This design comes from an exercise in tuning for small area on the open sky130 flow, not from production work. At most, simulation tests tie the RTL to the original design; equivalence was not proved. The series may have gaps, and a smaller design here may also do less where the tests do not look. Function not checked in runs 2 and 8: the RTL went through the layout flow alone. Power is estimated from default activity; no workload was simulated.

$ cat design.v
module Lab_4_1(a,b,c,d,o1,o2,o3,o4,o5,o6,o7);
input a,b,c,d;
output o1,o2,o3,o4,o5,o6,o7;
assign o1 = (!((!a&b&d) | (a&!b&!c) | (a&!d) | (c&b) | (!b&!d) | (!a&c)));
assign o2 = (!((!a&!b) | (!b&!d) | (!a&c&d) | (!a&!c&!d) | (a&!c&d)));
assign o3 = (!((!a&!c) | (!a&d) | (!a&b) | (!c&d) | (a&!b)));
assign o4 = (!((!a&!b&c) | (!a&!b&!d) | (b&c&!d) | (!b&c&d) | (b&!c&d) | (a&!c&!d)));
assign o5 = (!((!b&!d) | (a&b) | (c&!d) | (a&c)));
assign o6 = (!((!a&b&!c) | (b&!d) | (a&c) | (a&!b) | (!c&!d)));
assign o7 = (!((!a&b&!c) | (!a&!b&c) | (c&!d) | (a&d) | (a&!b)));
endmodule 
module VGA_Controller(clk, rst, xLength, yLength, ScreenArea, hsync, vsync, blank_n);
input clk, rst;
output reg [9:0]xLength, yLength; 
output reg ScreenArea;  
output hsync, vsync, blank_n;
reg p_hSync, p_vSync; 
localparam [9:0] porchHF = 10'd640;  
localparam [9:0] syncH = 10'd655; 
localparam [9:0] porchHB = 10'd747;  
localparam [9:0] maxH = 10'd793;  
localparam [9:0] porchVF = 10'd480;  
localparam [9:0] syncV = 10'd490;  
localparam [9:0] porchVB = 10'd492;  
localparam [9:0] maxV = 10'd525;  
always@(posedge clk)
	begin
		if(rst == 1'b1)
			xLength <= 10'd0;
		else if(xLength == maxH)
			xLength <= 10'd0;
		else
			xLength <= xLength + 10'd1;
	end
always@(posedge clk)
	begin
		if(rst == 1'b1)
			yLength <= 10'd0;
		else if(xLength == maxH)
			begin
				if(yLength == maxV)
					yLength <= 10'd0;
				else
					yLength <= yLength + 10'd1;
			end
	end
always@(posedge clk)  
	begin
		ScreenArea <= ((xLength < porchHF) && (yLength < porchVF)); 
	end
always@(posedge clk)  
	begin
		p_hSync <= ((xLength >= syncH) && (xLength < porchHB)); 
		p_vSync <= ((yLength >= syncV) && (yLength < porchVB)); 
	end
assign vsync = ~p_vSync; 
assign hsync = ~p_hSync;
assign blank_n = ScreenArea;
endmodule
module Guy(clk, rst, up, down, left, right, update, xLength, yLength, Guy);
input clk, rst;
input up, down, left, right, update;
input [9:0] xLength;
input [9:0] yLength;
output Guy;
reg Guy;
wire rst;
reg [9:0] GuyX;
reg [8:0] GuyY;
wire [9:0] xLength;
wire [9:0] yLength;
always@(posedge clk)
	begin
		Guy <= (xLength > GuyX && xLength < (GuyX+10'd15)) && (yLength > GuyY && yLength < (GuyY+10'd15));
	end	
reg [2:0]S;
reg [2:0]NS;
parameter Go_up = 3'd0,
		Go_down = 3'd1,
		Go_left = 3'd2,
		Go_right = 3'd3,
		Stay = 3'hF;
always @(posedge clk) if (rst == 1'b1 || update == 1'b1)
begin
	if (rst ==1'b1)
		S <= Stay;
	else
		S <= NS;
end
always@(*)
		case(S)
			Go_up:
				begin
					if (up == 1'b0)
						NS = Go_up;
					else
						NS = Stay;
				end
			Go_down:
				begin
					if (down == 1'b0)
						NS = Go_down;
					else
						NS = Stay;
				end
			Go_left:
				begin
					if (left == 1'b0)
						NS = Go_left;
					else
						NS = Stay;
				end
			Go_right:
				begin
					if (right == 1'b0)
						NS = Go_right;
					else
						NS = Stay;
				end
			Stay:
				begin
					if (up == 1'b0)
						NS = Go_up;
					else if (down == 1'b0)
						NS = Go_down;
					else if (left == 1'b0)
						NS = Go_left;
					else if (right == 1'b0)
						NS = Go_right;
					else
						NS = Stay;
				end
			default:
				NS = Stay;
		endcase
always @(posedge clk) if (rst == 1'b1 || update == 1'b1)
		begin
			if (rst == 1'b1)
				begin
					GuyX <= 10'd305;
					GuyY <= 9'd200;
				end
			else
				case(S)
					Go_up:
						GuyY <= (GuyY-9'd3);
					Go_down:
						GuyY <= (GuyY+9'd3);
					Go_left:
						GuyX <= (GuyX-10'd3);
					Go_right:
						GuyX <= (GuyX+10'd3);
					Stay:
						begin
							GuyY <= GuyY;
							GuyX <= GuyX;
						end
				endcase
		end
endmodule 
module Apple(clk, update, rst, xLength, yLength, apple);
input clk, update, rst;
input [9:0] xLength;
input [9:0] yLength;
output reg [4:0] apple;
always @(posedge clk)
	begin
		apple[2] <= (xLength >= 10'd205 && xLength < 10'd220) && (yLength >= 10'd400 && yLength < 10'd415);
		apple[1] <= (xLength >= 10'd135 && xLength < 10'd150) && (yLength >= 10'd300 && yLength < 10'd315);
		apple[0] <= (xLength >= 10'd35  && xLength < 10'd50 ) && (yLength >= 10'd80  && yLength < 10'd95 );
		apple[3] <= (xLength >= 10'd440 && xLength < 10'd455) && (yLength >= 10'd290 && yLength < 10'd305);
		apple[4] <= (xLength >= 10'd600 && xLength < 10'd615) && (yLength >= 10'd50  && yLength < 10'd65 );
	end
endmodule
module Truck (clk,update,rst,xLength,yLength,truck);	
input clk,rst,update;
input [9:0]xLength;
input [9:0]yLength;
wire [9:0] xLength;
wire [9:0] yLength;
output [14:0]truck;
assign truck[0] = slot0;
assign truck[1] = slot1;
assign truck[2] = slot2;
assign truck[3] = slot3;
assign truck[4] = slot4;
assign truck[5] = slot5;
assign truck[6] = slot6;
assign truck[7] = slot7;
assign truck[8] = slot8;
assign truck[9] = slot9;
assign truck[10] = slot10;
assign truck[11] = slot11;
assign truck[12] = slot12;
assign truck[13] = slot13;
assign truck[14] = slot14;
reg slot0;
reg slot1;
reg slot2;
reg slot3;
reg slot4;
reg slot5;
reg slot6;
reg slot7;
reg slot8;
reg slot9;
reg slot10;
reg slot11;
reg slot12;
reg slot13;
reg slot14;
reg [9:0] slot0X;
reg [9:0] slot1X;
reg [9:0] slot2X;
reg [9:0] slot3X;
reg [9:0] slot4X;
reg [9:0] slot5X;
reg [9:0] slot6X;
reg [9:0] slot7X;
reg [9:0] slot8X;
reg [9:0] slot9X;
reg [9:0] slot10X;
reg [9:0] slot11X;
reg [9:0] slot12X;
reg [9:0] slot13X;
reg [9:0] slot14X;
reg [8:0] slot0Y;
reg [8:0] slot1Y;
reg [8:0] slot2Y;
reg [8:0] slot3Y;
reg [8:0] slot4Y;
reg [8:0] slot5Y;
reg [8:0] slot6Y;
reg [8:0] slot7Y;
reg [8:0] slot8Y;
reg [8:0] slot9Y;
reg [8:0] slot10Y;
reg [8:0] slot11Y;
reg [8:0] slot12Y;
reg [8:0] slot13Y;
reg [8:0] slot14Y;
always@(posedge clk) 
	begin	 
		slot0 <= (xLength > slot0X && xLength < (slot0X+10'd30)) && (yLength > slot0Y && yLength < (slot0Y+10'd30));
		slot1 <= (xLength > slot1X && xLength < (slot1X+10'd30)) && (yLength > slot1Y && yLength < (slot1Y+10'd30));
		slot2 <= (xLength > slot2X && xLength < (slot2X+10'd30)) && (yLength > slot2Y && yLength < (slot2Y+10'd30));
		slot3 <= (xLength > slot3X && xLength < (slot3X+10'd30)) && (yLength > slot3Y && yLength < (slot3Y+10'd30));
		slot4 <= (xLength > slot4X && xLength < (slot4X+10'd30)) && (yLength > slot4Y && yLength < (slot4Y+10'd30));
		slot5 <= (xLength > slot5X && xLength < (slot5X+10'd30)) && (yLength > slot5Y && yLength < (slot5Y+10'd30));
		slot6 <= (xLength > slot6X && xLength < (slot6X+10'd30)) && (yLength > slot6Y && yLength < (slot6Y+10'd30));
		slot7 <= (xLength > slot7X && xLength < (slot7X+10'd30)) && (yLength > slot7Y && yLength < (slot7Y+10'd30));
		slot8 <= (xLength > slot8X && xLength < (slot8X+10'd30)) && (yLength > slot8Y && yLength < (slot8Y+10'd30));
		slot9 <= (xLength > slot9X && xLength < (slot9X+10'd30)) && (yLength > slot9Y && yLength < (slot9Y+10'd30));
		slot10 <= (xLength > slot10X && xLength < (slot10X+10'd30)) && (yLength > slot10Y && yLength < (slot10Y+10'd30));
		slot11 <= (xLength > slot11X && xLength < (slot11X+10'd30)) && (yLength > slot11Y && yLength < (slot11Y+10'd30));
		slot12 <= (xLength > slot12X && xLength < (slot12X+10'd30)) && (yLength > slot12Y && yLength < (slot12Y+10'd30));
		slot13 <= (xLength > slot13X && xLength < (slot13X+10'd30)) && (yLength > slot13Y && yLength < (slot13Y+10'd30));
		slot14 <= (xLength > slot14X && xLength < (slot14X+10'd30)) && (yLength > slot14Y && yLength < (slot14Y+10'd30));
	end
	always @(posedge clk) if (rst == 1'b1 || update == 1'b1)
	begin
		if (rst == 1'b1)
			begin  
				slot0X <= 10'd60;
				slot0Y <= 9'd0;
				slot1X <= 10'd95;
				slot1Y <= 9'd450;
				slot2X <= 10'd130;
				slot2Y <= 9'd450;
				slot3X <= 10'd165;
				slot3Y <= 9'd0;
				slot4X <= 10'd200;
				slot4Y <= 9'd0;
				slot5X <= 10'd235;
				slot5Y <= 9'd450;
				slot6X <= 10'd270;
				slot6Y <= 9'd450;
				slot7X <= 10'd330;
				slot7Y <= 9'd450;
				slot8X <= 10'd365;
				slot8Y <= 9'd0;
				slot9X <= 10'd400;
				slot9Y <= 9'd0;
				slot10X <= 10'd435;
				slot10Y <= 9'd450;
				slot11X <= 10'd470;
				slot11Y <= 9'd450;
				slot12X <= 10'd505;
				slot12Y <= 9'd0;
				slot13X <= 10'd540;
				slot13Y <= 9'd0;
				slot14X <= 10'd575;
				slot14Y <= 9'd450;
			end
		else
			begin
				slot0X <= 10'd60;
				slot0Y <= 9'd0;
				slot1X <= 10'd95;
				slot1Y <= 9'd450;
				slot2X <= 10'd130;
				slot2Y <= 9'd450;
				slot3X <= 10'd165;
				slot3Y <= 9'd0;
				slot4X <= 10'd200;
				slot4Y <= 9'd0;
				slot5X <= 10'd235;
				slot5Y <= 9'd450;
				slot6X <= 10'd270;
				slot6Y <= 9'd450;
				slot7X <= 10'd330;
				slot7Y <= 9'd450;
				slot8X <= 10'd365;
				slot8Y <= 9'd0;
				slot9X <= 10'd400;
				slot9Y <= 9'd0;
				slot10X <= 10'd435;
				slot10Y <= 9'd450;
				slot11X <= 10'd470;
				slot11Y <= 9'd450;
				slot12X <= 10'd505;
				slot12Y <= 9'd0;
				slot13X <= 10'd540;
				slot13Y <= 9'd0;
				slot14X <= 10'd575;
				slot14Y <= 9'd450;
			end
	end	
endmodule 
module Easy (clk,update,rst,xLength,yLength,cake);	
input clk,rst,update;
input [9:0]xLength;
input [9:0]yLength;
wire [9:0] xLength;
wire [9:0] yLength;
output [100:0]cake;
assign cake[0] = truck1c0;
assign cake[1] = truck1c1;
assign cake[2] = truck1c2;
assign cake[3] = truck1c3;
assign cake[4] = truck1c4;
assign cake[5] = truck1c5;
assign cake[6] = truck2c0;
assign cake[7] = truck2c1;
assign cake[8] = truck2c2;
assign cake[9] = truck2c3;
assign cake[10] = truck2c4;
assign cake[11] = truck2c5;
assign cake[12] = 1'b0;
assign cake[13] = 1'b0;
assign cake[14] = 1'b0;
assign cake[15] = 1'b0;
assign cake[16] = 1'b0;
assign cake[17] = 1'b0;
assign cake[18] = truck4c0;
assign cake[19] = truck4c1;
assign cake[20] = truck4c2;
assign cake[21] = truck4c3;
assign cake[22] = truck4c4;
assign cake[23] = truck4c5;
assign cake[24] = 1'b0;
assign cake[25] = 1'b0;
assign cake[26] = 1'b0;
assign cake[27] = 1'b0;
assign cake[28] = 1'b0;
assign cake[29] = 1'b0;
assign cake[30] = truck6c0;
assign cake[31] = truck6c1;
assign cake[32] = truck6c2;
assign cake[33] = truck6c3;
assign cake[34] = truck6c4;
assign cake[35] = truck6c5;
assign cake[36] = truck6c6;
assign cake[37] = truck6c7;
assign cake[38] = truck7c0;
assign cake[39] = truck7c1;
assign cake[40] = truck7c2;
assign cake[41] = truck7c3;
assign cake[42] = truck7c4;
assign cake[43] = truck7c5;
assign cake[44] = 1'b0;
assign cake[45] = 1'b0;
assign cake[46] = 1'b0;
assign cake[47] = 1'b0;
assign cake[48] = 1'b0;
assign cake[49] = 1'b0;
assign cake[50] = truck9c0;
assign cake[51] = truck9c1;
assign cake[52] = truck9c2;
assign cake[53] = truck9c3;
assign cake[54] = truck9c4;
assign cake[55] = truck9c5;
assign cake[56] = 1'b0;
assign cake[57] = 1'b0;
assign cake[58] = 1'b0;
assign cake[59] = 1'b0;
assign cake[60] = 1'b0;
assign cake[61] = 1'b0;
assign cake[62] = truck11c0;
assign cake[63] = truck11c1;
assign cake[64] = truck11c2;
assign cake[65] = truck11c3;
assign cake[66] = truck11c4;
assign cake[67] = truck11c5;
assign cake[68] = 1'b0;
assign cake[69] = 1'b0;
assign cake[70] = 1'b0;
assign cake[71] = 1'b0;
assign cake[72] = 1'b0;
assign cake[73] = 1'b0;
assign cake[74] = 1'b0;
assign cake[75] = truck13c0;
assign cake[76] = truck13c1;
assign cake[77] = truck13c2;
assign cake[78] = truck13c3;
assign cake[79] = truck13c4;
assign cake[80] = truck13c5;
assign cake[81] = truck14c0;
assign cake[82] = truck14c1;
assign cake[83] = truck14c2;
assign cake[84] = truck14c3;
assign cake[85] = truck14c4;
assign cake[86] = truck14c5;
assign cake[87] = truck14c6;
assign cake[88] = 1'b0;
assign cake[89] = 1'b0;
assign cake[90] = 1'b0;
assign cake[91] = 1'b0;
assign cake[92] = 1'b0;
assign cake[93] = 1'b0;
assign cake[94] = 1'b0;
assign cake[95] = truck16c0;
assign cake[96] = truck16c1;
assign cake[97] = truck16c2;
assign cake[98] = truck16c3;
assign cake[99] = truck16c4;
assign cake[100] = truck16c5;
reg truck1c0;
reg truck1c1;
reg truck1c2;
reg truck1c3;
reg truck1c4;
reg truck1c5;
reg truck2c0;
reg truck2c1;
reg truck2c2;
reg truck2c3;
reg truck2c4;
reg truck2c5;
reg truck4c0;
reg truck4c1;
reg truck4c2;
reg truck4c3;
reg truck4c4;
reg truck4c5;
reg truck6c0;
reg truck6c1;
reg truck6c2;
reg truck6c3;
reg truck6c4;
reg truck6c5;
reg truck6c6;
reg truck6c7;
reg truck7c0;
reg truck7c1;
reg truck7c2;
reg truck7c3;
reg truck7c4;
reg truck7c5;
reg truck9c0;
reg truck9c1;
reg truck9c2;
reg truck9c3;
reg truck9c4;
reg truck9c5;
reg truck11c0;
reg truck11c1;
reg truck11c2;
reg truck11c3;
reg truck11c4;
reg truck11c5;
reg truck13c0;
reg truck13c1;
reg truck13c2;
reg truck13c3;
reg truck13c4;
reg truck13c5;
reg truck14c0;
reg truck14c1;
reg truck14c2;
reg truck14c3;
reg truck14c4;
reg truck14c5;
reg truck14c6;
reg truck16c0;
reg truck16c1;
reg truck16c2;
reg truck16c3;
reg truck16c4;
reg truck16c5;
reg [9:0] truck1c0X;
reg [9:0] truck1c1X;
reg [9:0] truck1c2X;
reg [9:0] truck1c3X;
reg [9:0] truck1c4X;
reg [9:0] truck1c5X;
reg [9:0] truck2c0X;
reg [9:0] truck2c1X;
reg [9:0] truck2c2X;
reg [9:0] truck2c3X;
reg [9:0] truck2c4X;
reg [9:0] truck2c5X;
reg [9:0] truck4c0X;
reg [9:0] truck4c1X;
reg [9:0] truck4c2X;
reg [9:0] truck4c3X;
reg [9:0] truck4c4X;
reg [9:0] truck4c5X;
reg [9:0] truck6c0X;
reg [9:0] truck6c1X;
reg [9:0] truck6c2X;
reg [9:0] truck6c3X;
reg [9:0] truck6c4X;
reg [9:0] truck6c5X;
reg [9:0] truck6c6X;
reg [9:0] truck6c7X;
reg [9:0] truck7c0X;
reg [9:0] truck7c1X;
reg [9:0] truck7c2X;
reg [9:0] truck7c3X;
reg [9:0] truck7c4X;
reg [9:0] truck7c5X;
reg [9:0] truck9c0X;
reg [9:0] truck9c1X;
reg [9:0] truck9c2X;
reg [9:0] truck9c3X;
reg [9:0] truck9c4X;
reg [9:0] truck9c5X;
reg [9:0] truck11c0X;
reg [9:0] truck11c1X;
reg [9:0] truck11c2X;
reg [9:0] truck11c3X;
reg [9:0] truck11c4X;
reg [9:0] truck11c5X;
reg [9:0] truck13c0X;
reg [9:0] truck13c1X;
reg [9:0] truck13c2X;
reg [9:0] truck13c3X;
reg [9:0] truck13c4X;
reg [9:0] truck13c5X;
reg [9:0] truck14c0X;
reg [9:0] truck14c1X;
reg [9:0] truck14c2X;
reg [9:0] truck14c3X;
reg [9:0] truck14c4X;
reg [9:0] truck14c5X;
reg [9:0] truck14c6X;
reg [9:0] truck16c0X;
reg [9:0] truck16c1X;
reg [9:0] truck16c2X;
reg [9:0] truck16c3X;
reg [9:0] truck16c4X;
reg [9:0] truck16c5X;
reg [8:0] truck1c0Y;
reg [8:0] truck1c1Y;
reg [8:0] truck1c2Y;
reg [8:0] truck1c3Y;
reg [8:0] truck1c4Y;
reg [8:0] truck1c5Y;
reg [8:0] truck2c0Y;
reg [8:0] truck2c1Y;
reg [8:0] truck2c2Y;
reg [8:0] truck2c3Y;
reg [8:0] truck2c4Y;
reg [8:0] truck2c5Y;
reg [8:0] truck4c0Y;
reg [8:0] truck4c1Y;
reg [8:0] truck4c2Y;
reg [8:0] truck4c3Y;
reg [8:0] truck4c4Y;
reg [8:0] truck4c5Y;
reg [8:0] truck6c0Y;
reg [8:0] truck6c1Y;
reg [8:0] truck6c2Y;
reg [8:0] truck6c3Y;
reg [8:0] truck6c4Y;
reg [8:0] truck6c5Y;
reg [8:0] truck6c6Y;
reg [8:0] truck6c7Y;
reg [8:0] truck7c0Y;
reg [8:0] truck7c1Y;
reg [8:0] truck7c2Y;
reg [8:0] truck7c3Y;
reg [8:0] truck7c4Y;
reg [8:0] truck7c5Y;
reg [8:0] truck9c0Y;
reg [8:0] truck9c1Y;
reg [8:0] truck9c2Y;
reg [8:0] truck9c3Y;
reg [8:0] truck9c4Y;
reg [8:0] truck9c5Y;
reg [8:0] truck11c0Y;
reg [8:0] truck11c1Y;
reg [8:0] truck11c2Y;
reg [8:0] truck11c3Y;
reg [8:0] truck11c4Y;
reg [8:0] truck11c5Y;
reg [8:0] truck13c0Y;
reg [8:0] truck13c1Y;
reg [8:0] truck13c2Y;
reg [8:0] truck13c3Y;
reg [8:0] truck13c4Y;
reg [8:0] truck13c5Y;
reg [8:0] truck14c0Y;
reg [8:0] truck14c1Y;
reg [8:0] truck14c2Y;
reg [8:0] truck14c3Y;
reg [8:0] truck14c4Y;
reg [8:0] truck14c5Y;
reg [8:0] truck14c6Y;
reg [8:0] truck16c0Y;
reg [8:0] truck16c1Y;
reg [8:0] truck16c2Y;
reg [8:0] truck16c3Y;
reg [8:0] truck16c4Y;
reg [8:0] truck16c5Y;
always@(posedge clk) 
	begin	
		truck1c0 <= (xLength > truck1c0X && xLength < (truck1c0X+10'd20)) && (yLength > truck1c0Y && yLength < (truck1c0Y+10'd20));
		truck1c1 <= (xLength > truck1c1X && xLength < (truck1c1X+10'd20)) && (yLength > truck1c1Y && yLength < (truck1c1Y+10'd20));
		truck1c2 <= (xLength > truck1c2X && xLength < (truck1c2X+10'd20)) && (yLength > truck1c2Y && yLength < (truck1c2Y+10'd20));
		truck1c3 <= (xLength > truck1c3X && xLength < (truck1c3X+10'd20)) && (yLength > truck1c3Y && yLength < (truck1c3Y+10'd20));
		truck1c4 <= (xLength > truck1c4X && xLength < (truck1c4X+10'd20)) && (yLength > truck1c4Y && yLength < (truck1c4Y+10'd20));
		truck1c5 <= (xLength > truck1c5X && xLength < (truck1c5X+10'd20)) && (yLength > truck1c5Y && yLength < (truck1c5Y+10'd20));
		truck2c0 <= (xLength > truck2c0X && xLength < (truck2c0X+10'd20)) && (yLength > truck2c0Y && yLength < (truck2c0Y+10'd20));
		truck2c1 <= (xLength > truck2c1X && xLength < (truck2c1X+10'd20)) && (yLength > truck2c1Y && yLength < (truck2c1Y+10'd20));
		truck2c2 <= (xLength > truck2c2X && xLength < (truck2c2X+10'd20)) && (yLength > truck2c2Y && yLength < (truck2c2Y+10'd20));
		truck2c3 <= (xLength > truck2c3X && xLength < (truck2c3X+10'd20)) && (yLength > truck2c3Y && yLength < (truck2c3Y+10'd20));
		truck2c4 <= (xLength > truck2c4X && xLength < (truck2c4X+10'd20)) && (yLength > truck2c4Y && yLength < (truck2c4Y+10'd20));
		truck2c5 <= (xLength > truck2c5X && xLength < (truck2c5X+10'd20)) && (yLength > truck2c5Y && yLength < (truck2c5Y+10'd20));
		truck4c0 <= (xLength > truck4c0X && xLength < (truck4c0X+10'd20)) && (yLength > truck4c0Y && yLength < (truck4c0Y+10'd20));
		truck4c1 <= (xLength > truck4c1X && xLength < (truck4c1X+10'd20)) && (yLength > truck4c1Y && yLength < (truck4c1Y+10'd20));
		truck4c2 <= (xLength > truck4c2X && xLength < (truck4c2X+10'd20)) && (yLength > truck4c2Y && yLength < (truck4c2Y+10'd20));
		truck4c3 <= (xLength > truck4c3X && xLength < (truck4c3X+10'd20)) && (yLength > truck4c3Y && yLength < (truck4c3Y+10'd20));
		truck4c4 <= (xLength > truck4c4X && xLength < (truck4c4X+10'd20)) && (yLength > truck4c4Y && yLength < (truck4c4Y+10'd20));
		truck4c5 <= (xLength > truck4c5X && xLength < (truck4c5X+10'd20)) && (yLength > truck4c5Y && yLength < (truck4c5Y+10'd20));
		truck6c0 <= (xLength > truck6c0X && xLength < (truck6c0X+10'd20)) && (yLength > truck6c0Y && yLength < (truck6c0Y+10'd20));
		truck6c1 <= (xLength > truck6c1X && xLength < (truck6c1X+10'd20)) && (yLength > truck6c1Y && yLength < (truck6c1Y+10'd20));
		truck6c2 <= (xLength > truck6c2X && xLength < (truck6c2X+10'd20)) && (yLength > truck6c2Y && yLength < (truck6c2Y+10'd20));
		truck6c3 <= (xLength > truck6c3X && xLength < (truck6c3X+10'd20)) && (yLength > truck6c3Y && yLength < (truck6c3Y+10'd20));
		truck6c4 <= (xLength > truck6c4X && xLength < (truck6c4X+10'd20)) && (yLength > truck6c4Y && yLength < (truck6c4Y+10'd20));
		truck6c5 <= (xLength > truck6c5X && xLength < (truck6c5X+10'd20)) && (yLength > truck6c5Y && yLength < (truck6c5Y+10'd20));
		truck6c6 <= (xLength > truck6c6X && xLength < (truck6c6X+10'd20)) && (yLength > truck6c6Y && yLength < (truck6c6Y+10'd20));
		truck6c7 <= (xLength > truck6c7X && xLength < (truck6c7X+10'd20)) && (yLength > truck6c7Y && yLength < (truck6c7Y+10'd20));
		truck7c0 <= (xLength > truck7c0X && xLength < (truck7c0X+10'd20)) && (yLength > truck7c0Y && yLength < (truck7c0Y+10'd20));
		truck7c1 <= (xLength > truck7c1X && xLength < (truck7c1X+10'd20)) && (yLength > truck7c1Y && yLength < (truck7c1Y+10'd20));
		truck7c2 <= (xLength > truck7c2X && xLength < (truck7c2X+10'd20)) && (yLength > truck7c2Y && yLength < (truck7c2Y+10'd20));
		truck7c3 <= (xLength > truck7c3X && xLength < (truck7c3X+10'd20)) && (yLength > truck7c3Y && yLength < (truck7c3Y+10'd20));
		truck7c4 <= (xLength > truck7c4X && xLength < (truck7c4X+10'd20)) && (yLength > truck7c4Y && yLength < (truck7c4Y+10'd20));
		truck7c5 <= (xLength > truck7c5X && xLength < (truck7c5X+10'd20)) && (yLength > truck7c5Y && yLength < (truck7c5Y+10'd20));
		truck9c0 <= (xLength > truck9c0X && xLength < (truck9c0X+10'd20)) && (yLength > truck9c0Y && yLength < (truck9c0Y+10'd20));
		truck9c1 <= (xLength > truck9c1X && xLength < (truck9c1X+10'd20)) && (yLength > truck9c1Y && yLength < (truck9c1Y+10'd20));
		truck9c2 <= (xLength > truck9c2X && xLength < (truck9c2X+10'd20)) && (yLength > truck9c2Y && yLength < (truck9c2Y+10'd20));
		truck9c3 <= (xLength > truck9c3X && xLength < (truck9c3X+10'd20)) && (yLength > truck9c3Y && yLength < (truck9c3Y+10'd20));
		truck9c4 <= (xLength > truck9c4X && xLength < (truck9c4X+10'd20)) && (yLength > truck9c4Y && yLength < (truck9c4Y+10'd20));
		truck9c5 <= (xLength > truck9c5X && xLength < (truck9c5X+10'd20)) && (yLength > truck9c5Y && yLength < (truck9c5Y+10'd20));
		truck11c0 <= (xLength > truck11c0X && xLength < (truck11c0X+10'd20)) && (yLength > truck11c0Y && yLength < (truck11c0Y+10'd20));
		truck11c1 <= (xLength > truck11c1X && xLength < (truck11c1X+10'd20)) && (yLength > truck11c1Y && yLength < (truck11c1Y+10'd20));
		truck11c2 <= (xLength > truck11c2X && xLength < (truck11c2X+10'd20)) && (yLength > truck11c2Y && yLength < (truck11c2Y+10'd20));
		truck11c3 <= (xLength > truck11c3X && xLength < (truck11c3X+10'd20)) && (yLength > truck11c3Y && yLength < (truck11c3Y+10'd20));
		truck11c4 <= (xLength > truck11c4X && xLength < (truck11c4X+10'd20)) && (yLength > truck11c4Y && yLength < (truck11c4Y+10'd20));
		truck11c5 <= (xLength > truck11c5X && xLength < (truck11c5X+10'd20)) && (yLength > truck11c5Y && yLength < (truck11c5Y+10'd20));
		truck13c0 <= (xLength > truck13c0X && xLength < (truck13c0X+10'd20)) && (yLength > truck13c0Y && yLength < (truck13c0Y+10'd20));
		truck13c1 <= (xLength > truck13c1X && xLength < (truck13c1X+10'd20)) && (yLength > truck13c1Y && yLength < (truck13c1Y+10'd20));
		truck13c2 <= (xLength > truck13c2X && xLength < (truck13c2X+10'd20)) && (yLength > truck13c2Y && yLength < (truck13c2Y+10'd20));
		truck13c3 <= (xLength > truck13c3X && xLength < (truck13c3X+10'd20)) && (yLength > truck13c3Y && yLength < (truck13c3Y+10'd20));
		truck13c4 <= (xLength > truck13c4X && xLength < (truck13c4X+10'd20)) && (yLength > truck13c4Y && yLength < (truck13c4Y+10'd20));
		truck13c5 <= (xLength > truck13c5X && xLength < (truck13c5X+10'd20)) && (yLength > truck13c5Y && yLength < (truck13c5Y+10'd20));
		truck14c0 <= (xLength > truck14c0X && xLength < (truck14c0X+10'd20)) && (yLength > truck14c0Y && yLength < (truck14c0Y+10'd20));
		truck14c1 <= (xLength > truck14c1X && xLength < (truck14c1X+10'd20)) && (yLength > truck14c1Y && yLength < (truck14c1Y+10'd20));
		truck14c2 <= (xLength > truck14c2X && xLength < (truck14c2X+10'd20)) && (yLength > truck14c2Y && yLength < (truck14c2Y+10'd20));
		truck14c3 <= (xLength > truck14c3X && xLength < (truck14c3X+10'd20)) && (yLength > truck14c3Y && yLength < (truck14c3Y+10'd20));
		truck14c4 <= (xLength > truck14c4X && xLength < (truck14c4X+10'd20)) && (yLength > truck14c4Y && yLength < (truck14c4Y+10'd20));
		truck14c5 <= (xLength > truck14c5X && xLength < (truck14c5X+10'd20)) && (yLength > truck14c5Y && yLength < (truck14c5Y+10'd20));
		truck14c6 <= (xLength > truck14c6X && xLength < (truck14c6X+10'd20)) && (yLength > truck14c6Y && yLength < (truck14c6Y+10'd20));
		truck16c0 <= (xLength > truck16c0X && xLength < (truck16c0X+10'd20)) && (yLength > truck16c0Y && yLength < (truck16c0Y+10'd20));
		truck16c1 <= (xLength > truck16c1X && xLength < (truck16c1X+10'd20)) && (yLength > truck16c1Y && yLength < (truck16c1Y+10'd20));
		truck16c2 <= (xLength > truck16c2X && xLength < (truck16c2X+10'd20)) && (yLength > truck16c2Y && yLength < (truck16c2Y+10'd20));
		truck16c3 <= (xLength > truck16c3X && xLength < (truck16c3X+10'd20)) && (yLength > truck16c3Y && yLength < (truck16c3Y+10'd20));
		truck16c4 <= (xLength > truck16c4X && xLength < (truck16c4X+10'd20)) && (yLength > truck16c4Y && yLength < (truck16c4Y+10'd20));
		truck16c5 <= (xLength > truck16c5X && xLength < (truck16c5X+10'd20)) && (yLength > truck16c5Y && yLength < (truck16c5Y+10'd20));
	end
always @(posedge clk) if (rst == 1'b1 || update == 1'b1)
	begin
		if (rst == 1'b1)
			begin  
				truck1c0X <= 10'd65;
				truck1c0Y <= 9'd70;
				truck1c1X <= 10'd65;
				truck1c1Y <= 9'd150;
				truck1c2X <= 10'd65;
				truck1c2Y <= 9'd200;
				truck1c3X <= 10'd65;
				truck1c3Y <= 9'd290;
				truck1c4X <= 10'd65;
				truck1c4Y <= 9'd370;
				truck1c5X <= 10'd65;
				truck1c5Y <= 9'd450;
			end
		else if (truck1c0Y >= 9'd480)
			truck1c0Y <= 9'd0;
		else if (truck1c1Y >= 9'd480)
			truck1c1Y <= 9'd0;
		else if (truck1c2Y >= 9'd480)
			truck1c2Y <= 9'd0;
		else if (truck1c3Y >= 9'd480)
			truck1c3Y <= 9'd0;
		else if (truck1c4Y >= 9'd480)
			truck1c4Y <= 9'd0;
		else if (truck1c5Y >= 9'd480)
			truck1c5Y <= 9'd0;
		else
			begin  
				truck1c0Y <= truck1c0Y + 9'd1;
				truck1c1Y <= truck1c1Y + 9'd1;
				truck1c2Y <= truck1c2Y + 9'd1;
				truck1c3Y <= truck1c3Y + 9'd1;
				truck1c4Y <= truck1c4Y + 9'd1;
				truck1c5Y <= truck1c5Y + 9'd1;	
			end
	end
always @(posedge clk) if (rst == 1'b1 || update == 1'b1)
	begin
		if (rst == 1'b1)
			begin  
				truck2c0X <= 10'd100;
				truck2c0Y <= 9'd50;
				truck2c1X <= 10'd100;
				truck2c1Y <= 9'd150;
				truck2c2X <= 10'd100;
				truck2c2Y <= 9'd220;
				truck2c3X <= 10'd100;
				truck2c3Y <= 9'd290;
				truck2c4X <= 10'd100;
				truck2c4Y <= 9'd340;
				truck2c5X <= 10'd100;
				truck2c5Y <= 9'd440;
			end
		else if (truck2c0Y == 9'd0)
			truck2c0Y <= 9'd480;
		else if (truck2c1Y == 9'd0)
			truck2c1Y <= 9'd480;
		else if (truck2c2Y == 9'd0)
			truck2c2Y <= 9'd480;
		else if (truck2c3Y == 9'd0)
			truck2c3Y <= 9'd480;
		else if (truck2c4Y == 9'd0)
			truck2c4Y <= 9'd480;
		else if (truck2c5Y == 9'd0)
			truck2c5Y <= 9'd480;
		else
			begin  
				truck2c0Y <= truck2c0Y - 9'd1;
				truck2c1Y <= truck2c1Y - 9'd1;
				truck2c2Y <= truck2c2Y - 9'd1;
				truck2c3Y <= truck2c3Y - 9'd1;
				truck2c4Y <= truck2c4Y - 9'd1;
				truck2c5Y <= truck2c5Y - 9'd1;	
			end
	end
always @(posedge clk) if (rst == 1'b1 || update == 1'b1)
	begin
		if (rst == 1'b1)
			begin  
				truck4c0X <= 10'd170;
				truck4c0Y <= 9'd16;
				truck4c1X <= 10'd170;
				truck4c1Y <= 9'd69;
				truck4c2X <= 10'd170;
				truck4c2Y <= 9'd145;
				truck4c3X <= 10'd170;
				truck4c3Y <= 9'd215;
				truck4c4X <= 10'd170;
				truck4c4Y <= 9'd375;
				truck4c5X <= 10'd170;
				truck4c5Y <= 9'd420;
			end
		else if (truck4c0Y >= 9'd480)
			truck4c0Y <= 9'd0;
		else if (truck4c1Y >= 9'd480)
			truck4c1Y <= 9'd0;
		else if (truck4c2Y >= 9'd480)
			truck4c2Y <= 9'd0;
		else if (truck4c3Y >= 9'd480)
			truck4c3Y <= 9'd0;
		else if (truck4c4Y >= 9'd480)
			truck4c4Y <= 9'd0;
		else if (truck4c5Y >= 9'd480)
			truck4c5Y <= 9'd0;
		else
			begin  
				truck4c0Y <= truck4c0Y + 9'd1;
				truck4c1Y <= truck4c1Y + 9'd1;
				truck4c2Y <= truck4c2Y + 9'd1;
				truck4c3Y <= truck4c3Y + 9'd1;
				truck4c4Y <= truck4c4Y + 9'd1;
				truck4c5Y <= truck4c5Y + 9'd1;	
			end
	end
always @(posedge clk) if (rst == 1'b1 || update == 1'b1)
	begin
		if (rst == 1'b1)
			begin  
				truck6c0X <= 10'd240;
				truck6c0Y <= 9'd25;
				truck6c1X <= 10'd240;
				truck6c1Y <= 9'd75;
				truck6c2X <= 10'd240;
				truck6c2Y <= 9'd180;
				truck6c3X <= 10'd240;
				truck6c3Y <= 9'd210;
				truck6c4X <= 10'd240;
				truck6c4Y <= 9'd350;
				truck6c5X <= 10'd240;
				truck6c5Y <= 9'd375;
				truck6c6X <= 10'd240;
				truck6c6Y <= 9'd415;
				truck6c7X <= 10'd240;
				truck6c7Y <= 9'd460;
			end
		else if (truck6c0Y == 9'd0)
			truck6c0Y <= 9'd480;
		else if (truck6c1Y == 9'd0)
			truck6c1Y <= 9'd480;
		else if (truck6c2Y == 9'd0)
			truck6c2Y <= 9'd480;
		else if (truck6c3Y == 9'd0)
			truck6c3Y <= 9'd480;
		else if (truck6c4Y == 9'd0)
			truck6c4Y <= 9'd480;
		else if (truck6c5Y == 9'd0)
			truck6c5Y <= 9'd480;
		else if (truck6c6Y == 9'd0)
			truck6c6Y <= 9'd480;
		else if (truck6c7Y == 9'd0)
			truck6c7Y <= 9'd480;
		else
			begin  
				truck6c0Y <= truck6c0Y - 9'd2;
				truck6c1Y <= truck6c1Y - 9'd2;
				truck6c2Y <= truck6c2Y - 9'd2;
				truck6c3Y <= truck6c3Y - 9'd2;
				truck6c4Y <= truck6c4Y - 9'd2;
				truck6c5Y <= truck6c5Y - 9'd2;
				truck6c6Y <= truck6c6Y - 9'd2;
				truck6c7Y <= truck6c7Y - 9'd2;	
			end
	end
always @(posedge clk) if (rst == 1'b1 || update == 1'b1)
	begin
		if (rst == 1'b1)
			begin  
				truck7c0X <= 10'd275;
				truck7c0Y <= 9'd55;
				truck7c1X <= 10'd275;
				truck7c1Y <= 9'd155;
				truck7c2X <= 10'd275;
				truck7c2Y <= 9'd225;
				truck7c3X <= 10'd275;
				truck7c3Y <= 9'd296;
				truck7c4X <= 10'd275;
				truck7c4Y <= 9'd348;
				truck7c5X <= 10'd275;
				truck7c5Y <= 9'd451;
			end
		else if (truck7c0Y == 9'd0)
			truck7c0Y <= 9'd480;
		else if (truck7c1Y == 9'd0)
			truck7c1Y <= 9'd480;
		else if (truck7c2Y == 9'd0)
			truck7c2Y <= 9'd480;
		else if (truck7c3Y == 9'd0)
			truck7c3Y <= 9'd480;
		else if (truck7c4Y == 9'd0)
			truck7c4Y <= 9'd480;
		else if (truck7c5Y == 9'd0)
			truck7c5Y <= 9'd480;
		else
			begin  
				truck7c0Y <= truck7c0Y - 9'd1;
				truck7c1Y <= truck7c1Y - 9'd1;
				truck7c2Y <= truck7c2Y - 9'd1;
				truck7c3Y <= truck7c3Y - 9'd1;
				truck7c4Y <= truck7c4Y - 9'd1;
				truck7c5Y <= truck7c5Y - 9'd1;	
			end
	end
always @(posedge clk) if (rst == 1'b1 || update == 1'b1)
	begin
		if (rst == 1'b1)
			begin  
				truck9c0X <= 10'd335;
				truck9c0Y <= 9'd70;
				truck9c1X <= 10'd335;
				truck9c1Y <= 9'd160;
				truck9c2X <= 10'd335;
				truck9c2Y <= 9'd220;
				truck9c3X <= 10'd335;
				truck9c3Y <= 9'd255;
				truck9c4X <= 10'd335;
				truck9c4Y <= 9'd315;
				truck9c5X <= 10'd335;
				truck9c5Y <= 9'd420;
			end
		else if (truck9c0Y == 9'd0)
			truck9c0Y <= 9'd480;
		else if (truck9c1Y == 9'd0)
			truck9c1Y <= 9'd480;
		else if (truck9c2Y == 9'd0)
			truck9c2Y <= 9'd480;
		else if (truck9c3Y == 9'd0)
			truck9c3Y <= 9'd480;
		else if (truck9c4Y == 9'd0)
			truck9c4Y <= 9'd480;
		else if (truck9c5Y == 9'd0)
			truck9c5Y <= 9'd480;
		else
			begin  
				truck9c0Y <= truck9c0Y - 9'd1;
				truck9c1Y <= truck9c1Y - 9'd1;
				truck9c2Y <= truck9c2Y - 9'd1;
				truck9c3Y <= truck9c3Y - 9'd1;
				truck9c4Y <= truck9c4Y - 9'd1;
				truck9c5Y <= truck9c5Y - 9'd1;	
			end
	end
always @(posedge clk) if (rst == 1'b1 || update == 1'b1)
	begin
		if (rst == 1'b1)
			begin  
				truck11c0X <= 10'd405;
				truck11c0Y <= 9'd60;
				truck11c1X <= 10'd405;
				truck11c1Y <= 9'd190;
				truck11c2X <= 10'd405;
				truck11c2Y <= 9'd235;
				truck11c3X <= 10'd405;
				truck11c3Y <= 9'd280;
				truck11c4X <= 10'd405;
				truck11c4Y <= 9'd370;
				truck11c5X <= 10'd405;
				truck11c5Y <= 9'd445;
			end
		else if (truck11c0Y >= 9'd480)
			truck11c0Y <= 9'd0;
		else if (truck11c1Y >= 9'd480)
			truck11c1Y <= 9'd0;
		else if (truck11c2Y >= 9'd480)
			truck11c2Y <= 9'd0;
		else if (truck11c3Y >= 9'd480)
			truck11c3Y <= 9'd0;
		else if (truck11c4Y >= 9'd480)
			truck11c4Y <= 9'd0;
		else if (truck11c5Y >= 9'd480)
			truck11c5Y <= 9'd0;
		else
			begin  
				truck11c0Y <= truck11c0Y + 9'd1;
				truck11c1Y <= truck11c1Y + 9'd1;
				truck11c2Y <= truck11c2Y + 9'd1;
				truck11c3Y <= truck11c3Y + 9'd1;
				truck11c4Y <= truck11c4Y + 9'd1;
				truck11c5Y <= truck11c5Y + 9'd1;	
			end
	end		
always @(posedge clk) if (rst == 1'b1 || update == 1'b1)
	begin
		if (rst == 1'b1)
			begin  
				truck13c0X <= 10'd475;
				truck13c0Y <= 9'd50;
				truck13c1X <= 10'd475;
				truck13c1Y <= 9'd160;
				truck13c2X <= 10'd475;
				truck13c2Y <= 9'd220;
				truck13c3X <= 10'd475;
				truck13c3Y <= 9'd255;
				truck13c4X <= 10'd475;
				truck13c4Y <= 9'd335;
				truck13c5X <= 10'd475;
				truck13c5Y <= 9'd430;
			end
		else if (truck13c0Y == 9'd0)
			truck13c0Y <= 9'd480;
		else if (truck13c1Y == 9'd0)
			truck13c1Y <= 9'd480;
		else if (truck13c2Y == 9'd0)
			truck13c2Y <= 9'd480;
		else if (truck13c3Y == 9'd0)
			truck13c3Y <= 9'd480;
		else if (truck13c4Y == 9'd0)
			truck13c4Y <= 9'd480;
		else if (truck13c5Y == 9'd0)
			truck13c5Y <= 9'd480;
		else
			begin  
				truck13c0Y <= truck13c0Y - 9'd1;
				truck13c1Y <= truck13c1Y - 9'd1;
				truck13c2Y <= truck13c2Y - 9'd1;
				truck13c3Y <= truck13c3Y - 9'd1;
				truck13c4Y <= truck13c4Y - 9'd1;
				truck13c5Y <= truck13c5Y - 9'd1;	
			end
	end	
always @(posedge clk) if (rst == 1'b1 || update == 1'b1)
	begin
		if (rst == 1'b1)
			begin  
				truck14c0X <= 10'd510;
				truck14c0Y <= 9'd20;
				truck14c1X <= 10'd510;
				truck14c1Y <= 9'd100;
				truck14c2X <= 10'd510;
				truck14c2Y <= 9'd200;
				truck14c3X <= 10'd510;
				truck14c3Y <= 9'd255;
				truck14c4X <= 10'd510;
				truck14c4Y <= 9'd330;
				truck14c5X <= 10'd510;
				truck14c5Y <= 9'd400;
				truck14c6X <= 10'd510;
				truck14c6Y <= 9'd430;
			end
		else if (truck14c0Y >= 9'd480)
			truck14c0Y <= 9'd0;
		else if (truck14c1Y >= 9'd480)
			truck14c1Y <= 9'd0;
		else if (truck14c2Y >= 9'd480)
			truck14c2Y <= 9'd0;
		else if (truck14c3Y >= 9'd480)
			truck14c3Y <= 9'd0;
		else if (truck14c4Y >= 9'd480)
			truck14c4Y <= 9'd0;
		else if (truck14c5Y >= 9'd480)
			truck14c5Y <= 9'd0;
		else if (truck14c6Y >= 9'd480)
			truck14c6Y <= 9'd0;
		else
			begin  
				truck14c0Y <= truck14c0Y + 9'd1;
				truck14c1Y <= truck14c1Y + 9'd1;
				truck14c2Y <= truck14c2Y + 9'd1;
				truck14c3Y <= truck14c3Y + 9'd1;
				truck14c4Y <= truck14c4Y + 9'd1;
				truck14c5Y <= truck14c5Y + 9'd1;
				truck14c6Y <= truck14c6Y + 9'd1;		
			end
	end	
always @(posedge clk) if (rst == 1'b1 || update == 1'b1)
	begin
		if (rst == 1'b1)
			begin  
				truck16c0X <= 10'd580;
				truck16c0Y <= 9'd100;
				truck16c1X <= 10'd580;
				truck16c1Y <= 9'd150;
				truck16c2X <= 10'd580;
				truck16c2Y <= 9'd220;
				truck16c3X <= 10'd580;
				truck16c3Y <= 9'd300;
				truck16c4X <= 10'd580;
				truck16c4Y <= 9'd340;
				truck16c5X <= 10'd580;
				truck16c5Y <= 9'd430;
			end
		else if (truck16c0Y == 9'd0)
			truck16c0Y <= 9'd480;
		else if (truck16c1Y == 9'd0)
			truck16c1Y <= 9'd480;
		else if (truck16c2Y == 9'd0)
			truck16c2Y <= 9'd480;
		else if (truck16c3Y == 9'd0)
			truck16c3Y <= 9'd480;
		else if (truck16c4Y == 9'd0)
			truck16c4Y <= 9'd480;
		else if (truck16c5Y == 9'd0)
			truck16c5Y <= 9'd480;
		else
			begin  
				truck16c0Y <= truck16c0Y - 9'd1;
				truck16c1Y <= truck16c1Y - 9'd1;
				truck16c2Y <= truck16c2Y - 9'd1;
				truck16c3Y <= truck16c3Y - 9'd1;
				truck16c4Y <= truck16c4Y - 9'd1;
				truck16c5Y <= truck16c5Y - 9'd1;	
			end
	end	
endmodule 
module Hard (clk,update,rst,xLength,yLength,cake);	
input clk,rst,update;
input [9:0]xLength;
input [9:0]yLength;
wire [9:0] xLength;
wire [9:0] yLength;
output [100:0]cake;
assign cake[0] = truck1c0;
assign cake[1] = truck1c1;
assign cake[2] = truck1c2;
assign cake[3] = truck1c3;
assign cake[4] = truck1c4;
assign cake[5] = truck1c5;
assign cake[6] = truck2c0;
assign cake[7] = truck2c1;
assign cake[8] = truck2c2;
assign cake[9] = truck2c3;
assign cake[10] = truck2c4;
assign cake[11] = truck2c5;
assign cake[12] = truck3c0;
assign cake[13] = truck3c1;
assign cake[14] = truck3c2;
assign cake[15] = truck3c3;
assign cake[16] = truck3c4;
assign cake[17] = truck3c5;
assign cake[18] = truck4c0;
assign cake[19] = truck4c1;
assign cake[20] = truck4c2;
assign cake[21] = truck4c3;
assign cake[22] = truck4c4;
assign cake[23] = truck4c5;
assign cake[24] = truck5c0;
assign cake[25] = truck5c1;
assign cake[26] = truck5c2;
assign cake[27] = truck5c3;
assign cake[28] = truck5c4;
assign cake[29] = truck5c5;
assign cake[30] = truck6c0;
assign cake[31] = truck6c1;
assign cake[32] = truck6c2;
assign cake[33] = truck6c3;
assign cake[34] = truck6c4;
assign cake[35] = truck6c5;
assign cake[36] = truck6c6;
assign cake[37] = truck6c7;
assign cake[38] = truck7c0;
assign cake[39] = truck7c1;
assign cake[40] = truck7c2;
assign cake[41] = truck7c3;
assign cake[42] = truck7c4;
assign cake[43] = truck7c5;
assign cake[44] = 1'b0;
assign cake[45] = 1'b0;
assign cake[46] = 1'b0;
assign cake[47] = 1'b0;
assign cake[48] = 1'b0;
assign cake[49] = 1'b0;
assign cake[50] = truck9c0;
assign cake[51] = truck9c1;
assign cake[52] = truck9c2;
assign cake[53] = truck9c3;
assign cake[54] = truck9c4;
assign cake[55] = truck9c5;
assign cake[56] = truck10c0;
assign cake[57] = truck10c1;
assign cake[58] = truck10c2;
assign cake[59] = truck10c3;
assign cake[60] = truck10c4;
assign cake[61] = truck10c5;
assign cake[62] = truck11c0;
assign cake[63] = truck11c1;
assign cake[64] = truck11c2;
assign cake[65] = truck11c3;
assign cake[66] = truck11c4;
assign cake[67] = truck11c5;
assign cake[68] = truck12c0;
assign cake[69] = truck12c1;
assign cake[70] = truck12c2;
assign cake[71] = truck12c3;
assign cake[72] = truck12c4;
assign cake[73] = truck12c5;
assign cake[74] = truck12c6;
assign cake[75] = truck13c0;
assign cake[76] = truck13c1;
assign cake[77] = truck13c2;
assign cake[78] = truck13c3;
assign cake[79] = truck13c4;
assign cake[80] = truck13c5;
assign cake[81] = truck14c0;
assign cake[82] = truck14c1;
assign cake[83] = truck14c2;
assign cake[84] = truck14c3;
assign cake[85] = truck14c4;
assign cake[86] = truck14c5;
assign cake[87] = truck14c6;
assign cake[88] = truck15c0;
assign cake[89] = truck15c1;
assign cake[90] = truck15c2;
assign cake[91] = truck15c3;
assign cake[92] = truck15c4;
assign cake[93] = truck15c5;
assign cake[94] = truck15c6;
assign cake[95] = truck16c0;
assign cake[96] = truck16c1;
assign cake[97] = truck16c2;
assign cake[98] = truck16c3;
assign cake[99] = truck16c4;
assign cake[100] = truck16c5;
reg truck1c0;
reg truck1c1;
reg truck1c2;
reg truck1c3;
reg truck1c4;
reg truck1c5;
reg truck2c0;
reg truck2c1;
reg truck2c2;
reg truck2c3;
reg truck2c4;
reg truck2c5;
reg truck3c0;
reg truck3c1;
reg truck3c2;
reg truck3c3;
reg truck3c4;
reg truck3c5;
reg truck4c0;
reg truck4c1;
reg truck4c2;
reg truck4c3;
reg truck4c4;
reg truck4c5;
reg truck5c0;
reg truck5c1;
reg truck5c2;
reg truck5c3;
reg truck5c4;
reg truck5c5;
reg truck6c0;
reg truck6c1;
reg truck6c2;
reg truck6c3;
reg truck6c4;
reg truck6c5;
reg truck6c6;
reg truck6c7;
reg truck7c0;
reg truck7c1;
reg truck7c2;
reg truck7c3;
reg truck7c4;
reg truck7c5;
reg truck9c0;
reg truck9c1;
reg truck9c2;
reg truck9c3;
reg truck9c4;
reg truck9c5;
reg truck10c0;
reg truck10c1;
reg truck10c2;
reg truck10c3;
reg truck10c4;
reg truck10c5;
reg truck11c0;
reg truck11c1;
reg truck11c2;
reg truck11c3;
reg truck11c4;
reg truck11c5;
reg truck12c0;
reg truck12c1;
reg truck12c2;
reg truck12c3;
reg truck12c4;
reg truck12c5;
reg truck12c6;
reg truck13c0;
reg truck13c1;
reg truck13c2;
reg truck13c3;
reg truck13c4;
reg truck13c5;
reg truck14c0;
reg truck14c1;
reg truck14c2;
reg truck14c3;
reg truck14c4;
reg truck14c5;
reg truck14c6;
reg truck15c0;
reg truck15c1;
reg truck15c2;
reg truck15c3;
reg truck15c4;
reg truck15c5;
reg truck15c6;
reg truck16c0;
reg truck16c1;
reg truck16c2;
reg truck16c3;
reg truck16c4;
reg truck16c5;
reg [9:0] truck1c0X;
reg [9:0] truck1c1X;
reg [9:0] truck1c2X;
reg [9:0] truck1c3X;
reg [9:0] truck1c4X;
reg [9:0] truck1c5X;
reg [9:0] truck2c0X;
reg [9:0] truck2c1X;
reg [9:0] truck2c2X;
reg [9:0] truck2c3X;
reg [9:0] truck2c4X;
reg [9:0] truck2c5X;
reg [9:0] truck3c0X;
reg [9:0] truck3c1X;
reg [9:0] truck3c2X;
reg [9:0] truck3c3X;
reg [9:0] truck3c4X;
reg [9:0] truck3c5X;
reg [9:0] truck4c0X;
reg [9:0] truck4c1X;
reg [9:0] truck4c2X;
reg [9:0] truck4c3X;
reg [9:0] truck4c4X;
reg [9:0] truck4c5X;
reg [9:0] truck5c0X;
reg [9:0] truck5c1X;
reg [9:0] truck5c2X;
reg [9:0] truck5c3X;
reg [9:0] truck5c4X;
reg [9:0] truck5c5X;
reg [9:0] truck6c0X;
reg [9:0] truck6c1X;
reg [9:0] truck6c2X;
reg [9:0] truck6c3X;
reg [9:0] truck6c4X;
reg [9:0] truck6c5X;
reg [9:0] truck6c6X;
reg [9:0] truck6c7X;
reg [9:0] truck7c0X;
reg [9:0] truck7c1X;
reg [9:0] truck7c2X;
reg [9:0] truck7c3X;
reg [9:0] truck7c4X;
reg [9:0] truck7c5X;
reg [9:0] truck9c0X;
reg [9:0] truck9c1X;
reg [9:0] truck9c2X;
reg [9:0] truck9c3X;
reg [9:0] truck9c4X;
reg [9:0] truck9c5X;
reg [9:0] truck10c0X;
reg [9:0] truck10c1X;
reg [9:0] truck10c2X;
reg [9:0] truck10c3X;
reg [9:0] truck10c4X;
reg [9:0] truck10c5X;
reg [9:0] truck11c0X;
reg [9:0] truck11c1X;
reg [9:0] truck11c2X;
reg [9:0] truck11c3X;
reg [9:0] truck11c4X;
reg [9:0] truck11c5X;
reg [9:0] truck12c0X;
reg [9:0] truck12c1X;
reg [9:0] truck12c2X;
reg [9:0] truck12c3X;
reg [9:0] truck12c4X;
reg [9:0] truck12c5X;
reg [9:0] truck12c6X;
reg [9:0] truck13c0X;
reg [9:0] truck13c1X;
reg [9:0] truck13c2X;
reg [9:0] truck13c3X;
reg [9:0] truck13c4X;
reg [9:0] truck13c5X;
reg [9:0] truck14c0X;
reg [9:0] truck14c1X;
reg [9:0] truck14c2X;
reg [9:0] truck14c3X;
reg [9:0] truck14c4X;
reg [9:0] truck14c5X;
reg [9:0] truck14c6X;
reg [9:0] truck15c0X;
reg [9:0] truck15c1X;
reg [9:0] truck15c2X;
reg [9:0] truck15c3X;
reg [9:0] truck15c4X;
reg [9:0] truck15c5X;
reg [9:0] truck15c6X;
reg [9:0] truck16c0X;
reg [9:0] truck16c1X;
reg [9:0] truck16c2X;
reg [9:0] truck16c3X;
reg [9:0] truck16c4X;
reg [9:0] truck16c5X;
reg [8:0] truck1c0Y;
reg [8:0] truck1c1Y;
reg [8:0] truck1c2Y;
reg [8:0] truck1c3Y;
reg [8:0] truck1c4Y;
reg [8:0] truck1c5Y;
reg [8:0] truck2c0Y;
reg [8:0] truck2c1Y;
reg [8:0] truck2c2Y;
reg [8:0] truck2c3Y;
reg [8:0] truck2c4Y;
reg [8:0] truck2c5Y;
reg [8:0] truck3c0Y;
reg [8:0] truck3c1Y;
reg [8:0] truck3c2Y;
reg [8:0] truck3c3Y;
reg [8:0] truck3c4Y;
reg [8:0] truck3c5Y;
reg [8:0] truck4c0Y;
reg [8:0] truck4c1Y;
reg [8:0] truck4c2Y;
reg [8:0] truck4c3Y;
reg [8:0] truck4c4Y;
reg [8:0] truck4c5Y;
reg [8:0] truck5c0Y;
reg [8:0] truck5c1Y;
reg [8:0] truck5c2Y;
reg [8:0] truck5c3Y;
reg [8:0] truck5c4Y;
reg [8:0] truck5c5Y;
reg [8:0] truck6c0Y;
reg [8:0] truck6c1Y;
reg [8:0] truck6c2Y;
reg [8:0] truck6c3Y;
reg [8:0] truck6c4Y;
reg [8:0] truck6c5Y;
reg [8:0] truck6c6Y;
reg [8:0] truck6c7Y;
reg [8:0] truck7c0Y;
reg [8:0] truck7c1Y;
reg [8:0] truck7c2Y;
reg [8:0] truck7c3Y;
reg [8:0] truck7c4Y;
reg [8:0] truck7c5Y;
reg [8:0] truck9c0Y;
reg [8:0] truck9c1Y;
reg [8:0] truck9c2Y;
reg [8:0] truck9c3Y;
reg [8:0] truck9c4Y;
reg [8:0] truck9c5Y;
reg [8:0] truck10c0Y;
reg [8:0] truck10c1Y;
reg [8:0] truck10c2Y;
reg [8:0] truck10c3Y;
reg [8:0] truck10c4Y;
reg [8:0] truck10c5Y;
reg [8:0] truck11c0Y;
reg [8:0] truck11c1Y;
reg [8:0] truck11c2Y;
reg [8:0] truck11c3Y;
reg [8:0] truck11c4Y;
reg [8:0] truck11c5Y;
reg [8:0] truck12c0Y;
reg [8:0] truck12c1Y;
reg [8:0] truck12c2Y;
reg [8:0] truck12c3Y;
reg [8:0] truck12c4Y;
reg [8:0] truck12c5Y;
reg [8:0] truck12c6Y;
reg [8:0] truck13c0Y;
reg [8:0] truck13c1Y;
reg [8:0] truck13c2Y;
reg [8:0] truck13c3Y;
reg [8:0] truck13c4Y;
reg [8:0] truck13c5Y;
reg [8:0] truck14c0Y;
reg [8:0] truck14c1Y;
reg [8:0] truck14c2Y;
reg [8:0] truck14c3Y;
reg [8:0] truck14c4Y;
reg [8:0] truck14c5Y;
reg [8:0] truck14c6Y;
reg [8:0] truck15c0Y;
reg [8:0] truck15c1Y;
reg [8:0] truck15c2Y;
reg [8:0] truck15c3Y;
reg [8:0] truck15c4Y;
reg [8:0] truck15c5Y;
reg [8:0] truck15c6Y;
reg [8:0] truck16c0Y;
reg [8:0] truck16c1Y;
reg [8:0] truck16c2Y;
reg [8:0] truck16c3Y;
reg [8:0] truck16c4Y;
reg [8:0] truck16c5Y;
always@(posedge clk) 
	begin	
		truck1c0 <= (xLength > truck1c0X && xLength < (truck1c0X+10'd20)) && (yLength > truck1c0Y && yLength < (truck1c0Y+10'd20));
		truck1c1 <= (xLength > truck1c1X && xLength < (truck1c1X+10'd20)) && (yLength > truck1c1Y && yLength < (truck1c1Y+10'd20));
		truck1c2 <= (xLength > truck1c2X && xLength < (truck1c2X+10'd20)) && (yLength > truck1c2Y && yLength < (truck1c2Y+10'd20));
		truck1c3 <= (xLength > truck1c3X && xLength < (truck1c3X+10'd20)) && (yLength > truck1c3Y && yLength < (truck1c3Y+10'd20));
		truck1c4 <= (xLength > truck1c4X && xLength < (truck1c4X+10'd20)) && (yLength > truck1c4Y && yLength < (truck1c4Y+10'd20));
		truck1c5 <= (xLength > truck1c5X && xLength < (truck1c5X+10'd20)) && (yLength > truck1c5Y && yLength < (truck1c5Y+10'd20));
		truck2c0 <= (xLength > truck2c0X && xLength < (truck2c0X+10'd20)) && (yLength > truck2c0Y && yLength < (truck2c0Y+10'd20));
		truck2c1 <= (xLength > truck2c1X && xLength < (truck2c1X+10'd20)) && (yLength > truck2c1Y && yLength < (truck2c1Y+10'd20));
		truck2c2 <= (xLength > truck2c2X && xLength < (truck2c2X+10'd20)) && (yLength > truck2c2Y && yLength < (truck2c2Y+10'd20));
		truck2c3 <= (xLength > truck2c3X && xLength < (truck2c3X+10'd20)) && (yLength > truck2c3Y && yLength < (truck2c3Y+10'd20));
		truck2c4 <= (xLength > truck2c4X && xLength < (truck2c4X+10'd20)) && (yLength > truck2c4Y && yLength < (truck2c4Y+10'd20));
		truck2c5 <= (xLength > truck2c5X && xLength < (truck2c5X+10'd20)) && (yLength > truck2c5Y && yLength < (truck2c5Y+10'd20));
		truck3c0 <= (xLength > truck3c0X && xLength < (truck3c0X+10'd20)) && (yLength > truck3c0Y && yLength < (truck3c0Y+10'd20));
		truck3c1 <= (xLength > truck3c1X && xLength < (truck3c1X+10'd20)) && (yLength > truck3c1Y && yLength < (truck3c1Y+10'd20));
		truck3c2 <= (xLength > truck3c2X && xLength < (truck3c2X+10'd20)) && (yLength > truck3c2Y && yLength < (truck3c2Y+10'd20));
		truck3c3 <= (xLength > truck3c3X && xLength < (truck3c3X+10'd20)) && (yLength > truck3c3Y && yLength < (truck3c3Y+10'd20));
		truck3c4 <= (xLength > truck3c4X && xLength < (truck3c4X+10'd20)) && (yLength > truck3c4Y && yLength < (truck3c4Y+10'd20));
		truck3c5 <= (xLength > truck3c5X && xLength < (truck3c5X+10'd20)) && (yLength > truck3c5Y && yLength < (truck3c5Y+10'd20));
		truck4c0 <= (xLength > truck4c0X && xLength < (truck4c0X+10'd20)) && (yLength > truck4c0Y && yLength < (truck4c0Y+10'd20));
		truck4c1 <= (xLength > truck4c1X && xLength < (truck4c1X+10'd20)) && (yLength > truck4c1Y && yLength < (truck4c1Y+10'd20));
		truck4c2 <= (xLength > truck4c2X && xLength < (truck4c2X+10'd20)) && (yLength > truck4c2Y && yLength < (truck4c2Y+10'd20));
		truck4c3 <= (xLength > truck4c3X && xLength < (truck4c3X+10'd20)) && (yLength > truck4c3Y && yLength < (truck4c3Y+10'd20));
		truck4c4 <= (xLength > truck4c4X && xLength < (truck4c4X+10'd20)) && (yLength > truck4c4Y && yLength < (truck4c4Y+10'd20));
		truck4c5 <= (xLength > truck4c5X && xLength < (truck4c5X+10'd20)) && (yLength > truck4c5Y && yLength < (truck4c5Y+10'd20));
		truck5c0 <= (xLength > truck5c0X && xLength < (truck5c0X+10'd20)) && (yLength > truck5c0Y && yLength < (truck5c0Y+10'd20));
		truck5c1 <= (xLength > truck5c1X && xLength < (truck5c1X+10'd20)) && (yLength > truck5c1Y && yLength < (truck5c1Y+10'd20));
		truck5c2 <= (xLength > truck5c2X && xLength < (truck5c2X+10'd20)) && (yLength > truck5c2Y && yLength < (truck5c2Y+10'd20));
		truck5c3 <= (xLength > truck5c3X && xLength < (truck5c3X+10'd20)) && (yLength > truck5c3Y && yLength < (truck5c3Y+10'd20));
		truck5c4 <= (xLength > truck5c4X && xLength < (truck5c4X+10'd20)) && (yLength > truck5c4Y && yLength < (truck5c4Y+10'd20));
		truck5c5 <= (xLength > truck5c5X && xLength < (truck5c5X+10'd20)) && (yLength > truck5c5Y && yLength < (truck5c5Y+10'd20));
		truck6c0 <= (xLength > truck6c0X && xLength < (truck6c0X+10'd20)) && (yLength > truck6c0Y && yLength < (truck6c0Y+10'd20));
		truck6c1 <= (xLength > truck6c1X && xLength < (truck6c1X+10'd20)) && (yLength > truck6c1Y && yLength < (truck6c1Y+10'd20));
		truck6c2 <= (xLength > truck6c2X && xLength < (truck6c2X+10'd20)) && (yLength > truck6c2Y && yLength < (truck6c2Y+10'd20));
		truck6c3 <= (xLength > truck6c3X && xLength < (truck6c3X+10'd20)) && (yLength > truck6c3Y && yLength < (truck6c3Y+10'd20));
		truck6c4 <= (xLength > truck6c4X && xLength < (truck6c4X+10'd20)) && (yLength > truck6c4Y && yLength < (truck6c4Y+10'd20));
		truck6c5 <= (xLength > truck6c5X && xLength < (truck6c5X+10'd20)) && (yLength > truck6c5Y && yLength < (truck6c5Y+10'd20));
		truck6c6 <= (xLength > truck6c6X && xLength < (truck6c6X+10'd20)) && (yLength > truck6c6Y && yLength < (truck6c6Y+10'd20));
		truck6c7 <= (xLength > truck6c7X && xLength < (truck6c7X+10'd20)) && (yLength > truck6c7Y && yLength < (truck6c7Y+10'd20));
		truck7c0 <= (xLength > truck7c0X && xLength < (truck7c0X+10'd20)) && (yLength > truck7c0Y && yLength < (truck7c0Y+10'd20));
		truck7c1 <= (xLength > truck7c1X && xLength < (truck7c1X+10'd20)) && (yLength > truck7c1Y && yLength < (truck7c1Y+10'd20));
		truck7c2 <= (xLength > truck7c2X && xLength < (truck7c2X+10'd20)) && (yLength > truck7c2Y && yLength < (truck7c2Y+10'd20));
		truck7c3 <= (xLength > truck7c3X && xLength < (truck7c3X+10'd20)) && (yLength > truck7c3Y && yLength < (truck7c3Y+10'd20));
		truck7c4 <= (xLength > truck7c4X && xLength < (truck7c4X+10'd20)) && (yLength > truck7c4Y && yLength < (truck7c4Y+10'd20));
		truck7c5 <= (xLength > truck7c5X && xLength < (truck7c5X+10'd20)) && (yLength > truck7c5Y && yLength < (truck7c5Y+10'd20));
		truck9c0 <= (xLength > truck9c0X && xLength < (truck9c0X+10'd20)) && (yLength > truck9c0Y && yLength < (truck9c0Y+10'd20));
		truck9c1 <= (xLength > truck9c1X && xLength < (truck9c1X+10'd20)) && (yLength > truck9c1Y && yLength < (truck9c1Y+10'd20));
		truck9c2 <= (xLength > truck9c2X && xLength < (truck9c2X+10'd20)) && (yLength > truck9c2Y && yLength < (truck9c2Y+10'd20));
		truck9c3 <= (xLength > truck9c3X && xLength < (truck9c3X+10'd20)) && (yLength > truck9c3Y && yLength < (truck9c3Y+10'd20));
		truck9c4 <= (xLength > truck9c4X && xLength < (truck9c4X+10'd20)) && (yLength > truck9c4Y && yLength < (truck9c4Y+10'd20));
		truck9c5 <= (xLength > truck9c5X && xLength < (truck9c5X+10'd20)) && (yLength > truck9c5Y && yLength < (truck9c5Y+10'd20));
		truck10c0 <= (xLength > truck10c0X && xLength < (truck10c0X+10'd20)) && (yLength > truck10c0Y && yLength < (truck10c0Y+10'd20));
		truck10c1 <= (xLength > truck10c1X && xLength < (truck10c1X+10'd20)) && (yLength > truck10c1Y && yLength < (truck10c1Y+10'd20));
		truck10c2 <= (xLength > truck10c2X && xLength < (truck10c2X+10'd20)) && (yLength > truck10c2Y && yLength < (truck10c2Y+10'd20));
		truck10c3 <= (xLength > truck10c3X && xLength < (truck10c3X+10'd20)) && (yLength > truck10c3Y && yLength < (truck10c3Y+10'd20));
		truck10c4 <= (xLength > truck10c4X && xLength < (truck10c4X+10'd20)) && (yLength > truck10c4Y && yLength < (truck10c4Y+10'd20));
		truck10c5 <= (xLength > truck10c5X && xLength < (truck10c5X+10'd20)) && (yLength > truck10c5Y && yLength < (truck10c5Y+10'd20));
		truck11c0 <= (xLength > truck11c0X && xLength < (truck11c0X+10'd20)) && (yLength > truck11c0Y && yLength < (truck11c0Y+10'd20));
		truck11c1 <= (xLength > truck11c1X && xLength < (truck11c1X+10'd20)) && (yLength > truck11c1Y && yLength < (truck11c1Y+10'd20));
		truck11c2 <= (xLength > truck11c2X && xLength < (truck11c2X+10'd20)) && (yLength > truck11c2Y && yLength < (truck11c2Y+10'd20));
		truck11c3 <= (xLength > truck11c3X && xLength < (truck11c3X+10'd20)) && (yLength > truck11c3Y && yLength < (truck11c3Y+10'd20));
		truck11c4 <= (xLength > truck11c4X && xLength < (truck11c4X+10'd20)) && (yLength > truck11c4Y && yLength < (truck11c4Y+10'd20));
		truck11c5 <= (xLength > truck11c5X && xLength < (truck11c5X+10'd20)) && (yLength > truck11c5Y && yLength < (truck11c5Y+10'd20));
		truck12c0 <= (xLength > truck12c0X && xLength < (truck12c0X+10'd20)) && (yLength > truck12c0Y && yLength < (truck12c0Y+10'd20));
		truck12c1 <= (xLength > truck12c1X && xLength < (truck12c1X+10'd20)) && (yLength > truck12c1Y && yLength < (truck12c1Y+10'd20));
		truck12c2 <= (xLength > truck12c2X && xLength < (truck12c2X+10'd20)) && (yLength > truck12c2Y && yLength < (truck12c2Y+10'd20));
		truck12c3 <= (xLength > truck12c3X && xLength < (truck12c3X+10'd20)) && (yLength > truck12c3Y && yLength < (truck12c3Y+10'd20));
		truck12c4 <= (xLength > truck12c4X && xLength < (truck12c4X+10'd20)) && (yLength > truck12c4Y && yLength < (truck12c4Y+10'd20));
		truck12c5 <= (xLength > truck12c5X && xLength < (truck12c5X+10'd20)) && (yLength > truck12c5Y && yLength < (truck12c5Y+10'd20));
		truck12c6 <= (xLength > truck12c6X && xLength < (truck12c6X+10'd20)) && (yLength > truck12c6Y && yLength < (truck12c6Y+10'd20));
		truck13c0 <= (xLength > truck13c0X && xLength < (truck13c0X+10'd20)) && (yLength > truck13c0Y && yLength < (truck13c0Y+10'd20));
		truck13c1 <= (xLength > truck13c1X && xLength < (truck13c1X+10'd20)) && (yLength > truck13c1Y && yLength < (truck13c1Y+10'd20));
		truck13c2 <= (xLength > truck13c2X && xLength < (truck13c2X+10'd20)) && (yLength > truck13c2Y && yLength < (truck13c2Y+10'd20));
		truck13c3 <= (xLength > truck13c3X && xLength < (truck13c3X+10'd20)) && (yLength > truck13c3Y && yLength < (truck13c3Y+10'd20));
		truck13c4 <= (xLength > truck13c4X && xLength < (truck13c4X+10'd20)) && (yLength > truck13c4Y && yLength < (truck13c4Y+10'd20));
		truck13c5 <= (xLength > truck13c5X && xLength < (truck13c5X+10'd20)) && (yLength > truck13c5Y && yLength < (truck13c5Y+10'd20));
		truck14c0 <= (xLength > truck14c0X && xLength < (truck14c0X+10'd20)) && (yLength > truck14c0Y && yLength < (truck14c0Y+10'd20));
		truck14c1 <= (xLength > truck14c1X && xLength < (truck14c1X+10'd20)) && (yLength > truck14c1Y && yLength < (truck14c1Y+10'd20));
		truck14c2 <= (xLength > truck14c2X && xLength < (truck14c2X+10'd20)) && (yLength > truck14c2Y && yLength < (truck14c2Y+10'd20));
		truck14c3 <= (xLength > truck14c3X && xLength < (truck14c3X+10'd20)) && (yLength > truck14c3Y && yLength < (truck14c3Y+10'd20));
		truck14c4 <= (xLength > truck14c4X && xLength < (truck14c4X+10'd20)) && (yLength > truck14c4Y && yLength < (truck14c4Y+10'd20));
		truck14c5 <= (xLength > truck14c5X && xLength < (truck14c5X+10'd20)) && (yLength > truck14c5Y && yLength < (truck14c5Y+10'd20));
		truck14c6 <= (xLength > truck14c6X && xLength < (truck14c6X+10'd20)) && (yLength > truck14c6Y && yLength < (truck14c6Y+10'd20));
		truck15c0 <= (xLength > truck15c0X && xLength < (truck15c0X+10'd20)) && (yLength > truck15c0Y && yLength < (truck15c0Y+10'd20));
		truck15c1 <= (xLength > truck15c1X && xLength < (truck15c1X+10'd20)) && (yLength > truck15c1Y && yLength < (truck15c1Y+10'd20));
		truck15c2 <= (xLength > truck15c2X && xLength < (truck15c2X+10'd20)) && (yLength > truck15c2Y && yLength < (truck15c2Y+10'd20));
		truck15c3 <= (xLength > truck15c3X && xLength < (truck15c3X+10'd20)) && (yLength > truck15c3Y && yLength < (truck15c3Y+10'd20));
		truck15c4 <= (xLength > truck15c4X && xLength < (truck15c4X+10'd20)) && (yLength > truck15c4Y && yLength < (truck15c4Y+10'd20));
		truck15c5 <= (xLength > truck15c5X && xLength < (truck15c5X+10'd20)) && (yLength > truck15c5Y && yLength < (truck15c5Y+10'd20));
		truck15c6 <= (xLength > truck15c6X && xLength < (truck15c6X+10'd20)) && (yLength > truck15c6Y && yLength < (truck15c6Y+10'd20));
		truck16c0 <= (xLength > truck16c0X && xLength < (truck16c0X+10'd20)) && (yLength > truck16c0Y && yLength < (truck16c0Y+10'd20));
		truck16c1 <= (xLength > truck16c1X && xLength < (truck16c1X+10'd20)) && (yLength > truck16c1Y && yLength < (truck16c1Y+10'd20));
		truck16c2 <= (xLength > truck16c2X && xLength < (truck16c2X+10'd20)) && (yLength > truck16c2Y && yLength < (truck16c2Y+10'd20));
		truck16c3 <= (xLength > truck16c3X && xLength < (truck16c3X+10'd20)) && (yLength > truck16c3Y && yLength < (truck16c3Y+10'd20));
		truck16c4 <= (xLength > truck16c4X && xLength < (truck16c4X+10'd20)) && (yLength > truck16c4Y && yLength < (truck16c4Y+10'd20));
		truck16c5 <= (xLength > truck16c5X && xLength < (truck16c5X+10'd20)) && (yLength > truck16c5Y && yLength < (truck16c5Y+10'd20));
	end
always @(posedge clk) if (rst == 1'b1 || update == 1'b1)
	begin
		if (rst == 1'b1)
			begin  
				truck1c0X <= 10'd65;
				truck1c0Y <= 9'd70;
				truck1c1X <= 10'd65;
				truck1c1Y <= 9'd150;
				truck1c2X <= 10'd65;
				truck1c2Y <= 9'd200;
				truck1c3X <= 10'd65;
				truck1c3Y <= 9'd290;
				truck1c4X <= 10'd65;
				truck1c4Y <= 9'd370;
				truck1c5X <= 10'd65;
				truck1c5Y <= 9'd450;
			end
		else if (truck1c0Y >= 9'd480)
			truck1c0Y <= 9'd0;
		else if (truck1c1Y >= 9'd480)
			truck1c1Y <= 9'd0;
		else if (truck1c2Y >= 9'd480)
			truck1c2Y <= 9'd0;
		else if (truck1c3Y >= 9'd480)
			truck1c3Y <= 9'd0;
		else if (truck1c4Y >= 9'd480)
			truck1c4Y <= 9'd0;
		else if (truck1c5Y >= 9'd480)
			truck1c5Y <= 9'd0;
		else
			begin  
				truck1c0Y <= truck1c0Y + 9'd1;
				truck1c1Y <= truck1c1Y + 9'd1;
				truck1c2Y <= truck1c2Y + 9'd1;
				truck1c3Y <= truck1c3Y + 9'd1;
				truck1c4Y <= truck1c4Y + 9'd1;
				truck1c5Y <= truck1c5Y + 9'd1;	
			end
	end
always @(posedge clk) if (rst == 1'b1 || update == 1'b1)
	begin
		if (rst == 1'b1)
			begin  
				truck2c0X <= 10'd100;
				truck2c0Y <= 9'd50;
				truck2c1X <= 10'd100;
				truck2c1Y <= 9'd150;
				truck2c2X <= 10'd100;
				truck2c2Y <= 9'd220;
				truck2c3X <= 10'd100;
				truck2c3Y <= 9'd290;
				truck2c4X <= 10'd100;
				truck2c4Y <= 9'd340;
				truck2c5X <= 10'd100;
				truck2c5Y <= 9'd440;
			end
		else if (truck2c0Y == 9'd0)
			truck2c0Y <= 9'd480;
		else if (truck2c1Y == 9'd0)
			truck2c1Y <= 9'd480;
		else if (truck2c2Y == 9'd0)
			truck2c2Y <= 9'd480;
		else if (truck2c3Y == 9'd0)
			truck2c3Y <= 9'd480;
		else if (truck2c4Y == 9'd0)
			truck2c4Y <= 9'd480;
		else if (truck2c5Y == 9'd0)
			truck2c5Y <= 9'd480;
		else
			begin  
				truck2c0Y <= truck2c0Y - 9'd1;
				truck2c1Y <= truck2c1Y - 9'd1;
				truck2c2Y <= truck2c2Y - 9'd1;
				truck2c3Y <= truck2c3Y - 9'd1;
				truck2c4Y <= truck2c4Y - 9'd1;
				truck2c5Y <= truck2c5Y - 9'd1;	
			end
	end
always @(posedge clk) if (rst == 1'b1 || update == 1'b1)
	begin
		if (rst == 1'b1)
			begin  
				truck3c0X <= 10'd135;
				truck3c0Y <= 9'd20;
				truck3c1X <= 10'd135;
				truck3c1Y <= 9'd90;
				truck3c2X <= 10'd135;
				truck3c2Y <= 9'd160;
				truck3c3X <= 10'd135;
				truck3c3Y <= 9'd190;
				truck3c4X <= 10'd135;
				truck3c4Y <= 9'd300;
				truck3c5X <= 10'd135;
				truck3c5Y <= 9'd410;
			end
		else if (truck3c0Y == 9'd0)
			truck3c0Y <= 9'd480;
		else if (truck3c1Y == 9'd0)
			truck3c1Y <= 9'd480;
		else if (truck3c2Y == 9'd0)
			truck3c2Y <= 9'd480;
		else if (truck3c3Y == 9'd0)
			truck3c3Y <= 9'd480;
		else if (truck3c4Y == 9'd0)
			truck3c4Y <= 9'd480;
		else if (truck3c5Y == 9'd0)
			truck3c5Y <= 9'd480;
		else
			begin  
				truck3c0Y <= truck3c0Y - 9'd2;
				truck3c1Y <= truck3c1Y - 9'd2;
				truck3c2Y <= truck3c2Y - 9'd2;
				truck3c3Y <= truck3c3Y - 9'd2;
				truck3c4Y <= truck3c4Y - 9'd2;
				truck3c5Y <= truck3c5Y - 9'd2;	
			end
	end
always @(posedge clk) if (rst == 1'b1 || update == 1'b1)
	begin
		if (rst == 1'b1)
			begin  
				truck4c0X <= 10'd170;
				truck4c0Y <= 9'd16;
				truck4c1X <= 10'd170;
				truck4c1Y <= 9'd69;
				truck4c2X <= 10'd170;
				truck4c2Y <= 9'd145;
				truck4c3X <= 10'd170;
				truck4c3Y <= 9'd215;
				truck4c4X <= 10'd170;
				truck4c4Y <= 9'd375;
				truck4c5X <= 10'd170;
				truck4c5Y <= 9'd420;
			end
		else if (truck4c0Y >= 9'd480)
			truck4c0Y <= 9'd0;
		else if (truck4c1Y >= 9'd480)
			truck4c1Y <= 9'd0;
		else if (truck4c2Y >= 9'd480)
			truck4c2Y <= 9'd0;
		else if (truck4c3Y >= 9'd480)
			truck4c3Y <= 9'd0;
		else if (truck4c4Y >= 9'd480)
			truck4c4Y <= 9'd0;
		else if (truck4c5Y >= 9'd480)
			truck4c5Y <= 9'd0;
		else
			begin  
				truck4c0Y <= truck4c0Y + 9'd1;
				truck4c1Y <= truck4c1Y + 9'd1;
				truck4c2Y <= truck4c2Y + 9'd1;
				truck4c3Y <= truck4c3Y + 9'd1;
				truck4c4Y <= truck4c4Y + 9'd1;
				truck4c5Y <= truck4c5Y + 9'd1;	
			end
	end
always @(posedge clk) if (rst == 1'b1 || update == 1'b1)
	begin
		if (rst == 1'b1)
			begin  
				truck5c0X <= 10'd205;
				truck5c0Y <= 9'd20;
				truck5c1X <= 10'd205;
				truck5c1Y <= 9'd60;
				truck5c2X <= 10'd205;
				truck5c2Y <= 9'd120;
				truck5c3X <= 10'd205;
				truck5c3Y <= 9'd190;
				truck5c4X <= 10'd205;
				truck5c4Y <= 9'd350;
				truck5c5X <= 10'd205;
				truck5c5Y <= 9'd460;
			end
		else if (truck5c0Y >= 9'd480)
			truck5c0Y <= 9'd0;
		else if (truck5c1Y >= 9'd480)
			truck5c1Y <= 9'd0;
		else if (truck5c2Y >= 9'd480)
			truck5c2Y <= 9'd0;
		else if (truck5c3Y >= 9'd480)
			truck5c3Y <= 9'd0;
		else if (truck5c4Y >= 9'd480)
			truck5c4Y <= 9'd0;
		else if (truck5c5Y >= 9'd480)
			truck5c5Y <= 9'd0;
		else
			begin  
				truck5c0Y <= truck5c0Y + 9'd1;
				truck5c1Y <= truck5c1Y + 9'd1;
				truck5c2Y <= truck5c2Y + 9'd1;
				truck5c3Y <= truck5c3Y + 9'd1;
				truck5c4Y <= truck5c4Y + 9'd1;
				truck5c5Y <= truck5c5Y + 9'd1;	
			end
	end
always @(posedge clk) if (rst == 1'b1 || update == 1'b1)
	begin
		if (rst == 1'b1)
			begin  
				truck6c0X <= 10'd240;
				truck6c0Y <= 9'd25;
				truck6c1X <= 10'd240;
				truck6c1Y <= 9'd75;
				truck6c2X <= 10'd240;
				truck6c2Y <= 9'd180;
				truck6c3X <= 10'd240;
				truck6c3Y <= 9'd210;
				truck6c4X <= 10'd240;
				truck6c4Y <= 9'd350;
				truck6c5X <= 10'd240;
				truck6c5Y <= 9'd375;
				truck6c6X <= 10'd240;
				truck6c6Y <= 9'd415;
				truck6c7X <= 10'd240;
				truck6c7Y <= 9'd460;
			end
		else if (truck6c0Y == 9'd0)
			truck6c0Y <= 9'd480;
		else if (truck6c1Y == 9'd0)
			truck6c1Y <= 9'd480;
		else if (truck6c2Y == 9'd0)
			truck6c2Y <= 9'd480;
		else if (truck6c3Y == 9'd0)
			truck6c3Y <= 9'd480;
		else if (truck6c4Y == 9'd0)
			truck6c4Y <= 9'd480;
		else if (truck6c5Y == 9'd0)
			truck6c5Y <= 9'd480;
		else if (truck6c6Y == 9'd0)
			truck6c6Y <= 9'd480;
		else if (truck6c7Y == 9'd0)
			truck6c7Y <= 9'd480;
		else
			begin  
				truck6c0Y <= truck6c0Y - 9'd2;
				truck6c1Y <= truck6c1Y - 9'd2;
				truck6c2Y <= truck6c2Y - 9'd2;
				truck6c3Y <= truck6c3Y - 9'd2;
				truck6c4Y <= truck6c4Y - 9'd2;
				truck6c5Y <= truck6c5Y - 9'd2;
				truck6c6Y <= truck6c6Y - 9'd2;
				truck6c7Y <= truck6c7Y - 9'd2;	
			end
	end
always @(posedge clk) if (rst == 1'b1 || update == 1'b1)
	begin
		if (rst == 1'b1)
			begin  
				truck7c0X <= 10'd275;
				truck7c0Y <= 9'd55;
				truck7c1X <= 10'd275;
				truck7c1Y <= 9'd155;
				truck7c2X <= 10'd275;
				truck7c2Y <= 9'd225;
				truck7c3X <= 10'd275;
				truck7c3Y <= 9'd296;
				truck7c4X <= 10'd275;
				truck7c4Y <= 9'd348;
				truck7c5X <= 10'd275;
				truck7c5Y <= 9'd451;
			end
		else if (truck7c0Y == 9'd0)
			truck7c0Y <= 9'd480;
		else if (truck7c1Y == 9'd0)
			truck7c1Y <= 9'd480;
		else if (truck7c2Y == 9'd0)
			truck7c2Y <= 9'd480;
		else if (truck7c3Y == 9'd0)
			truck7c3Y <= 9'd480;
		else if (truck7c4Y == 9'd0)
			truck7c4Y <= 9'd480;
		else if (truck7c5Y == 9'd0)
			truck7c5Y <= 9'd480;
		else
			begin  
				truck7c0Y <= truck7c0Y - 9'd1;
				truck7c1Y <= truck7c1Y - 9'd1;
				truck7c2Y <= truck7c2Y - 9'd1;
				truck7c3Y <= truck7c3Y - 9'd1;
				truck7c4Y <= truck7c4Y - 9'd1;
				truck7c5Y <= truck7c5Y - 9'd1;	
			end
	end
always @(posedge clk) if (rst == 1'b1 || update == 1'b1)
	begin
		if (rst == 1'b1)
			begin  
				truck9c0X <= 10'd335;
				truck9c0Y <= 9'd70;
				truck9c1X <= 10'd335;
				truck9c1Y <= 9'd160;
				truck9c2X <= 10'd335;
				truck9c2Y <= 9'd220;
				truck9c3X <= 10'd335;
				truck9c3Y <= 9'd255;
				truck9c4X <= 10'd335;
				truck9c4Y <= 9'd315;
				truck9c5X <= 10'd335;
				truck9c5Y <= 9'd420;
			end
		else if (truck9c0Y == 9'd0)
			truck9c0Y <= 9'd480;
		else if (truck9c1Y == 9'd0)
			truck9c1Y <= 9'd480;
		else if (truck9c2Y == 9'd0)
			truck9c2Y <= 9'd480;
		else if (truck9c3Y == 9'd0)
			truck9c3Y <= 9'd480;
		else if (truck9c4Y == 9'd0)
			truck9c4Y <= 9'd480;
		else if (truck9c5Y == 9'd0)
			truck9c5Y <= 9'd480;
		else
			begin  
				truck9c0Y <= truck9c0Y - 9'd1;
				truck9c1Y <= truck9c1Y - 9'd1;
				truck9c2Y <= truck9c2Y - 9'd1;
				truck9c3Y <= truck9c3Y - 9'd1;
				truck9c4Y <= truck9c4Y - 9'd1;
				truck9c5Y <= truck9c5Y - 9'd1;	
			end
	end
always @(posedge clk) if (rst == 1'b1 || update == 1'b1)
	begin
		if (rst == 1'b1)
			begin  
				truck10c0X <= 10'd370;
				truck10c0Y <= 9'd90;
				truck10c1X <= 10'd370;
				truck10c1Y <= 9'd150;
				truck10c2X <= 10'd370;
				truck10c2Y <= 9'd190;
				truck10c3X <= 10'd370;
				truck10c3Y <= 9'd240;
				truck10c4X <= 10'd370;
				truck10c4Y <= 9'd325;
				truck10c5X <= 10'd370;
				truck10c5Y <= 9'd410;
			end
		else if (truck10c0Y >= 9'd480)
			truck10c0Y <= 9'd0;
		else if (truck10c1Y >= 9'd480)
			truck10c1Y <= 9'd0;
		else if (truck10c2Y >= 9'd480)
			truck10c2Y <= 9'd0;
		else if (truck10c3Y >= 9'd480)
			truck10c3Y <= 9'd0;
		else if (truck10c4Y >= 9'd480)
			truck10c4Y <= 9'd0;
		else if (truck10c5Y >= 9'd480)
			truck10c5Y <= 9'd0;
		else
			begin  
				truck10c0Y <= truck10c0Y + 9'd1;
				truck10c1Y <= truck10c1Y + 9'd1;
				truck10c2Y <= truck10c2Y + 9'd1;
				truck10c3Y <= truck10c3Y + 9'd1;
				truck10c4Y <= truck10c4Y + 9'd1;
				truck10c5Y <= truck10c5Y + 9'd1;	
			end
	end	
always @(posedge clk) if (rst == 1'b1 || update == 1'b1)
	begin
		if (rst == 1'b1)
			begin  
				truck11c0X <= 10'd405;
				truck11c0Y <= 9'd60;
				truck11c1X <= 10'd405;
				truck11c1Y <= 9'd190;
				truck11c2X <= 10'd405;
				truck11c2Y <= 9'd235;
				truck11c3X <= 10'd405;
				truck11c3Y <= 9'd280;
				truck11c4X <= 10'd405;
				truck11c4Y <= 9'd370;
				truck11c5X <= 10'd405;
				truck11c5Y <= 9'd445;
			end
		else if (truck11c0Y >= 9'd480)
			truck11c0Y <= 9'd0;
		else if (truck11c1Y >= 9'd480)
			truck11c1Y <= 9'd0;
		else if (truck11c2Y >= 9'd480)
			truck11c2Y <= 9'd0;
		else if (truck11c3Y >= 9'd480)
			truck11c3Y <= 9'd0;
		else if (truck11c4Y >= 9'd480)
			truck11c4Y <= 9'd0;
		else if (truck11c5Y >= 9'd480)
			truck11c5Y <= 9'd0;
		else
			begin  
				truck11c0Y <= truck11c0Y + 9'd1;
				truck11c1Y <= truck11c1Y + 9'd1;
				truck11c2Y <= truck11c2Y + 9'd1;
				truck11c3Y <= truck11c3Y + 9'd1;
				truck11c4Y <= truck11c4Y + 9'd1;
				truck11c5Y <= truck11c5Y + 9'd1;	
			end
	end		
always @(posedge clk) if (rst == 1'b1 || update == 1'b1)
	begin
		if (rst == 1'b1)
			begin  
				truck12c0X <= 10'd440;
				truck12c0Y <= 9'd20;
				truck12c1X <= 10'd440;
				truck12c1Y <= 9'd100;
				truck12c2X <= 10'd440;
				truck12c2Y <= 9'd200;
				truck12c3X <= 10'd440;
				truck12c3Y <= 9'd255;
				truck12c4X <= 10'd440;
				truck12c4Y <= 9'd330;
				truck12c5X <= 10'd440;
				truck12c5Y <= 9'd400;
				truck12c6X <= 10'd440;
				truck12c6Y <= 9'd430;
			end
		else if (truck12c0Y == 9'd0)
			truck12c0Y <= 9'd480;
		else if (truck12c1Y == 9'd0)
			truck12c1Y <= 9'd480;
		else if (truck12c2Y == 9'd0)
			truck12c2Y <= 9'd480;
		else if (truck12c3Y == 9'd0)
			truck12c3Y <= 9'd480;
		else if (truck12c4Y == 9'd0)
			truck12c4Y <= 9'd480;
		else if (truck12c5Y == 9'd0)
			truck12c5Y <= 9'd480;
		else if (truck12c6Y == 9'd0)
			truck12c6Y <= 9'd480;
		else
			begin  
				truck12c0Y <= truck12c0Y - 9'd2;
				truck12c1Y <= truck12c1Y - 9'd2;
				truck12c2Y <= truck12c2Y - 9'd2;
				truck12c3Y <= truck12c3Y - 9'd2;
				truck12c4Y <= truck12c4Y - 9'd2;
				truck12c5Y <= truck12c5Y - 9'd2;
				truck12c6Y <= truck12c6Y - 9'd2;		
			end
	end	
always @(posedge clk) if (rst == 1'b1 || update == 1'b1)
	begin
		if (rst == 1'b1)
			begin  
				truck13c0X <= 10'd475;
				truck13c0Y <= 9'd50;
				truck13c1X <= 10'd475;
				truck13c1Y <= 9'd160;
				truck13c2X <= 10'd475;
				truck13c2Y <= 9'd220;
				truck13c3X <= 10'd475;
				truck13c3Y <= 9'd255;
				truck13c4X <= 10'd475;
				truck13c4Y <= 9'd335;
				truck13c5X <= 10'd475;
				truck13c5Y <= 9'd430;
			end
		else if (truck13c0Y == 9'd0)
			truck13c0Y <= 9'd480;
		else if (truck13c1Y == 9'd0)
			truck13c1Y <= 9'd480;
		else if (truck13c2Y == 9'd0)
			truck13c2Y <= 9'd480;
		else if (truck13c3Y == 9'd0)
			truck13c3Y <= 9'd480;
		else if (truck13c4Y == 9'd0)
			truck13c4Y <= 9'd480;
		else if (truck13c5Y == 9'd0)
			truck13c5Y <= 9'd480;
		else
			begin  
				truck13c0Y <= truck13c0Y - 9'd1;
				truck13c1Y <= truck13c1Y - 9'd1;
				truck13c2Y <= truck13c2Y - 9'd1;
				truck13c3Y <= truck13c3Y - 9'd1;
				truck13c4Y <= truck13c4Y - 9'd1;
				truck13c5Y <= truck13c5Y - 9'd1;	
			end
	end	
always @(posedge clk) if (rst == 1'b1 || update == 1'b1)
	begin
		if (rst == 1'b1)
			begin  
				truck14c0X <= 10'd510;
				truck14c0Y <= 9'd20;
				truck14c1X <= 10'd510;
				truck14c1Y <= 9'd100;
				truck14c2X <= 10'd510;
				truck14c2Y <= 9'd200;
				truck14c3X <= 10'd510;
				truck14c3Y <= 9'd255;
				truck14c4X <= 10'd510;
				truck14c4Y <= 9'd330;
				truck14c5X <= 10'd510;
				truck14c5Y <= 9'd400;
				truck14c6X <= 10'd510;
				truck14c6Y <= 9'd430;
			end
		else if (truck14c0Y >= 9'd480)
			truck14c0Y <= 9'd0;
		else if (truck14c1Y >= 9'd480)
			truck14c1Y <= 9'd0;
		else if (truck14c2Y >= 9'd480)
			truck14c2Y <= 9'd0;
		else if (truck14c3Y >= 9'd480)
			truck14c3Y <= 9'd0;
		else if (truck14c4Y >= 9'd480)
			truck14c4Y <= 9'd0;
		else if (truck14c5Y >= 9'd480)
			truck14c5Y <= 9'd0;
		else if (truck14c6Y >= 9'd480)
			truck14c6Y <= 9'd0;
		else
			begin  
				truck14c0Y <= truck14c0Y + 9'd1;
				truck14c1Y <= truck14c1Y + 9'd1;
				truck14c2Y <= truck14c2Y + 9'd1;
				truck14c3Y <= truck14c3Y + 9'd1;
				truck14c4Y <= truck14c4Y + 9'd1;
				truck14c5Y <= truck14c5Y + 9'd1;
				truck14c6Y <= truck14c6Y + 9'd1;		
			end
	end	
always @(posedge clk) if (rst == 1'b1 || update == 1'b1)
	begin
		if (rst == 1'b1)
			begin  
				truck15c0X <= 10'd545;
				truck15c0Y <= 9'd30;
				truck15c1X <= 10'd545;
				truck15c1Y <= 9'd120;
				truck15c2X <= 10'd545;
				truck15c2Y <= 9'd220;
				truck15c3X <= 10'd545;
				truck15c3Y <= 9'd255;
				truck15c4X <= 10'd545;
				truck15c4Y <= 9'd350;
				truck15c5X <= 10'd545;
				truck15c5Y <= 9'd410;
				truck15c6X <= 10'd545;
				truck15c6Y <= 9'd440;
			end
		else if (truck15c0Y >= 9'd480)
			truck15c0Y <= 9'd0;
		else if (truck15c1Y >= 9'd480)
			truck15c1Y <= 9'd0;
		else if (truck15c2Y >= 9'd480)
			truck15c2Y <= 9'd0;
		else if (truck15c3Y >= 9'd480)
			truck15c3Y <= 9'd0;
		else if (truck15c4Y >= 9'd480)
			truck15c4Y <= 9'd0;
		else if (truck15c5Y >= 9'd480)
			truck15c5Y <= 9'd0;
		else if (truck15c6Y >= 9'd480)
			truck15c6Y <= 9'd0;
		else
			begin  
				truck15c0Y <= truck15c0Y + 9'd1;
				truck15c1Y <= truck15c1Y + 9'd1;
				truck15c2Y <= truck15c2Y + 9'd1;
				truck15c3Y <= truck15c3Y + 9'd1;
				truck15c4Y <= truck15c4Y + 9'd1;
				truck15c5Y <= truck15c5Y + 9'd1;
				truck15c6Y <= truck15c6Y + 9'd1;		
			end
	end	
always @(posedge clk) if (rst == 1'b1 || update == 1'b1)
	begin
		if (rst == 1'b1)
			begin  
				truck16c0X <= 10'd580;
				truck16c0Y <= 9'd100;
				truck16c1X <= 10'd580;
				truck16c1Y <= 9'd150;
				truck16c2X <= 10'd580;
				truck16c2Y <= 9'd220;
				truck16c3X <= 10'd580;
				truck16c3Y <= 9'd300;
				truck16c4X <= 10'd580;
				truck16c4Y <= 9'd340;
				truck16c5X <= 10'd580;
				truck16c5Y <= 9'd430;
			end
		else if (truck16c0Y == 9'd0)
			truck16c0Y <= 9'd480;
		else if (truck16c1Y == 9'd0)
			truck16c1Y <= 9'd480;
		else if (truck16c2Y == 9'd0)
			truck16c2Y <= 9'd480;
		else if (truck16c3Y == 9'd0)
			truck16c3Y <= 9'd480;
		else if (truck16c4Y == 9'd0)
			truck16c4Y <= 9'd480;
		else if (truck16c5Y == 9'd0)
			truck16c5Y <= 9'd480;
		else
			begin  
				truck16c0Y <= truck16c0Y - 9'd1;
				truck16c1Y <= truck16c1Y - 9'd1;
				truck16c2Y <= truck16c2Y - 9'd1;
				truck16c3Y <= truck16c3Y - 9'd1;
				truck16c4Y <= truck16c4Y - 9'd1;
				truck16c5Y <= truck16c5Y - 9'd1;	
			end
	end	
endmodule 
module collision (clk,rst,Guy,cake,border,apple,xLength,yLength,win,game_over, score); 
input clk, rst, Guy, border;  
input [4:0] apple;
input [100:0]cake;
input [9:0]xLength;
input [9:0]yLength;
output win, game_over;  
output [3:0] score;  
wire Guy;
wire [4:0] apple;
wire border;
wire [100:0]cake;
wire [9:0] xLength;
wire [9:0] yLength;
reg game_over; 
reg win;
reg [3:0] score;
wire [4:0]eat; 
wire hit;  
assign eat[0] = (Guy && apple[0]);
assign eat[1] = (Guy && apple[1]);
assign eat[2] = (Guy && apple[2]);
assign eat[3] = (Guy && apple[3]);
assign eat[4] = (Guy && apple[4]);
assign hit = (Guy && border) || (Guy && (cake[0] || cake[1] || cake[2] || cake[3] || cake[4] || cake[5] || cake[6] || cake[7] || cake[8] || cake[9] || cake[10] || cake [11] || cake[12] || cake[13] || cake[14] || cake[15] || cake[16] || cake[17] || cake[18] || cake[19] || cake[20] || cake[21] || cake[22] || cake[23] || cake[24] || cake[25] || cake[26] || cake[27] || cake[28] || cake[29] || cake[30] || cake[31] || cake[32] || cake[33] || cake[34] || cake[35] || cake[36] || cake[37] || cake[38] || cake[39] || cake[40] || cake[41] || cake[42] || cake[43] || cake[44] || cake[45] || cake[46] || cake[47] || cake[48] || cake[49] || cake[50] || cake[51] || cake[52] || cake[53] || cake[54] || cake[55] || cake [56] || cake[57] || cake[58] || cake[59] || cake[60] || cake[61] || cake[62] || cake[63] || cake[64] || cake[65] || cake[66] || cake[67] || cake[68] || cake[69] || cake[70] || cake[71] || cake[72] || cake[73] || cake[74] || cake[75] || cake[76] || cake[77] || cake[78] || cake[79] || cake[80] || cake[81] || cake[82] || cake[83] || cake[84] || cake[85] || cake[86] || cake[87] || cake[88] || cake[89] || cake[90] || cake[91] || cake[92] || cake[93] || cake[94] || cake[95] || cake[96] || cake[97] || cake[98] || cake[99] || cake[100] ));
localparam alive1 = 3'd0,
				alive2 = 3'd1,
				alive3 = 3'd2,
				alive4 = 3'd3,
				alive5 = 3'd4,
				winner = 3'd5,
				loser = 3'd6;
reg [2:0]S;
reg [2:0]NS;
always @(posedge clk)
	begin
		if (rst == 1'b1)
			begin
			S <= alive1;
			end
		else
			begin
			S <= NS;
			end
	end
always @(*) 
	case (S)
		alive1: 
			begin
				if (hit == 1'b1)
					NS = loser;
				else if(eat[2] == 1'b1)
					NS = alive2;
				else
					NS = alive1;
			end
			alive2: 
			begin
				if (hit == 1'b1)
					NS = loser;
				else if(eat[1] == 1'b1)
					NS = alive3;
				else
					NS = alive2;
			end
			alive3: 
			begin
				if (hit == 1'b1)
					NS = loser;
				else if(eat[0] == 1'b1)
					NS = alive4;
				else
					NS = alive3;
			end
			alive4: 
			begin
				if (hit == 1'b1)
					NS = loser;
				else if(eat[3] == 1'b1)
					NS = alive5;
				else
					NS = alive4;
			end
			alive5: 
			begin
				if (hit == 1'b1)
					NS = loser;
				else if(eat[4] == 1'b1)
					NS = winner;
				else
					NS = alive5;
			end
		winner:	 
			NS = winner;
		loser:   
			NS = loser;
		default:
			NS = S;
	endcase
always @(posedge clk) 
	begin
		if (rst == 1'b1)
			begin
				win <= 1'b0;
				game_over <= 1'b0;
				score <= 4'b0001;
			end
		else
			begin
				case (S)
					alive1:
						begin
							win <= 1'b0;
							game_over <= 1'b0;
							score <= 4'b0001;
						end
					alive2:
						begin
							win <= 1'b0;
							game_over <= 1'b0;
							score <= 4'b0010;
						end
					alive3:
						begin
							win <= 1'b0;
							game_over <= 1'b0;
							score <= 4'b0011;
						end
					alive4:
						begin
							win <= 1'b0;
							game_over <= 1'b0;
							score <= 4'b0100;
						end
					alive5:
						begin
							win <= 1'b0;
							game_over <= 1'b0;
							score <= 4'b0101;
						end
					winner:
						begin
						win <= 1'b1;
						score <= 4'b0000;
						end
					loser:
						begin
						game_over <= 1'b1;
						score <= 4'b0000;
						end
				endcase
			end
	end
endmodule
module text(clk,rst,xLength,yLength,game_over_text,win_text,level_num1_text,level_num2_text, apple1_text, apple2_text, apple3_text, apple4_text, apple5_text); 
input clk,rst;
input [9:0]xLength;
input [9:0] yLength;
wire [9:0] xLength;
wire [9:0] yLength;
output game_over_text;
output win_text;
output level_num1_text;
output level_num2_text;
wire game_over_text;
assign game_over_text = (go1 || go2 || go3 || go4 || go5 || go6 || go7 || go8 || go9 || go10);
reg [9:0] game_overX;
reg [8:0] game_overY;
reg go1, go2, go3, go4, go5;
reg go6, go7, go8, go9, go10;
always@(posedge clk) 
	begin	
			if (rst == 1'b1)
				begin
					game_overX = 10'd100;
					game_overY = 9'd200;
				end
			else
				begin
					go1 <= ((yLength >= (game_overY + 9'd0))  && (yLength < (game_overY + 9'd10)))  &&  ( ( (xLength >= (game_overX + 10'd0)) && (xLength < (game_overX + 10'd50)) ) || ( (xLength >= (game_overX + 10'd70)) && (xLength < (game_overX + 10'd100)) ) || ( (xLength >= (game_overX + 10'd130)) && (xLength < (game_overX + 10'd160)) ) || ( (xLength >= (game_overX + 10'd190)) && (xLength < (game_overX + 10'd200)) ) || ( (xLength >= (game_overX + 10'd230)) && (xLength < (game_overX + 10'd240)) ) || ( (xLength >= (game_overX + 10'd250)) && (xLength < (game_overX + 10'd260)) ) || ( (xLength >= (game_overX + 10'd290)) && (xLength < (game_overX + 10'd300)) ) || ( (xLength >= (game_overX + 10'd320)) && (xLength < (game_overX + 10'd360)) ) || ( (xLength >= (game_overX + 10'd370)) && (xLength < (game_overX + 10'd380)) ) || ( (xLength >= (game_overX + 10'd410)) && (xLength < (game_overX + 10'd420)) ));
					go2 <= ((yLength >= (game_overY + 9'd10)) && (yLength < (game_overY + 9'd20)))  &&  ( ( (xLength >= (game_overX + 10'd20)) && (xLength < (game_overX + 10'd30)) ) || ( (xLength >= (game_overX + 10'd60)) && (xLength < (game_overX + 10'd70)) ) || ( (xLength >= (game_overX + 10'd100)) && (xLength < (game_overX + 10'd110)) ) || ( (xLength >= (game_overX + 10'd120)) && (xLength < (game_overX + 10'd130)) ) || ( (xLength >= (game_overX + 10'd160)) && (xLength < (game_overX + 10'd170)) ) || ( (xLength >= (game_overX + 10'd190)) && (xLength < (game_overX + 10'd210)) ) || ( (xLength >= (game_overX + 10'd220)) && (xLength < (game_overX + 10'd240)) ) || ( (xLength >= (game_overX + 10'd250)) && (xLength < (game_overX + 10'd260)) ) || ( (xLength >= (game_overX + 10'd290)) && (xLength < (game_overX + 10'd300)) ) || ( (xLength >= (game_overX + 10'd310)) && (xLength < (game_overX + 10'd320)) ) || ( (xLength >= (game_overX + 10'd370)) && (xLength < (game_overX + 10'd380)) ) || ( (xLength >= (game_overX + 10'd410)) && (xLength < (game_overX + 10'd420)) ));
					go3 <= ((yLength >= (game_overY + 9'd20)) && (yLength < (game_overY + 9'd30)))  &&  ( ( (xLength >= (game_overX + 10'd20)) && (xLength < (game_overX + 10'd30)) ) || ( (xLength >= (game_overX + 10'd60)) && (xLength < (game_overX + 10'd70)) ) || ( (xLength >= (game_overX + 10'd100)) && (xLength < (game_overX + 10'd110)) ) || ( (xLength >= (game_overX + 10'd120)) && (xLength < (game_overX + 10'd130)) ) || ( (xLength >= (game_overX + 10'd160)) && (xLength < (game_overX + 10'd170)) ) || ( (xLength >= (game_overX + 10'd190)) && (xLength < (game_overX + 10'd200)) ) || ( (xLength >= (game_overX + 10'd210)) && (xLength < (game_overX + 10'd220)) ) || ( (xLength >= (game_overX + 10'd230)) && (xLength < (game_overX + 10'd240)) ) || ( (xLength >= (game_overX + 10'd250)) && (xLength < (game_overX + 10'd260)) ) || ( (xLength >= (game_overX + 10'd290)) && (xLength < (game_overX + 10'd300)) ) || ( (xLength >= (game_overX + 10'd310)) && (xLength < (game_overX + 10'd320)) ) || ( (xLength >= (game_overX + 10'd370)) && (xLength < (game_overX + 10'd420)) ));
					go4 <= ((yLength >= (game_overY + 9'd30)) && (yLength < (game_overY + 9'd40)))  &&  ( ( (xLength >= (game_overX + 10'd20)) && (xLength < (game_overX + 10'd30)) ) || ( (xLength >= (game_overX + 10'd60)) && (xLength < (game_overX + 10'd70)) ) || ( (xLength >= (game_overX + 10'd100)) && (xLength < (game_overX + 10'd110)) ) || ( (xLength >= (game_overX + 10'd120)) && (xLength < (game_overX + 10'd130)) ) || ( (xLength >= (game_overX + 10'd160)) && (xLength < (game_overX + 10'd170)) ) || ( (xLength >= (game_overX + 10'd190)) && (xLength < (game_overX + 10'd200)) ) || ( (xLength >= (game_overX + 10'd230)) && (xLength < (game_overX + 10'd240)) ) || ( (xLength >= (game_overX + 10'd250)) && (xLength < (game_overX + 10'd260)) ) || ( (xLength >= (game_overX + 10'd290)) && (xLength < (game_overX + 10'd300)) ) || ( (xLength >= (game_overX + 10'd310)) && (xLength < (game_overX + 10'd320)) ) || ( (xLength >= (game_overX + 10'd370)) && (xLength < (game_overX + 10'd380)) ) || ( (xLength >= (game_overX + 10'd410)) && (xLength < (game_overX + 10'd420)) ));
					go5 <= ((yLength >= (game_overY + 9'd40)) && (yLength < (game_overY + 9'd50)))  &&  ( ( (xLength >= (game_overX + 10'd20)) && (xLength < (game_overX + 10'd30)) ) || ( (xLength >= (game_overX + 10'd70)) && (xLength < (game_overX + 10'd100)) ) || ( (xLength >= (game_overX + 10'd130)) && (xLength < (game_overX + 10'd160)) ) || ( (xLength >= (game_overX + 10'd190)) && (xLength < (game_overX + 10'd200)) ) || ( (xLength >= (game_overX + 10'd230)) && (xLength < (game_overX + 10'd240)) ) || ( (xLength >= (game_overX + 10'd260)) && (xLength < (game_overX + 10'd290)) ) || ( (xLength >= (game_overX + 10'd320)) && (xLength < (game_overX + 10'd360)) ) || ( (xLength >= (game_overX + 10'd370)) && (xLength < (game_overX + 10'd380)) ) || ( (xLength >= (game_overX + 10'd410)) && (xLength < (game_overX + 10'd420)) ));
					go6 <= ((yLength >= (game_overY + 9'd60))  && (yLength < (game_overY + 9'd70)))  &&  ( ( (xLength >= (game_overX + 10'd105)) && (xLength < (game_overX + 10'd145)) ) || ( (xLength >= (game_overX + 10'd175)) && (xLength < (game_overX + 10'd185)) ) || ( (xLength >= (game_overX + 10'd215)) && (xLength < (game_overX + 10'd225)) ) || ( (xLength >= (game_overX + 10'd255)) && (xLength < (game_overX + 10'd265)) ) || ( (xLength >= (game_overX + 10'd275)) && (xLength < (game_overX + 10'd325)) ) );
					go7 <= ((yLength >= (game_overY + 9'd70))  && (yLength < (game_overY + 9'd80)))  &&  ( ( (xLength >= (game_overX + 10'd95)) && (xLength < (game_overX + 10'd105)) ) || ( (xLength >= (game_overX + 10'd165)) && (xLength < (game_overX + 10'd175)) ) || ( (xLength >= (game_overX + 10'd185)) && (xLength < (game_overX + 10'd195)) ) || ( (xLength >= (game_overX + 10'd215)) && (xLength < (game_overX + 10'd225)) ) || ( (xLength >= (game_overX + 10'd245)) && (xLength < (game_overX + 10'd255)) ) || ( (xLength >= (game_overX + 10'd275)) && (xLength < (game_overX + 10'd285)) ));
					go8 <= ((yLength >= (game_overY + 9'd80))  && (yLength < (game_overY + 9'd90)))  &&  ( ( (xLength >= (game_overX + 10'd95)) && (xLength < (game_overX + 10'd105)) ) || ( (xLength >= (game_overX + 10'd155)) && (xLength < (game_overX + 10'd205)) ) || ( (xLength >= (game_overX + 10'd215)) && (xLength < (game_overX + 10'd245)) ) || ( (xLength >= (game_overX + 10'd275)) && (xLength < (game_overX + 10'd305)) ));
					go9 <= ((yLength >= (game_overY + 9'd90))  && (yLength < (game_overY + 9'd100))) &&  ( ( (xLength >= (game_overX + 10'd95)) && (xLength < (game_overX + 10'd105)) ) || ( (xLength >= (game_overX + 10'd155)) && (xLength < (game_overX + 10'd165)) ) || ( (xLength >= (game_overX + 10'd195)) && (xLength < (game_overX + 10'd205)) ) || ( (xLength >= (game_overX + 10'd215)) && (xLength < (game_overX + 10'd225)) ) || ( (xLength >= (game_overX + 10'd245)) && (xLength < (game_overX + 10'd255)) ) || ( (xLength >= (game_overX + 10'd275)) && (xLength < (game_overX + 10'd285)) ));
					go10 <= ((yLength >= (game_overY + 9'd100)) && (yLength < (game_overY + 9'd110))) &&  ( ( (xLength >= (game_overX + 10'd105)) && (xLength < (game_overX + 10'd145)) ) || ( (xLength >= (game_overX + 10'd155)) && (xLength < (game_overX + 10'd165)) ) || ( (xLength >= (game_overX + 10'd195)) && (xLength < (game_overX + 10'd205)) ) || ( (xLength >= (game_overX + 10'd215)) && (xLength < (game_overX + 10'd225)) ) || ( (xLength >= (game_overX + 10'd255)) && (xLength < (game_overX + 10'd265)) ) || ( (xLength >= (game_overX + 10'd275)) && (xLength < (game_overX + 10'd325)) ));
				end
	end
wire win_text;
assign win_text = (win1 || win2 || win3 || win4 || win5);
reg [9:0] wt_X;
reg [8:0] wt_Y;
reg win1, win2, win3, win4, win5;
always @(posedge clk)
	begin
		if (rst == 1'b1)
			begin
				wt_X = 10'd230;
				wt_Y = 9'd230;
			end
		else
			begin
			win1 <= ((yLength >= (wt_Y + 9'd0))  && (yLength < (wt_Y + 9'd10)))  && ( ( (xLength >= (wt_X + 10'd0)) && (xLength < (wt_X + 10'd10)) ) || ( (xLength >= (wt_X + 10'd40)) && (xLength < (wt_X + 10'd50)) ) || ( (xLength >= (wt_X + 10'd60)) && (xLength < (wt_X + 10'd90)) ) || ( (xLength >= (wt_X + 10'd110)) && (xLength < (wt_X + 10'd150)) ) || ((xLength >= (wt_X + 10'd160)) && (xLength < (wt_X + 10'd210)) ) );
			win2 <= ((yLength >= (wt_Y + 9'd10)) && (yLength < (wt_Y + 9'd20)))  && ( ( (xLength >= (wt_X + 10'd0)) && (xLength < (wt_X + 10'd20)) ) || ( (xLength >= (wt_X + 10'd40)) && (xLength < (wt_X + 10'd50)) ) || ( (xLength >= (wt_X + 10'd70)) && (xLength < (wt_X + 10'd80)) ) || ( (xLength >= (wt_X + 10'd100)) && (xLength < (wt_X + 10'd110)) ) || ((xLength >= (wt_X + 10'd160)) && (xLength < (wt_X + 10'd170)) ) );
			win3 <= ((yLength >= (wt_Y + 9'd20)) && (yLength < (wt_Y + 9'd30)))  && ( ( (xLength >= (wt_X + 10'd0)) && (xLength < (wt_X + 10'd10)) ) || ( (xLength >= (wt_X + 10'd20)) && (xLength < (wt_X + 10'd30)) ) || ( (xLength >= (wt_X + 10'd40)) && (xLength < (wt_X + 10'd50)) ) || ( (xLength >= (wt_X + 10'd70)) && (xLength < (wt_X + 10'd80)) ) || ( (xLength >= (wt_X + 10'd100)) && (xLength < (wt_X + 10'd110)) ) || ((xLength >= (wt_X + 10'd160)) && (xLength < (wt_X + 10'd190)) ));
			win4 <= ((yLength >= (wt_Y + 9'd30)) && (yLength < (wt_Y + 9'd40)))  && ( ( (xLength >= (wt_X + 10'd0)) && (xLength < (wt_X + 10'd10)) ) || ( (xLength >= (wt_X + 10'd30)) && (xLength < (wt_X + 10'd50)) ) || ( (xLength >= (wt_X + 10'd70)) && (xLength < (wt_X + 10'd80)) ) || ( (xLength >= (wt_X + 10'd100)) && (xLength < (wt_X + 10'd110)) ) || ((xLength >= (wt_X + 10'd160)) && (xLength < (wt_X + 10'd170)) ) );
			win5 <= ((yLength >= (wt_Y + 9'd40)) && (yLength < (wt_Y + 9'd50)))  && ( ( (xLength >= (wt_X + 10'd0)) && (xLength < (wt_X + 10'd10)) ) || ( (xLength >= (wt_X + 10'd40)) && (xLength < (wt_X + 10'd50)) ) || ( (xLength >= (wt_X + 10'd60)) && (xLength < (wt_X + 10'd90)) ) || ( (xLength >= (wt_X + 10'd110)) && (xLength < (wt_X + 10'd150)) ) || ((xLength >= (wt_X + 10'd160)) && (xLength < (wt_X + 10'd210)) ) );
			end
	end
wire level_num1_text;
wire level_num2_text;
reg [9:0] level_X;
reg [8:0] level_Y;
assign level_num1_text = (lvone1 || lvone2 || lvone3 || lvone4 || lvone5);
assign level_num2_text = (lvtwo1 || lvtwo2 || lvtwo3 || lvtwo4 || lvtwo5);
reg lvone1, lvone2, lvone3, lvone4, lvone5;
reg lvtwo1, lvtwo2, lvtwo3, lvtwo4, lvtwo5;
always @(posedge clk)
	begin
		level_X = 10'd15;
		level_Y = 9'd3;
		lvone1 <= ((yLength >= (level_Y + 9'd0))  && (yLength < (level_Y + 9'd2)))  && ( ( (xLength >= (level_X + 10'd0)) && (xLength < (level_X + 10'd10)) )  || ( (xLength >= (level_X + 10'd16)) && (xLength < (level_X + 10'd18)) ) || ( (xLength >= (level_X + 10'd24)) && (xLength < (level_X + 10'd34)) ) || ( (xLength >= (level_X + 10'd36)) && (xLength < (level_X + 10'd38)) ) || ( (xLength >= (level_X + 10'd44)) && (xLength < (level_X + 10'd46)) ));
		lvone2 <= ((yLength >= (level_Y + 9'd2))  && (yLength < (level_Y + 9'd4)))  && ( ( (xLength >= (level_X + 10'd0)) && (xLength < (level_X + 10'd2)) )  || ( (xLength >= (level_X + 10'd14)) && (xLength < (level_X + 10'd16)) ) || ( (xLength >= (level_X + 10'd18)) && (xLength < (level_X + 10'd20)) ) || ( (xLength >= (level_X + 10'd24)) && (xLength < (level_X + 10'd26)) ) || ( (xLength >= (level_X + 10'd36)) && (xLength < (level_X + 10'd38)) ) || ( (xLength >= (level_X + 10'd44)) && (xLength < (level_X + 10'd46)) ) );
		lvone3 <= ((yLength >= (level_Y + 9'd4))  && (yLength < (level_Y + 9'd6)))  && ( ( (xLength >= (level_X + 10'd0)) && (xLength < (level_X + 10'd6)) )  || ( (xLength >= (level_X + 10'd12)) && (xLength < (level_X + 10'd22)) ) || ( (xLength >= (level_X + 10'd24)) && (xLength < (level_X + 10'd34)) ) || ( (xLength >= (level_X + 10'd38)) && (xLength < (level_X + 10'd40)) ) || ( (xLength >= (level_X + 10'd42)) && (xLength < (level_X + 10'd44)) ));
		lvone4 <= ((yLength >= (level_Y + 9'd6))  && (yLength < (level_Y + 9'd8)))  && ( ( (xLength >= (level_X + 10'd0)) && (xLength < (level_X + 10'd2)) )  || ( (xLength >= (level_X + 10'd12)) && (xLength < (level_X + 10'd14)) ) || ( (xLength >= (level_X + 10'd20)) && (xLength < (level_X + 10'd22)) ) || ( (xLength >= (level_X + 10'd32)) && (xLength < (level_X + 10'd34)) ) || ( (xLength >= (level_X + 10'd40)) && (xLength < (level_X + 10'd42)) ));
		lvone5 <= ((yLength >= (level_Y + 9'd8))  && (yLength < (level_Y + 9'd10))) && ( ( (xLength >= (level_X + 10'd0)) && (xLength < (level_X + 10'd10)) ) || ( (xLength >= (level_X + 10'd12)) && (xLength < (level_X + 10'd14)) ) || ( (xLength >= (level_X + 10'd20)) && (xLength < (level_X + 10'd22)) ) || ( (xLength >= (level_X + 10'd24)) && (xLength < (level_X + 10'd34)) ) || ( (xLength >= (level_X + 10'd40)) && (xLength < (level_X + 10'd42)) )  );
		lvtwo1 <= ((yLength >= (level_Y + 9'd0))  && (yLength < (level_Y + 9'd2)))  && ( ( (xLength >= (level_X + 10'd0)) && (xLength < (level_X + 10'd2)) )  || ( (xLength >= (level_X + 10'd8)) && (xLength < (level_X + 10'd10)) ) || ( (xLength >= (level_X + 10'd16)) && (xLength < (level_X + 10'd18)) ) || ( (xLength >= (level_X + 10'd26)) && (xLength < (level_X + 10'd32)) ) || ( (xLength >= (level_X + 10'd36)) && (xLength < (level_X + 10'd44)) ));
		lvtwo2 <= ((yLength >= (level_Y + 9'd2))  && (yLength < (level_Y + 9'd4)))  && ( ( (xLength >= (level_X + 10'd0)) && (xLength < (level_X + 10'd2)) )  || ( (xLength >= (level_X + 10'd8)) && (xLength < (level_X + 10'd10)) ) || ( (xLength >= (level_X + 10'd14)) && (xLength < (level_X + 10'd16)) ) || ( (xLength >= (level_X + 10'd18)) && (xLength < (level_X + 10'd20)) ) || ( (xLength >= (level_X + 10'd24)) && (xLength < (level_X + 10'd26)) ) || ( (xLength >= (level_X + 10'd32)) && (xLength < (level_X + 10'd34)) ) || ( (xLength >= (level_X + 10'd36)) && (xLength < (level_X + 10'd38)) ) || ( (xLength >= (level_X + 10'd44)) && (xLength < (level_X + 10'd46)) ));
		lvtwo3 <= ((yLength >= (level_Y + 9'd4))  && (yLength < (level_Y + 9'd6)))  && ( ( (xLength >= (level_X + 10'd0)) && (xLength < (level_X + 10'd10)) )  || ( (xLength >= (level_X + 10'd12)) && (xLength < (level_X + 10'd22)) ) || ( (xLength >= (level_X + 10'd24)) && (xLength < (level_X + 10'd34)) ) || ( (xLength >= (level_X + 10'd36)) && (xLength < (level_X + 10'd38)) ) || ( (xLength >= (level_X + 10'd44)) && (xLength < (level_X + 10'd46)) ));
		lvtwo4 <= ((yLength >= (level_Y + 9'd6))  && (yLength < (level_Y + 9'd8)))  && ( ( (xLength >= (level_X + 10'd0)) && (xLength < (level_X + 10'd2)) )  || ( (xLength >= (level_X + 10'd8)) && (xLength < (level_X + 10'd10)) ) || ( (xLength >= (level_X + 10'd12)) && (xLength < (level_X + 10'd14)) ) || ( (xLength >= (level_X + 10'd20)) && (xLength < (level_X + 10'd22)) ) || ( (xLength >= (level_X + 10'd24)) && (xLength < (level_X + 10'd26)) ) || ( (xLength >= (level_X + 10'd30)) && (xLength < (level_X + 10'd32)) ) || ( (xLength >= (level_X + 10'd36)) && (xLength < (level_X + 10'd38)) ) || ( (xLength >= (level_X + 10'd44)) && (xLength < (level_X + 10'd46)) ));
		lvtwo5 <= ((yLength >= (level_Y + 9'd8))  && (yLength < (level_Y + 9'd10))) && ( ( (xLength >= (level_X + 10'd0)) && (xLength < (level_X + 10'd2)) ) || ( (xLength >= (level_X + 10'd8)) && (xLength < (level_X + 10'd10)) ) || ( (xLength >= (level_X + 10'd12)) && (xLength < (level_X + 10'd14)) ) || ( (xLength >= (level_X + 10'd20)) && (xLength < (level_X + 10'd22)) ) || ( (xLength >= (level_X + 10'd24)) && (xLength < (level_X + 10'd26)) )  || ( (xLength >= (level_X + 10'd32)) && (xLength < (level_X + 10'd34)) ) || ( (xLength >= (level_X + 10'd36)) && (xLength < (level_X + 10'd44)) ));
		end
output apple1_text;
output apple2_text;
output apple3_text;
output apple4_text;
output apple5_text;
wire apple1_text;
wire apple2_text;
wire apple3_text;
wire apple4_text;
wire apple5_text;
reg [9:0] apple1_X;
reg [8:0] apple1_Y;
reg [9:0] apple2_X;
reg [8:0] apple2_Y;
reg [9:0] apple3_X;
reg [8:0] apple3_Y;
reg [9:0] apple4_X;
reg [8:0] apple4_Y;
reg [9:0] apple5_X;
reg [8:0] apple5_Y;
assign apple1_text = (app11 || app12 || app13 || app14 || app15);
assign apple2_text = (app21 || app22 || app23 || app24 || app25);
assign apple3_text = (app31 || app32 || app33 || app34 || app35);
assign apple4_text = (app41 || app42 || app43 || app44 || app45);
assign apple5_text = (app51 || app52 || app53 || app54 || app55);
reg app11, app12, app13, app14, app15;
reg app21, app22, app23, app24, app25;
reg app31, app32, app33, app34, app35;
reg app41, app42, app43, app44, app45;
reg app51, app52, app53, app54, app55;
always @(posedge clk)
	begin
		apple1_X = 10'd205;
		apple1_Y = 9'd400;
		app11 <= ((yLength >= (apple1_Y + 9'd2))  && (yLength < (apple1_Y + 9'd4)))  && ( ( (xLength >= (apple1_X + 10'd4)) && (xLength < (apple1_X + 10'd8)) )  );
		app12 <= ((yLength >= (apple1_Y + 9'd4))  && (yLength < (apple1_Y + 9'd6)))  && ( ( (xLength >= (apple1_X + 10'd6)) && (xLength < (apple1_X + 10'd8)) ) );
		app13 <= ((yLength >= (apple1_Y + 9'd6))  && (yLength < (apple1_Y + 9'd8)))  && ( ( (xLength >= (apple1_X + 10'd6)) && (xLength < (apple1_X + 10'd8)) ) );
		app14 <= ((yLength >= (apple1_Y + 9'd8))  && (yLength < (apple1_Y + 9'd10)))  && ( ( (xLength >= (apple1_X + 10'd6)) && (xLength < (apple1_X + 10'd8)) ) );
		app15 <= ((yLength >= (apple1_Y + 9'd10))  && (yLength < (apple1_Y + 9'd12))) && ( ( (xLength >= (apple1_X + 10'd4)) && (xLength < (apple1_X + 10'd10)) ));
		apple2_X = 10'd135;
		apple2_Y = 9'd300;
		app21 <= ((yLength >= (apple2_Y + 9'd2))  && (yLength < (apple2_Y + 9'd4)))  && ( ( (xLength >= (apple2_X + 10'd2)) && (xLength < (apple2_X + 10'd10)) )  );
		app22 <= ((yLength >= (apple2_Y + 9'd4))  && (yLength < (apple2_Y + 9'd6)))  && ( ( (xLength >= (apple2_X + 10'd10)) && (xLength < (apple2_X + 10'd12)) ) );
		app23 <= ((yLength >= (apple2_Y + 9'd6))  && (yLength < (apple2_Y + 9'd8)))  && ( ( (xLength >= (apple2_X + 10'd4)) && (xLength < (apple2_X + 10'd10)) ) );
		app24 <= ((yLength >= (apple2_Y + 9'd8))  && (yLength < (apple2_Y + 9'd10)))  && ( ( (xLength >= (apple2_X + 10'd2)) && (xLength < (apple2_X + 10'd4)) ) );
		app25 <= ((yLength >= (apple2_Y + 9'd10))  && (yLength < (apple2_Y + 9'd12))) && ( ( (xLength >= (apple2_X + 10'd2)) && (xLength < (apple2_X + 10'd12)) ));
		apple3_X = 10'd35;
		apple3_Y = 9'd80;
		app31 <= ((yLength >= (apple3_Y + 9'd2))  && (yLength < (apple3_Y + 9'd4)))  && ( ( (xLength >= (apple3_X + 10'd2)) && (xLength < (apple3_X + 10'd10)) )  );
		app32 <= ((yLength >= (apple3_Y + 9'd4))  && (yLength < (apple3_Y + 9'd6)))  && ( ( (xLength >= (apple3_X + 10'd10)) && (xLength < (apple3_X + 10'd12)) ) );
		app33 <= ((yLength >= (apple3_Y + 9'd6))  && (yLength < (apple3_Y + 9'd8)))  && ( ( (xLength >= (apple3_X + 10'd6)) && (xLength < (apple3_X + 10'd10)) ) );
		app34 <= ((yLength >= (apple3_Y + 9'd8))  && (yLength < (apple3_Y + 9'd10)))  && ( ( (xLength >= (apple3_X + 10'd10)) && (xLength < (apple3_X + 10'd12)) ) );
		app35 <= ((yLength >= (apple3_Y + 9'd10))  && (yLength < (apple3_Y + 9'd12))) && ( ( (xLength >= (apple3_X + 10'd2)) && (xLength < (apple3_X + 10'd10)) ));
		apple4_X = 10'd440;
		apple4_Y = 9'd290;
		app41 <= ((yLength >= (apple4_Y + 9'd2))  && (yLength < (apple4_Y + 9'd4)))  && ( ( (xLength >= (apple4_X + 10'd2)) && (xLength < (apple4_X + 10'd4)) )  || ( (xLength >= (apple4_X + 10'd10)) && (xLength < (apple4_X + 10'd12)) ) );
		app42 <= ((yLength >= (apple4_Y + 9'd4))  && (yLength < (apple4_Y + 9'd6)))  && ( ( (xLength >= (apple4_X + 10'd2)) && (xLength < (apple4_X + 10'd4)) ) || ( (xLength >= (apple4_X + 10'd10)) && (xLength < (apple4_X + 10'd12)) ) );
		app43 <= ((yLength >= (apple4_Y + 9'd6))  && (yLength < (apple4_Y + 9'd8)))  && ( ( (xLength >= (apple4_X + 10'd4)) && (xLength < (apple4_X + 10'd12)) ) );
		app44 <= ((yLength >= (apple4_Y + 9'd8))  && (yLength < (apple4_Y + 9'd10)))  && ( ( (xLength >= (apple4_X + 10'd10)) && (xLength < (apple4_X + 10'd12)) ) );
		app45 <= ((yLength >= (apple4_Y + 9'd10))  && (yLength < (apple4_Y + 9'd12))) && ( ( (xLength >= (apple4_X + 10'd10)) && (xLength < (apple4_X + 10'd12)) ));
		apple5_X = 10'd600;
		apple5_Y = 9'd50;
		app51 <= ((yLength >= (apple5_Y + 9'd2))  && (yLength < (apple5_Y + 9'd4)))  && ( ( (xLength >= (apple5_X + 10'd2)) && (xLength < (apple5_X + 10'd12)) )  );
		app52 <= ((yLength >= (apple5_Y + 9'd4))  && (yLength < (apple5_Y + 9'd6)))  && ( ( (xLength >= (apple5_X + 10'd2)) && (xLength < (apple5_X + 10'd4)) ) );
		app53 <= ((yLength >= (apple5_Y + 9'd6))  && (yLength < (apple5_Y + 9'd8)))  && ( ( (xLength >= (apple5_X + 10'd2)) && (xLength < (apple5_X + 10'd10)) ) );
		app54 <= ((yLength >= (apple5_Y + 9'd8))  && (yLength < (apple5_Y + 9'd10)))  && ( ( (xLength >= (apple5_X + 10'd10)) && (xLength < (apple5_X + 10'd12)) ) );
		app55 <= ((yLength >= (apple5_Y + 9'd10))  && (yLength < (apple5_Y + 9'd12))) && ( ( (xLength >= (apple5_X + 10'd2)) && (xLength < (apple5_X + 10'd10)) ));
	end
endmodule
module Too_Much_Cake(clk, rst, tick, up, down, left, right, VGA_R, VGA_G, VGA_B, hsync, vsync, blank_n, difficulty, o1,o2,o3,o4,o5,o6,o7);
input clk, rst;
input tick;
input difficulty;
input up, down, left, right;
output hsync, vsync, blank_n;
output o1,o2,o3,o4,o5,o6,o7;
wire update = tick;
Guy Guy1(clk, rst, up, down, left, right, update, xLength, yLength, Guy);
wire Guy;
Apple app(clk,update,rst,xLength,yLength,apple);
wire [4:0] apple;
Truck tru(clk,update,rst,xLength,yLength,truck);
wire [14:0] truck;
Easy Cake1(clk,update,rst,xLength,yLength,cake1);
Hard Cake2(clk,update,rst,xLength,yLength,cake2);
wire [100:0]cake1;
wire [100:0]cake2;
reg [100:0]cake;
always @(posedge clk)
		begin
			if (difficulty == 1'b0)
				cake <= cake1;
			else
				cake <=cake2;
		end
collision WL(clk,rst,Guy,cake,border,apple,xLength,yLength,win,game_over, score); 
wire game_over;
wire win;
wire [3:0] score;
Lab_4_1 Lab4(score[3],score[2],score[1],score[0],o1,o2,o3,o4,o5,o6,o7);
reg border;
always @(posedge clk)
	begin
		border <= (((xLength >= 0) && (xLength < 15) || (xLength >= 630) && (xLength < 641)) || ((yLength >= 0) && (yLength < 15) || (yLength >= 465) && (yLength < 481)));
	end
wire game_over_text;
wire win_text;
wire level_num1_text;
wire level_num2_text;
wire apple1_text;
wire apple2_text;
wire apple3_text;
wire apple4_text;
wire apple5_text;
text txt(clk,rst,xLength,yLength,game_over_text,win_text,level_num1_text,level_num2_text, apple1_text, apple2_text, apple3_text, apple4_text, apple5_text);
wire [9:0] xLength; 
wire [9:0] yLength;
wire ScreenArea;
VGA_Controller VGA(clk, rst, xLength, yLength, ScreenArea, hsync, vsync, blank_n);
output reg [7:0]VGA_R, VGA_G, VGA_B;
reg R;
reg G;
reg B;
always @(posedge clk)
	begin
		if (game_over == 1'b0)
			begin
				if (win == 1'b0)
					begin
						if (difficulty == 1'b0)
							begin
								R <= (((border && !level_num1_text) || (apple && !apple1_text && !apple2_text && !apple3_text && !apple4_text && !apple5_text)  ||Guy || cake[0] || cake[1] || cake[2] || cake[3] || cake[4] || cake[5] || cake[6] || cake[7] || cake[8] || cake[9] || cake[10] || cake[11] || cake[12] || cake[13] || cake[14] || cake[15] || cake[16] || cake[17] || cake[18] || cake[19] || cake[20] || cake[21] || cake[22] || cake[23] || cake[24] || cake[25] || cake[26] || cake[27] || cake[28] || cake[29] || cake[30] || cake[31] || cake[32] || cake[33] || cake[34] || cake[35] || cake[36] || cake[37] || cake[38] || cake[39] || cake[40] || cake[41] || cake[42] || cake[43] || cake[44] || cake[45] || cake[46] || cake[47] || cake[48] || cake[49] || cake[50] || cake[51] || cake[52] || cake[53] || cake[54] || cake[55] || cake[56] || cake[57] || cake[58] || cake[59] || cake[60] || cake[61] || cake[62] || cake[63] || cake[64] || cake[65] || cake[66] || cake[67] || cake[68] || cake[69] || cake[70] || cake[71] || cake[72] || cake[73] || cake[74] || cake[75] || cake[76] || cake[77] || cake[78] || cake[79] || cake[80] || cake[81] || cake[82] || cake[83] || cake[84] || cake[85] || cake[86] || cake[87] || cake[88] || cake[89] || cake[90] || cake[91] || cake[92] || cake[93] || cake[94] || cake[95] || cake[96] || cake[97] || cake[98] || cake[99] || cake[100]));
								G <= (((border && !level_num1_text) || cake[0] || cake[1] || cake[2] || cake[3] || cake[4] || cake[5] || cake[6] || cake[7] || cake[8] || cake[9] || cake[10] || cake[11] || cake[12] || cake[13] || cake[14] || cake[15] || cake[16] || cake[17] || cake[18] || cake[19] || cake[20] || cake[21] || cake[22] || cake[23] || cake[24] || cake[25] || cake[26] || cake[27] || cake[28] || cake[29] || cake[30] || cake[31] || cake[32] || cake[33] || cake[34] || cake[35] || cake[36] || cake[37] || cake[38] || cake[39] || cake[40] || cake[41] || cake[42] || cake[43] || cake[44] || cake[45] || cake[46] || cake[47] || cake[48] || cake[49] || cake[50] || cake[51] || cake[52] || cake[53] || cake[54] || cake[55] || cake[56] || cake[57] || cake[58] || cake[59] || cake[60] || cake[61] || cake[62] || cake[63] || cake[64] || cake[65] || cake[66] || cake[67] || cake[68] || cake[69] || cake[70] || cake[71] || cake[72] || cake[73] || cake[74] || cake[75] || cake[76] || cake[77] || cake[78] || cake[79] || cake[80] || cake[81] || cake[82] || cake[83] || cake[84] || cake[85] || cake[86] || cake[87] || cake[88] || cake[89] || cake[90] || cake[91] || cake[92] || cake[93] || cake[94] || cake[95] || cake[96] || cake[97] || cake[98] || cake[99] || cake[100] || truck[0] || truck[1] || truck[2] || truck[3] || truck[4] || truck[5] || truck[6] || truck[7] || truck[8] || truck[9] || truck[10] || truck[11] || truck[12] || truck[13] || truck[14]));
								B <= (((border && !level_num1_text) || Guy));
							end
						else
							begin
								R <= (((border && !level_num2_text) || (apple && !apple1_text && !apple2_text && !apple3_text && !apple4_text && !apple5_text) || Guy || cake[0] || cake[1] || cake[2] || cake[3] || cake[4] || cake[5] || cake[6] || cake[7] || cake[8] || cake[9] || cake[10] || cake[11] || cake[12] || cake[13] || cake[14] || cake[15] || cake[16] || cake[17] || cake[18] || cake[19] || cake[20] || cake[21] || cake[22] || cake[23] || cake[24] || cake[25] || cake[26] || cake[27] || cake[28] || cake[29] || cake[30] || cake[31] || cake[32] || cake[33] || cake[34] || cake[35] || cake[36] || cake[37] || cake[38] || cake[39] || cake[40] || cake[41] || cake[42] || cake[43] || cake[44] || cake[45] || cake[46] || cake[47] || cake[48] || cake[49] || cake[50] || cake[51] || cake[52] || cake[53] || cake[54] || cake[55] || cake[56] || cake[57] || cake[58] || cake[59] || cake[60] || cake[61] || cake[62] || cake[63] || cake[64] || cake[65] || cake[66] || cake[67] || cake[68] || cake[69] || cake[70] || cake[71] || cake[72] || cake[73] || cake[74] || cake[75] || cake[76] || cake[77] || cake[78] || cake[79] || cake[80] || cake[81] || cake[82] || cake[83] || cake[84] || cake[85] || cake[86] || cake[87] || cake[88] || cake[89] || cake[90] || cake[91] || cake[92] || cake[93] || cake[94] || cake[95] || cake[96] || cake[97] || cake[98] || cake[99] || cake[100]));
								G <= (((border && !level_num2_text) || cake[0] || cake[1] || cake[2] || cake[3] || cake[4] || cake[5] || cake[6] || cake[7] || cake[8] || cake[9] || cake[10] || cake[11] || cake[12] || cake[13] || cake[14] || cake[15] || cake[16] || cake[17] || cake[18] || cake[19] || cake[20] || cake[21] || cake[22] || cake[23] || cake[24] || cake[25] || cake[26] || cake[27] || cake[28] || cake[29] || cake[30] || cake[31] || cake[32] || cake[33] || cake[34] || cake[35] || cake[36] || cake[37] || cake[38] || cake[39] || cake[40] || cake[41] || cake[42] || cake[43] || cake[44] || cake[45] || cake[46] || cake[47] || cake[48] || cake[49] || cake[50] || cake[51] || cake[52] || cake[53] || cake[54] || cake[55] || cake[56] || cake[57] || cake[58] || cake[59] || cake[60] || cake[61] || cake[62] || cake[63] || cake[64] || cake[65] || cake[66] || cake[67] || cake[68] || cake[69] || cake[70] || cake[71] || cake[72] || cake[73] || cake[74] || cake[75] || cake[76] || cake[77] || cake[78] || cake[79] || cake[80] || cake[81] || cake[82] || cake[83] || cake[84] || cake[85] || cake[86] || cake[87] || cake[88] || cake[89] || cake[90] || cake[91] || cake[92] || cake[93] || cake[94] || cake[95] || cake[96] || cake[97] || cake[98] || cake[99] || cake[100] || truck[0] || truck[1] || truck[2] || truck[3] || truck[4] || truck[5] || truck[6] || truck[7] || truck[8] || truck[9] || truck[10] || truck[11] || truck[12] || truck[13] || truck[14]));
								B <= (((border && !level_num2_text) || Guy));
							end
					end
				else
					begin
						R <= 1'b0;
						G <= win_text;
						B <= 1'b0;
					end
			end
		else
			begin
				R <= game_over_text;
				G <= 1'b0;
				B <= 1'b0;
			end
	end
always@(posedge clk)
	begin
		VGA_R <= {8{R}};
		VGA_G <= {8{G}};
		VGA_B <= {8{B}};
	end 
endmodule
$ cat run.sh
#!/bin/bash
# synth_recipe.tcl (not shown) runs the flow's synth.tcl, then flattens the netlist and writes it again
# the make line also repeats each setting of config.mk as NAME=value (left out here)
make -C /OpenROAD-flow-scripts/flow DESIGN_CONFIG=/design/flow/config.mk WORK_HOME=/design/flow/orfs CLKGATE_MAP_FILE= SYNTH_SCRIPT=/design/flow/synth_recipe.tcl finish
$ cat config.mk
export PLATFORM = sky130hd
export DESIGN_NAME = Too_Much_Cake
export DESIGN_NICKNAME = Too_Much_Cake
export VERILOG_FILES = /design/flow/design.v
export SDC_FILE = /design/flow/constraint.sdc
export NUM_CORES = 4
export LEC_CHECK = 0
export CAP_MARGIN = 20
export CORE_MARGIN = 2
export CORE_UTILIZATION = 40
export SLEW_MARGIN = 20
$ cat constraint.sdc
create_clock -name core_clock -period 10.0 [get_ports {clk}]
set_input_delay 2.0000 -clock core_clock [delete_from_list [all_inputs] [get_ports {clk}]]
set_output_delay 2.0000 -clock core_clock [all_outputs]
set_load 0.01 [all_outputs]
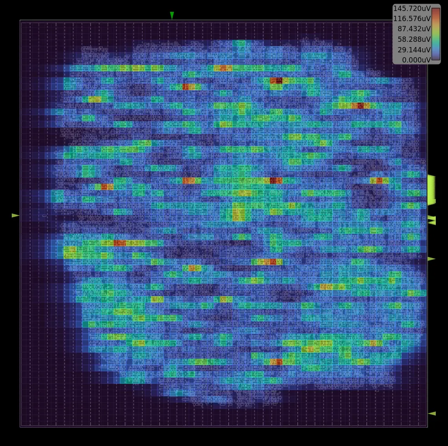
*IR drop over the die, run 1*
PD cells: 159 nW/um^2
Int Pwr: 18.7 mW

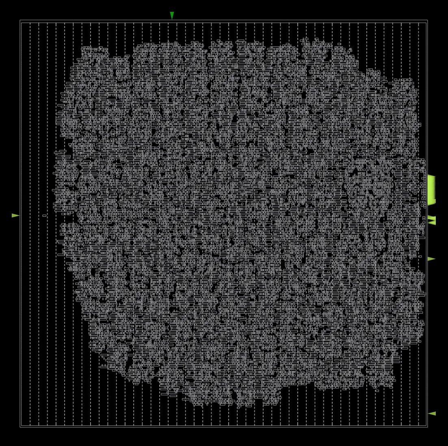
*Cell outlines without signal wires, run 1*
# fillers: 40.5k
Seq cells: 1804
final core occ: 43.7%

==> results.json, run 1 <==
{
  "power_mw": 29.0,
  "io_buffers": 41,
  "fin_nets": 21900,
  "die_w_um": 652,
  "hold_start": "B",
  "antenna_found_initial": 7,
  "cts_made_buffers": 220,
  "slew_headroom_pct": 18.5,
  "grt_busiest_layer": "met2",
  "tightest_slew_ns": 1.21,
  "use_met3_pct": 1.95,
  "nWellTaps": 5497,
  "placed_cells": 23800,
  "synthCells": 18600,
  "rrSetupSlack_ns": 5.95,
  "clock_buffers": 280,
  "drt_iter0_drc": 9154,
  "post_cts_resized": 0,
  "status": "no timing/DRC/antenna violations",
  "seqAreaFraction_pct": 27.8,
  "grt_pass1_wl_um": 713000,
  "setup_viol": 0,
  "dieArea_sq_um": 425000,
  "instances_no_fill": 24300,
  "drcViolationCount": 0,
  "whs_ns": 0.325,
  "fin_area_sq_um": 182000,
  "avgSynthCellArea_sq_um": 9.03,
  "yosysMostFrequentCell": "ha_1",
  "layout_commonest_cell": "ha_1",
  "crit_arrival_ns": 2.64,
  "synth_seq_area_share_pct": 30.2,
  "drv_cap": 0,
  "min_to": "VGA_B[0]",
  "top_layer_used": "met5",
  "largest_reg_flops": 95,
  "drive_above_1_share_pct": 3.59,
  "cts_setup_buffers": 0,
  "grt_max_degree": 114,
  "path_clk_slew_ns": 0.06,
  "nNonClkInverters": 1739,
  "synth_top_area_cell": "edfxtp_1",
  "leakagePower_nw": 80.7,
  "yosys_register_bits": 1804,
  "slew_violations": 0,
  "yosysWarnings": 10,
  "finalCritPeriodShare_pct": 46.4,
  "max-clock-path-buffers": 4,
  "layout.nonclk_buf_share_pct": 0.968,
  "seq_area_sq_um": 50700,
  "signal_buffers": 178,
  "period_minus_slack_ns": 4.64,
  "gp_congestion": 0.942,
  "met2_usage_pct": 33.6,
  "avgViaCountPerCell": 5.54,
  "synth_edf_count": 1457,
  "multi_input_comb_area_sq_um": 109000,
  "grt-ovfl-total": 0,
  "r2r_start": "VGA.yLength[6]",
  "r2r_cells": 10,
  "initial_core_util_pct": 40.2,
  "vdd_drop_max_uv": 127,
  "synth_cell_types": 89,
  "n_antenna_cell": 2,
  "syn-cell-area_sq_um": 168000,
  "setup_tns_ns": 0,
  "die_y_um": 652,
  "criticalPathCategory": "register to primary output",
  "num_rows": 237,
  "rsz0062_at_grt": "no"
}
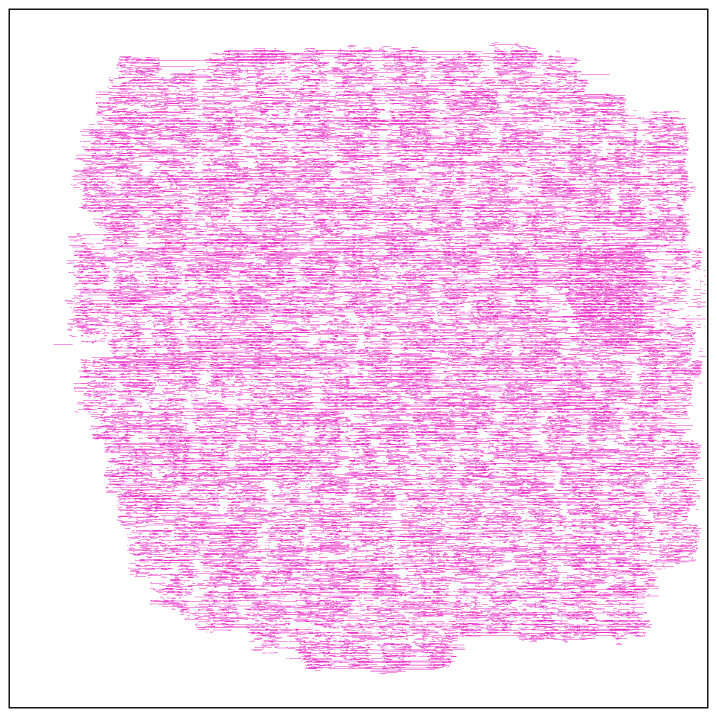
*Met1 routing, run 1*
main direction	horizontal
wire length on this layer	212 mm
longest straight run	115 um
drt total wl: 444000 um
Vias: 134k
routing usage on met1: 28.0%

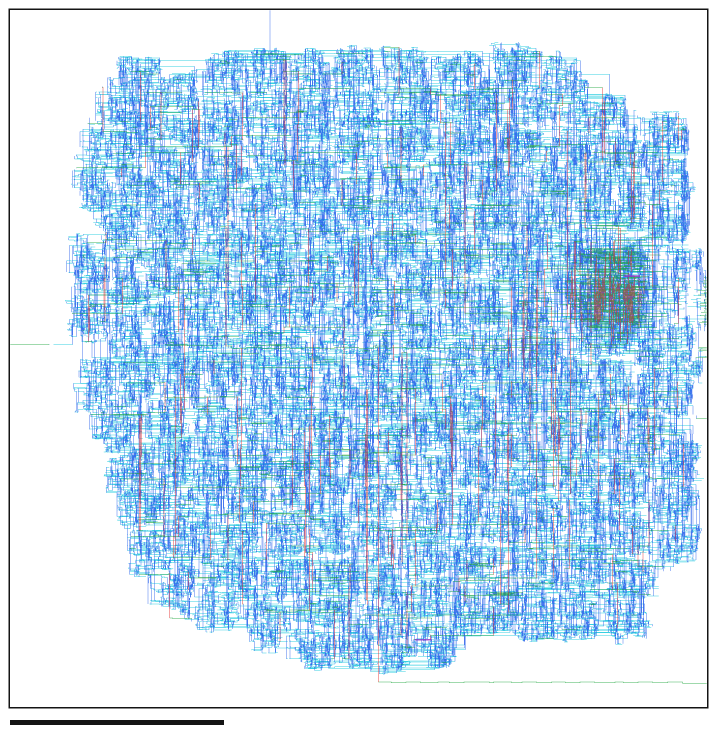
*Metal layers overlaid, run 1*
Bar = 200 um.
color	layer	wire length
blue	met2	201 mm
red	met4	12500 um
purple	met5	26.7 um
cyan	met1	212 mm
green	met3	18600 um
wire per inst: 18.3 um
overall routing resource usage: 20.3%

## run 1: through the flow
| step | setup WS, ns | util (%) |
|---|---|---|
| final | 5.36 | 43.7 |
| after global routing | 5.20 | 43.7 |
| after CTS | 5.25 | 43.7 |
| after detailed placement | 4.72 | 41.9 |
| after global placement | 4.78 | 41.9 |
| after floorplan | 0.890 | - |
## run 1: worst max-delay path, cell delays in order, from the launching register on
cell	delay, ns
dfxtp_1	0.44
inv_1	0.11
ha_1	0.22
nand2b_1	0.14
o31a_1	0.11
nor2_1	0.13
clkdlybuf4s50_1	0.56
## run 1: power breakdown
group / switching, mW / internal [mW]
registers: 1.44 / 9.69
clock network: 3.46 / 5.00
logic: 5.42 / 3.97
total: 10.3 / 18.7
## run 1: kinds of logic (layout without fill, tap and decap cells)
family	after synthesis	in the layout	synth area share, %
XOR/XNOR	1680	1680	8.76
AND/OR/NAND/NOR	5520	5520	16.2
buffers and inverters	2158	2324	4.91
flip-flops	1804	1804	30.2
multiplexers	73	73	0.483
other	0	2	0
adder cells (fa/ha/maj)	3342	3342	24.9
AO/OA/AOI/OAI	4010	4010	14.5
### Floorplan with the power grid, run 1

Bar = 200 um. Pins as bars on the die edge. Tap cells in gray.
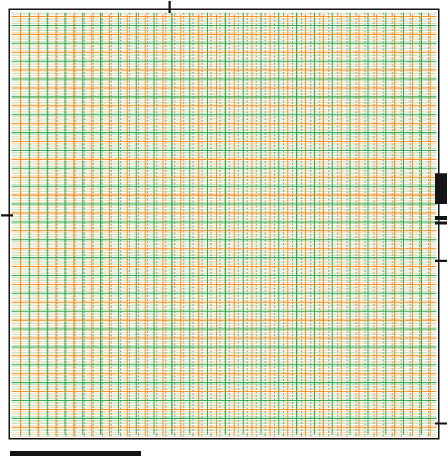

==> run 2: a larger rewrite; changed files in full <==
==> design.v <==
module Lab_4_1(a,b,c,d,o1,o2,o3,o4,o5,o6,o7);
input a,b,c,d;
output o1,o2,o3,o4,o5,o6,o7;
assign o1 = (!((!a&b&d) | (a&!b&!c) | (a&!d) | (c&b) | (!b&!d) | (!a&c)));
assign o2 = (!((!a&!b) | (!b&!d) | (!a&c&d) | (!a&!c&!d) | (a&!c&d)));
assign o3 = (!((!a&!c) | (!a&d) | (!a&b) | (!c&d) | (a&!b)));
assign o4 = (!((!a&!b&c) | (!a&!b&!d) | (b&c&!d) | (!b&c&d) | (b&!c&d) | (a&!c&!d)));
assign o5 = (!((!b&!d) | (a&b) | (c&!d) | (a&c)));
assign o6 = (!((!a&b&!c) | (b&!d) | (a&c) | (a&!b) | (!c&!d)));
assign o7 = (!((!a&b&!c) | (!a&!b&c) | (c&!d) | (a&d) | (a&!b)));
endmodule 
module VGA_Controller(clk, rst, xLength, yLength, ScreenArea, hsync, vsync, blank_n);
input clk, rst;
output reg [9:0]xLength, yLength; 
output reg ScreenArea;  
output hsync, vsync, blank_n;
reg p_hSync, p_vSync; 
localparam [9:0] porchHF = 10'd640;  
localparam [9:0] syncH = 10'd655; 
localparam [9:0] porchHB = 10'd747;  
localparam [9:0] maxH = 10'd793;  
localparam [9:0] porchVF = 10'd480;  
localparam [9:0] syncV = 10'd490;  
localparam [9:0] porchVB = 10'd492;  
localparam [9:0] maxV = 10'd525;  
always@(posedge clk)
	begin
		if(rst == 1'b1)
			xLength <= 10'd0;
		else if(xLength == maxH)
			xLength <= 10'd0;
		else
			xLength <= xLength + 10'd1;
	end
always@(posedge clk)
	begin
		if(rst == 1'b1)
			yLength <= 10'd0;
		else if(xLength == maxH)
			begin
				if(yLength == maxV)
					yLength <= 10'd0;
				else
					yLength <= yLength + 10'd1;
			end
	end
always@(posedge clk)  
	begin
		ScreenArea <= ((xLength < porchHF) && (yLength < porchVF)); 
	end
always@(posedge clk)  
	begin
		p_hSync <= ((xLength >= syncH) && (xLength < porchHB)); 
		p_vSync <= ((yLength >= syncV) && (yLength < porchVB)); 
	end
assign vsync = ~p_vSync; 
assign hsync = ~p_hSync;
assign blank_n = ScreenArea;
endmodule
module Guy(clk, rst, up, down, left, right, update, xLength, yLength, Guy);
input clk, rst;
input up, down, left, right, update;
input [9:0] xLength;
input [9:0] yLength;
output reg Guy;
reg [9:0] GuyX;
reg [8:0] GuyY;
wire [10:0] dx = {1'b0, xLength} - {1'b0, GuyX};
wire [9:0] dy = yLength - {1'b0, GuyY};
always@(posedge clk)
	begin
		Guy <= (dx >= 11'd1 && dx <= 11'd14) && (dy >= 10'd1 && dy <= 10'd14);
	end
reg [2:0]S;
reg [2:0]NS;
parameter Go_up = 3'd0,
		Go_down = 3'd1,
		Go_left = 3'd2,
		Go_right = 3'd3,
		Stay = 3'd7;
always @(posedge clk) if (rst == 1'b1 || update == 1'b1)
begin
	if (rst ==1'b1)
		S <= Stay;
	else
		S <= NS;
end
always@(*)
		case(S)
			Go_up:    NS = (up == 1'b0) ? Go_up : Stay;
			Go_down:  NS = (down == 1'b0) ? Go_down : Stay;
			Go_left:  NS = (left == 1'b0) ? Go_left : Stay;
			Go_right: NS = (right == 1'b0) ? Go_right : Stay;
			Stay:
				begin
					if (up == 1'b0)
						NS = Go_up;
					else if (down == 1'b0)
						NS = Go_down;
					else if (left == 1'b0)
						NS = Go_left;
					else if (right == 1'b0)
						NS = Go_right;
					else
						NS = Stay;
				end
			default:
				NS = Stay;
		endcase
wire moving = (S[2] == 1'b0);
wire vertical = (S[1] == 1'b0);
wire [9:0] pos = vertical ? {1'b0, GuyY} : GuyX;
wire [9:0] moved = pos + (S[0] ? 10'd3 : 10'h3FD);
always @(posedge clk) if (rst == 1'b1 || update == 1'b1)
		begin
			if (rst == 1'b1)
				begin
					GuyX <= 10'd305;
					GuyY <= 9'd200;
				end
			else if (moving)
				begin
					if (vertical)
						GuyY <= moved[8:0];
					else
						GuyX <= moved;
				end
		end
endmodule
module Apple(clk, xLength, yLength, apple, apple_shown);
input clk;
input [9:0] xLength;
input [9:0] yLength;
output reg [4:0] apple;
output reg apple_shown;
wire [9:0] x = xLength;
wire [9:0] y = yLength;
wire [4:0] a;
assign a[2] = (x >= 10'd205 && x < 10'd220) && (y >= 10'd400 && y < 10'd415);
assign a[1] = (x >= 10'd135 && x < 10'd150) && (y >= 10'd300 && y < 10'd315);
assign a[0] = (x >= 10'd35  && x < 10'd50 ) && (y >= 10'd80  && y < 10'd95 );
assign a[3] = (x >= 10'd440 && x < 10'd455) && (y >= 10'd290 && y < 10'd305);
assign a[4] = (x >= 10'd600 && x < 10'd615) && (y >= 10'd50  && y < 10'd65 );
wire n1 = ((y >= 10'd402 && y < 10'd404) && (x >= 10'd209 && x < 10'd213)) ||
          ((y >= 10'd404 && y < 10'd410) && (x >= 10'd211 && x < 10'd213)) ||
          ((y >= 10'd410 && y < 10'd412) && (x >= 10'd209 && x < 10'd215));
wire n2 = ((y >= 10'd302 && y < 10'd304) && (x >= 10'd137 && x < 10'd145)) ||
          ((y >= 10'd304 && y < 10'd306) && (x >= 10'd145 && x < 10'd147)) ||
          ((y >= 10'd306 && y < 10'd308) && (x >= 10'd139 && x < 10'd145)) ||
          ((y >= 10'd308 && y < 10'd310) && (x >= 10'd137 && x < 10'd139)) ||
          ((y >= 10'd310 && y < 10'd312) && (x >= 10'd137 && x < 10'd147));
wire n3 = ((y >= 10'd82 && y < 10'd84) && (x >= 10'd37 && x < 10'd45)) ||
          ((y >= 10'd84 && y < 10'd86) && (x >= 10'd45 && x < 10'd47)) ||
          ((y >= 10'd86 && y < 10'd88) && (x >= 10'd41 && x < 10'd45)) ||
          ((y >= 10'd88 && y < 10'd90) && (x >= 10'd45 && x < 10'd47)) ||
          ((y >= 10'd90 && y < 10'd92) && (x >= 10'd37 && x < 10'd45));
wire n4 = ((y >= 10'd292 && y < 10'd296) && ((x >= 10'd442 && x < 10'd444) || (x >= 10'd450 && x < 10'd452))) ||
          ((y >= 10'd296 && y < 10'd298) && (x >= 10'd444 && x < 10'd452)) ||
          ((y >= 10'd298 && y < 10'd302) && (x >= 10'd450 && x < 10'd452));
wire n5 = ((y >= 10'd52 && y < 10'd54) && (x >= 10'd602 && x < 10'd612)) ||
          ((y >= 10'd54 && y < 10'd56) && (x >= 10'd602 && x < 10'd604)) ||
          ((y >= 10'd56 && y < 10'd58) && (x >= 10'd602 && x < 10'd610)) ||
          ((y >= 10'd58 && y < 10'd60) && (x >= 10'd610 && x < 10'd612)) ||
          ((y >= 10'd60 && y < 10'd62) && (x >= 10'd602 && x < 10'd610));
always @(posedge clk)
	begin
		apple <= a;
		apple_shown <= (|a) && !(n1 || n2 || n3 || n4 || n5);
	end
endmodule
module Truck(clk, xLength, yLength, truck);
input clk;
input [9:0] xLength;
input [9:0] yLength;
output reg truck;
wire [9:0] x = xLength;
wire [9:0] y = yLength;
wire top = (x > 10'd60  && x < 10'd90 ) || (x > 10'd165 && x < 10'd195) || (x > 10'd200 && x < 10'd230) ||
           (x > 10'd365 && x < 10'd395) || (x > 10'd400 && x < 10'd430) || (x > 10'd505 && x < 10'd535) ||
           (x > 10'd540 && x < 10'd570);
wire bot = (x > 10'd95  && x < 10'd125) || (x > 10'd130 && x < 10'd160) || (x > 10'd235 && x < 10'd265) ||
           (x > 10'd270 && x < 10'd300) || (x > 10'd330 && x < 10'd360) || (x > 10'd435 && x < 10'd465) ||
           (x > 10'd470 && x < 10'd500) || (x > 10'd575 && x < 10'd605);
always @(posedge clk)
	truck <= (top && y > 10'd0 && y < 10'd30) || (bot && y > 10'd450 && y < 10'd480);
endmodule
module Easy(clk, rst, update, xLength, yLength, hit, hard_only);
input clk, rst, update;
input [9:0] xLength;
input [9:0] yLength;
output reg hit;        
output reg hard_only;  
reg [8:0] n486, n487;
reg [7:0] n246, n244;
reg [7:0] a6, a12;
wire rec6 = (n244 == 8'd90) || (n244 == 8'd106) || (n244 == 8'd177) || (n244 == 8'd233);  
wire rec12 = (n246 == 8'd10) || (n246 == 8'd51) || (n246 == 8'd102) || (n246 == 8'd168) || (n246 == 8'd204) || (n246 == 8'd220);
wire [8:0] n486_nx = rst ? 9'd0 : !update ? n486 : (n486 == 9'd485) ? 9'd0 : n486 + 9'd1;
wire [8:0] n487_nx = rst ? 9'd0 : !update ? n487 : (n487 == 9'd486) ? 9'd0 : n487 + 9'd1;
wire [7:0] n246_nx = rst ? 8'd0 : !update ? n246 : (n246 == 8'd245) ? 8'd0 : n246 + 8'd1;
wire [7:0] n244_nx = rst ? 8'd0 : !update ? n244 : (n244 == 8'd243) ? 8'd0 : n244 + 8'd1;
wire [7:0] a6_nx = rst ? 8'd0 : (update && !rec6) ? a6 + 8'd1 : a6;
wire [7:0] a12_nx = rst ? 8'd0 : (update && !rec12) ? a12 + 8'd1 : a12;
always @(posedge clk) begin
	n486 <= n486_nx;
	n487 <= n487_nx;
	n246 <= n246_nx;
	n244 <= n244_nx;
	a6 <= a6_nx;
	a12 <= a12_nx;
end
reg [3:0] kn; reg inln;
always @(*) begin
	kn = 4'd0; inln = 1'b0;
	if (xLength >= 10'd65 && xLength <= 10'd83) begin kn = 4'd0; inln = 1'b1; end
	if (xLength >= 10'd100 && xLength <= 10'd118) begin kn = 4'd1; inln = 1'b1; end
	if (xLength >= 10'd135 && xLength <= 10'd153) begin kn = 4'd2; inln = 1'b1; end
	if (xLength >= 10'd170 && xLength <= 10'd188) begin kn = 4'd3; inln = 1'b1; end
	if (xLength >= 10'd205 && xLength <= 10'd223) begin kn = 4'd4; inln = 1'b1; end
	if (xLength >= 10'd240 && xLength <= 10'd258) begin kn = 4'd5; inln = 1'b1; end
	if (xLength >= 10'd275 && xLength <= 10'd293) begin kn = 4'd6; inln = 1'b1; end
	if (xLength >= 10'd335 && xLength <= 10'd353) begin kn = 4'd8; inln = 1'b1; end
	if (xLength >= 10'd370 && xLength <= 10'd388) begin kn = 4'd9; inln = 1'b1; end
	if (xLength >= 10'd405 && xLength <= 10'd423) begin kn = 4'd10; inln = 1'b1; end
	if (xLength >= 10'd440 && xLength <= 10'd458) begin kn = 4'd11; inln = 1'b1; end
	if (xLength >= 10'd475 && xLength <= 10'd493) begin kn = 4'd12; inln = 1'b1; end
	if (xLength >= 10'd510 && xLength <= 10'd528) begin kn = 4'd13; inln = 1'b1; end
	if (xLength >= 10'd545 && xLength <= 10'd563) begin kn = 4'd14; inln = 1'b1; end
	if (xLength >= 10'd580 && xLength <= 10'd598) begin kn = 4'd15; inln = 1'b1; end
end
reg [8:0] nn;
reg [8:0] r0, r1, r2, r3, r4, r5, r6;
always @(*) begin
	case (kn)
		4'd0: begin nn = n486_nx; r0 = 9'd30; r1 = 9'd111; r2 = 9'd192; r3 = 9'd283; r4 = 9'd334; r5 = 9'd415; r6 = 9'd511; end
		4'd1: begin nn = n486_nx; r0 = 9'd50; r1 = 9'd151; r2 = 9'd222; r3 = 9'd293; r4 = 9'd344; r5 = 9'd445; r6 = 9'd511; end
		4'd2: begin nn = {1'b0,n246_nx}; r0 = 9'd10; r1 = 9'd46; r2 = 9'd82; r3 = 9'd98; r4 = 9'd154; r5 = 9'd210; r6 = 9'd511; end
		4'd3: begin nn = n486_nx; r0 = 9'd60; r1 = 9'd106; r2 = 9'd267; r3 = 9'd338; r4 = 9'd415; r5 = 9'd469; r6 = 9'd511; end
		4'd4: begin nn = n486_nx; r0 = 9'd20; r1 = 9'd131; r2 = 9'd292; r3 = 9'd363; r4 = 9'd424; r5 = 9'd465; r6 = 9'd511; end
		4'd5: begin nn = {1'b0,n244_nx}; r0 = 9'd90; r1 = 9'd106; r2 = 9'd177; r3 = 9'd233; r4 = 9'd511; r5 = 9'd511; r6 = 9'd511; end
		4'd6: begin nn = n486_nx; r0 = 9'd55; r1 = 9'd156; r2 = 9'd227; r3 = 9'd299; r4 = 9'd352; r5 = 9'd456; r6 = 9'd511; end
		4'd8: begin nn = n486_nx; r0 = 9'd70; r1 = 9'd161; r2 = 9'd222; r3 = 9'd258; r4 = 9'd319; r5 = 9'd425; r6 = 9'd511; end
		4'd9: begin nn = n486_nx; r0 = 9'd70; r1 = 9'd156; r2 = 9'd242; r3 = 9'd293; r4 = 9'd334; r5 = 9'd395; r6 = 9'd511; end
		4'd10: begin nn = n486_nx; r0 = 9'd35; r1 = 9'd111; r2 = 9'd202; r3 = 9'd248; r4 = 9'd294; r5 = 9'd425; r6 = 9'd511; end
		4'd11: begin nn = {1'b0,n246_nx}; r0 = 9'd10; r1 = 9'd51; r2 = 9'd102; r3 = 9'd168; r4 = 9'd204; r5 = 9'd220; r6 = 9'd511; end
		4'd12: begin nn = n486_nx; r0 = 9'd50; r1 = 9'd161; r2 = 9'd222; r3 = 9'd258; r4 = 9'd339; r5 = 9'd435; r6 = 9'd511; end
		4'd13: begin nn = n487_nx; r0 = 9'd50; r1 = 9'd81; r2 = 9'd152; r3 = 9'd228; r4 = 9'd284; r5 = 9'd385; r6 = 9'd466; end
		4'd14: begin nn = n487_nx; r0 = 9'd40; r1 = 9'd71; r2 = 9'd132; r3 = 9'd228; r4 = 9'd264; r5 = 9'd365; r6 = 9'd456; end
		4'd15: begin nn = n486_nx; r0 = 9'd100; r1 = 9'd151; r2 = 9'd222; r3 = 9'd303; r4 = 9'd344; r5 = 9'd435; r6 = 9'd511; end
		default: begin nn = 9'd0; r0 = 9'd511; r1 = 9'd511; r2 = 9'd511; r3 = 9'd511; r4 = 9'd511; r5 = 9'd511; r6 = 9'd511; end
	endcase
end
reg [3:0] k;
reg inl;
reg [6:0] b;  
always @(posedge clk) begin
	k <= kn;
	inl <= inln;
	b <= {nn > r6, nn > r5, nn > r4, nn > r3, nn > r2, nn > r1, nn > r0};
end
reg [8:0] n; reg [1:0] typ; reg ho; reg [6:0] sv;
reg [9:0] c0, c1, c2, c3, c4, c5, c6;
always @(*) begin
	case (k)
		4'd0: begin n = n486; typ = 2'd0; ho = 1'b0; sv = 7'b0111111; c0 = 10'd450; c1 = 10'd370; c2 = 10'd290; c3 = 10'd200; c4 = 10'd150; c5 = 10'd70; c6 = 10'd0; end
		4'd1: begin n = n486; typ = 2'd1; ho = 1'b0; sv = 7'b0111111; c0 = 10'd50; c1 = 10'd150; c2 = 10'd220; c3 = 10'd290; c4 = 10'd340; c5 = 10'd440; c6 = 10'd0; end
		4'd2: begin n = {1'b0,n246}; typ = 2'd2; ho = 1'b1; sv = 7'b0111111; c0 = 10'd20; c1 = 10'd90; c2 = 10'd160; c3 = 10'd190; c4 = 10'd300; c5 = 10'd410; c6 = 10'd0; end
		4'd3: begin n = n486; typ = 2'd0; ho = 1'b0; sv = 7'b0111111; c0 = 10'd420; c1 = 10'd375; c2 = 10'd215; c3 = 10'd145; c4 = 10'd69; c5 = 10'd16; c6 = 10'd0; end
		4'd4: begin n = n486; typ = 2'd0; ho = 1'b1; sv = 7'b0111111; c0 = 10'd460; c1 = 10'd350; c2 = 10'd190; c3 = 10'd120; c4 = 10'd60; c5 = 10'd20; c6 = 10'd0; end
		4'd5: begin n = {1'b0,n244}; typ = 2'd2; ho = 1'b0; sv = 7'b0001111; c0 = 10'd180; c1 = 10'd210; c2 = 10'd350; c3 = 10'd460; c4 = 10'd0; c5 = 10'd0; c6 = 10'd0; end
		4'd6: begin n = n486; typ = 2'd1; ho = 1'b0; sv = 7'b0111111; c0 = 10'd55; c1 = 10'd155; c2 = 10'd225; c3 = 10'd296; c4 = 10'd348; c5 = 10'd451; c6 = 10'd0; end
		4'd8: begin n = n486; typ = 2'd1; ho = 1'b0; sv = 7'b0111111; c0 = 10'd70; c1 = 10'd160; c2 = 10'd220; c3 = 10'd255; c4 = 10'd315; c5 = 10'd420; c6 = 10'd0; end
		4'd9: begin n = n486; typ = 2'd0; ho = 1'b1; sv = 7'b0111111; c0 = 10'd410; c1 = 10'd325; c2 = 10'd240; c3 = 10'd190; c4 = 10'd150; c5 = 10'd90; c6 = 10'd0; end
		4'd10: begin n = n486; typ = 2'd0; ho = 1'b0; sv = 7'b0111111; c0 = 10'd445; c1 = 10'd370; c2 = 10'd280; c3 = 10'd235; c4 = 10'd190; c5 = 10'd60; c6 = 10'd0; end
		4'd11: begin n = {1'b0,n246}; typ = 2'd2; ho = 1'b1; sv = 7'b0111111; c0 = 10'd20; c1 = 10'd100; c2 = 10'd200; c3 = 10'd330; c4 = 10'd400; c5 = 10'd430; c6 = 10'd0; end
		4'd12: begin n = n486; typ = 2'd1; ho = 1'b0; sv = 7'b0111111; c0 = 10'd50; c1 = 10'd160; c2 = 10'd220; c3 = 10'd255; c4 = 10'd335; c5 = 10'd430; c6 = 10'd0; end
		4'd13: begin n = n487; typ = 2'd0; ho = 1'b0; sv = 7'b1111111; c0 = 10'd430; c1 = 10'd400; c2 = 10'd330; c3 = 10'd255; c4 = 10'd200; c5 = 10'd100; c6 = 10'd20; end
		4'd14: begin n = n487; typ = 2'd0; ho = 1'b1; sv = 7'b1111111; c0 = 10'd440; c1 = 10'd410; c2 = 10'd350; c3 = 10'd255; c4 = 10'd220; c5 = 10'd120; c6 = 10'd30; end
		4'd15: begin n = n486; typ = 2'd1; ho = 1'b0; sv = 7'b0111111; c0 = 10'd100; c1 = 10'd150; c2 = 10'd220; c3 = 10'd300; c4 = 10'd340; c5 = 10'd430; c6 = 10'd0; end
		default: begin n = 9'd0; typ = 2'd0; ho = 1'b0; sv = 7'b0; c0 = 10'd0; c1 = 10'd0; c2 = 10'd0; c3 = 10'd0; c4 = 10'd0; c5 = 10'd0; c6 = 10'd0; end
	endcase
end
wire [2:0] m;
assign m[2] = b[3];
assign m[1] = b[1] && !b[3] || b[5];
assign m[0] = b[0] && !b[1] || b[2] && !b[3] || b[4] && !b[5] || b[6];
wire [9:0] u = {1'b0, n} - {7'b0, m};  
wire [9:0] v = (typ == 2'd0) ? yLength - u : (typ == 2'd1) ? yLength + u : yLength + {u[8:0], 1'b0};
wire [6:0] sh;
wire [9:0] d0 = v - c0;
assign sh[0] = sv[0] && (!b[0] ? (d0 >= 10'd1 && d0 <= 10'd19) : (typ == 2'd0) ? (d0 >= 10'd545 && d0 <= 10'd563) : (d0 >= 10'd481 && d0 <= 10'd499));
wire [9:0] d1 = v - c1;
assign sh[1] = sv[1] && (!b[1] ? (d1 >= 10'd1 && d1 <= 10'd19) : (typ == 2'd0) ? (d1 >= 10'd545 && d1 <= 10'd563) : (d1 >= 10'd481 && d1 <= 10'd499));
wire [9:0] d2 = v - c2;
assign sh[2] = sv[2] && (!b[2] ? (d2 >= 10'd1 && d2 <= 10'd19) : (typ == 2'd0) ? (d2 >= 10'd545 && d2 <= 10'd563) : (d2 >= 10'd481 && d2 <= 10'd499));
wire [9:0] d3 = v - c3;
assign sh[3] = sv[3] && (!b[3] ? (d3 >= 10'd1 && d3 <= 10'd19) : (typ == 2'd0) ? (d3 >= 10'd545 && d3 <= 10'd563) : (d3 >= 10'd481 && d3 <= 10'd499));
wire [9:0] d4 = v - c4;
assign sh[4] = sv[4] && (!b[4] ? (d4 >= 10'd1 && d4 <= 10'd19) : (typ == 2'd0) ? (d4 >= 10'd545 && d4 <= 10'd563) : (d4 >= 10'd481 && d4 <= 10'd499));
wire [9:0] d5 = v - c5;
assign sh[5] = sv[5] && (!b[5] ? (d5 >= 10'd1 && d5 <= 10'd19) : (typ == 2'd0) ? (d5 >= 10'd545 && d5 <= 10'd563) : (d5 >= 10'd481 && d5 <= 10'd499));
wire [9:0] d6 = v - c6;
assign sh[6] = sv[6] && (!b[6] ? (d6 >= 10'd1 && d6 <= 10'd19) : (typ == 2'd0) ? (d6 >= 10'd545 && d6 <= 10'd563) : (d6 >= 10'd481 && d6 <= 10'd499));
wire [10:0] z6 = {1'b0, yLength} + {2'b0, a6, 1'b0};
wire [10:0] z12 = {1'b0, yLength} + {2'b0, a12, 1'b0};
wire oh5 = (k == 4'd5) && ((z6[8:0] > 9'd25 && z6[8:0] < 9'd45 && z6[10:9] == ((a6 > 8'd12) ? 2'd1 : 2'd0)) || (z6[8:0] > 9'd75 && z6[8:0] < 9'd95 && z6[10:9] == ((a6 > 8'd37) ? 2'd1 : 2'd0)) || (z6[8:0] > 9'd375 && z6[8:0] < 9'd395 && z6[10:9] == ((a6 > 8'd187) ? 2'd1 : 2'd0)) || (z6[8:0] > 9'd415 && z6[8:0] < 9'd435 && z6[10:9] == ((a6 > 8'd207) ? 2'd1 : 2'd0)));
wire oh11 = (k == 4'd11) && ((z12[8:0] > 9'd255 && z12[8:0] < 9'd275 && z12[10:9] == ((a12 > 8'd127) ? 2'd1 : 2'd0)));
always @(posedge clk) begin
	hit <= inl && ((|sh) || oh5 || oh11);
	hard_only <= ho;
end
endmodule
module collision (clk,rst,Guy,cake,border,apple,win,game_over, score); 
input clk, rst, Guy, border;  
input [4:0] apple;
input cake;  
output win, game_over;  
output [3:0] score;  
wire Guy;
wire [4:0] apple;
wire border;
wire cake;
wire [4:0]eat; 
wire hit;  
assign eat[0] = (Guy && apple[0]);
assign eat[1] = (Guy && apple[1]);
assign eat[2] = (Guy && apple[2]);
assign eat[3] = (Guy && apple[3]);
assign eat[4] = (Guy && apple[4]);
assign hit = (Guy && border) || (Guy && cake);
localparam alive1 = 3'd0,
				alive2 = 3'd1,
				alive3 = 3'd2,
				alive4 = 3'd3,
				alive5 = 3'd4,
				winner = 3'd5,
				loser = 3'd6;
reg [2:0]S;
reg [2:0]NS;
always @(posedge clk)
	begin
		if (rst == 1'b1)
			begin
			S <= alive1;
			end
		else
			begin
			S <= NS;
			end
	end
always @(*) 
	case (S)
		alive1: 
			begin
				if (hit == 1'b1)
					NS = loser;
				else if(eat[2] == 1'b1)
					NS = alive2;
				else
					NS = alive1;
			end
			alive2: 
			begin
				if (hit == 1'b1)
					NS = loser;
				else if(eat[1] == 1'b1)
					NS = alive3;
				else
					NS = alive2;
			end
			alive3: 
			begin
				if (hit == 1'b1)
					NS = loser;
				else if(eat[0] == 1'b1)
					NS = alive4;
				else
					NS = alive3;
			end
			alive4: 
			begin
				if (hit == 1'b1)
					NS = loser;
				else if(eat[3] == 1'b1)
					NS = alive5;
				else
					NS = alive4;
			end
			alive5: 
			begin
				if (hit == 1'b1)
					NS = loser;
				else if(eat[4] == 1'b1)
					NS = winner;
				else
					NS = alive5;
			end
		winner:	 
			NS = winner;
		loser:   
			NS = loser;
		default:
			NS = S;
	endcase
reg [2:0] S_d;
always @(posedge clk)
	begin
		if (rst == 1'b1)
			S_d <= alive1;
		else
			S_d <= S;
	end
assign win = (S_d == winner);
assign game_over = (S_d == loser);
assign score = (S_d == alive1) ? 4'b0001 :
               (S_d == alive2) ? 4'b0010 :
               (S_d == alive3) ? 4'b0011 :
               (S_d == alive4) ? 4'b0100 :
               (S_d == alive5) ? 4'b0101 : 4'b0000;
endmodule
module text(clk, xLength, yLength, game_over_text, win_text, level_num1_text, level_num2_text);
input clk;
input [9:0] xLength;
input [9:0] yLength;
output reg game_over_text, win_text, level_num1_text, level_num2_text;
wire go1 = ((yLength >= 10'd200)  && (yLength < 10'd210))  &&  ( ( (xLength >= 10'd100) && (xLength < 10'd150) ) || ( (xLength >= 10'd170) && (xLength < 10'd200) ) || ( (xLength >= 10'd230) && (xLength < 10'd260) ) || ( (xLength >= 10'd290) && (xLength < 10'd300) ) || ( (xLength >= 10'd330) && (xLength < 10'd340) ) || ( (xLength >= 10'd350) && (xLength < 10'd360) ) || ( (xLength >= 10'd390) && (xLength < 10'd400) ) || ( (xLength >= 10'd420) && (xLength < 10'd460) ) || ( (xLength >= 10'd470) && (xLength < 10'd480) ) || ( (xLength >= 10'd510) && (xLength < 10'd520) ));
wire go2 = ((yLength >= 10'd210) && (yLength < 10'd220))  &&  ( ( (xLength >= 10'd120) && (xLength < 10'd130) ) || ( (xLength >= 10'd160) && (xLength < 10'd170) ) || ( (xLength >= 10'd200) && (xLength < 10'd210) ) || ( (xLength >= 10'd220) && (xLength < 10'd230) ) || ( (xLength >= 10'd260) && (xLength < 10'd270) ) || ( (xLength >= 10'd290) && (xLength < 10'd310) ) || ( (xLength >= 10'd320) && (xLength < 10'd340) ) || ( (xLength >= 10'd350) && (xLength < 10'd360) ) || ( (xLength >= 10'd390) && (xLength < 10'd400) ) || ( (xLength >= 10'd410) && (xLength < 10'd420) ) || ( (xLength >= 10'd470) && (xLength < 10'd480) ) || ( (xLength >= 10'd510) && (xLength < 10'd520) ));
wire go3 = ((yLength >= 10'd220) && (yLength < 10'd230))  &&  ( ( (xLength >= 10'd120) && (xLength < 10'd130) ) || ( (xLength >= 10'd160) && (xLength < 10'd170) ) || ( (xLength >= 10'd200) && (xLength < 10'd210) ) || ( (xLength >= 10'd220) && (xLength < 10'd230) ) || ( (xLength >= 10'd260) && (xLength < 10'd270) ) || ( (xLength >= 10'd290) && (xLength < 10'd300) ) || ( (xLength >= 10'd310) && (xLength < 10'd320) ) || ( (xLength >= 10'd330) && (xLength < 10'd340) ) || ( (xLength >= 10'd350) && (xLength < 10'd360) ) || ( (xLength >= 10'd390) && (xLength < 10'd400) ) || ( (xLength >= 10'd410) && (xLength < 10'd420) ) || ( (xLength >= 10'd470) && (xLength < 10'd520) ));
wire go4 = ((yLength >= 10'd230) && (yLength < 10'd240))  &&  ( ( (xLength >= 10'd120) && (xLength < 10'd130) ) || ( (xLength >= 10'd160) && (xLength < 10'd170) ) || ( (xLength >= 10'd200) && (xLength < 10'd210) ) || ( (xLength >= 10'd220) && (xLength < 10'd230) ) || ( (xLength >= 10'd260) && (xLength < 10'd270) ) || ( (xLength >= 10'd290) && (xLength < 10'd300) ) || ( (xLength >= 10'd330) && (xLength < 10'd340) ) || ( (xLength >= 10'd350) && (xLength < 10'd360) ) || ( (xLength >= 10'd390) && (xLength < 10'd400) ) || ( (xLength >= 10'd410) && (xLength < 10'd420) ) || ( (xLength >= 10'd470) && (xLength < 10'd480) ) || ( (xLength >= 10'd510) && (xLength < 10'd520) ));
wire go5 = ((yLength >= 10'd240) && (yLength < 10'd250))  &&  ( ( (xLength >= 10'd120) && (xLength < 10'd130) ) || ( (xLength >= 10'd170) && (xLength < 10'd200) ) || ( (xLength >= 10'd230) && (xLength < 10'd260) ) || ( (xLength >= 10'd290) && (xLength < 10'd300) ) || ( (xLength >= 10'd330) && (xLength < 10'd340) ) || ( (xLength >= 10'd360) && (xLength < 10'd390) ) || ( (xLength >= 10'd420) && (xLength < 10'd460) ) || ( (xLength >= 10'd470) && (xLength < 10'd480) ) || ( (xLength >= 10'd510) && (xLength < 10'd520) ));
wire go6 = ((yLength >= 10'd260)  && (yLength < 10'd270))  &&  ( ( (xLength >= 10'd205) && (xLength < 10'd245) ) || ( (xLength >= 10'd275) && (xLength < 10'd285) ) || ( (xLength >= 10'd315) && (xLength < 10'd325) ) || ( (xLength >= 10'd355) && (xLength < 10'd365) ) || ( (xLength >= 10'd375) && (xLength < 10'd425) ) );
wire go7 = ((yLength >= 10'd270)  && (yLength < 10'd280))  &&  ( ( (xLength >= 10'd195) && (xLength < 10'd205) ) || ( (xLength >= 10'd265) && (xLength < 10'd275) ) || ( (xLength >= 10'd285) && (xLength < 10'd295) ) || ( (xLength >= 10'd315) && (xLength < 10'd325) ) || ( (xLength >= 10'd345) && (xLength < 10'd355) ) || ( (xLength >= 10'd375) && (xLength < 10'd385) ));
wire go8 = ((yLength >= 10'd280)  && (yLength < 10'd290))  &&  ( ( (xLength >= 10'd195) && (xLength < 10'd205) ) || ( (xLength >= 10'd255) && (xLength < 10'd305) ) || ( (xLength >= 10'd315) && (xLength < 10'd345) ) || ( (xLength >= 10'd375) && (xLength < 10'd405) ));
wire go9 = ((yLength >= 10'd290)  && (yLength < 10'd300)) &&  ( ( (xLength >= 10'd195) && (xLength < 10'd205) ) || ( (xLength >= 10'd255) && (xLength < 10'd265) ) || ( (xLength >= 10'd295) && (xLength < 10'd305) ) || ( (xLength >= 10'd315) && (xLength < 10'd325) ) || ( (xLength >= 10'd345) && (xLength < 10'd355) ) || ( (xLength >= 10'd375) && (xLength < 10'd385) ));
wire go10 = ((yLength >= 10'd300) && (yLength < 10'd310)) &&  ( ( (xLength >= 10'd205) && (xLength < 10'd245) ) || ( (xLength >= 10'd255) && (xLength < 10'd265) ) || ( (xLength >= 10'd295) && (xLength < 10'd305) ) || ( (xLength >= 10'd315) && (xLength < 10'd325) ) || ( (xLength >= 10'd355) && (xLength < 10'd365) ) || ( (xLength >= 10'd375) && (xLength < 10'd425) ));
wire win1 = ((yLength >= 10'd230)  && (yLength < 10'd240))  && ( ( (xLength >= 10'd230) && (xLength < 10'd240) ) || ( (xLength >= 10'd270) && (xLength < 10'd280) ) || ( (xLength >= 10'd290) && (xLength < 10'd320) ) || ( (xLength >= 10'd340) && (xLength < 10'd380) ) || ((xLength >= 10'd390) && (xLength < 10'd440) ) );
wire win2 = ((yLength >= 10'd240) && (yLength < 10'd250))  && ( ( (xLength >= 10'd230) && (xLength < 10'd250) ) || ( (xLength >= 10'd270) && (xLength < 10'd280) ) || ( (xLength >= 10'd300) && (xLength < 10'd310) ) || ( (xLength >= 10'd330) && (xLength < 10'd340) ) || ((xLength >= 10'd390) && (xLength < 10'd400) ) );
wire win3 = ((yLength >= 10'd250) && (yLength < 10'd260))  && ( ( (xLength >= 10'd230) && (xLength < 10'd240) ) || ( (xLength >= 10'd250) && (xLength < 10'd260) ) || ( (xLength >= 10'd270) && (xLength < 10'd280) ) || ( (xLength >= 10'd300) && (xLength < 10'd310) ) || ( (xLength >= 10'd330) && (xLength < 10'd340) ) || ((xLength >= 10'd390) && (xLength < 10'd420) ));
wire win4 = ((yLength >= 10'd260) && (yLength < 10'd270))  && ( ( (xLength >= 10'd230) && (xLength < 10'd240) ) || ( (xLength >= 10'd260) && (xLength < 10'd280) ) || ( (xLength >= 10'd300) && (xLength < 10'd310) ) || ( (xLength >= 10'd330) && (xLength < 10'd340) ) || ((xLength >= 10'd390) && (xLength < 10'd400) ) );
wire win5 = ((yLength >= 10'd270) && (yLength < 10'd280))  && ( ( (xLength >= 10'd230) && (xLength < 10'd240) ) || ( (xLength >= 10'd270) && (xLength < 10'd280) ) || ( (xLength >= 10'd290) && (xLength < 10'd320) ) || ( (xLength >= 10'd340) && (xLength < 10'd380) ) || ((xLength >= 10'd390) && (xLength < 10'd440) ) );
wire lvone1 = ((yLength >= 10'd3)  && (yLength < 10'd5))  && ( ( (xLength >= 10'd15) && (xLength < 10'd25) )  || ( (xLength >= 10'd31) && (xLength < 10'd33) ) || ( (xLength >= 10'd39) && (xLength < 10'd49) ) || ( (xLength >= 10'd51) && (xLength < 10'd53) ) || ( (xLength >= 10'd59) && (xLength < 10'd61) ));
wire lvone2 = ((yLength >= 10'd5)  && (yLength < 10'd7))  && ( ( (xLength >= 10'd15) && (xLength < 10'd17) )  || ( (xLength >= 10'd29) && (xLength < 10'd31) ) || ( (xLength >= 10'd33) && (xLength < 10'd35) ) || ( (xLength >= 10'd39) && (xLength < 10'd41) ) || ( (xLength >= 10'd51) && (xLength < 10'd53) ) || ( (xLength >= 10'd59) && (xLength < 10'd61) ) );
wire lvone3 = ((yLength >= 10'd7)  && (yLength < 10'd9))  && ( ( (xLength >= 10'd15) && (xLength < 10'd21) )  || ( (xLength >= 10'd27) && (xLength < 10'd37) ) || ( (xLength >= 10'd39) && (xLength < 10'd49) ) || ( (xLength >= 10'd53) && (xLength < 10'd55) ) || ( (xLength >= 10'd57) && (xLength < 10'd59) ));
wire lvone4 = ((yLength >= 10'd9)  && (yLength < 10'd11))  && ( ( (xLength >= 10'd15) && (xLength < 10'd17) )  || ( (xLength >= 10'd27) && (xLength < 10'd29) ) || ( (xLength >= 10'd35) && (xLength < 10'd37) ) || ( (xLength >= 10'd47) && (xLength < 10'd49) ) || ( (xLength >= 10'd55) && (xLength < 10'd57) ));
wire lvone5 = ((yLength >= 10'd11)  && (yLength < 10'd13)) && ( ( (xLength >= 10'd15) && (xLength < 10'd25) ) || ( (xLength >= 10'd27) && (xLength < 10'd29) ) || ( (xLength >= 10'd35) && (xLength < 10'd37) ) || ( (xLength >= 10'd39) && (xLength < 10'd49) ) || ( (xLength >= 10'd55) && (xLength < 10'd57) )  );
wire lvtwo1 = ((yLength >= 10'd3)  && (yLength < 10'd5))  && ( ( (xLength >= 10'd15) && (xLength < 10'd17) )  || ( (xLength >= 10'd23) && (xLength < 10'd25) ) || ( (xLength >= 10'd31) && (xLength < 10'd33) ) || ( (xLength >= 10'd41) && (xLength < 10'd47) ) || ( (xLength >= 10'd51) && (xLength < 10'd59) ));
wire lvtwo2 = ((yLength >= 10'd5)  && (yLength < 10'd7))  && ( ( (xLength >= 10'd15) && (xLength < 10'd17) )  || ( (xLength >= 10'd23) && (xLength < 10'd25) ) || ( (xLength >= 10'd29) && (xLength < 10'd31) ) || ( (xLength >= 10'd33) && (xLength < 10'd35) ) || ( (xLength >= 10'd39) && (xLength < 10'd41) ) || ( (xLength >= 10'd47) && (xLength < 10'd49) ) || ( (xLength >= 10'd51) && (xLength < 10'd53) ) || ( (xLength >= 10'd59) && (xLength < 10'd61) ));
wire lvtwo3 = ((yLength >= 10'd7)  && (yLength < 10'd9))  && ( ( (xLength >= 10'd15) && (xLength < 10'd25) )  || ( (xLength >= 10'd27) && (xLength < 10'd37) ) || ( (xLength >= 10'd39) && (xLength < 10'd49) ) || ( (xLength >= 10'd51) && (xLength < 10'd53) ) || ( (xLength >= 10'd59) && (xLength < 10'd61) ));
wire lvtwo4 = ((yLength >= 10'd9)  && (yLength < 10'd11))  && ( ( (xLength >= 10'd15) && (xLength < 10'd17) )  || ( (xLength >= 10'd23) && (xLength < 10'd25) ) || ( (xLength >= 10'd27) && (xLength < 10'd29) ) || ( (xLength >= 10'd35) && (xLength < 10'd37) ) || ( (xLength >= 10'd39) && (xLength < 10'd41) ) || ( (xLength >= 10'd45) && (xLength < 10'd47) ) || ( (xLength >= 10'd51) && (xLength < 10'd53) ) || ( (xLength >= 10'd59) && (xLength < 10'd61) ));
wire lvtwo5 = ((yLength >= 10'd11)  && (yLength < 10'd13)) && ( ( (xLength >= 10'd15) && (xLength < 10'd17) ) || ( (xLength >= 10'd23) && (xLength < 10'd25) ) || ( (xLength >= 10'd27) && (xLength < 10'd29) ) || ( (xLength >= 10'd35) && (xLength < 10'd37) ) || ( (xLength >= 10'd39) && (xLength < 10'd41) )  || ( (xLength >= 10'd47) && (xLength < 10'd49) ) || ( (xLength >= 10'd51) && (xLength < 10'd59) ));
always @(posedge clk)
	begin
		game_over_text <= go1 || go2 || go3 || go4 || go5 || go6 || go7 || go8 || go9 || go10;
		win_text <= win1 || win2 || win3 || win4 || win5;
		level_num1_text <= lvone1 || lvone2 || lvone3 || lvone4 || lvone5;
		level_num2_text <= lvtwo1 || lvtwo2 || lvtwo3 || lvtwo4 || lvtwo5;
	end
endmodule
module Too_Much_Cake(clk, rst, tick, up, down, left, right, VGA_R, VGA_G, VGA_B, hsync, vsync, blank_n, difficulty, o1,o2,o3,o4,o5,o6,o7);
input clk, rst;
input tick;
input difficulty;
input up, down, left, right;
output hsync, vsync, blank_n;
output o1,o2,o3,o4,o5,o6,o7;
output [7:0] VGA_R, VGA_G, VGA_B;
wire update = tick;
wire [9:0] xLength;
wire [9:0] yLength;
wire ScreenArea;
VGA_Controller VGA(clk, rst, xLength, yLength, ScreenArea, hsync, vsync, blank_n);
wire Guy;
Guy Guy1(clk, rst, up, down, left, right, update, xLength, yLength, Guy);
wire [4:0] apple;
wire apple_shown;
Apple app(clk, xLength, yLength, apple, apple_shown);
wire truck;
Truck tru(clk, xLength, yLength, truck);
wire lane_hit, lane_hard_only;
Easy Cakes(clk, rst, update, xLength, yLength, lane_hit, lane_hard_only);
reg cake;
always @(posedge clk)
	cake <= lane_hit && (difficulty || !lane_hard_only);
reg border;
always @(posedge clk)
	border <= (xLength < 15) || (xLength >= 630 && xLength < 641) || (yLength < 15) || (yLength >= 465 && yLength < 481);
wire game_over;
wire win;
wire [3:0] score;
collision WL(clk, rst, Guy, cake, border, apple, win, game_over, score);
Lab_4_1 Lab4(score[3],score[2],score[1],score[0],o1,o2,o3,o4,o5,o6,o7);
wire game_over_text, win_text, level_num1_text, level_num2_text;
text txt(clk, xLength, yLength, game_over_text, win_text, level_num1_text, level_num2_text);
reg R, G, B;
wire edge_ = border && !(difficulty ? level_num2_text : level_num1_text);
always @(posedge clk)
	begin
		if (game_over)
			begin
				R <= game_over_text;
				G <= 1'b0;
				B <= 1'b0;
			end
		else if (win)
			begin
				R <= 1'b0;
				G <= win_text;
				B <= 1'b0;
			end
		else
			begin
				R <= edge_ || apple_shown || Guy || cake;
				G <= edge_ || cake || truck;
				B <= edge_ || Guy;
			end
	end
reg r_q, g_q, b_q;
always @(posedge clk)
	begin
		r_q <= R;
		g_q <= G;
		b_q <= B;
	end
assign VGA_R = {8{r_q}};
assign VGA_G = {8{g_q}};
assign VGA_B = {8{b_q}};
endmodule
==> config.mk <==
export PLATFORM = sky130hd
export DESIGN_NAME = Too_Much_Cake
export DESIGN_NICKNAME = Too_Much_Cake
export VERILOG_FILES = /design/flow/design.v
export SDC_FILE = /design/flow/constraint.sdc
export NUM_CORES = 4
export LEC_CHECK = 0
export CAP_MARGIN = 20
export CORE_MARGIN = 2
export CORE_UTILIZATION = 45
export GPL_TIMING_DRIVEN = 0
export SLEW_MARGIN = 20
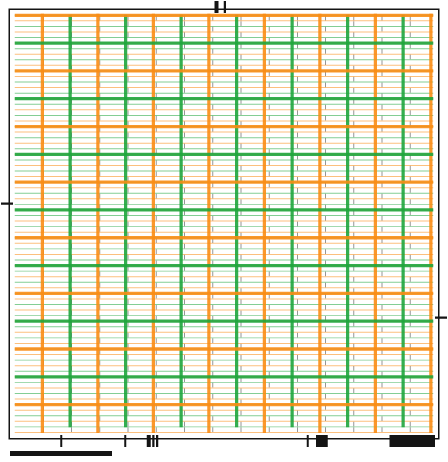
*Floorplan with the power grid, run 2*
Bar = 50 um. Pins as bars on the die edge. Tap cells in gray.
color	net
green	VDD
orange	VSS
met1 rails	76
tap cells	539
signal pins	42
met4 straps	15
met5 straps	15
die width: 209 um
Die H: 209 um
maximum VDD drop: 126 uV
total core area: 41800 sq um

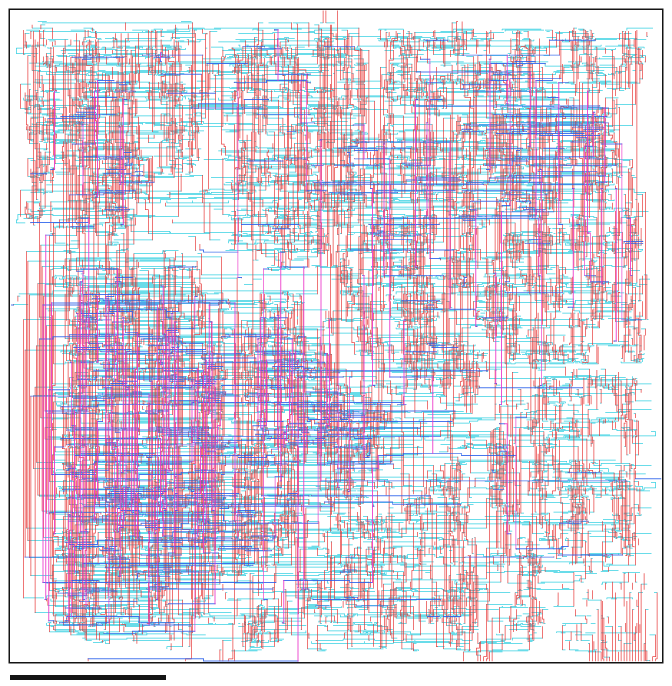
*Metal layers overlaid, run 2*
Bar = 50 um.
color	layer	wire length
cyan	met1	32.5 mm
magenta	met4	5110 um
blue	met3	6530 um
red	met2	34.4 mm
drt total wl: 78500 um
Vias: 21.1k
overall routing resource usage: 35.6%

==> run 2 against run 1 <==
  * Routed wire length decreased by 82%
  * Via count down 84%
  * Critical endpoint is now Cakes.hit
  * Core utilization grew 5.9 points
  * Clock power decreased by 92%
  * Count of clock-buffer cells in the layout decreased by 258
  * Hold slack improved by 0.0029 ns
  * Final cell count is 87% lower
  * Sequential cell count decreased by 1669
==> results.json, run 2 <==
{
  "criticalPathCategory": "register to register",
  "drive_above_1_share_pct": 4.44,
  "synthCells": 2648,
  "syn-cell-area_sq_um": 19000,
  "ys.flop_type": "dfxtp_1",
  "path_clk_slew_ns": 0.06,
  "synth_area_leaders": "ha_1 14%, dfxtp_1 12%, nor2_1 6.3%, a21oi_1 5.3%, o21ai_0 4.5%",
  "dp_hpwl_um": 61300,
  "yosys_register_bits": 135,
  "tritoncts": "done",
  "finalCritPeriodShare_pct": 84.1,
  "areaGrowthSynthToFinish_pct": 9.17,
  "muxShareOfSynthArea_pct": 1.19,
  "final.setup.worst_slack_ns": 1.59,
  "required_ns": 10.34,
  "combPwrFrac_pct": 41.2,
  "gp_congestion": 1.14,
  "fmax_mhz": 119,
  "synth_top_area_cell": "ha_1",
  "clock_power_mw": 0.641,
  "drt_iter0_drc": 2307,
  "nFillCells": 4253,
  "fin_nets": 2956,
  "max_stage_delay_ns": 0.80,
  "dr.pass1.iters": 7,
  "maxPowerGroup": "combinational logic",
  "p_sw_share_pct": 38.3,
  "slew_violations": 0,
  "synth-simple-area-share_pct": 27.2,
  "final_util_pct": 49.6,
  "grt-ovfl-total": 0,
  "seqPwrFrac_pct": 28.7,
  "crit_family": "compound AO/OA/AOI/OAI gates",
  "setup_tns_ns": 0,
  "cp-start-kind": "register",
  "postSynth.asyncResetShare_pct": 0,
  "clkSinkCount": 135,
  "cts_made_buffers": 17,
  "p_int_mw": 1.31,
  "synth_cell_types": 92,
  "yosysWarnings": 8,
  "setup_viol": 0,
  "cp.buffers_inverters": 2,
  "slew_headroom_pct": 17.1,
  "power_mw": 2.13,
  "whs_ns": 0.328,
  "placed_cells": 3233,
  "synthXorXnorAreaFrac_pct": 7.30,
  "status": "no timing/DRC/antenna violations",
  "wire_per_inst_um": 24.0,
  "initial_core_util_pct": 45.4,
  "io_buffers": 40,
  "critPathMaxFanout": 10,
  "cp_slowest_cell": "a22oi_1",
  "antenna_found_initial": 1,
  "yosys-top-cells-count": "316 x nor2_1, 225 x nand2_1, 219 x ha_1",
  "synth_seq_area_share_pct": 15.4,
  "pg_seq_mw": 0.610,
  "period_minus_slack_ns": 8.41,
  "p_comb_mw": 0.875,
  "crit_arrival_ns": 8.76,
  "fin_area_sq_um": 20700,
  "dieArea_sq_um": 43800,
  "tightest_slew_ns": 1.23,
  "cts-root-buf": "clkbuf_16",
  "leakagePower_nw": 8.52,
  "yosysMostFrequentCell": "nor2_1",
  "num_rows": 75,
  "synth_top_family_by_area": "simple AND/OR/NAND/NOR gates",
  "post_cts_resized": 0,
  "grt_max_degree": 17,
  "finalHoldViolCount": 0,
  "end_kind": "register",
  "hold_path.class": "register to register",
  "reg_top3": "Guy1.GuyX x10, VGA.xLength x10, VGA.yLength x10",
  "insertion_delay_ns": 0.46,
  "powerDensity_nw_per_um2": 103,
  "ios": 42,
  "cts_setup_buffers": 0,
  "drtAntennaViolNets": 0,
  "drv_cap": 0,
  "skew_ns": 0.0124,
  "synth_fa_ha_area_share_pct": 16.3,
  "avgSynthCellArea_sq_um": 7.16,
  "clockPowerShare_pct": 30.1,
  "holdBufCountCts": 0,
  "htreeDepth": 4,
  "switchingPower_mw": 0.814,
  "avgViaCountPerCell": 6.46,
  "synth_edf_count": 22,
  "max-clock-path-buffers": 2,
  "synth_compound_area_share_pct": 26.2,
  "drcViolationCount": 0,
  "placed_area_sq_um": 20100,
  "pre_cts_ws_ns": 1.78,
  "rsz0062_at_grt": "no",
  "grt_pass1_wl_um": 120000,
  "final_cell_mix": "316 x nor2_1, 225 x nand2_1, 219 x ha_1, 199 x a21oi_1, 169 x o21ai_0",
  "grt_pass1_vias": 20400,
  "synth.top_cell.area_share_pct": 14.4
}
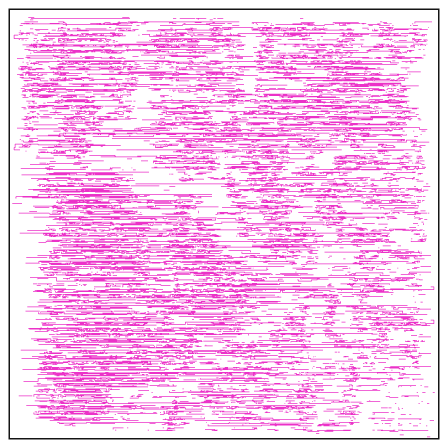
*Met1 routing, run 2*
routing usage on met1: 45.3%

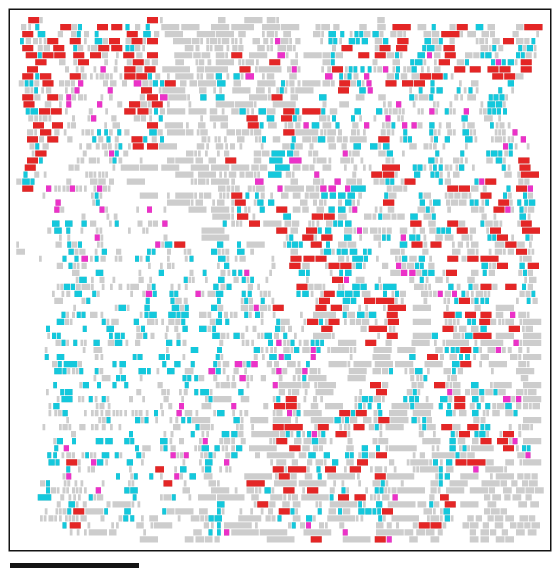
*Selected gate families, run 2*
Bar = 50 um.
color	family	cells	most used	where
magenta	AND and OR gates	108	or3_1	all over the die
red	adder and majority cells	238	ha_1	all over the die
cyan	inverting AOI/OAI gates	623	a21oi_1	all over the die
commonest non-fill, non-tap cell in the layout: nor2_1
fraction of area in multi-input gates: 71.9%
post-route insts no fill: 3267

run 2: cell types whose count changed after synthesis, sizes merged, moves of 234 or more:
cell / delta
a21o: -249
a21oi: -1060
clkbuf: -240
dfxtp: -234
edfxtp: -1435
ha: -3121
inv: -1594
nand2: -919
nand3: -381
nand4: -402
nor2: -1146
nor3: -659
o21ai: -1081
xnor2: -1400
run 2: cell type report:
class	count	area, sq um	share of cell area (%)
multi-input combinational	2231	14900	71.9
sequential	135	2920	14.1
inverter	136	510	2.47
tap	539	674	3.26
buffer	148	689	3.33
antenna	2	5.00	0.0242
clock inverter	10	120	0.580
timing repair buffer	44	435	2.10
clock buffer	22	454	2.19
run 2: final timing paths:
kind | startpoint | to | slack [ns] | cells after the start
setup reg to reg | Cakes.k[3] | Cakes.hit | 1.59 | 29
hold / removal | B | b_q | 0.33 | 0
setup / recovery | Cakes.k[3] | Cakes.hit | 1.59 | 29
hold reg to reg | B | b_q | 0.33 | 0
run 2: metal layers:
layer  vias to the layer above  wire length [um]  global-route usage, %
li1                       9752                 -                      -
met1                      9918             32500                   45.3
met2                      1109             34400                   56.2
met3                       310              6530                   6.66
met4                         0              5110                   21.4
met5                         -                 0                      0
### Cell outlines without signal wires, run 2

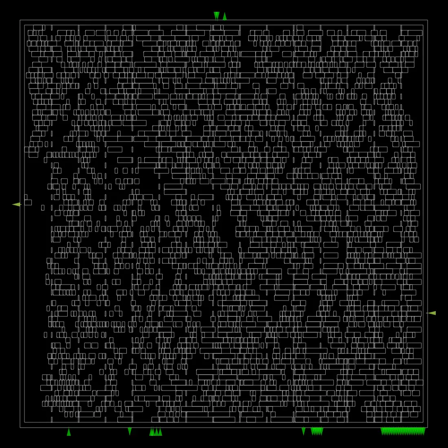

==> run 3: changes to the inputs <==
--- a/design.v
+++ b/design.v
@@ -192,22 +192,20 @@
 output reg hard_only;  
 reg [8:0] n486, n487;
 reg [7:0] n246, n244;
-reg [7:0] a6, a12;
-wire rec6 = (n244 == 8'd90) || (n244 == 8'd106) || (n244 == 8'd177) || (n244 == 8'd233);  
-wire rec12 = (n246 == 8'd10) || (n246 == 8'd51) || (n246 == 8'd102) || (n246 == 8'd168) || (n246 == 8'd204) || (n246 == 8'd220);
+reg [3:0] q6, q12;
 wire [8:0] n486_nx = rst ? 9'd0 : !update ? n486 : (n486 == 9'd485) ? 9'd0 : n486 + 9'd1;
 wire [8:0] n487_nx = rst ? 9'd0 : !update ? n487 : (n487 == 9'd486) ? 9'd0 : n487 + 9'd1;
 wire [7:0] n246_nx = rst ? 8'd0 : !update ? n246 : (n246 == 8'd245) ? 8'd0 : n246 + 8'd1;
 wire [7:0] n244_nx = rst ? 8'd0 : !update ? n244 : (n244 == 8'd243) ? 8'd0 : n244 + 8'd1;
-wire [7:0] a6_nx = rst ? 8'd0 : (update && !rec6) ? a6 + 8'd1 : a6;
-wire [7:0] a12_nx = rst ? 8'd0 : (update && !rec12) ? a12 + 8'd1 : a12;
+wire [3:0] q6_nx = rst ? 4'd0 : (update && n244 == 8'd243) ? q6 + 4'd1 : q6;
+wire [3:0] q12_nx = rst ? 4'd0 : (update && n246 == 8'd245) ? q12 + 4'd1 : q12;
 always @(posedge clk) begin
 	n486 <= n486_nx;
 	n487 <= n487_nx;
 	n246 <= n246_nx;
 	n244 <= n244_nx;
-	a6 <= a6_nx;
-	a12 <= a12_nx;
+	q6 <= q6_nx;
+	q12 <= q12_nx;
 end
 reg [3:0] kn; reg inln;
 always @(*) begin
@@ -301,10 +299,26 @@
 assign sh[5] = sv[5] && (!b[5] ? (d5 >= 10'd1 && d5 <= 10'd19) : (typ == 2'd0) ? (d5 >= 10'd545 && d5 <= 10'd563) : (d5 >= 10'd481 && d5 <= 10'd499));
 wire [9:0] d6 = v - c6;
 assign sh[6] = sv[6] && (!b[6] ? (d6 >= 10'd1 && d6 <= 10'd19) : (typ == 2'd0) ? (d6 >= 10'd545 && d6 <= 10'd563) : (d6 >= 10'd481 && d6 <= 10'd499));
-wire [10:0] z6 = {1'b0, yLength} + {2'b0, a6, 1'b0};
-wire [10:0] z12 = {1'b0, yLength} + {2'b0, a12, 1'b0};
-wire oh5 = (k == 4'd5) && ((z6[8:0] > 9'd25 && z6[8:0] < 9'd45 && z6[10:9] == ((a6 > 8'd12) ? 2'd1 : 2'd0)) || (z6[8:0] > 9'd75 && z6[8:0] < 9'd95 && z6[10:9] == ((a6 > 8'd37) ? 2'd1 : 2'd0)) || (z6[8:0] > 9'd375 && z6[8:0] < 9'd395 && z6[10:9] == ((a6 > 8'd187) ? 2'd1 : 2'd0)) || (z6[8:0] > 9'd415 && z6[8:0] < 9'd435 && z6[10:9] == ((a6 > 8'd207) ? 2'd1 : 2'd0)));
-wire oh11 = (k == 4'd11) && ((z12[8:0] > 9'd255 && z12[8:0] < 9'd275 && z12[10:9] == ((a12 > 8'd127) ? 2'd1 : 2'd0)));
+wire [8:0] z = v[8:0] - {((k == 4'd5) ? q6 : q12), 5'b0};
+wire top = (yLength <= 10'd18);
+wire bot = (yLength >= 10'd513);
+wire [4:0] wo25 = z[4:0] - 5'd25;
+wire go25 = (wo25 > yLength[4:0]);
+wire ho25 = (z > 9'd25) && (z < 9'd45) && !(top && go25 || bot && !go25);
+wire [4:0] wo75 = z[4:0] - 5'd11;
+wire go75 = (wo75 > yLength[4:0]);
+wire ho75 = (z > 9'd75) && (z < 9'd95) && !(top && go75 || bot && !go75);
+wire [4:0] wo375 = z[4:0] - 5'd23;
+wire go375 = (wo375 > yLength[4:0]);
+wire ho375 = (z > 9'd375) && (z < 9'd395) && !(top && go375 || bot && !go375);
+wire [4:0] wo415 = z[4:0] - 5'd31;
+wire go415 = (wo415 > yLength[4:0]);
+wire ho415 = (z > 9'd415) && (z < 9'd435) && !(top && go415 || bot && !go415);
+wire oh5 = (k == 4'd5) && (ho25 || ho75 || ho375 || ho415);
+wire [4:0] wo255 = z[4:0] - 5'd31;
+wire go255 = (wo255 > yLength[4:0]);
+wire ho255 = (z > 9'd255) && (z < 9'd275) && !(top && go255 || bot && !go255);
+wire oh11 = (k == 4'd11) && (ho255);
 always @(posedge clk) begin
 	hit <= inl && ((|sh) || oh5 || oh11);
 	hard_only <= ho;
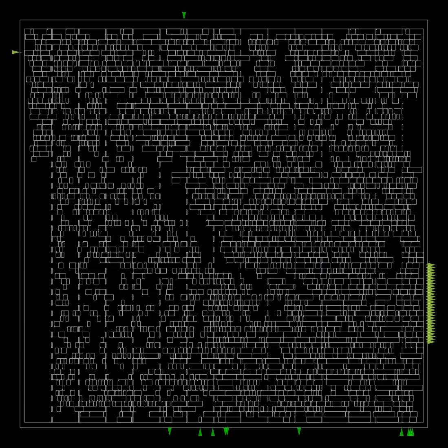
*Cell outlines without signal wires, run 3*
final core occ: 50.2%
Seq cells: 127

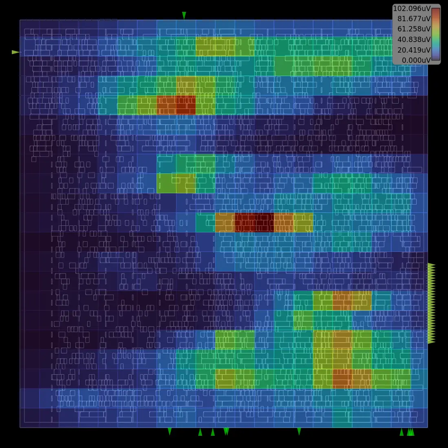
*IR drop over the die, run 3*
Switch Pwr: 0.925 mW
Tot Pwr: 2.30 mW
PD cells: 112 nW/um^2
Int Pwr: 1.38 mW

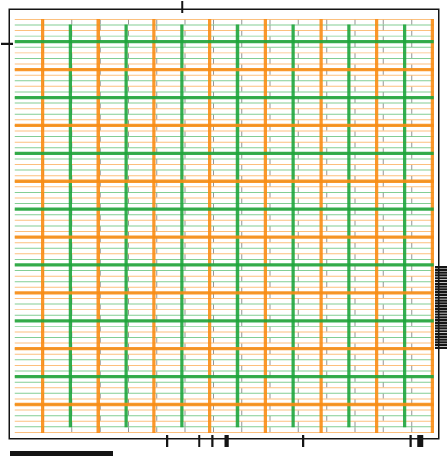
*Floorplan with the power grid, run 3*
Bar = 50 um. Pins as bars on the die edge. Tap cells in gray.
color	net
green	VDD
orange	VSS
met4 straps	15
met1 rails	75
Die H: 209 um
die width: 209 um
maximum VDD drop: 142 uV
total core area: 41100 sq um

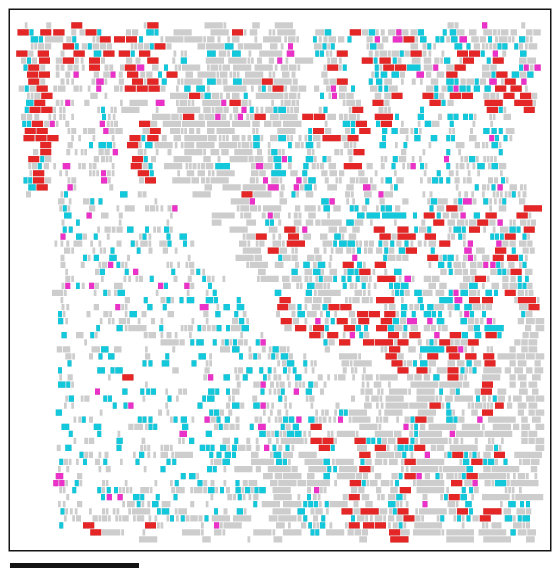
*Selected gate families, run 3*
Bar = 50 um.
color	family	cells	most used	where
red	adder and majority cells	233	ha_1	all over the die
magenta	AND and OR gates	112	and3_1	all over the die
cyan	inverting AOI/OAI gates	608	a21oi_1	all over the die
fraction of area in multi-input gates: 72.7%
post-route insts no fill: 3257

==> run 3 against run 2 <==
  * Combinational power rose by 18%
  * Sequential power down 6.4%
  * First-iteration DRC count grew 22%
  * Sequential share of layout area down 0.72 points
  * Die area down 0.69%
  * Critical path type unchanged
  * Critical endpoint unchanged
==> results.json, run 3 <==
{
  "period_minus_slack_ns": 9.35,
  "synth_cell_types": 89,
  "grt_pass1_vias": 20200,
  "placed_cells": 3223,
  "dp_hpwl_um": 63000,
  "tightest_slew_ns": 1.26,
  "holdBufCountCts": 0,
  "antenna_found_initial": 0,
  "drt_iter0_drc": 2812,
  "avgViaCountPerCell": 6.59,
  "slew_headroom_pct": 15.6,
  "yosysMostFrequentCell": "nor2_1",
  "gp_congestion": 1.06,
  "track_usage_pct": 36.1,
  "whs_ns": 0.328,
  "path_clk_slew_ns": 0.07,
  "cts_setup_buffers": 0,
  "postSynth.asyncResetShare_pct": 0,
  "synth_area_leaders": "ha_1 14%, dfxtp_1 11%, nor2_1 5.6%, nand2_1 5.4%, a21oi_1 5.4%",
  "clkSinkCount": 127,
  "max-clock-path-buffers": 2,
  "crit_family": "compound AO/OA/AOI/OAI gates",
  "rsz0062_at_grt": "no",
  "status": "no timing/DRC/antenna violations",
  "finalHoldViolCount": 0,
  "routed_wirelength_um": 80500,
  "cp.buffers_inverters": 8,
  "cts-root-buf": "clkbuf_16",
  "insertion_delay_ns": 0.45,
  "dieArea_sq_um": 43500,
  "drv_cap": 0,
  "via_count": 21500,
  "slew_violations": 0,
  "drtAntennaViolNets": 0,
  "synth_edf_count": 22,
  "areaGrowthSynthToFinish_pct": 9.49,
  "fmax_mhz": 107,
  "critPathLaunch": "Cakes.k[2]",
  "dr.pass1.iters": 6,
  "end_kind": "register",
  "syn-cell-area_sq_um": 18800,
  "synth.top_cell.area_share_pct": 14.4,
  "htreeDepth": 4,
  "muxShareOfSynthArea_pct": 1.63,
  "skew_ns": 0.0193,
  "hold_start": "B",
  "final.setup.worst_slack_ns": 0.645,
  "tritoncts": "done",
  "yosys_register_bits": 127,
  "reg_top3": "Guy1.GuyX x10, VGA.xLength x10, VGA.yLength x10",
  "setup_viol": 0,
  "placed_area_sq_um": 19900,
  "drive_above_1_share_pct": 4.66,
  "r2r_start": "Cakes.k[2]",
  "fin_nets": 2952,
  "synth-simple-area-share_pct": 28.6,
  "grt_max_degree": 17,
  "fin_area_sq_um": 20600,
  "pre_cts_ws_ns": 0.325,
  "drcViolationCount": 0,
  "avgSynthCellArea_sq_um": 7.12,
  "grt_pass1_wl_um": 121000,
  "io_buffers": 39,
  "synth_top_family_by_area": "simple AND/OR/NAND/NOR gates",
  "cp_slowest_cell": "xnor2_1",
  "cp-endpoint": "Cakes.hit",
  "hold_path_depth": 0,
  "finalCritPeriodShare_pct": 93.5,
  "crit_arrival_ns": 9.60,
  "leakagePower_nw": 8.51,
  "synth_seq_area_share_pct": 14.7,
  "yosysWarnings": 8,
  "n_antenna_cell": 0,
  "rr_endpoint": "Cakes.hit",
  "ys.flop_type": "dfxtp_1",
  "num_rows": 74,
  "criticalPathCategory": "register to register"
}
[run 3: layout make-up]
| class | instances | area, sq um |
|---|---|---|
| well taps | 532 | 666 |
| flip-flops and latches | 127 | 2760 |
| repair buffers | 46 | 438 |
| plain buffers | 149 | 672 |
| fillers | 4139 | 20500 |
| inverters | 122 | 462 |
| clock buffers | 17 | 425 |
| multi-input cells | 2249 | 15000 |
| clock inverters | 15 | 213 |
[run 3: layer usage]
metal	global-route usage (%)	share of wire (%)
met1	46.4	41
met2	57.7	44
met3	5.89	8.6
met4	19.7	6.0
met5	0	0
[run 3: logic make-up (layout without fill, tap and decap cells)]
| family | after synthesis | after routing |
|---|---|---|
| buffers and inverters | 272 | 349 |
| adder cells (fa/ha/maj) | 233 | 233 |
| flip-flops | 127 | 127 |
| multiplexers | 30 | 30 |
| AND/OR/NAND/NOR | 1089 | 1089 |
| AO/OA/AOI/OAI | 748 | 748 |
| XOR/XNOR | 146 | 146 |
| other | 1 | 3 |
[run 3: report_power, final]
group          switching [mW]  total, mW  internal, mW
Clock                   0.295      0.703         0.408
Sequential             0.0205      0.571         0.550
Combinational           0.609       1.03         0.420
Total                   0.925       2.30          1.38
### Metal layers overlaid, run 3

Bar = 50 um.
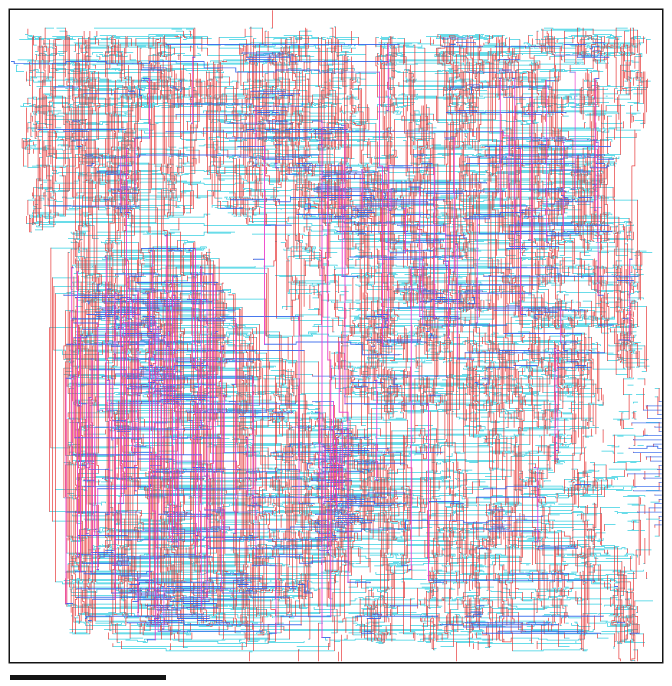

==> run 4: changes to the inputs <==
--- a/design.v
+++ b/design.v
@@ -227,25 +227,25 @@
 	if (xLength >= 10'd580 && xLength <= 10'd598) begin kn = 4'd15; inln = 1'b1; end
 end
 reg [8:0] nn;
-reg [8:0] r0, r1, r2, r3, r4, r5, r6;
+reg [8:0] r0, r1, r2, r3, r4, r5;
 always @(*) begin
 	case (kn)
-		4'd0: begin nn = n486_nx; r0 = 9'd30; r1 = 9'd111; r2 = 9'd192; r3 = 9'd283; r4 = 9'd334; r5 = 9'd415; r6 = 9'd511; end
-		4'd1: begin nn = n486_nx; r0 = 9'd50; r1 = 9'd151; r2 = 9'd222; r3 = 9'd293; r4 = 9'd344; r5 = 9'd445; r6 = 9'd511; end
-		4'd2: begin nn = {1'b0,n246_nx}; r0 = 9'd10; r1 = 9'd46; r2 = 9'd82; r3 = 9'd98; r4 = 9'd154; r5 = 9'd210; r6 = 9'd511; end
-		4'd3: begin nn = n486_nx; r0 = 9'd60; r1 = 9'd106; r2 = 9'd267; r3 = 9'd338; r4 = 9'd415; r5 = 9'd469; r6 = 9'd511; end
-		4'd4: begin nn = n486_nx; r0 = 9'd20; r1 = 9'd131; r2 = 9'd292; r3 = 9'd363; r4 = 9'd424; r5 = 9'd465; r6 = 9'd511; end
-		4'd5: begin nn = {1'b0,n244_nx}; r0 = 9'd90; r1 = 9'd106; r2 = 9'd177; r3 = 9'd233; r4 = 9'd511; r5 = 9'd511; r6 = 9'd511; end
-		4'd6: begin nn = n486_nx; r0 = 9'd55; r1 = 9'd156; r2 = 9'd227; r3 = 9'd299; r4 = 9'd352; r5 = 9'd456; r6 = 9'd511; end
-		4'd8: begin nn = n486_nx; r0 = 9'd70; r1 = 9'd161; r2 = 9'd222; r3 = 9'd258; r4 = 9'd319; r5 = 9'd425; r6 = 9'd511; end
-		4'd9: begin nn = n486_nx; r0 = 9'd70; r1 = 9'd156; r2 = 9'd242; r3 = 9'd293; r4 = 9'd334; r5 = 9'd395; r6 = 9'd511; end
-		4'd10: begin nn = n486_nx; r0 = 9'd35; r1 = 9'd111; r2 = 9'd202; r3 = 9'd248; r4 = 9'd294; r5 = 9'd425; r6 = 9'd511; end
-		4'd11: begin nn = {1'b0,n246_nx}; r0 = 9'd10; r1 = 9'd51; r2 = 9'd102; r3 = 9'd168; r4 = 9'd204; r5 = 9'd220; r6 = 9'd511; end
-		4'd12: begin nn = n486_nx; r0 = 9'd50; r1 = 9'd161; r2 = 9'd222; r3 = 9'd258; r4 = 9'd339; r5 = 9'd435; r6 = 9'd511; end
-		4'd13: begin nn = n487_nx; r0 = 9'd50; r1 = 9'd81; r2 = 9'd152; r3 = 9'd228; r4 = 9'd284; r5 = 9'd385; r6 = 9'd466; end
-		4'd14: begin nn = n487_nx; r0 = 9'd40; r1 = 9'd71; r2 = 9'd132; r3 = 9'd228; r4 = 9'd264; r5 = 9'd365; r6 = 9'd456; end
-		4'd15: begin nn = n486_nx; r0 = 9'd100; r1 = 9'd151; r2 = 9'd222; r3 = 9'd303; r4 = 9'd344; r5 = 9'd435; r6 = 9'd511; end
-		default: begin nn = 9'd0; r0 = 9'd511; r1 = 9'd511; r2 = 9'd511; r3 = 9'd511; r4 = 9'd511; r5 = 9'd511; r6 = 9'd511; end
+		4'd0: begin nn = n486_nx; r0 = 9'd30; r1 = 9'd111; r2 = 9'd192; r3 = 9'd283; r4 = 9'd334; r5 = 9'd415; end
+		4'd1: begin nn = n486_nx; r0 = 9'd50; r1 = 9'd151; r2 = 9'd222; r3 = 9'd293; r4 = 9'd344; r5 = 9'd445; end
+		4'd2: begin nn = {1'b0,n246_nx}; r0 = 9'd10; r1 = 9'd46; r2 = 9'd82; r3 = 9'd98; r4 = 9'd154; r5 = 9'd210; end
+		4'd3: begin nn = n486_nx; r0 = 9'd60; r1 = 9'd106; r2 = 9'd267; r3 = 9'd338; r4 = 9'd415; r5 = 9'd469; end
+		4'd4: begin nn = n486_nx; r0 = 9'd20; r1 = 9'd131; r2 = 9'd292; r3 = 9'd363; r4 = 9'd424; r5 = 9'd465; end
+		4'd5: begin nn = {1'b0,n244_nx}; r0 = 9'd90; r1 = 9'd106; r2 = 9'd177; r3 = 9'd233; r4 = 9'd511; r5 = 9'd511; end
+		4'd6: begin nn = n486_nx; r0 = 9'd55; r1 = 9'd156; r2 = 9'd227; r3 = 9'd299; r4 = 9'd352; r5 = 9'd456; end
+		4'd8: begin nn = n486_nx; r0 = 9'd70; r1 = 9'd161; r2 = 9'd222; r3 = 9'd258; r4 = 9'd319; r5 = 9'd425; end
+		4'd9: begin nn = n486_nx; r0 = 9'd70; r1 = 9'd156; r2 = 9'd242; r3 = 9'd293; r4 = 9'd334; r5 = 9'd395; end
+		4'd10: begin nn = n486_nx; r0 = 9'd35; r1 = 9'd111; r2 = 9'd202; r3 = 9'd248; r4 = 9'd294; r5 = 9'd425; end
+		4'd11: begin nn = {1'b0,n246_nx}; r0 = 9'd10; r1 = 9'd51; r2 = 9'd102; r3 = 9'd168; r4 = 9'd204; r5 = 9'd220; end
+		4'd12: begin nn = n486_nx; r0 = 9'd50; r1 = 9'd161; r2 = 9'd222; r3 = 9'd258; r4 = 9'd339; r5 = 9'd435; end
+		4'd13: begin nn = n487_nx; r0 = 9'd50; r1 = 9'd81; r2 = 9'd152; r3 = 9'd228; r4 = 9'd284; r5 = 9'd385; end
+		4'd14: begin nn = n487_nx; r0 = 9'd40; r1 = 9'd71; r2 = 9'd132; r3 = 9'd228; r4 = 9'd264; r5 = 9'd365; end
+		4'd15: begin nn = n486_nx; r0 = 9'd100; r1 = 9'd151; r2 = 9'd222; r3 = 9'd303; r4 = 9'd344; r5 = 9'd435; end
+		default: begin nn = 9'd0; r0 = 9'd511; r1 = 9'd511; r2 = 9'd511; r3 = 9'd511; r4 = 9'd511; r5 = 9'd511; end
 	endcase
 end
 reg [3:0] k;
@@ -254,28 +254,28 @@
 always @(posedge clk) begin
 	k <= kn;
 	inl <= inln;
-	b <= {nn > r6, nn > r5, nn > r4, nn > r3, nn > r2, nn > r1, nn > r0};
+	b <= {(kn == 4'd13 && n487_nx > 9'd466) || (kn == 4'd14 && n487_nx > 9'd456), nn > r5, nn > r4, nn > r3, nn > r2, nn > r1, nn > r0};
 end
-reg [8:0] n; reg [1:0] typ; reg ho; reg [6:0] sv;
-reg [9:0] c0, c1, c2, c3, c4, c5, c6;
+reg [8:0] n; reg [1:0] typ; reg ho; reg [5:0] sv;
+reg [9:0] c0, c1, c2, c3, c4, c5;
 always @(*) begin
 	case (k)
-		4'd0: begin n = n486; typ = 2'd0; ho = 1'b0; sv = 7'b0111111; c0 = 10'd450; c1 = 10'd370; c2 = 10'd290; c3 = 10'd200; c4 = 10'd150; c5 = 10'd70; c6 = 10'd0; end
-		4'd1: begin n = n486; typ = 2'd1; ho = 1'b0; sv = 7'b0111111; c0 = 10'd50; c1 = 10'd150; c2 = 10'd220; c3 = 10'd290; c4 = 10'd340; c5 = 10'd440; c6 = 10'd0; end
-		4'd2: begin n = {1'b0,n246}; typ = 2'd2; ho = 1'b1; sv = 7'b0111111; c0 = 10'd20; c1 = 10'd90; c2 = 10'd160; c3 = 10'd190; c4 = 10'd300; c5 = 10'd410; c6 = 10'd0; end
-		4'd3: begin n = n486; typ = 2'd0; ho = 1'b0; sv = 7'b0111111; c0 = 10'd420; c1 = 10'd375; c2 = 10'd215; c3 = 10'd145; c4 = 10'd69; c5 = 10'd16; c6 = 10'd0; end
-		4'd4: begin n = n486; typ = 2'd0; ho = 1'b1; sv = 7'b0111111; c0 = 10'd460; c1 = 10'd350; c2 = 10'd190; c3 = 10'd120; c4 = 10'd60; c5 = 10'd20; c6 = 10'd0; end
-		4'd5: begin n = {1'b0,n244}; typ = 2'd2; ho = 1'b0; sv = 7'b0001111; c0 = 10'd180; c1 = 10'd210; c2 = 10'd350; c3 = 10'd460; c4 = 10'd0; c5 = 10'd0; c6 = 10'd0; end
-		4'd6: begin n = n486; typ = 2'd1; ho = 1'b0; sv = 7'b0111111; c0 = 10'd55; c1 = 10'd155; c2 = 10'd225; c3 = 10'd296; c4 = 10'd348; c5 = 10'd451; c6 = 10'd0; end
-		4'd8: begin n = n486; typ = 2'd1; ho = 1'b0; sv = 7'b0111111; c0 = 10'd70; c1 = 10'd160; c2 = 10'd220; c3 = 10'd255; c4 = 10'd315; c5 = 10'd420; c6 = 10'd0; end
-		4'd9: begin n = n486; typ = 2'd0; ho = 1'b1; sv = 7'b0111111; c0 = 10'd410; c1 = 10'd325; c2 = 10'd240; c3 = 10'd190; c4 = 10'd150; c5 = 10'd90; c6 = 10'd0; end
-		4'd10: begin n = n486; typ = 2'd0; ho = 1'b0; sv = 7'b0111111; c0 = 10'd445; c1 = 10'd370; c2 = 10'd280; c3 = 10'd235; c4 = 10'd190; c5 = 10'd60; c6 = 10'd0; end
-		4'd11: begin n = {1'b0,n246}; typ = 2'd2; ho = 1'b1; sv = 7'b0111111; c0 = 10'd20; c1 = 10'd100; c2 = 10'd200; c3 = 10'd330; c4 = 10'd400; c5 = 10'd430; c6 = 10'd0; end
-		4'd12: begin n = n486; typ = 2'd1; ho = 1'b0; sv = 7'b0111111; c0 = 10'd50; c1 = 10'd160; c2 = 10'd220; c3 = 10'd255; c4 = 10'd335; c5 = 10'd430; c6 = 10'd0; end
-		4'd13: begin n = n487; typ = 2'd0; ho = 1'b0; sv = 7'b1111111; c0 = 10'd430; c1 = 10'd400; c2 = 10'd330; c3 = 10'd255; c4 = 10'd200; c5 = 10'd100; c6 = 10'd20; end
-		4'd14: begin n = n487; typ = 2'd0; ho = 1'b1; sv = 7'b1111111; c0 = 10'd440; c1 = 10'd410; c2 = 10'd350; c3 = 10'd255; c4 = 10'd220; c5 = 10'd120; c6 = 10'd30; end
-		4'd15: begin n = n486; typ = 2'd1; ho = 1'b0; sv = 7'b0111111; c0 = 10'd100; c1 = 10'd150; c2 = 10'd220; c3 = 10'd300; c4 = 10'd340; c5 = 10'd430; c6 = 10'd0; end
-		default: begin n = 9'd0; typ = 2'd0; ho = 1'b0; sv = 7'b0; c0 = 10'd0; c1 = 10'd0; c2 = 10'd0; c3 = 10'd0; c4 = 10'd0; c5 = 10'd0; c6 = 10'd0; end
+		4'd0: begin n = n486; typ = 2'd0; ho = 1'b0; sv = 6'b111111; c0 = 10'd450; c1 = 10'd370; c2 = 10'd290; c3 = 10'd200; c4 = 10'd150; c5 = 10'd70; end
+		4'd1: begin n = n486; typ = 2'd1; ho = 1'b0; sv = 6'b111111; c0 = 10'd50; c1 = 10'd150; c2 = 10'd220; c3 = 10'd290; c4 = 10'd340; c5 = 10'd440; end
+		4'd2: begin n = {1'b0,n246}; typ = 2'd2; ho = 1'b1; sv = 6'b111111; c0 = 10'd20; c1 = 10'd90; c2 = 10'd160; c3 = 10'd190; c4 = 10'd300; c5 = 10'd410; end
+		4'd3: begin n = n486; typ = 2'd0; ho = 1'b0; sv = 6'b111111; c0 = 10'd420; c1 = 10'd375; c2 = 10'd215; c3 = 10'd145; c4 = 10'd69; c5 = 10'd16; end
+		4'd4: begin n = n486; typ = 2'd0; ho = 1'b1; sv = 6'b111111; c0 = 10'd460; c1 = 10'd350; c2 = 10'd190; c3 = 10'd120; c4 = 10'd60; c5 = 10'd20; end
+		4'd5: begin n = {1'b0,n244}; typ = 2'd2; ho = 1'b0; sv = 6'b001111; c0 = 10'd180; c1 = 10'd210; c2 = 10'd350; c3 = 10'd460; c4 = 10'd0; c5 = 10'd0; end
+		4'd6: begin n = n486; typ = 2'd1; ho = 1'b0; sv = 6'b111111; c0 = 10'd55; c1 = 10'd155; c2 = 10'd225; c3 = 10'd296; c4 = 10'd348; c5 = 10'd451; end
+		4'd8: begin n = n486; typ = 2'd1; ho = 1'b0; sv = 6'b111111; c0 = 10'd70; c1 = 10'd160; c2 = 10'd220; c3 = 10'd255; c4 = 10'd315; c5 = 10'd420; end
+		4'd9: begin n = n486; typ = 2'd0; ho = 1'b1; sv = 6'b111111; c0 = 10'd410; c1 = 10'd325; c2 = 10'd240; c3 = 10'd190; c4 = 10'd150; c5 = 10'd90; end
+		4'd10: begin n = n486; typ = 2'd0; ho = 1'b0; sv = 6'b111111; c0 = 10'd445; c1 = 10'd370; c2 = 10'd280; c3 = 10'd235; c4 = 10'd190; c5 = 10'd60; end
+		4'd11: begin n = {1'b0,n246}; typ = 2'd2; ho = 1'b1; sv = 6'b111111; c0 = 10'd20; c1 = 10'd100; c2 = 10'd200; c3 = 10'd330; c4 = 10'd400; c5 = 10'd430; end
+		4'd12: begin n = n486; typ = 2'd1; ho = 1'b0; sv = 6'b111111; c0 = 10'd50; c1 = 10'd160; c2 = 10'd220; c3 = 10'd255; c4 = 10'd335; c5 = 10'd430; end
+		4'd13: begin n = n487; typ = 2'd0; ho = 1'b0; sv = 6'b111111; c0 = 10'd430; c1 = 10'd400; c2 = 10'd330; c3 = 10'd255; c4 = 10'd200; c5 = 10'd100; end
+		4'd14: begin n = n487; typ = 2'd0; ho = 1'b1; sv = 6'b111111; c0 = 10'd440; c1 = 10'd410; c2 = 10'd350; c3 = 10'd255; c4 = 10'd220; c5 = 10'd120; end
+		4'd15: begin n = n486; typ = 2'd1; ho = 1'b0; sv = 6'b111111; c0 = 10'd100; c1 = 10'd150; c2 = 10'd220; c3 = 10'd300; c4 = 10'd340; c5 = 10'd430; end
+		default: begin n = 9'd0; typ = 2'd0; ho = 1'b0; sv = 6'b0; c0 = 10'd0; c1 = 10'd0; c2 = 10'd0; c3 = 10'd0; c4 = 10'd0; c5 = 10'd0; end
 	endcase
 end
 wire [2:0] m;
@@ -297,28 +297,11 @@
 assign sh[4] = sv[4] && (!b[4] ? (d4 >= 10'd1 && d4 <= 10'd19) : (typ == 2'd0) ? (d4 >= 10'd545 && d4 <= 10'd563) : (d4 >= 10'd481 && d4 <= 10'd499));
 wire [9:0] d5 = v - c5;
 assign sh[5] = sv[5] && (!b[5] ? (d5 >= 10'd1 && d5 <= 10'd19) : (typ == 2'd0) ? (d5 >= 10'd545 && d5 <= 10'd563) : (d5 >= 10'd481 && d5 <= 10'd499));
-wire [9:0] d6 = v - c6;
-assign sh[6] = sv[6] && (!b[6] ? (d6 >= 10'd1 && d6 <= 10'd19) : (typ == 2'd0) ? (d6 >= 10'd545 && d6 <= 10'd563) : (d6 >= 10'd481 && d6 <= 10'd499));
-wire [8:0] z = v[8:0] - {((k == 4'd5) ? q6 : q12), 5'b0};
-wire top = (yLength <= 10'd18);
-wire bot = (yLength >= 10'd513);
-wire [4:0] wo25 = z[4:0] - 5'd25;
-wire go25 = (wo25 > yLength[4:0]);
-wire ho25 = (z > 9'd25) && (z < 9'd45) && !(top && go25 || bot && !go25);
-wire [4:0] wo75 = z[4:0] - 5'd11;
-wire go75 = (wo75 > yLength[4:0]);
-wire ho75 = (z > 9'd75) && (z < 9'd95) && !(top && go75 || bot && !go75);
-wire [4:0] wo375 = z[4:0] - 5'd23;
-wire go375 = (wo375 > yLength[4:0]);
-wire ho375 = (z > 9'd375) && (z < 9'd395) && !(top && go375 || bot && !go375);
-wire [4:0] wo415 = z[4:0] - 5'd31;
-wire go415 = (wo415 > yLength[4:0]);
-wire ho415 = (z > 9'd415) && (z < 9'd435) && !(top && go415 || bot && !go415);
-wire oh5 = (k == 4'd5) && (ho25 || ho75 || ho375 || ho415);
-wire [4:0] wo255 = z[4:0] - 5'd31;
-wire go255 = (wo255 > yLength[4:0]);
-wire ho255 = (z > 9'd255) && (z < 9'd275) && !(top && go255 || bot && !go255);
-wire oh11 = (k == 4'd11) && (ho255);
+assign sh[6] = ((k == 4'd13) && (b[6] ? (v >= 10'd565 && v <= 10'd583) : (v >= 10'd21 && v <= 10'd39))) || ((k == 4'd14) && (b[6] ? (v >= 10'd575 && v <= 10'd593) : (v >= 10'd31 && v <= 10'd49)));
+wire [7:0] eh = u[7:0] - {((k == 4'd5) ? q6 : q12), 4'b0};  
+wire [9:0] z = yLength + {1'b0, eh, 1'b0};
+wire oh5 = (k == 4'd5) && ((z[8:0] > 9'd25 && z[8:0] < 9'd45 && z[9] == (eh > 8'd12)) || (z[8:0] > 9'd75 && z[8:0] < 9'd95 && z[9] == (eh > 8'd37)) || (z[8:0] > 9'd375 && z[8:0] < 9'd395 && z[9] == (eh > 8'd187)) || (z[8:0] > 9'd415 && z[8:0] < 9'd435 && z[9] == (eh > 8'd207)));
+wire oh11 = (k == 4'd11) && ((z[8:0] > 9'd255 && z[8:0] < 9'd275 && z[9] == (eh > 8'd127)));
 always @(posedge clk) begin
 	hit <= inl && ((|sh) || oh5 || oh11);
 	hard_only <= ho;
--- a/config.mk
+++ b/config.mk
@@ -7,6 +7,9 @@
 export LEC_CHECK = 0
 export CAP_MARGIN = 20
 export CORE_MARGIN = 2
-export CORE_UTILIZATION = 45
+export CORE_UTILIZATION = 50
+export CTS_BUF_LIST = sky130_fd_sc_hd__clkbuf_8 sky130_fd_sc_hd__clkbuf_16
+export CTS_CLUSTER_DIAMETER = 120
+export CTS_CLUSTER_SIZE = 30
 export GPL_TIMING_DRIVEN = 0
 export SLEW_MARGIN = 20
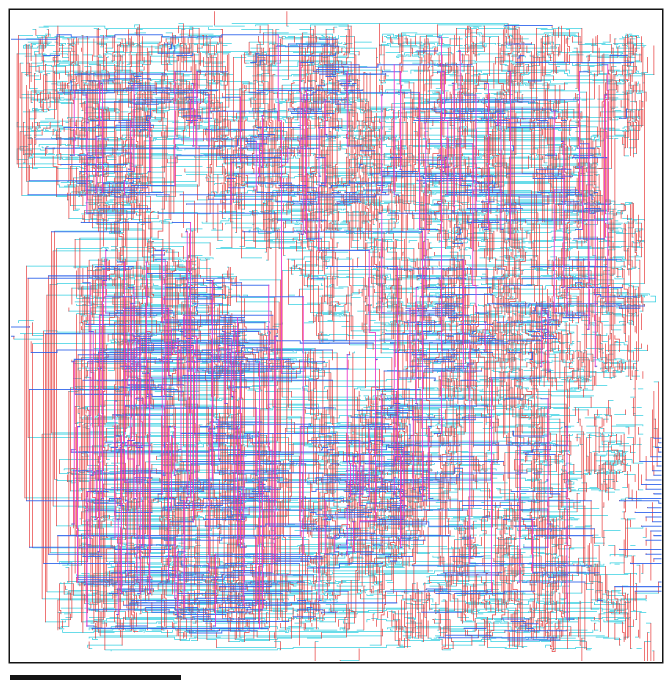
*Metal layers overlaid, run 4*
Bar = 50 um.
color	layer	wire length
cyan	met1	29.4 mm
blue	met3	8650 um
magenta	met4	5050 um
red	met2	32.7 mm
overall routing resource usage: 40.6%
drt total wl: 75800 um

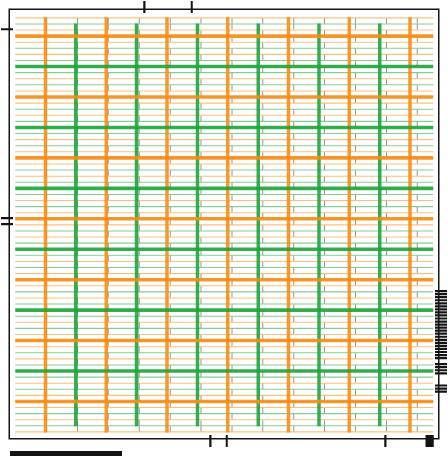
*Floorplan with the power grid, run 4*
Bar = 50 um. Pins as bars on the die edge. Tap cells in gray.
color	net
orange	VSS
green	VDD
met4 straps	13
signal pins	42
met5 straps	13
tap cells	455
total core area: 34500 sq um
die width: 191 um
Die H: 191 um
maximum VDD drop: 106 uV

==> run 4 against run 3 <==
  * Combinational power down 23%
  * Hold slack about the same
  * Sequential power about the same
  * Sequential share of layout area rose by 0.98 points
  * Synthesized cell count shrank 7.0%
  * Critical path type unchanged
==> results.json, run 4 <==
{
  "whs_ns": 0.328,
  "flops_and_latches": 127,
  "yosys-top-cells-count": "295 x nor2_1, 248 x nand2_1, 195 x ha_1",
  "drtAntennaViolNets": 0,
  "rr_endpoint": "Cakes.hit",
  "rsz0062_at_grt": "no",
  "clockPowerShare_pct": 32.6,
  "cp-start-kind": "register",
  "synth_top_area_cell": "ha_1",
  "setup_tns_ns": 0,
  "finalHoldViolCount": 0,
  "multi_input_cells": 2093,
  "setup_viol": 0,
  "ys.flop_type": "dfxtp_1",
  "drt_iter0_drc": 2919,
  "ios": 42,
  "drv_cap": 0,
  "slew_violations": 0,
  "instances_no_fill": 2997,
  "drive_above_1_share_pct": 5.35,
  "fin_area_sq_um": 19200,
  "placed_area_sq_um": 18600,
  "required_ns": 10.37,
  "powerDensity_nw_per_um2": 106,
  "placed_cells": 2964,
  "synthCells": 2461,
  "criticalPathCategory": "register to register",
  "n_antenna_cell": 0,
  "tightest_slew_ns": 1.24,
  "grt_pass1_vias": 19100,
  "antenna_found_initial": 2,
  "nNonClkInverters": 112,
  "areaGrowthSynthToFinish_pct": 9.68,
  "hold_start": "R",
  "multi_input_comb_area_sq_um": 13800,
  "clock_buffers": 17,
  "max-clock-path-buffers": 2,
  "r2r_start": "Cakes.k[3]",
  "reg_top3": "Guy1.GuyX x10, VGA.xLength x10, VGA.yLength x10",
  "gp_congestion": 1.09,
  "pg_seq_mw": 0.574,
  "clkSinkCount": 127,
  "cp_slowest_cell": "or4b_2",
  "holdBufCountCts": 0,
  "p_sw_share_pct": 38.2,
  "nFillCells": 3322,
  "yosysMostFrequentCell": "nor2_1",
  "leakagePower_nw": 7.90,
  "tritoncts": "done",
  "max_stage_delay_ns": 0.60,
  "cp.buffers_inverters": 5,
  "cts-root-buf": "clkbuf_16",
  "seq_area_sq_um": 2760,
  "avgSynthCellArea_sq_um": 7.12,
  "num_rows": 68,
  "maxPowerGroup": "combinational logic",
  "final_cell_mix": "295 x nor2_1, 248 x nand2_1, 195 x ha_1, 192 x a21oi_1, 164 x o21ai_0",
  "initial_core_util_pct": 50.7,
  "fin_nets": 2746,
  "drcViolationCount": 0,
  "dr.pass1.iters": 6,
  "cts_setup_buffers": 0,
  "signal_buffers": 178,
  "p_int_mw": 1.25,
  "post_cts_resized": 0,
  "synth_cell_types": 86,
  "cp-endpoint": "Cakes.hit",
  "hold_path.class": "register to register",
  "critPathLaunch": "Cakes.k[3]",
  "layout.nonclk_buf_share_pct": 5.61,
  "final.setup.worst_slack_ns": 1.86,
  "finalCritPeriodShare_pct": 81.4,
  "crit_arrival_ns": 8.51,
  "clock_cell_area_share_pct": 3.12,
  "end_kind": "register",
  "postSynth.asyncResetShare_pct": 0,
  "grt_pass1_wl_um": 113000,
  "critPathMaxFanout": 10,
  "period_minus_slack_ns": 8.14,
  "fmax_mhz": 123,
  "min_to": "r_q",
  "yosysWarnings": 8,
  "rrSetupSlack_ns": 1.86,
  "htreeDepth": 4,
  "slew_headroom_pct": 16.3,
  "cts_made_buffers": 17,
  "grt_max_degree": 17,
  "insertion_delay_ns": 0.46,
  "status": "no timing/DRC/antenna violations",
  "path_clk_slew_ns": 0.07,
  "synth.top_cell.area_share_pct": 13.9,
  "via_count": 20500,
  "dp_hpwl_um": 58400,
  "crit_family": "compound AO/OA/AOI/OAI gates",
  "cp.depth": 28,
  "layout_commonest_cell": "nor2_1",
  "synth_seq_area_share_pct": 15.8,
  "clock_power_mw": 0.661,
  "avgViaCountPerCell": 6.84,
  "grt-ovfl-total": 0,
  "dieArea_sq_um": 36600,
  "hold_path_depth": 0,
  "seqPwrFrac_pct": 28.3,
  "wire_per_inst_um": 25.3,
  "syn-cell-area_sq_um": 17500,
  "io_buffers": 40
}
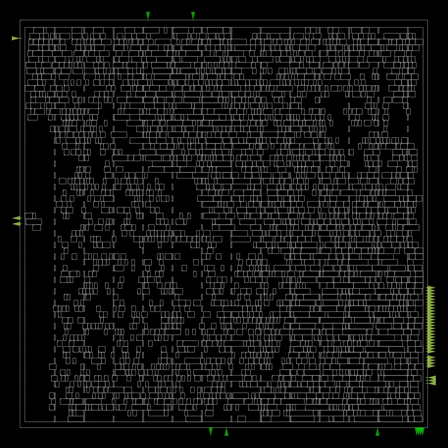
*Cell outlines without signal wires, run 4*
tap cells: 455
final core occ: 55.6%
sequential cell area share: 14.4%

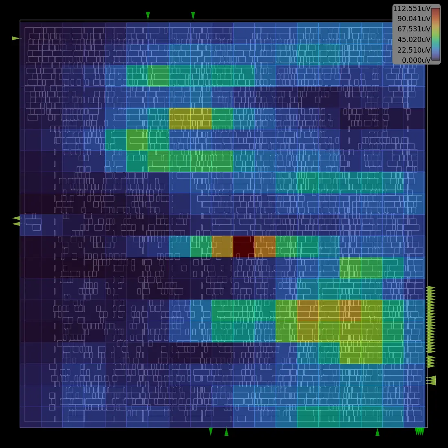
*IR drop over the die, run 4*
Tot Pwr: 2.03 mW
Switch Pwr: 0.775 mW

==> run 4: changes by cell type in the layout (fill, tap and decap cells not counted), sizes merged, moves of 10 or more <==
| cell | before | now |
|---|---|---|
| a21oi | 202 | 192 |
| clkbuf | 104 | 94 |
| a21o | 45 | 34 |
| a31oi | 34 | 24 |
| nand2 | 272 | 248 |
| nand2b | 77 | 52 |
| inv | 130 | 115 |
| nor4 | 25 | 37 |
| nor2 | 283 | 295 |
| ha | 217 | 195 |
| nor3 | 89 | 72 |
| o21bai | 11 | 22 |
==> run 4: logic make-up (layout without fill, tap and decap cells) <==
family / count (synthesis) / count (layout) / synth area share [%]
other cells: 1 / 3 / 0.0214
xor+xnor: 154 / 154 / 7.78
simple gates: 1014 / 1014 / 28.1
compound gates: 683 / 683 / 25.1
mux: 29 / 29 / 1.70
buf+inv: 243 / 322 / 5.96
fa+ha+maj: 210 / 210 / 15.6
flops: 127 / 127 / 15.8
==> run 4: metal layers <==
layer  vias up  share of wire [%]  GRT usage (%)
met5         -                  0              0
met4         0                6.7           24.1
met3       353                 11           8.33
met2      1480                 43           63.9
met1      9602                 39           51.2
li1       9076                  -              -
### Selected gate families, run 4

Bar = 50 um.
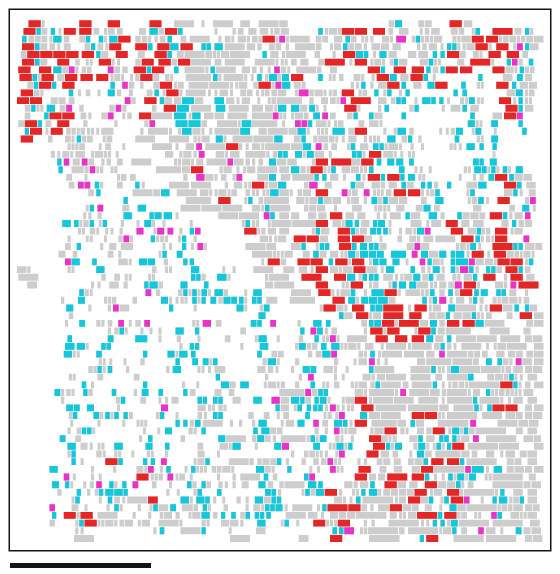

==> run 5: changes to the inputs <==
--- a/config.mk
+++ b/config.mk
@@ -8,8 +8,6 @@
 export CAP_MARGIN = 20
 export CORE_MARGIN = 2
 export CORE_UTILIZATION = 50
-export CTS_BUF_LIST = sky130_fd_sc_hd__clkbuf_8 sky130_fd_sc_hd__clkbuf_16
-export CTS_CLUSTER_DIAMETER = 120
-export CTS_CLUSTER_SIZE = 30
+export CTS_BUF_LIST = sky130_fd_sc_hd__clkbuf_4 sky130_fd_sc_hd__clkbuf_8
 export GPL_TIMING_DRIVEN = 0
 export SLEW_MARGIN = 20
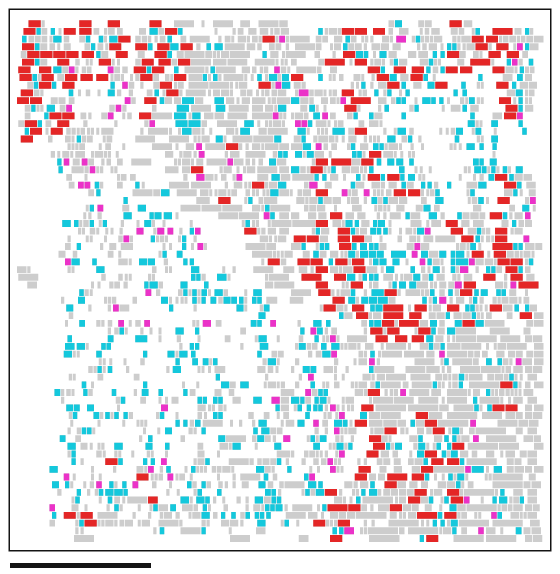
*Selected gate families, run 5*
Bar = 50 um.
post-route insts no fill: 2999
fraction of area in multi-input gates: 72.4%

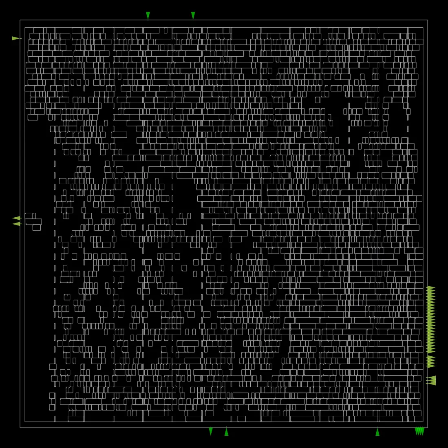
*Cell outlines without signal wires, run 5*
final core occ: 55.1%
row count: 68

==> run 5 against run 4 <==
  * Still clean on timing, DRC and antenna
  * Global-route usage fell by 0.26 points
  * Setup slack got worse by 0.028 ns
  * First-iteration DRC count is 7.5% lower
  * Synthesized area unchanged
  * Core utilization decreased by 0.55 points
  * Sequential share of layout area up 0.14 points
  * Die area unchanged
  * Fmax shrank 0.35%
  * Critical path depth unchanged
  * Count of clock-buffer cells in the layout is the same
  * Synthesized cell count is the same
  * Critical endpoint unchanged
  * Highest routed layer unchanged
==> results.json, run 5 <==
{
  "status": "no timing/DRC/antenna violations",
  "syn-cell-area_sq_um": 17500,
  "antenna_found_initial": 2,
  "rsz0062_at_grt": "no",
  "pre_cts_ws_ns": 2.16,
  "yosys-top-cells-count": "295 x nor2_1, 248 x nand2_1, 195 x ha_1",
  "post_cts_resized": 0,
  "cts-root-buf": "clkbuf_8",
  "grt-ovfl-total": 0,
  "ios": 42,
  "clock_power_mw": 0.490,
  "seqPwrFrac_pct": 30.9,
  "synth_cell_types": 86,
  "synth_top_area_cell": "ha_1",
  "setup_tns_ns": 0,
  "grt_pass1_wl_um": 112000,
  "insertion_delay_ns": 0.50,
  "placed_cells": 2964,
  "reg_top3": "Guy1.GuyX x10, VGA.xLength x10, VGA.yLength x10",
  "die_w_um": 191,
  "clockPowerShare_pct": 26.4,
  "synth.top_cell.area_share_pct": 13.9,
  "yosys_register_bits": 127,
  "drtAntennaViolNets": 0,
  "cts_made_buffers": 17,
  "fin_area_sq_um": 19000,
  "required_ns": 10.41,
  "switchingPower_mw": 0.749,
  "synth_edf_count": 22,
  "gp_congestion": 1.09,
  "drive_above_1_share_pct": 5.35,
  "muxShareOfSynthArea_pct": 1.70,
  "initial_core_util_pct": 50.7,
  "drv_cap": 0,
  "cp_slowest_cell": "or4b_2",
  "holdBufCountCts": 0,
  "nFillCells": 3343,
  "fp.coreArea_sq_um": 34500,
  "synth_compound_area_share_pct": 25.1,
  "fmax_mhz": 122,
  "cts_setup_buffers": 0,
  "slew_violations": 0,
  "p_int_mw": 1.11,
  "slew_headroom_pct": 20.7,
  "pg_seq_mw": 0.573,
  "dr.pass1.iters": 8,
  "yosysWarnings": 8,
  "clkSinkCount": 127,
  "avgSynthCellArea_sq_um": 7.12,
  "synth_fa_ha_area_share_pct": 15.6,
  "p_comb_mw": 0.792,
  "dieArea_sq_um": 36600,
  "leakagePower_nw": 7.82,
  "finalCritPeriodShare_pct": 81.7,
  "yosysMostFrequentCell": "nor2_1",
  "areaGrowthSynthToFinish_pct": 8.61,
  "fin_nets": 2747,
  "dp_hpwl_um": 58400,
  "critPathMaxFanout": 10,
  "multi_input_comb_area_sq_um": 13800,
  "drcViolationCount": 0,
  "skew_ns": 0.0329,
  "synth_area_leaders": "ha_1 14%, dfxtp_1 12%, nor2_1 6.3%, a21oi_1 5.5%, nand2_1 5.3%",
  "postSynth.asyncResetShare_pct": 0,
  "setup_viol": 0,
  "grt_pass1_vias": 19000,
  "end_kind": "register",
  "whs_ns": 0.333,
  "path_clk_slew_ns": 0.09,
  "final.setup.worst_slack_ns": 1.83,
  "ys.flop_type": "dfxtp_1",
  "htreeDepth": 4,
  "tightest_slew_ns": 1.18,
  "cp-start-kind": "register",
  "synthXorXnorAreaFrac_pct": 7.78,
  "vdd_drop_max_uv": 74.8,
  "seq_area_sq_um": 2760,
  "drt_iter0_drc": 2700,
  "avgViaCountPerCell": 6.82,
  "synthCells": 2461,
  "combPwrFrac_pct": 42.7,
  "io_buffers": 40,
  "hold_path.class": "register to register",
  "grt_max_degree": 17,
  "tritoncts": "done",
  "synth_top_family_by_area": "simple AND/OR/NAND/NOR gates",
  "cp.buffers_inverters": 5,
  "layout_commonest_cell": "nor2_1",
  "final_cell_mix": "295 x nor2_1, 248 x nand2_1, 195 x ha_1, 192 x a21oi_1, 164 x o21ai_0",
  "period_minus_slack_ns": 8.17,
  "die_y_um": 191,
  "powerDensity_nw_per_um2": 97.5,
  "power_mw": 1.86,
  "maxPowerGroup": "combinational logic",
  "p_sw_share_pct": 40.4,
  "max_stage_delay_ns": 0.60,
  "max-clock-path-buffers": 2,
  "synth-simple-area-share_pct": 28.1,
  "placed_area_sq_um": 18600,
  "crit_family": "compound AO/OA/AOI/OAI gates",
  "finalHoldViolCount": 0,
  "criticalPathCategory": "register to register",
  "crit_arrival_ns": 8.58,
  "synth_seq_area_share_pct": 15.8
}
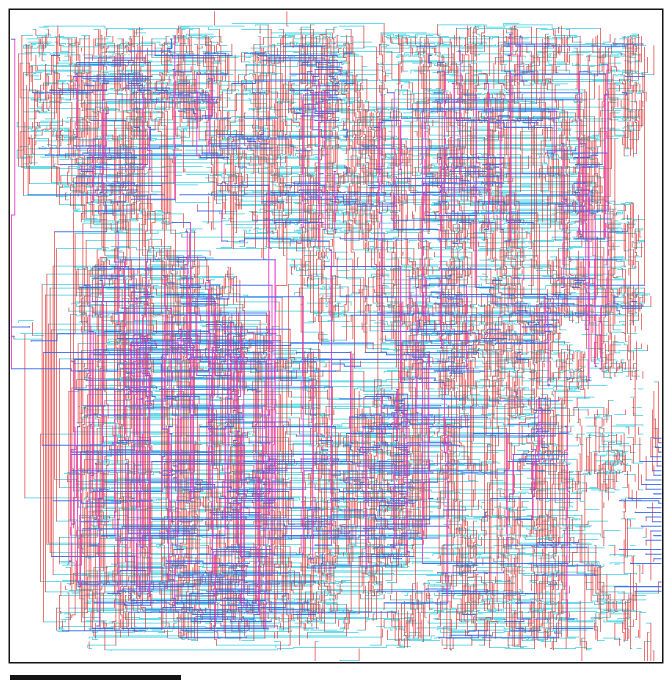
*Metal layers overlaid, run 5*
Bar = 50 um.
color	layer	wire length
magenta	met4	4740 um
blue	met3	8290 um
cyan	met1	29.6 mm
red	met2	32.9 mm
Vias: 20.4k
wire per inst: 25.2 um
drt total wl: 75500 um
overall routing resource usage: 40.3%

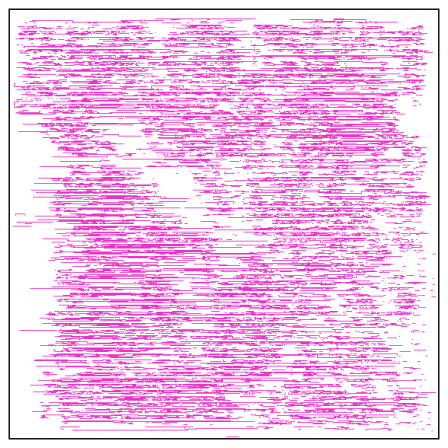
*Met1 routing, run 5*
routing usage on met1: 51.0%

[run 5: layout make-up]
class / count / share of cell area (%)
Buffer: 131 / 3.27
Inverter: 112 / 2.21
Tap cell: 455 / 2.99
Clock buffer: 17 / 1.23
Clock inverter: 15 / 0.914
Sequential cell: 127 / 14.5
Timing Repair Buffer: 48 / 2.42
Multi-Input combinational cell: 2093 / 72.4
Antenna cell: 1 / 0.0132
[run 5: path summary, 6_finish.rpt]
path | depth (start not counted) | slack, ns | startpoint | endpoint
max reg2reg | 28 | 1.83 | Cakes.k[3] | Cakes.hit
min | 0 | 0.33 | G | g_q
max | 28 | 1.83 | Cakes.k[3] | Cakes.hit
min reg2reg | 0 | 0.33 | G | g_q
[run 5: per-layer routing]
layer / GRT usage [%] / vias to the layer above / wire (um)
met4: 23.7 / 0 / 4740
met2: 63.4 / 1452 / 32900
met1: 51.0 / 9611 / 29600
li1: - / 9082 / -
met5: 0 / - / 0
met3: 8.41 / 303 / 8290
[run 5: cell families (layout without fill, tap and decap cells)]
group / Yosys count / after routing
other cells: 1 / 4
flops: 127 / 127
xor+xnor: 154 / 154
mux: 29 / 29
fa+ha+maj: 210 / 210
compound gates: 683 / 683
simple gates: 1014 / 1014
buf+inv: 243 / 323
### IR drop over the die, run 5

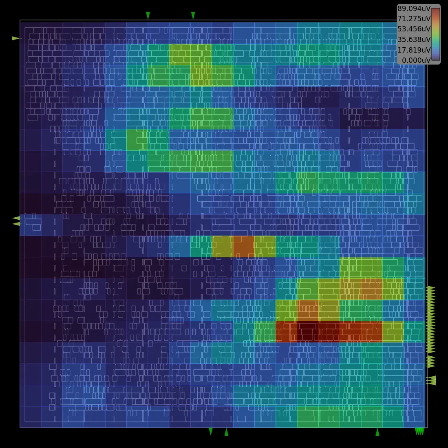

==> run 6: changes to the inputs <==
--- a/config.mk
+++ b/config.mk
@@ -9,5 +9,5 @@
 export CORE_MARGIN = 2
 export CORE_UTILIZATION = 50
 export CTS_BUF_LIST = sky130_fd_sc_hd__clkbuf_4 sky130_fd_sc_hd__clkbuf_8
-export GPL_TIMING_DRIVEN = 0
+export GPL_TIMING_DRIVEN = 1
 export SLEW_MARGIN = 20
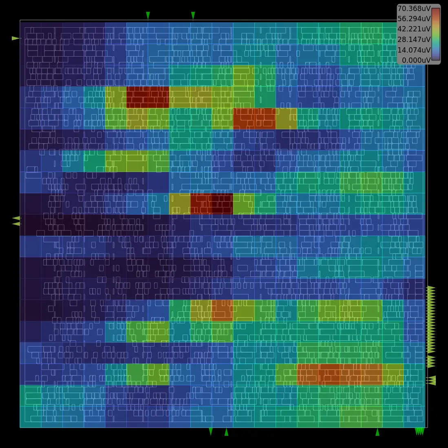
*IR drop over the die, run 6*
Switch Pwr: 0.730 mW
Tot Pwr: 1.80 mW
PD cells: 96.9 nW/um^2
Int Pwr: 1.07 mW

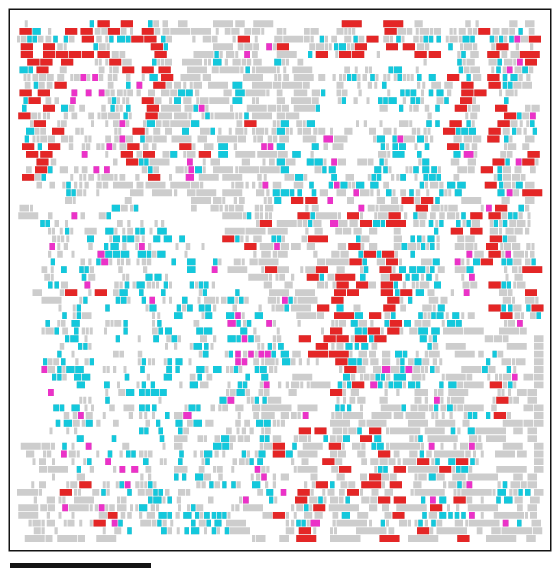
*Selected gate families, run 6*
Bar = 50 um.
color	family	cells	where
magenta	AND and OR gates	96	all over the die
cyan	inverting AOI/OAI gates	581	all over the die
red	adder and majority cells	210	all over the die
post-route insts no fill: 2903
fraction of area in multi-input gates: 73.9%

==> run 6 against run 5 <==
  * Highest routed layer unchanged
  * Die area is the same
  * Critical path type unchanged
  * Still clean on timing, DRC and antenna
  * Non-clock buffer count is 95 lower
  * Final cell count is 3.2% lower
  * Sequential cell count stayed put
==> results.json, run 6 <==
{
  "avgSynthCellArea_sq_um": 7.12,
  "tritoncts": "done",
  "ios": 42,
  "signal_buffers": 84,
  "slew_headroom_pct": 18.9,
  "grt_pass1_vias": 17900,
  "finalHoldViolCount": 0,
  "synth_top_area_cell": "ha_1",
  "layout_commonest_cell": "nor2_1",
  "layout.nonclk_buf_share_pct": 3.94,
  "whs_ns": 0.334,
  "drv_cap": 0,
  "p_comb_mw": 0.774,
  "n_antenna_cell": 0,
  "areaGrowthSynthToFinish_pct": 6.09,
  "dieArea_sq_um": 36600,
  "fin_nets": 2652,
  "multi_input_cells": 2093,
  "seq_area_sq_um": 2770,
  "synth_edf_count": 22,
  "fmax_mhz": 128,
  "tightest_slew_ns": 1.21,
  "synthCells": 2461,
  "initial_core_util_pct": 50.7,
  "combPwrFrac_pct": 43.0,
  "syn-cell-area_sq_um": 17500,
  "placed_cells": 2871,
  "period_minus_slack_ns": 7.81,
  "clock_buffers": 17,
  "crit_arrival_ns": 8.24,
  "insertion_delay_ns": 0.50,
  "synth_area_leaders": "ha_1 14%, dfxtp_1 12%, nor2_1 6.3%, a21oi_1 5.5%, nand2_1 5.3%",
  "cts_setup_buffers": 0,
  "skew_ns": 0.0227,
  "routed_wirelength_um": 68700,
  "drtAntennaViolNets": 0,
  "io_buffers": 41,
  "hold_path.class": "register to register",
  "dr.pass1.iters": 8,
  "yosys_register_bits": 127,
  "maxPowerGroup": "combinational logic",
  "yosysWarnings": 8,
  "dp_hpwl_um": 52000,
  "path_clk_slew_ns": 0.09,
  "cp-start-kind": "register",
  "nNonClkInverters": 112,
  "met2_usage_pct": 58.6,
  "holdBufCountCts": 0,
  "die_w_um": 191,
  "post_cts_resized": 0,
  "die_y_um": 191,
  "postSynth.asyncResetShare_pct": 0,
  "cp_slowest_cell": "a22oi_1",
  "grt-ovfl-total": 0,
  "leakagePower_nw": 7.68,
  "num_rows": 68,
  "setup_viol": 0,
  "flops_and_latches": 127,
  "clock_cell_area_share_pct": 2.00,
  "max-clock-path-buffers": 2,
  "finalCritPeriodShare_pct": 78.1,
  "nWellTaps": 455,
  "crit_family": "compound AO/OA/AOI/OAI gates",
  "clock_power_mw": 0.458,
  "rsz0062_at_grt": "no",
  "clkSinkCount": 127,
  "slew_violations": 0,
  "use_met3_pct": 4.96,
  "synth_cell_types": 86,
  "multi_input_comb_area_sq_um": 13700,
  "pg_seq_mw": 0.569,
  "avgViaCountPerCell": 6.71,
  "max_stage_delay_ns": 0.81,
  "setup_tns_ns": 0,
  "seqPwrFrac_pct": 31.6,
  "criticalPathCategory": "register to register",
  "synth_seq_area_share_pct": 15.8,
  "clockPowerShare_pct": 25.4,
  "grt_pass1_wl_um": 105000,
  "cp.buffers_inverters": 3,
  "grt_busiest_layer": "met2",
  "track_usage_pct": 37.0,
  "cts_made_buffers": 17,
  "ys.flop_type": "dfxtp_1",
  "grt_max_degree": 53,
  "gp_congestion": 1.04,
  "drcViolationCount": 0,
  "yosys-top-cells-count": "295 x nor2_1, 248 x nand2_1, 195 x ha_1",
  "p_sw_share_pct": 40.5,
  "yosysMostFrequentCell": "nor2_1",
  "drive_above_1_share_pct": 5.07,
  "largestClassByArea": "multi-input combinational cells",
  "antenna_found_initial": 0,
  "fp.coreArea_sq_um": 34500,
  "synth.top_cell.area_share_pct": 13.9,
  "critPathMaxFanout": 40,
  "drt_iter0_drc": 3057,
  "vdd_drop_max_uv": 72.4,
  "wire_per_inst_um": 23.7,
  "htreeDepth": 4,
  "cts-root-buf": "clkbuf_8",
  "status": "no timing/DRC/antenna violations",
  "required_ns": 10.44,
  "end_kind": "register",
  "reg_top3": "Guy1.GuyX x10, VGA.xLength x10, VGA.yLength x10",
  "final_cell_mix": "295 x nor2_1, 248 x nand2_1, 195 x ha_1, 192 x a21oi_1, 164 x o21ai_0"
}
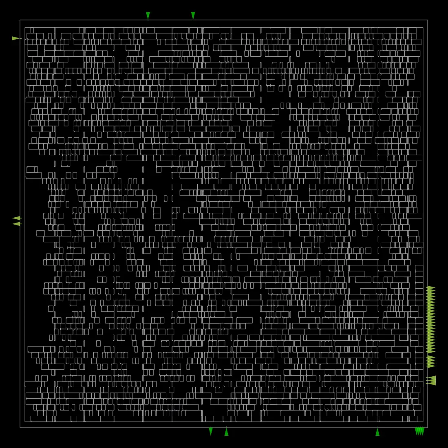
*Cell outlines without signal wires, run 6*
final core occ: 53.8%
# fillers: 3419
sequential cell area share: 14.9%

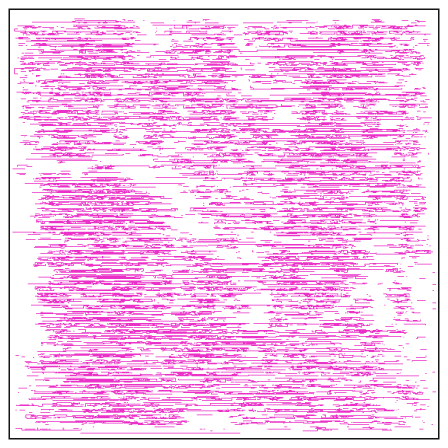
*Met1 routing, run 6*
Vias: 19.5k
routing usage on met1: 49.5%

[run 6: final timing paths]
| kind | start | to | slack, ns | cells past startpoint |
|---|---|---|---|---|
| setup reg to reg | Cakes.k[0] | Cakes.hit | 2.19 | 26 |
| hold / removal | B | b_q | 0.33 | 0 |
| hold reg to reg | B | b_q | 0.33 | 0 |
| setup / recovery | Cakes.k[0] | Cakes.hit | 2.19 | 26 |
[run 6: metrics by stage]
| step | utilization (%) | cell area (sq um) | worst slack (ns) |
|---|---|---|---|
| final | 53.8 | 18600 | 2.19 |
| after global routing | 53.8 | 18600 | 1.59 |
| after CTS | 53.8 | 18600 | 2.37 |
| after detailed placement | 52.7 | 18200 | 2.40 |
| after global placement | 52.7 | 18200 | 2.69 |
| after floorplan | - | 17500 | 3.56 |
[run 6: kinds of logic (layout without fill, tap and decap cells)]
family	after synthesis	after routing	share of synthesized area, %
buf+inv	243	228	5.96
compound gates	683	683	25.1
simple gates	1014	1014	28.1
mux	29	29	1.70
flops	127	127	15.8
fa+ha+maj	210	210	15.6
other cells	1	3	0.0214
xor+xnor	154	154	7.78
[run 6: metal layers]
layer	wire length, um	vias to the layer above
li1	-	8881
met4	3630	0
met5	0	-
met2	30100	1184
met1	28800	9179
met3	6190	246
==> run 7: changes to the inputs <==
--- a/config.mk
+++ b/config.mk
@@ -5,9 +5,9 @@
 export SDC_FILE = /design/flow/constraint.sdc
 export NUM_CORES = 4
 export LEC_CHECK = 0
-export CAP_MARGIN = 20
+export CAP_MARGIN = 10
 export CORE_MARGIN = 2
 export CORE_UTILIZATION = 50
 export CTS_BUF_LIST = sky130_fd_sc_hd__clkbuf_4 sky130_fd_sc_hd__clkbuf_8
 export GPL_TIMING_DRIVEN = 1
-export SLEW_MARGIN = 20
+export SLEW_MARGIN = 10
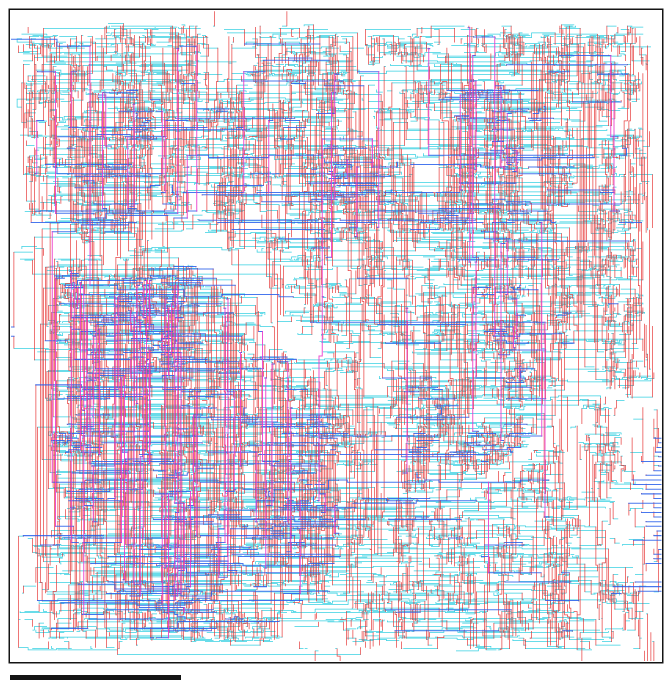
*Metal layers overlaid, run 7*
Bar = 50 um.
color	layer	wire length
cyan	met1	28.8 mm
blue	met3	6190 um
red	met2	30.1 mm
magenta	met4	3630 um
overall routing resource usage: 37.0%
drt total wl: 68700 um

==> run 7 against run 6 <==
  * Via count unchanged
  * Register-to-register slack about the same
  * Clock power barely moved
  * Sequential cell count did not move
  * Fmax did not move
  * Cell area is the same
  * Setup slack did not move
  * Hold slack unchanged
  * Largest power group unchanged
==> results.json, run 7 <==
{
  "slew_headroom_pct": 18.9,
  "finalHoldViolCount": 0,
  "tritoncts": "done",
  "r2r_cells": 26,
  "yosys-top-cells-count": "295 x nor2_1, 248 x nand2_1, 195 x ha_1",
  "reg_top3": "Guy1.GuyX x10, VGA.xLength x10, VGA.yLength x10",
  "period_minus_slack_ns": 7.81,
  "insertion_delay_ns": 0.50,
  "cp.depth": 26,
  "post_cts_resized": 0,
  "synth_edf_count": 22,
  "fmax_mhz": 128,
  "holdBufCountCts": 0,
  "powerDensity_nw_per_um2": 96.9,
  "hold_path.class": "register to register",
  "n_antenna_cell": 0,
  "synth_area_leaders": "ha_1 14%, dfxtp_1 12%, nor2_1 6.3%, a21oi_1 5.5%, nand2_1 5.3%",
  "leakagePower_nw": 7.68,
  "ios": 42,
  "synth_cell_types": 86,
  "power_mw": 1.80,
  "rsz0062_at_grt": "no",
  "grt_max_degree": 53,
  "criticalPathCategory": "register to register",
  "cts_setup_buffers": 0,
  "maxPowerGroup": "combinational logic",
  "io_buffers": 41,
  "fin_nets": 2652,
  "yosys_register_bits": 127,
  "gp_congestion": 1.04,
  "placed_cells": 2871,
  "fin_area_sq_um": 18600,
  "grt_pass1_wl_um": 105000,
  "antenna_found_initial": 0,
  "hold_start": "B",
  "p_comb_mw": 0.774,
  "fp.coreArea_sq_um": 34500,
  "path_clk_slew_ns": 0.09,
  "cts-root-buf": "clkbuf_8",
  "setup_viol": 0,
  "cp-start-kind": "register",
  "via_count": 19500,
  "yosysMostFrequentCell": "nor2_1",
  "critPathMaxFanout": 40,
  "whs_ns": 0.334,
  "cp.buffers_inverters": 3,
  "die_y_um": 191,
  "crit_arrival_ns": 8.24,
  "critPathLaunch": "Cakes.k[0]",
  "wire_per_inst_um": 23.7,
  "synth_seq_area_share_pct": 15.8,
  "drtAntennaViolNets": 0,
  "num_rows": 68,
  "combPwrFrac_pct": 43.0,
  "ys.flop_type": "dfxtp_1",
  "final_util_pct": 53.8,
  "dp_hpwl_um": 52000,
  "synth.top_cell.area_share_pct": 13.9,
  "htreeDepth": 4,
  "cts_made_buffers": 17,
  "areaGrowthSynthToFinish_pct": 6.09,
  "tightest_slew_ns": 1.21,
  "min_to": "b_q",
  "pg_seq_mw": 0.569,
  "cp-endpoint": "Cakes.hit",
  "r2r_start": "Cakes.k[0]",
  "crit_family": "compound AO/OA/AOI/OAI gates",
  "cp_slowest_cell": "a22oi_1",
  "finalCritPeriodShare_pct": 78.1,
  "end_kind": "register",
  "avgViaCountPerCell": 6.71,
  "clock_power_mw": 0.458,
  "setup_tns_ns": 0,
  "grt_pass1_vias": 17900,
  "synth_top_area_cell": "ha_1",
  "final.setup.worst_slack_ns": 2.19,
  "drive_above_1_share_pct": 5.07,
  "clkSinkCount": 127,
  "dieArea_sq_um": 36600,
  "max-clock-path-buffers": 2,
  "slew_violations": 0,
  "p_sw_share_pct": 40.5,
  "rr_endpoint": "Cakes.hit",
  "synthCells": 2461,
  "switchingPower_mw": 0.730,
  "drt_iter0_drc": 3057,
  "hold_path_depth": 0,
  "max_stage_delay_ns": 0.81,
  "required_ns": 10.44,
  "syn-cell-area_sq_um": 17500,
  "rrSetupSlack_ns": 2.19,
  "initial_core_util_pct": 50.7,
  "placed_area_sq_um": 18200,
  "drcViolationCount": 0,
  "skew_ns": 0.0227,
  "p_int_mw": 1.07,
  "die_w_um": 191,
  "final_cell_mix": "295 x nor2_1, 248 x nand2_1, 195 x ha_1, 192 x a21oi_1, 164 x o21ai_0",
  "pre_cts_ws_ns": 2.40,
  "grt-ovfl-total": 0,
  "postSynth.asyncResetShare_pct": 0,
  "status": "no timing/DRC/antenna violations",
  "dr.pass1.iters": 8,
  "yosysWarnings": 8,
  "avgSynthCellArea_sq_um": 7.12,
  "vdd_drop_max_uv": 72.4,
  "layout_commonest_cell": "nor2_1",
  "drv_cap": 0,
  "clockPowerShare_pct": 25.4,
  "seqPwrFrac_pct": 31.6,
  "instances_no_fill": 2903
}
-- run 7: cell counts in the layout (fill, tap and decap cells not counted) --
Identical to the previous run, type by type.
-- run 7: final cells by class --
| class | count | area (sq um) |
|---|---|---|
| multi-input cells | 2093 | 13700 |
| clock inverters | 15 | 138 |
| flip-flops and latches | 127 | 2770 |
| repair buffers | 84 | 733 |
| clock buffers | 17 | 234 |
| inverters | 112 | 420 |
| well taps | 455 | 569 |
| fillers | 3419 | 16000 |
-- run 7: kinds of logic after synthesis --
kind of cell / count (synthesis) / share of synthesized area, %
DFF: 127 / 15.8
AOI/OAI and AO/OA: 683 / 25.1
muxes: 29 / 1.70
other: 1 / 0.0214
and+or+nand+nor: 1014 / 28.1
adders and majority gates: 210 / 15.6
xor gates and xnor gates: 154 / 7.78
buffers and inverters: 243 / 5.96
-- run 7: layer usage --
layer | up-vias | GRT usage [%] | part of all wire [%]
li1 | 8881 | - | -
met1 | 9179 | 49.5 | 42
met2 | 1184 | 58.6 | 44
met3 | 246 | 4.96 | 9.0
met4 | 0 | 18.2 | 5.3
met5 | - | 0 | 0
## Run 8: large edit since run 7, in outline
design.v: 524 -> 518 lines; modules unchanged: 5
  Apple: edited, 41 -> 38 lines
  Truck: edited, 16 -> 15 lines
  text: edited, 38 -> 35 lines
  Too_Much_Cake: edited, 69 -> 70 lines
==> module Apple as of run 8 <==
module Apple(clk, xLength, yLength, apple, apple_shown);
input clk;
input [9:0] xLength;
input [9:0] yLength;
output [4:0] apple;
output apple_shown;
wire [9:0] x = xLength;
wire [9:0] y = yLength;
wire [4:0] a;
assign a[2] = (x >= 10'd206 && x < 10'd221) && (y >= 10'd400 && y < 10'd415);
assign a[1] = (x >= 10'd136 && x < 10'd151) && (y >= 10'd300 && y < 10'd315);
assign a[0] = (x >= 10'd36  && x < 10'd51 ) && (y >= 10'd80  && y < 10'd95 );
assign a[3] = (x >= 10'd441 && x < 10'd456) && (y >= 10'd290 && y < 10'd305);
assign a[4] = (x >= 10'd601 && x < 10'd616) && (y >= 10'd50  && y < 10'd65 );
wire n1 = ((y >= 10'd402 && y < 10'd404) && (x >= 10'd210 && x < 10'd214)) ||
          ((y >= 10'd404 && y < 10'd410) && (x >= 10'd212 && x < 10'd214)) ||
          ((y >= 10'd410 && y < 10'd412) && (x >= 10'd210 && x < 10'd216));
wire n2 = ((y >= 10'd302 && y < 10'd304) && (x >= 10'd138 && x < 10'd146)) ||
          ((y >= 10'd304 && y < 10'd306) && (x >= 10'd146 && x < 10'd148)) ||
          ((y >= 10'd306 && y < 10'd308) && (x >= 10'd140 && x < 10'd146)) ||
          ((y >= 10'd308 && y < 10'd310) && (x >= 10'd138 && x < 10'd140)) ||
          ((y >= 10'd310 && y < 10'd312) && (x >= 10'd138 && x < 10'd148));
wire n3 = ((y >= 10'd82 && y < 10'd84) && (x >= 10'd38 && x < 10'd46)) ||
          ((y >= 10'd84 && y < 10'd86) && (x >= 10'd46 && x < 10'd48)) ||
          ((y >= 10'd86 && y < 10'd88) && (x >= 10'd42 && x < 10'd46)) ||
          ((y >= 10'd88 && y < 10'd90) && (x >= 10'd46 && x < 10'd48)) ||
          ((y >= 10'd90 && y < 10'd92) && (x >= 10'd38 && x < 10'd46));
wire n4 = ((y >= 10'd292 && y < 10'd296) && ((x >= 10'd443 && x < 10'd445) || (x >= 10'd451 && x < 10'd453))) ||
          ((y >= 10'd296 && y < 10'd298) && (x >= 10'd445 && x < 10'd453)) ||
          ((y >= 10'd298 && y < 10'd302) && (x >= 10'd451 && x < 10'd453));
wire n5 = ((y >= 10'd52 && y < 10'd54) && (x >= 10'd603 && x < 10'd613)) ||
          ((y >= 10'd54 && y < 10'd56) && (x >= 10'd603 && x < 10'd605)) ||
          ((y >= 10'd56 && y < 10'd58) && (x >= 10'd603 && x < 10'd611)) ||
          ((y >= 10'd58 && y < 10'd60) && (x >= 10'd611 && x < 10'd613)) ||
          ((y >= 10'd60 && y < 10'd62) && (x >= 10'd603 && x < 10'd611));
assign apple = a;
assign apple_shown = (|a) && !(n1 || n2 || n3 || n4 || n5);
endmodule
==> module Truck as of run 8 <==
module Truck(clk, xLength, yLength, truck);
input clk;
input [9:0] xLength;
input [9:0] yLength;
output truck;
wire [9:0] x = xLength;
wire [9:0] y = yLength;
wire top = (x > 10'd61  && x < 10'd91 ) || (x > 10'd166 && x < 10'd196) || (x > 10'd201 && x < 10'd231) ||
           (x > 10'd366 && x < 10'd396) || (x > 10'd401 && x < 10'd431) || (x > 10'd506 && x < 10'd536) ||
           (x > 10'd541 && x < 10'd571);
wire bot = (x > 10'd96  && x < 10'd126) || (x > 10'd131 && x < 10'd161) || (x > 10'd236 && x < 10'd266) ||
           (x > 10'd271 && x < 10'd301) || (x > 10'd331 && x < 10'd361) || (x > 10'd436 && x < 10'd466) ||
           (x > 10'd471 && x < 10'd501) || (x > 10'd576 && x < 10'd606);
assign truck = (top && y > 10'd0 && y < 10'd30) || (bot && y > 10'd450 && y < 10'd480);
endmodule
--- a/config.mk
+++ b/config.mk
@@ -6,8 +6,8 @@
 export NUM_CORES = 4
 export LEC_CHECK = 0
-export CAP_MARGIN = 10
+export CAP_MARGIN = 20
 export CORE_MARGIN = 2
 export CORE_UTILIZATION = 50
 export CTS_BUF_LIST = sky130_fd_sc_hd__clkbuf_4 sky130_fd_sc_hd__clkbuf_8
 export GPL_TIMING_DRIVEN = 1
-export SLEW_MARGIN = 10
+export SLEW_MARGIN = 20
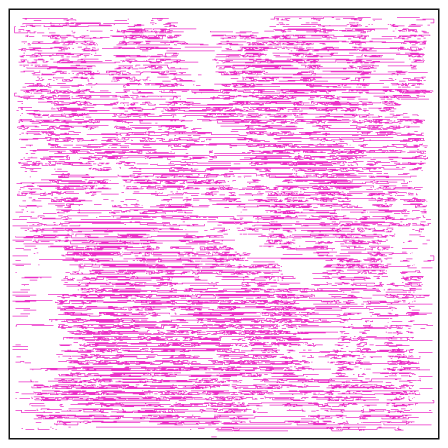
*Met1 routing, run 8*
Vias: 20.1k
drt total wl: 70700 um
routing usage on met1: 50.8%

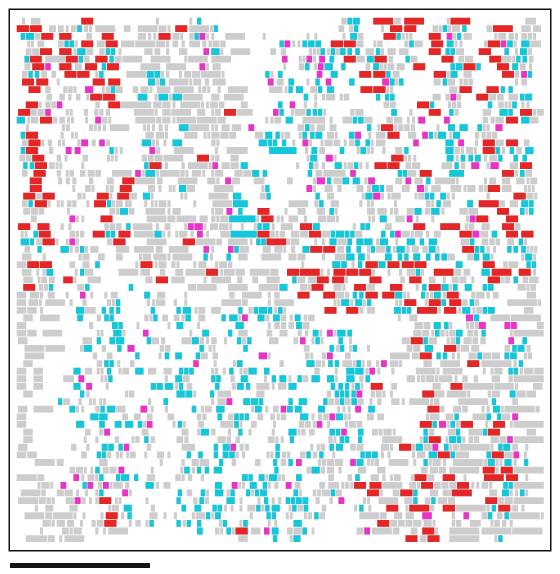
*Selected gate families, run 8*
Bar = 50 um.
color	family	cells	most used	where
cyan	inverting AOI/OAI gates	605	a21oi_1	all over the die
red	adder and majority cells	209	ha_1	all over the die
magenta	AND and OR gates	113	and2_1	all over the die
commonest non-fill, non-tap cell in the layout: nand2_1
post-route insts no fill: 2988
fraction of area in multi-input gates: 75.4%

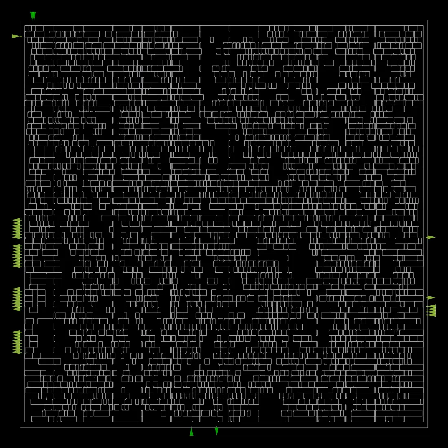
*Cell outlines without signal wires, run 8*
tap cells: 461
total core area: 35400 sq um
final core occ: 53.3%

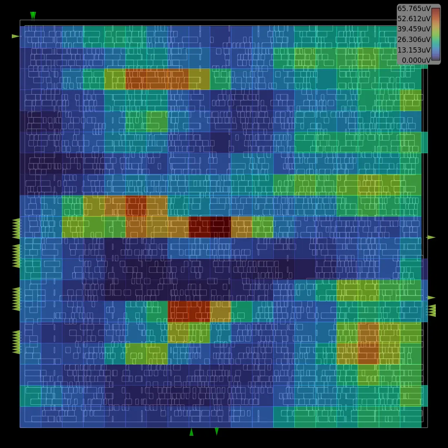
*IR drop over the die, run 8*
PD cells: 99.9 nW/um^2
Int Pwr: 1.07 mW
Tot Pwr: 1.89 mW
Switch Pwr: 0.811 mW

==> run 8 against run 7 <==
  * Sequential power shrank 8.1%
  * Register-to-register slack got worse by 0.31 ns
  * Synthesized area up 2.0%
  * Routed wire length increased by 2.9%
  * Non-clock buffer count grew 2
  * Die area rose by 1.9%
  * Total power up 4.7%
  * Largest cell class unchanged
  * Via count increased by 3.0%
  * Synthesized cell count is 3.8% higher
  * Still clean
==> results.json, run 8 <==
{
  "status": "no timing/DRC/antenna violations",
  "multi_input_comb_area_sq_um": 14200,
  "placed_area_sq_um": 18500,
  "cp-start-kind": "register",
  "clockPowerShare_pct": 24.1,
  "post_cts_resized": 0,
  "clock_power_mw": 0.455,
  "grt-ovfl-total": 0,
  "yosysWarnings": 5,
  "r2r_start": "Cakes.k[3]",
  "yosys-top-cells-count": "285 x nand2_1, 280 x nor2_1, 195 x a21oi_1",
  "die_y_um": 193,
  "postSynth.asyncResetShare_pct": 0,
  "track_usage_pct": 37.5,
  "cp.buffers_inverters": 2,
  "combPwrFrac_pct": 48.2,
  "reg_top3": "Guy1.GuyX x10, VGA.xLength x10, VGA.yLength x10",
  "whs_ns": 0.325,
  "drt_iter0_drc": 2694,
  "rr_endpoint": "Cakes.hit",
  "nFillCells": 3527,
  "ys.flop_type": "dfxtp_1",
  "finalHoldViolCount": 0,
  "pre_cts_ws_ns": 2.15,
  "grt_max_degree": 56,
  "maxPowerGroup": "combinational logic",
  "path_clk_slew_ns": 0.11,
  "die_w_um": 193,
  "synth_edf_count": 22,
  "critPathLaunch": "Cakes.k[3]",
  "syn-cell-area_sq_um": 17900,
  "dp_hpwl_um": 54000,
  "fmax_mhz": 123,
  "n_antenna_cell": 0,
  "max_stage_delay_ns": 1.08,
  "htreeDepth": 4,
  "p_comb_mw": 0.908,
  "seqPwrFrac_pct": 27.7,
  "hold_path.class": "register to register",
  "max-clock-path-buffers": 2,
  "num_rows": 69,
  "cp_slowest_cell": "dfxtp_1",
  "slew_headroom_pct": 25.2,
  "fin_area_sq_um": 18900,
  "setup_viol": 0,
  "cts_made_buffers": 17,
  "yosys_register_bits": 115,
  "rsz0062_at_grt": "no",
  "dieArea_sq_um": 37300,
  "fin_nets": 2730,
  "crit_family": "compound AO/OA/AOI/OAI gates",
  "setup_tns_ns": 0,
  "cp.depth": 29,
  "critPathMaxFanout": 32,
  "cts-root-buf": "clkbuf_8",
  "antenna_found_initial": 4,
  "cp-endpoint": "Cakes.hit",
  "io_buffers": 41,
  "areaGrowthSynthToFinish_pct": 5.71,
  "dr.pass1.iters": 7,
  "insertion_delay_ns": 0.52,
  "placed_cells": 2956,
  "period_minus_slack_ns": 8.12,
  "min_to": "g_q",
  "clkSinkCount": 115,
  "final.setup.worst_slack_ns": 1.88,
  "slew_violations": 0,
  "synth.top_cell.area_share_pct": 13.6,
  "crit_arrival_ns": 8.52,
  "criticalPathCategory": "register to register",
  "pg_seq_mw": 0.523,
  "seq_area_sq_um": 2520,
  "avgViaCountPerCell": 6.72,
  "initial_core_util_pct": 50.5,
  "holdBufCountCts": 0,
  "synth_area_leaders": "ha_1 14%, dfxtp_1 10%, nand2_1 6.0%, nor2_1 5.9%, a21oi_1 5.5%",
  "hold_start": "G",
  "tightest_slew_ns": 1.12,
  "vdd_drop_max_uv": 98.5,
  "synth_top_area_cell": "ha_1",
  "yosysMostFrequentCell": "nand2_1",
  "grt_pass1_vias": 18400,
  "wire_per_inst_um": 23.7,
  "rrSetupSlack_ns": 1.88,
  "synth_seq_area_share_pct": 14.1,
  "p_sw_share_pct": 43.0,
  "final_cell_mix": "285 x nand2_1, 280 x nor2_1, 195 x a21oi_1, 194 x ha_1, 171 x o21ai_0",
  "drtAntennaViolNets": 0,
  "synth_cell_types": 96,
  "ios": 42,
  "drcViolationCount": 0,
  "drive_above_1_share_pct": 5.18,
  "avgSynthCellArea_sq_um": 6.99,
  "drv_cap": 0,
  "cpMostUsedCell": "a21oi_1",
  "tritoncts": "done",
  "r2r_cells": 29,
  "skew_ns": 0.0410,
  "synthCells": 2555,
  "gp_congestion": 0.999,
  "hold_path_depth": 0,
  "cts_setup_buffers": 0,
  "grt_pass1_wl_um": 107000,
  "required_ns": 10.41,
  "leakagePower_nw": 7.89,
  "finalCritPeriodShare_pct": 81.2,
  "end_kind": "register"
}
run 8: cell types whose count changed after synthesis, sizes merged, moves of 10 or more:
| cell | previous run | this run |
|---|---|---|
| and2 | 13 | 31 |
| nand2 | 248 | 286 |
| xnor2 | 90 | 77 |
| nor3 | 72 | 94 |
| nor2 | 295 | 282 |
| dfxtp | 105 | 93 |
| a21o | 34 | 44 |
| o22ai | 16 | 30 |
| nand2b | 52 | 64 |
| clkbuf | 76 | 97 |
run 8: cell families after synthesis:
group           after synthesis  synth area share (%)
simple gates               1073                  29.2
compound gates              728                  26.6
buf+inv                     260                  6.23
mux                          29                  1.81
xor+xnor                    140                  6.86
flops                       115                  14.1
other cells                   1                0.0210
fa+ha+maj                   209                  15.2
run 8: area by class of cell:
class | instances | area share [%]
Tap cell | 461 | 3.05
Clock inverter | 14 | 0.683
Clock buffer | 18 | 1.28
Sequential cell | 115 | 13.4
Multi-Input combinational cell | 2182 | 75.4
Inverter | 112 | 2.23
Timing Repair Buffer | 86 | 3.94
run 8: layer usage:
layer	global-route usage, %	part of all wire, %
met3	8.34	11
met1	50.8	42
met2	57.1	42
met4	16.4	4.7
met5	0	0.045

port drivers added, routing unchanged:
How much do the figures lean on ideal ports? The routed layouts below were timed once more, with nothing changed but the port constraints.
Step 1: set_driving_cell puts a clkbuf_16 on clk and a buf_2 on each other input, an assumption about the parent block.
Step 2 also shifts input and output timing later by t, the mid clock arrival at the registers, as if the neighbouring blocks saw the same clock.
Slacks: ideal ports / drivers / drivers and shift; pairs: ideal ports / drivers.
run | t (ns) | setup WS [ns] | worst hold slack (ns) | clock arrival spread, ns | worst register clock-pin slew, ns
run 1 | 1.026 | 5.358 / 5.243 / 4.684 | 0.325 / 0.325 / 0.325 | 0.063 / 0.063 | 0.07 / 0.07
run 2 | 0.504 | 1.589 / 1.589 / 1.589 | 0.328 / 0.328 / 0.328 | 0.013 / 0.013 | 0.07 / 0.07
run 3 | 0.508 | 0.645 / 0.645 / 0.645 | 0.328 / 0.328 / 0.328 | 0.019 / 0.019 | 0.08 / 0.08
run 4 | 0.504 | 1.860 / 1.860 / 1.860 | 0.328 / 0.328 / 0.328 | 0.022 / 0.021 | 0.08 / 0.08
run 5 | 0.534 | 1.832 / 1.832 / 1.832 | 0.333 / 0.333 / 0.333 | 0.036 / 0.035 | 0.12 / 0.12
run 6 | 0.544 | 2.192 / 2.192 / 2.192 | 0.334 / 0.334 / 0.334 | 0.023 / 0.022 | 0.10 / 0.10
run 7 | 0.544 | 2.192 / 2.192 / 2.192 | 0.334 / 0.334 / 0.334 | 0.023 / 0.022 | 0.10 / 0.10
run 8 | 0.545 | 1.885 / 1.885 / 1.885 | 0.325 / 0.325 / 0.325 | 0.041 / 0.042 | 0.12 / 0.12
After both steps setup and hold are still met in every run listed. For run 1, which loses most, drivers alone change the setup slack by -0.115 ns; drivers and shift together by -0.674 ns.
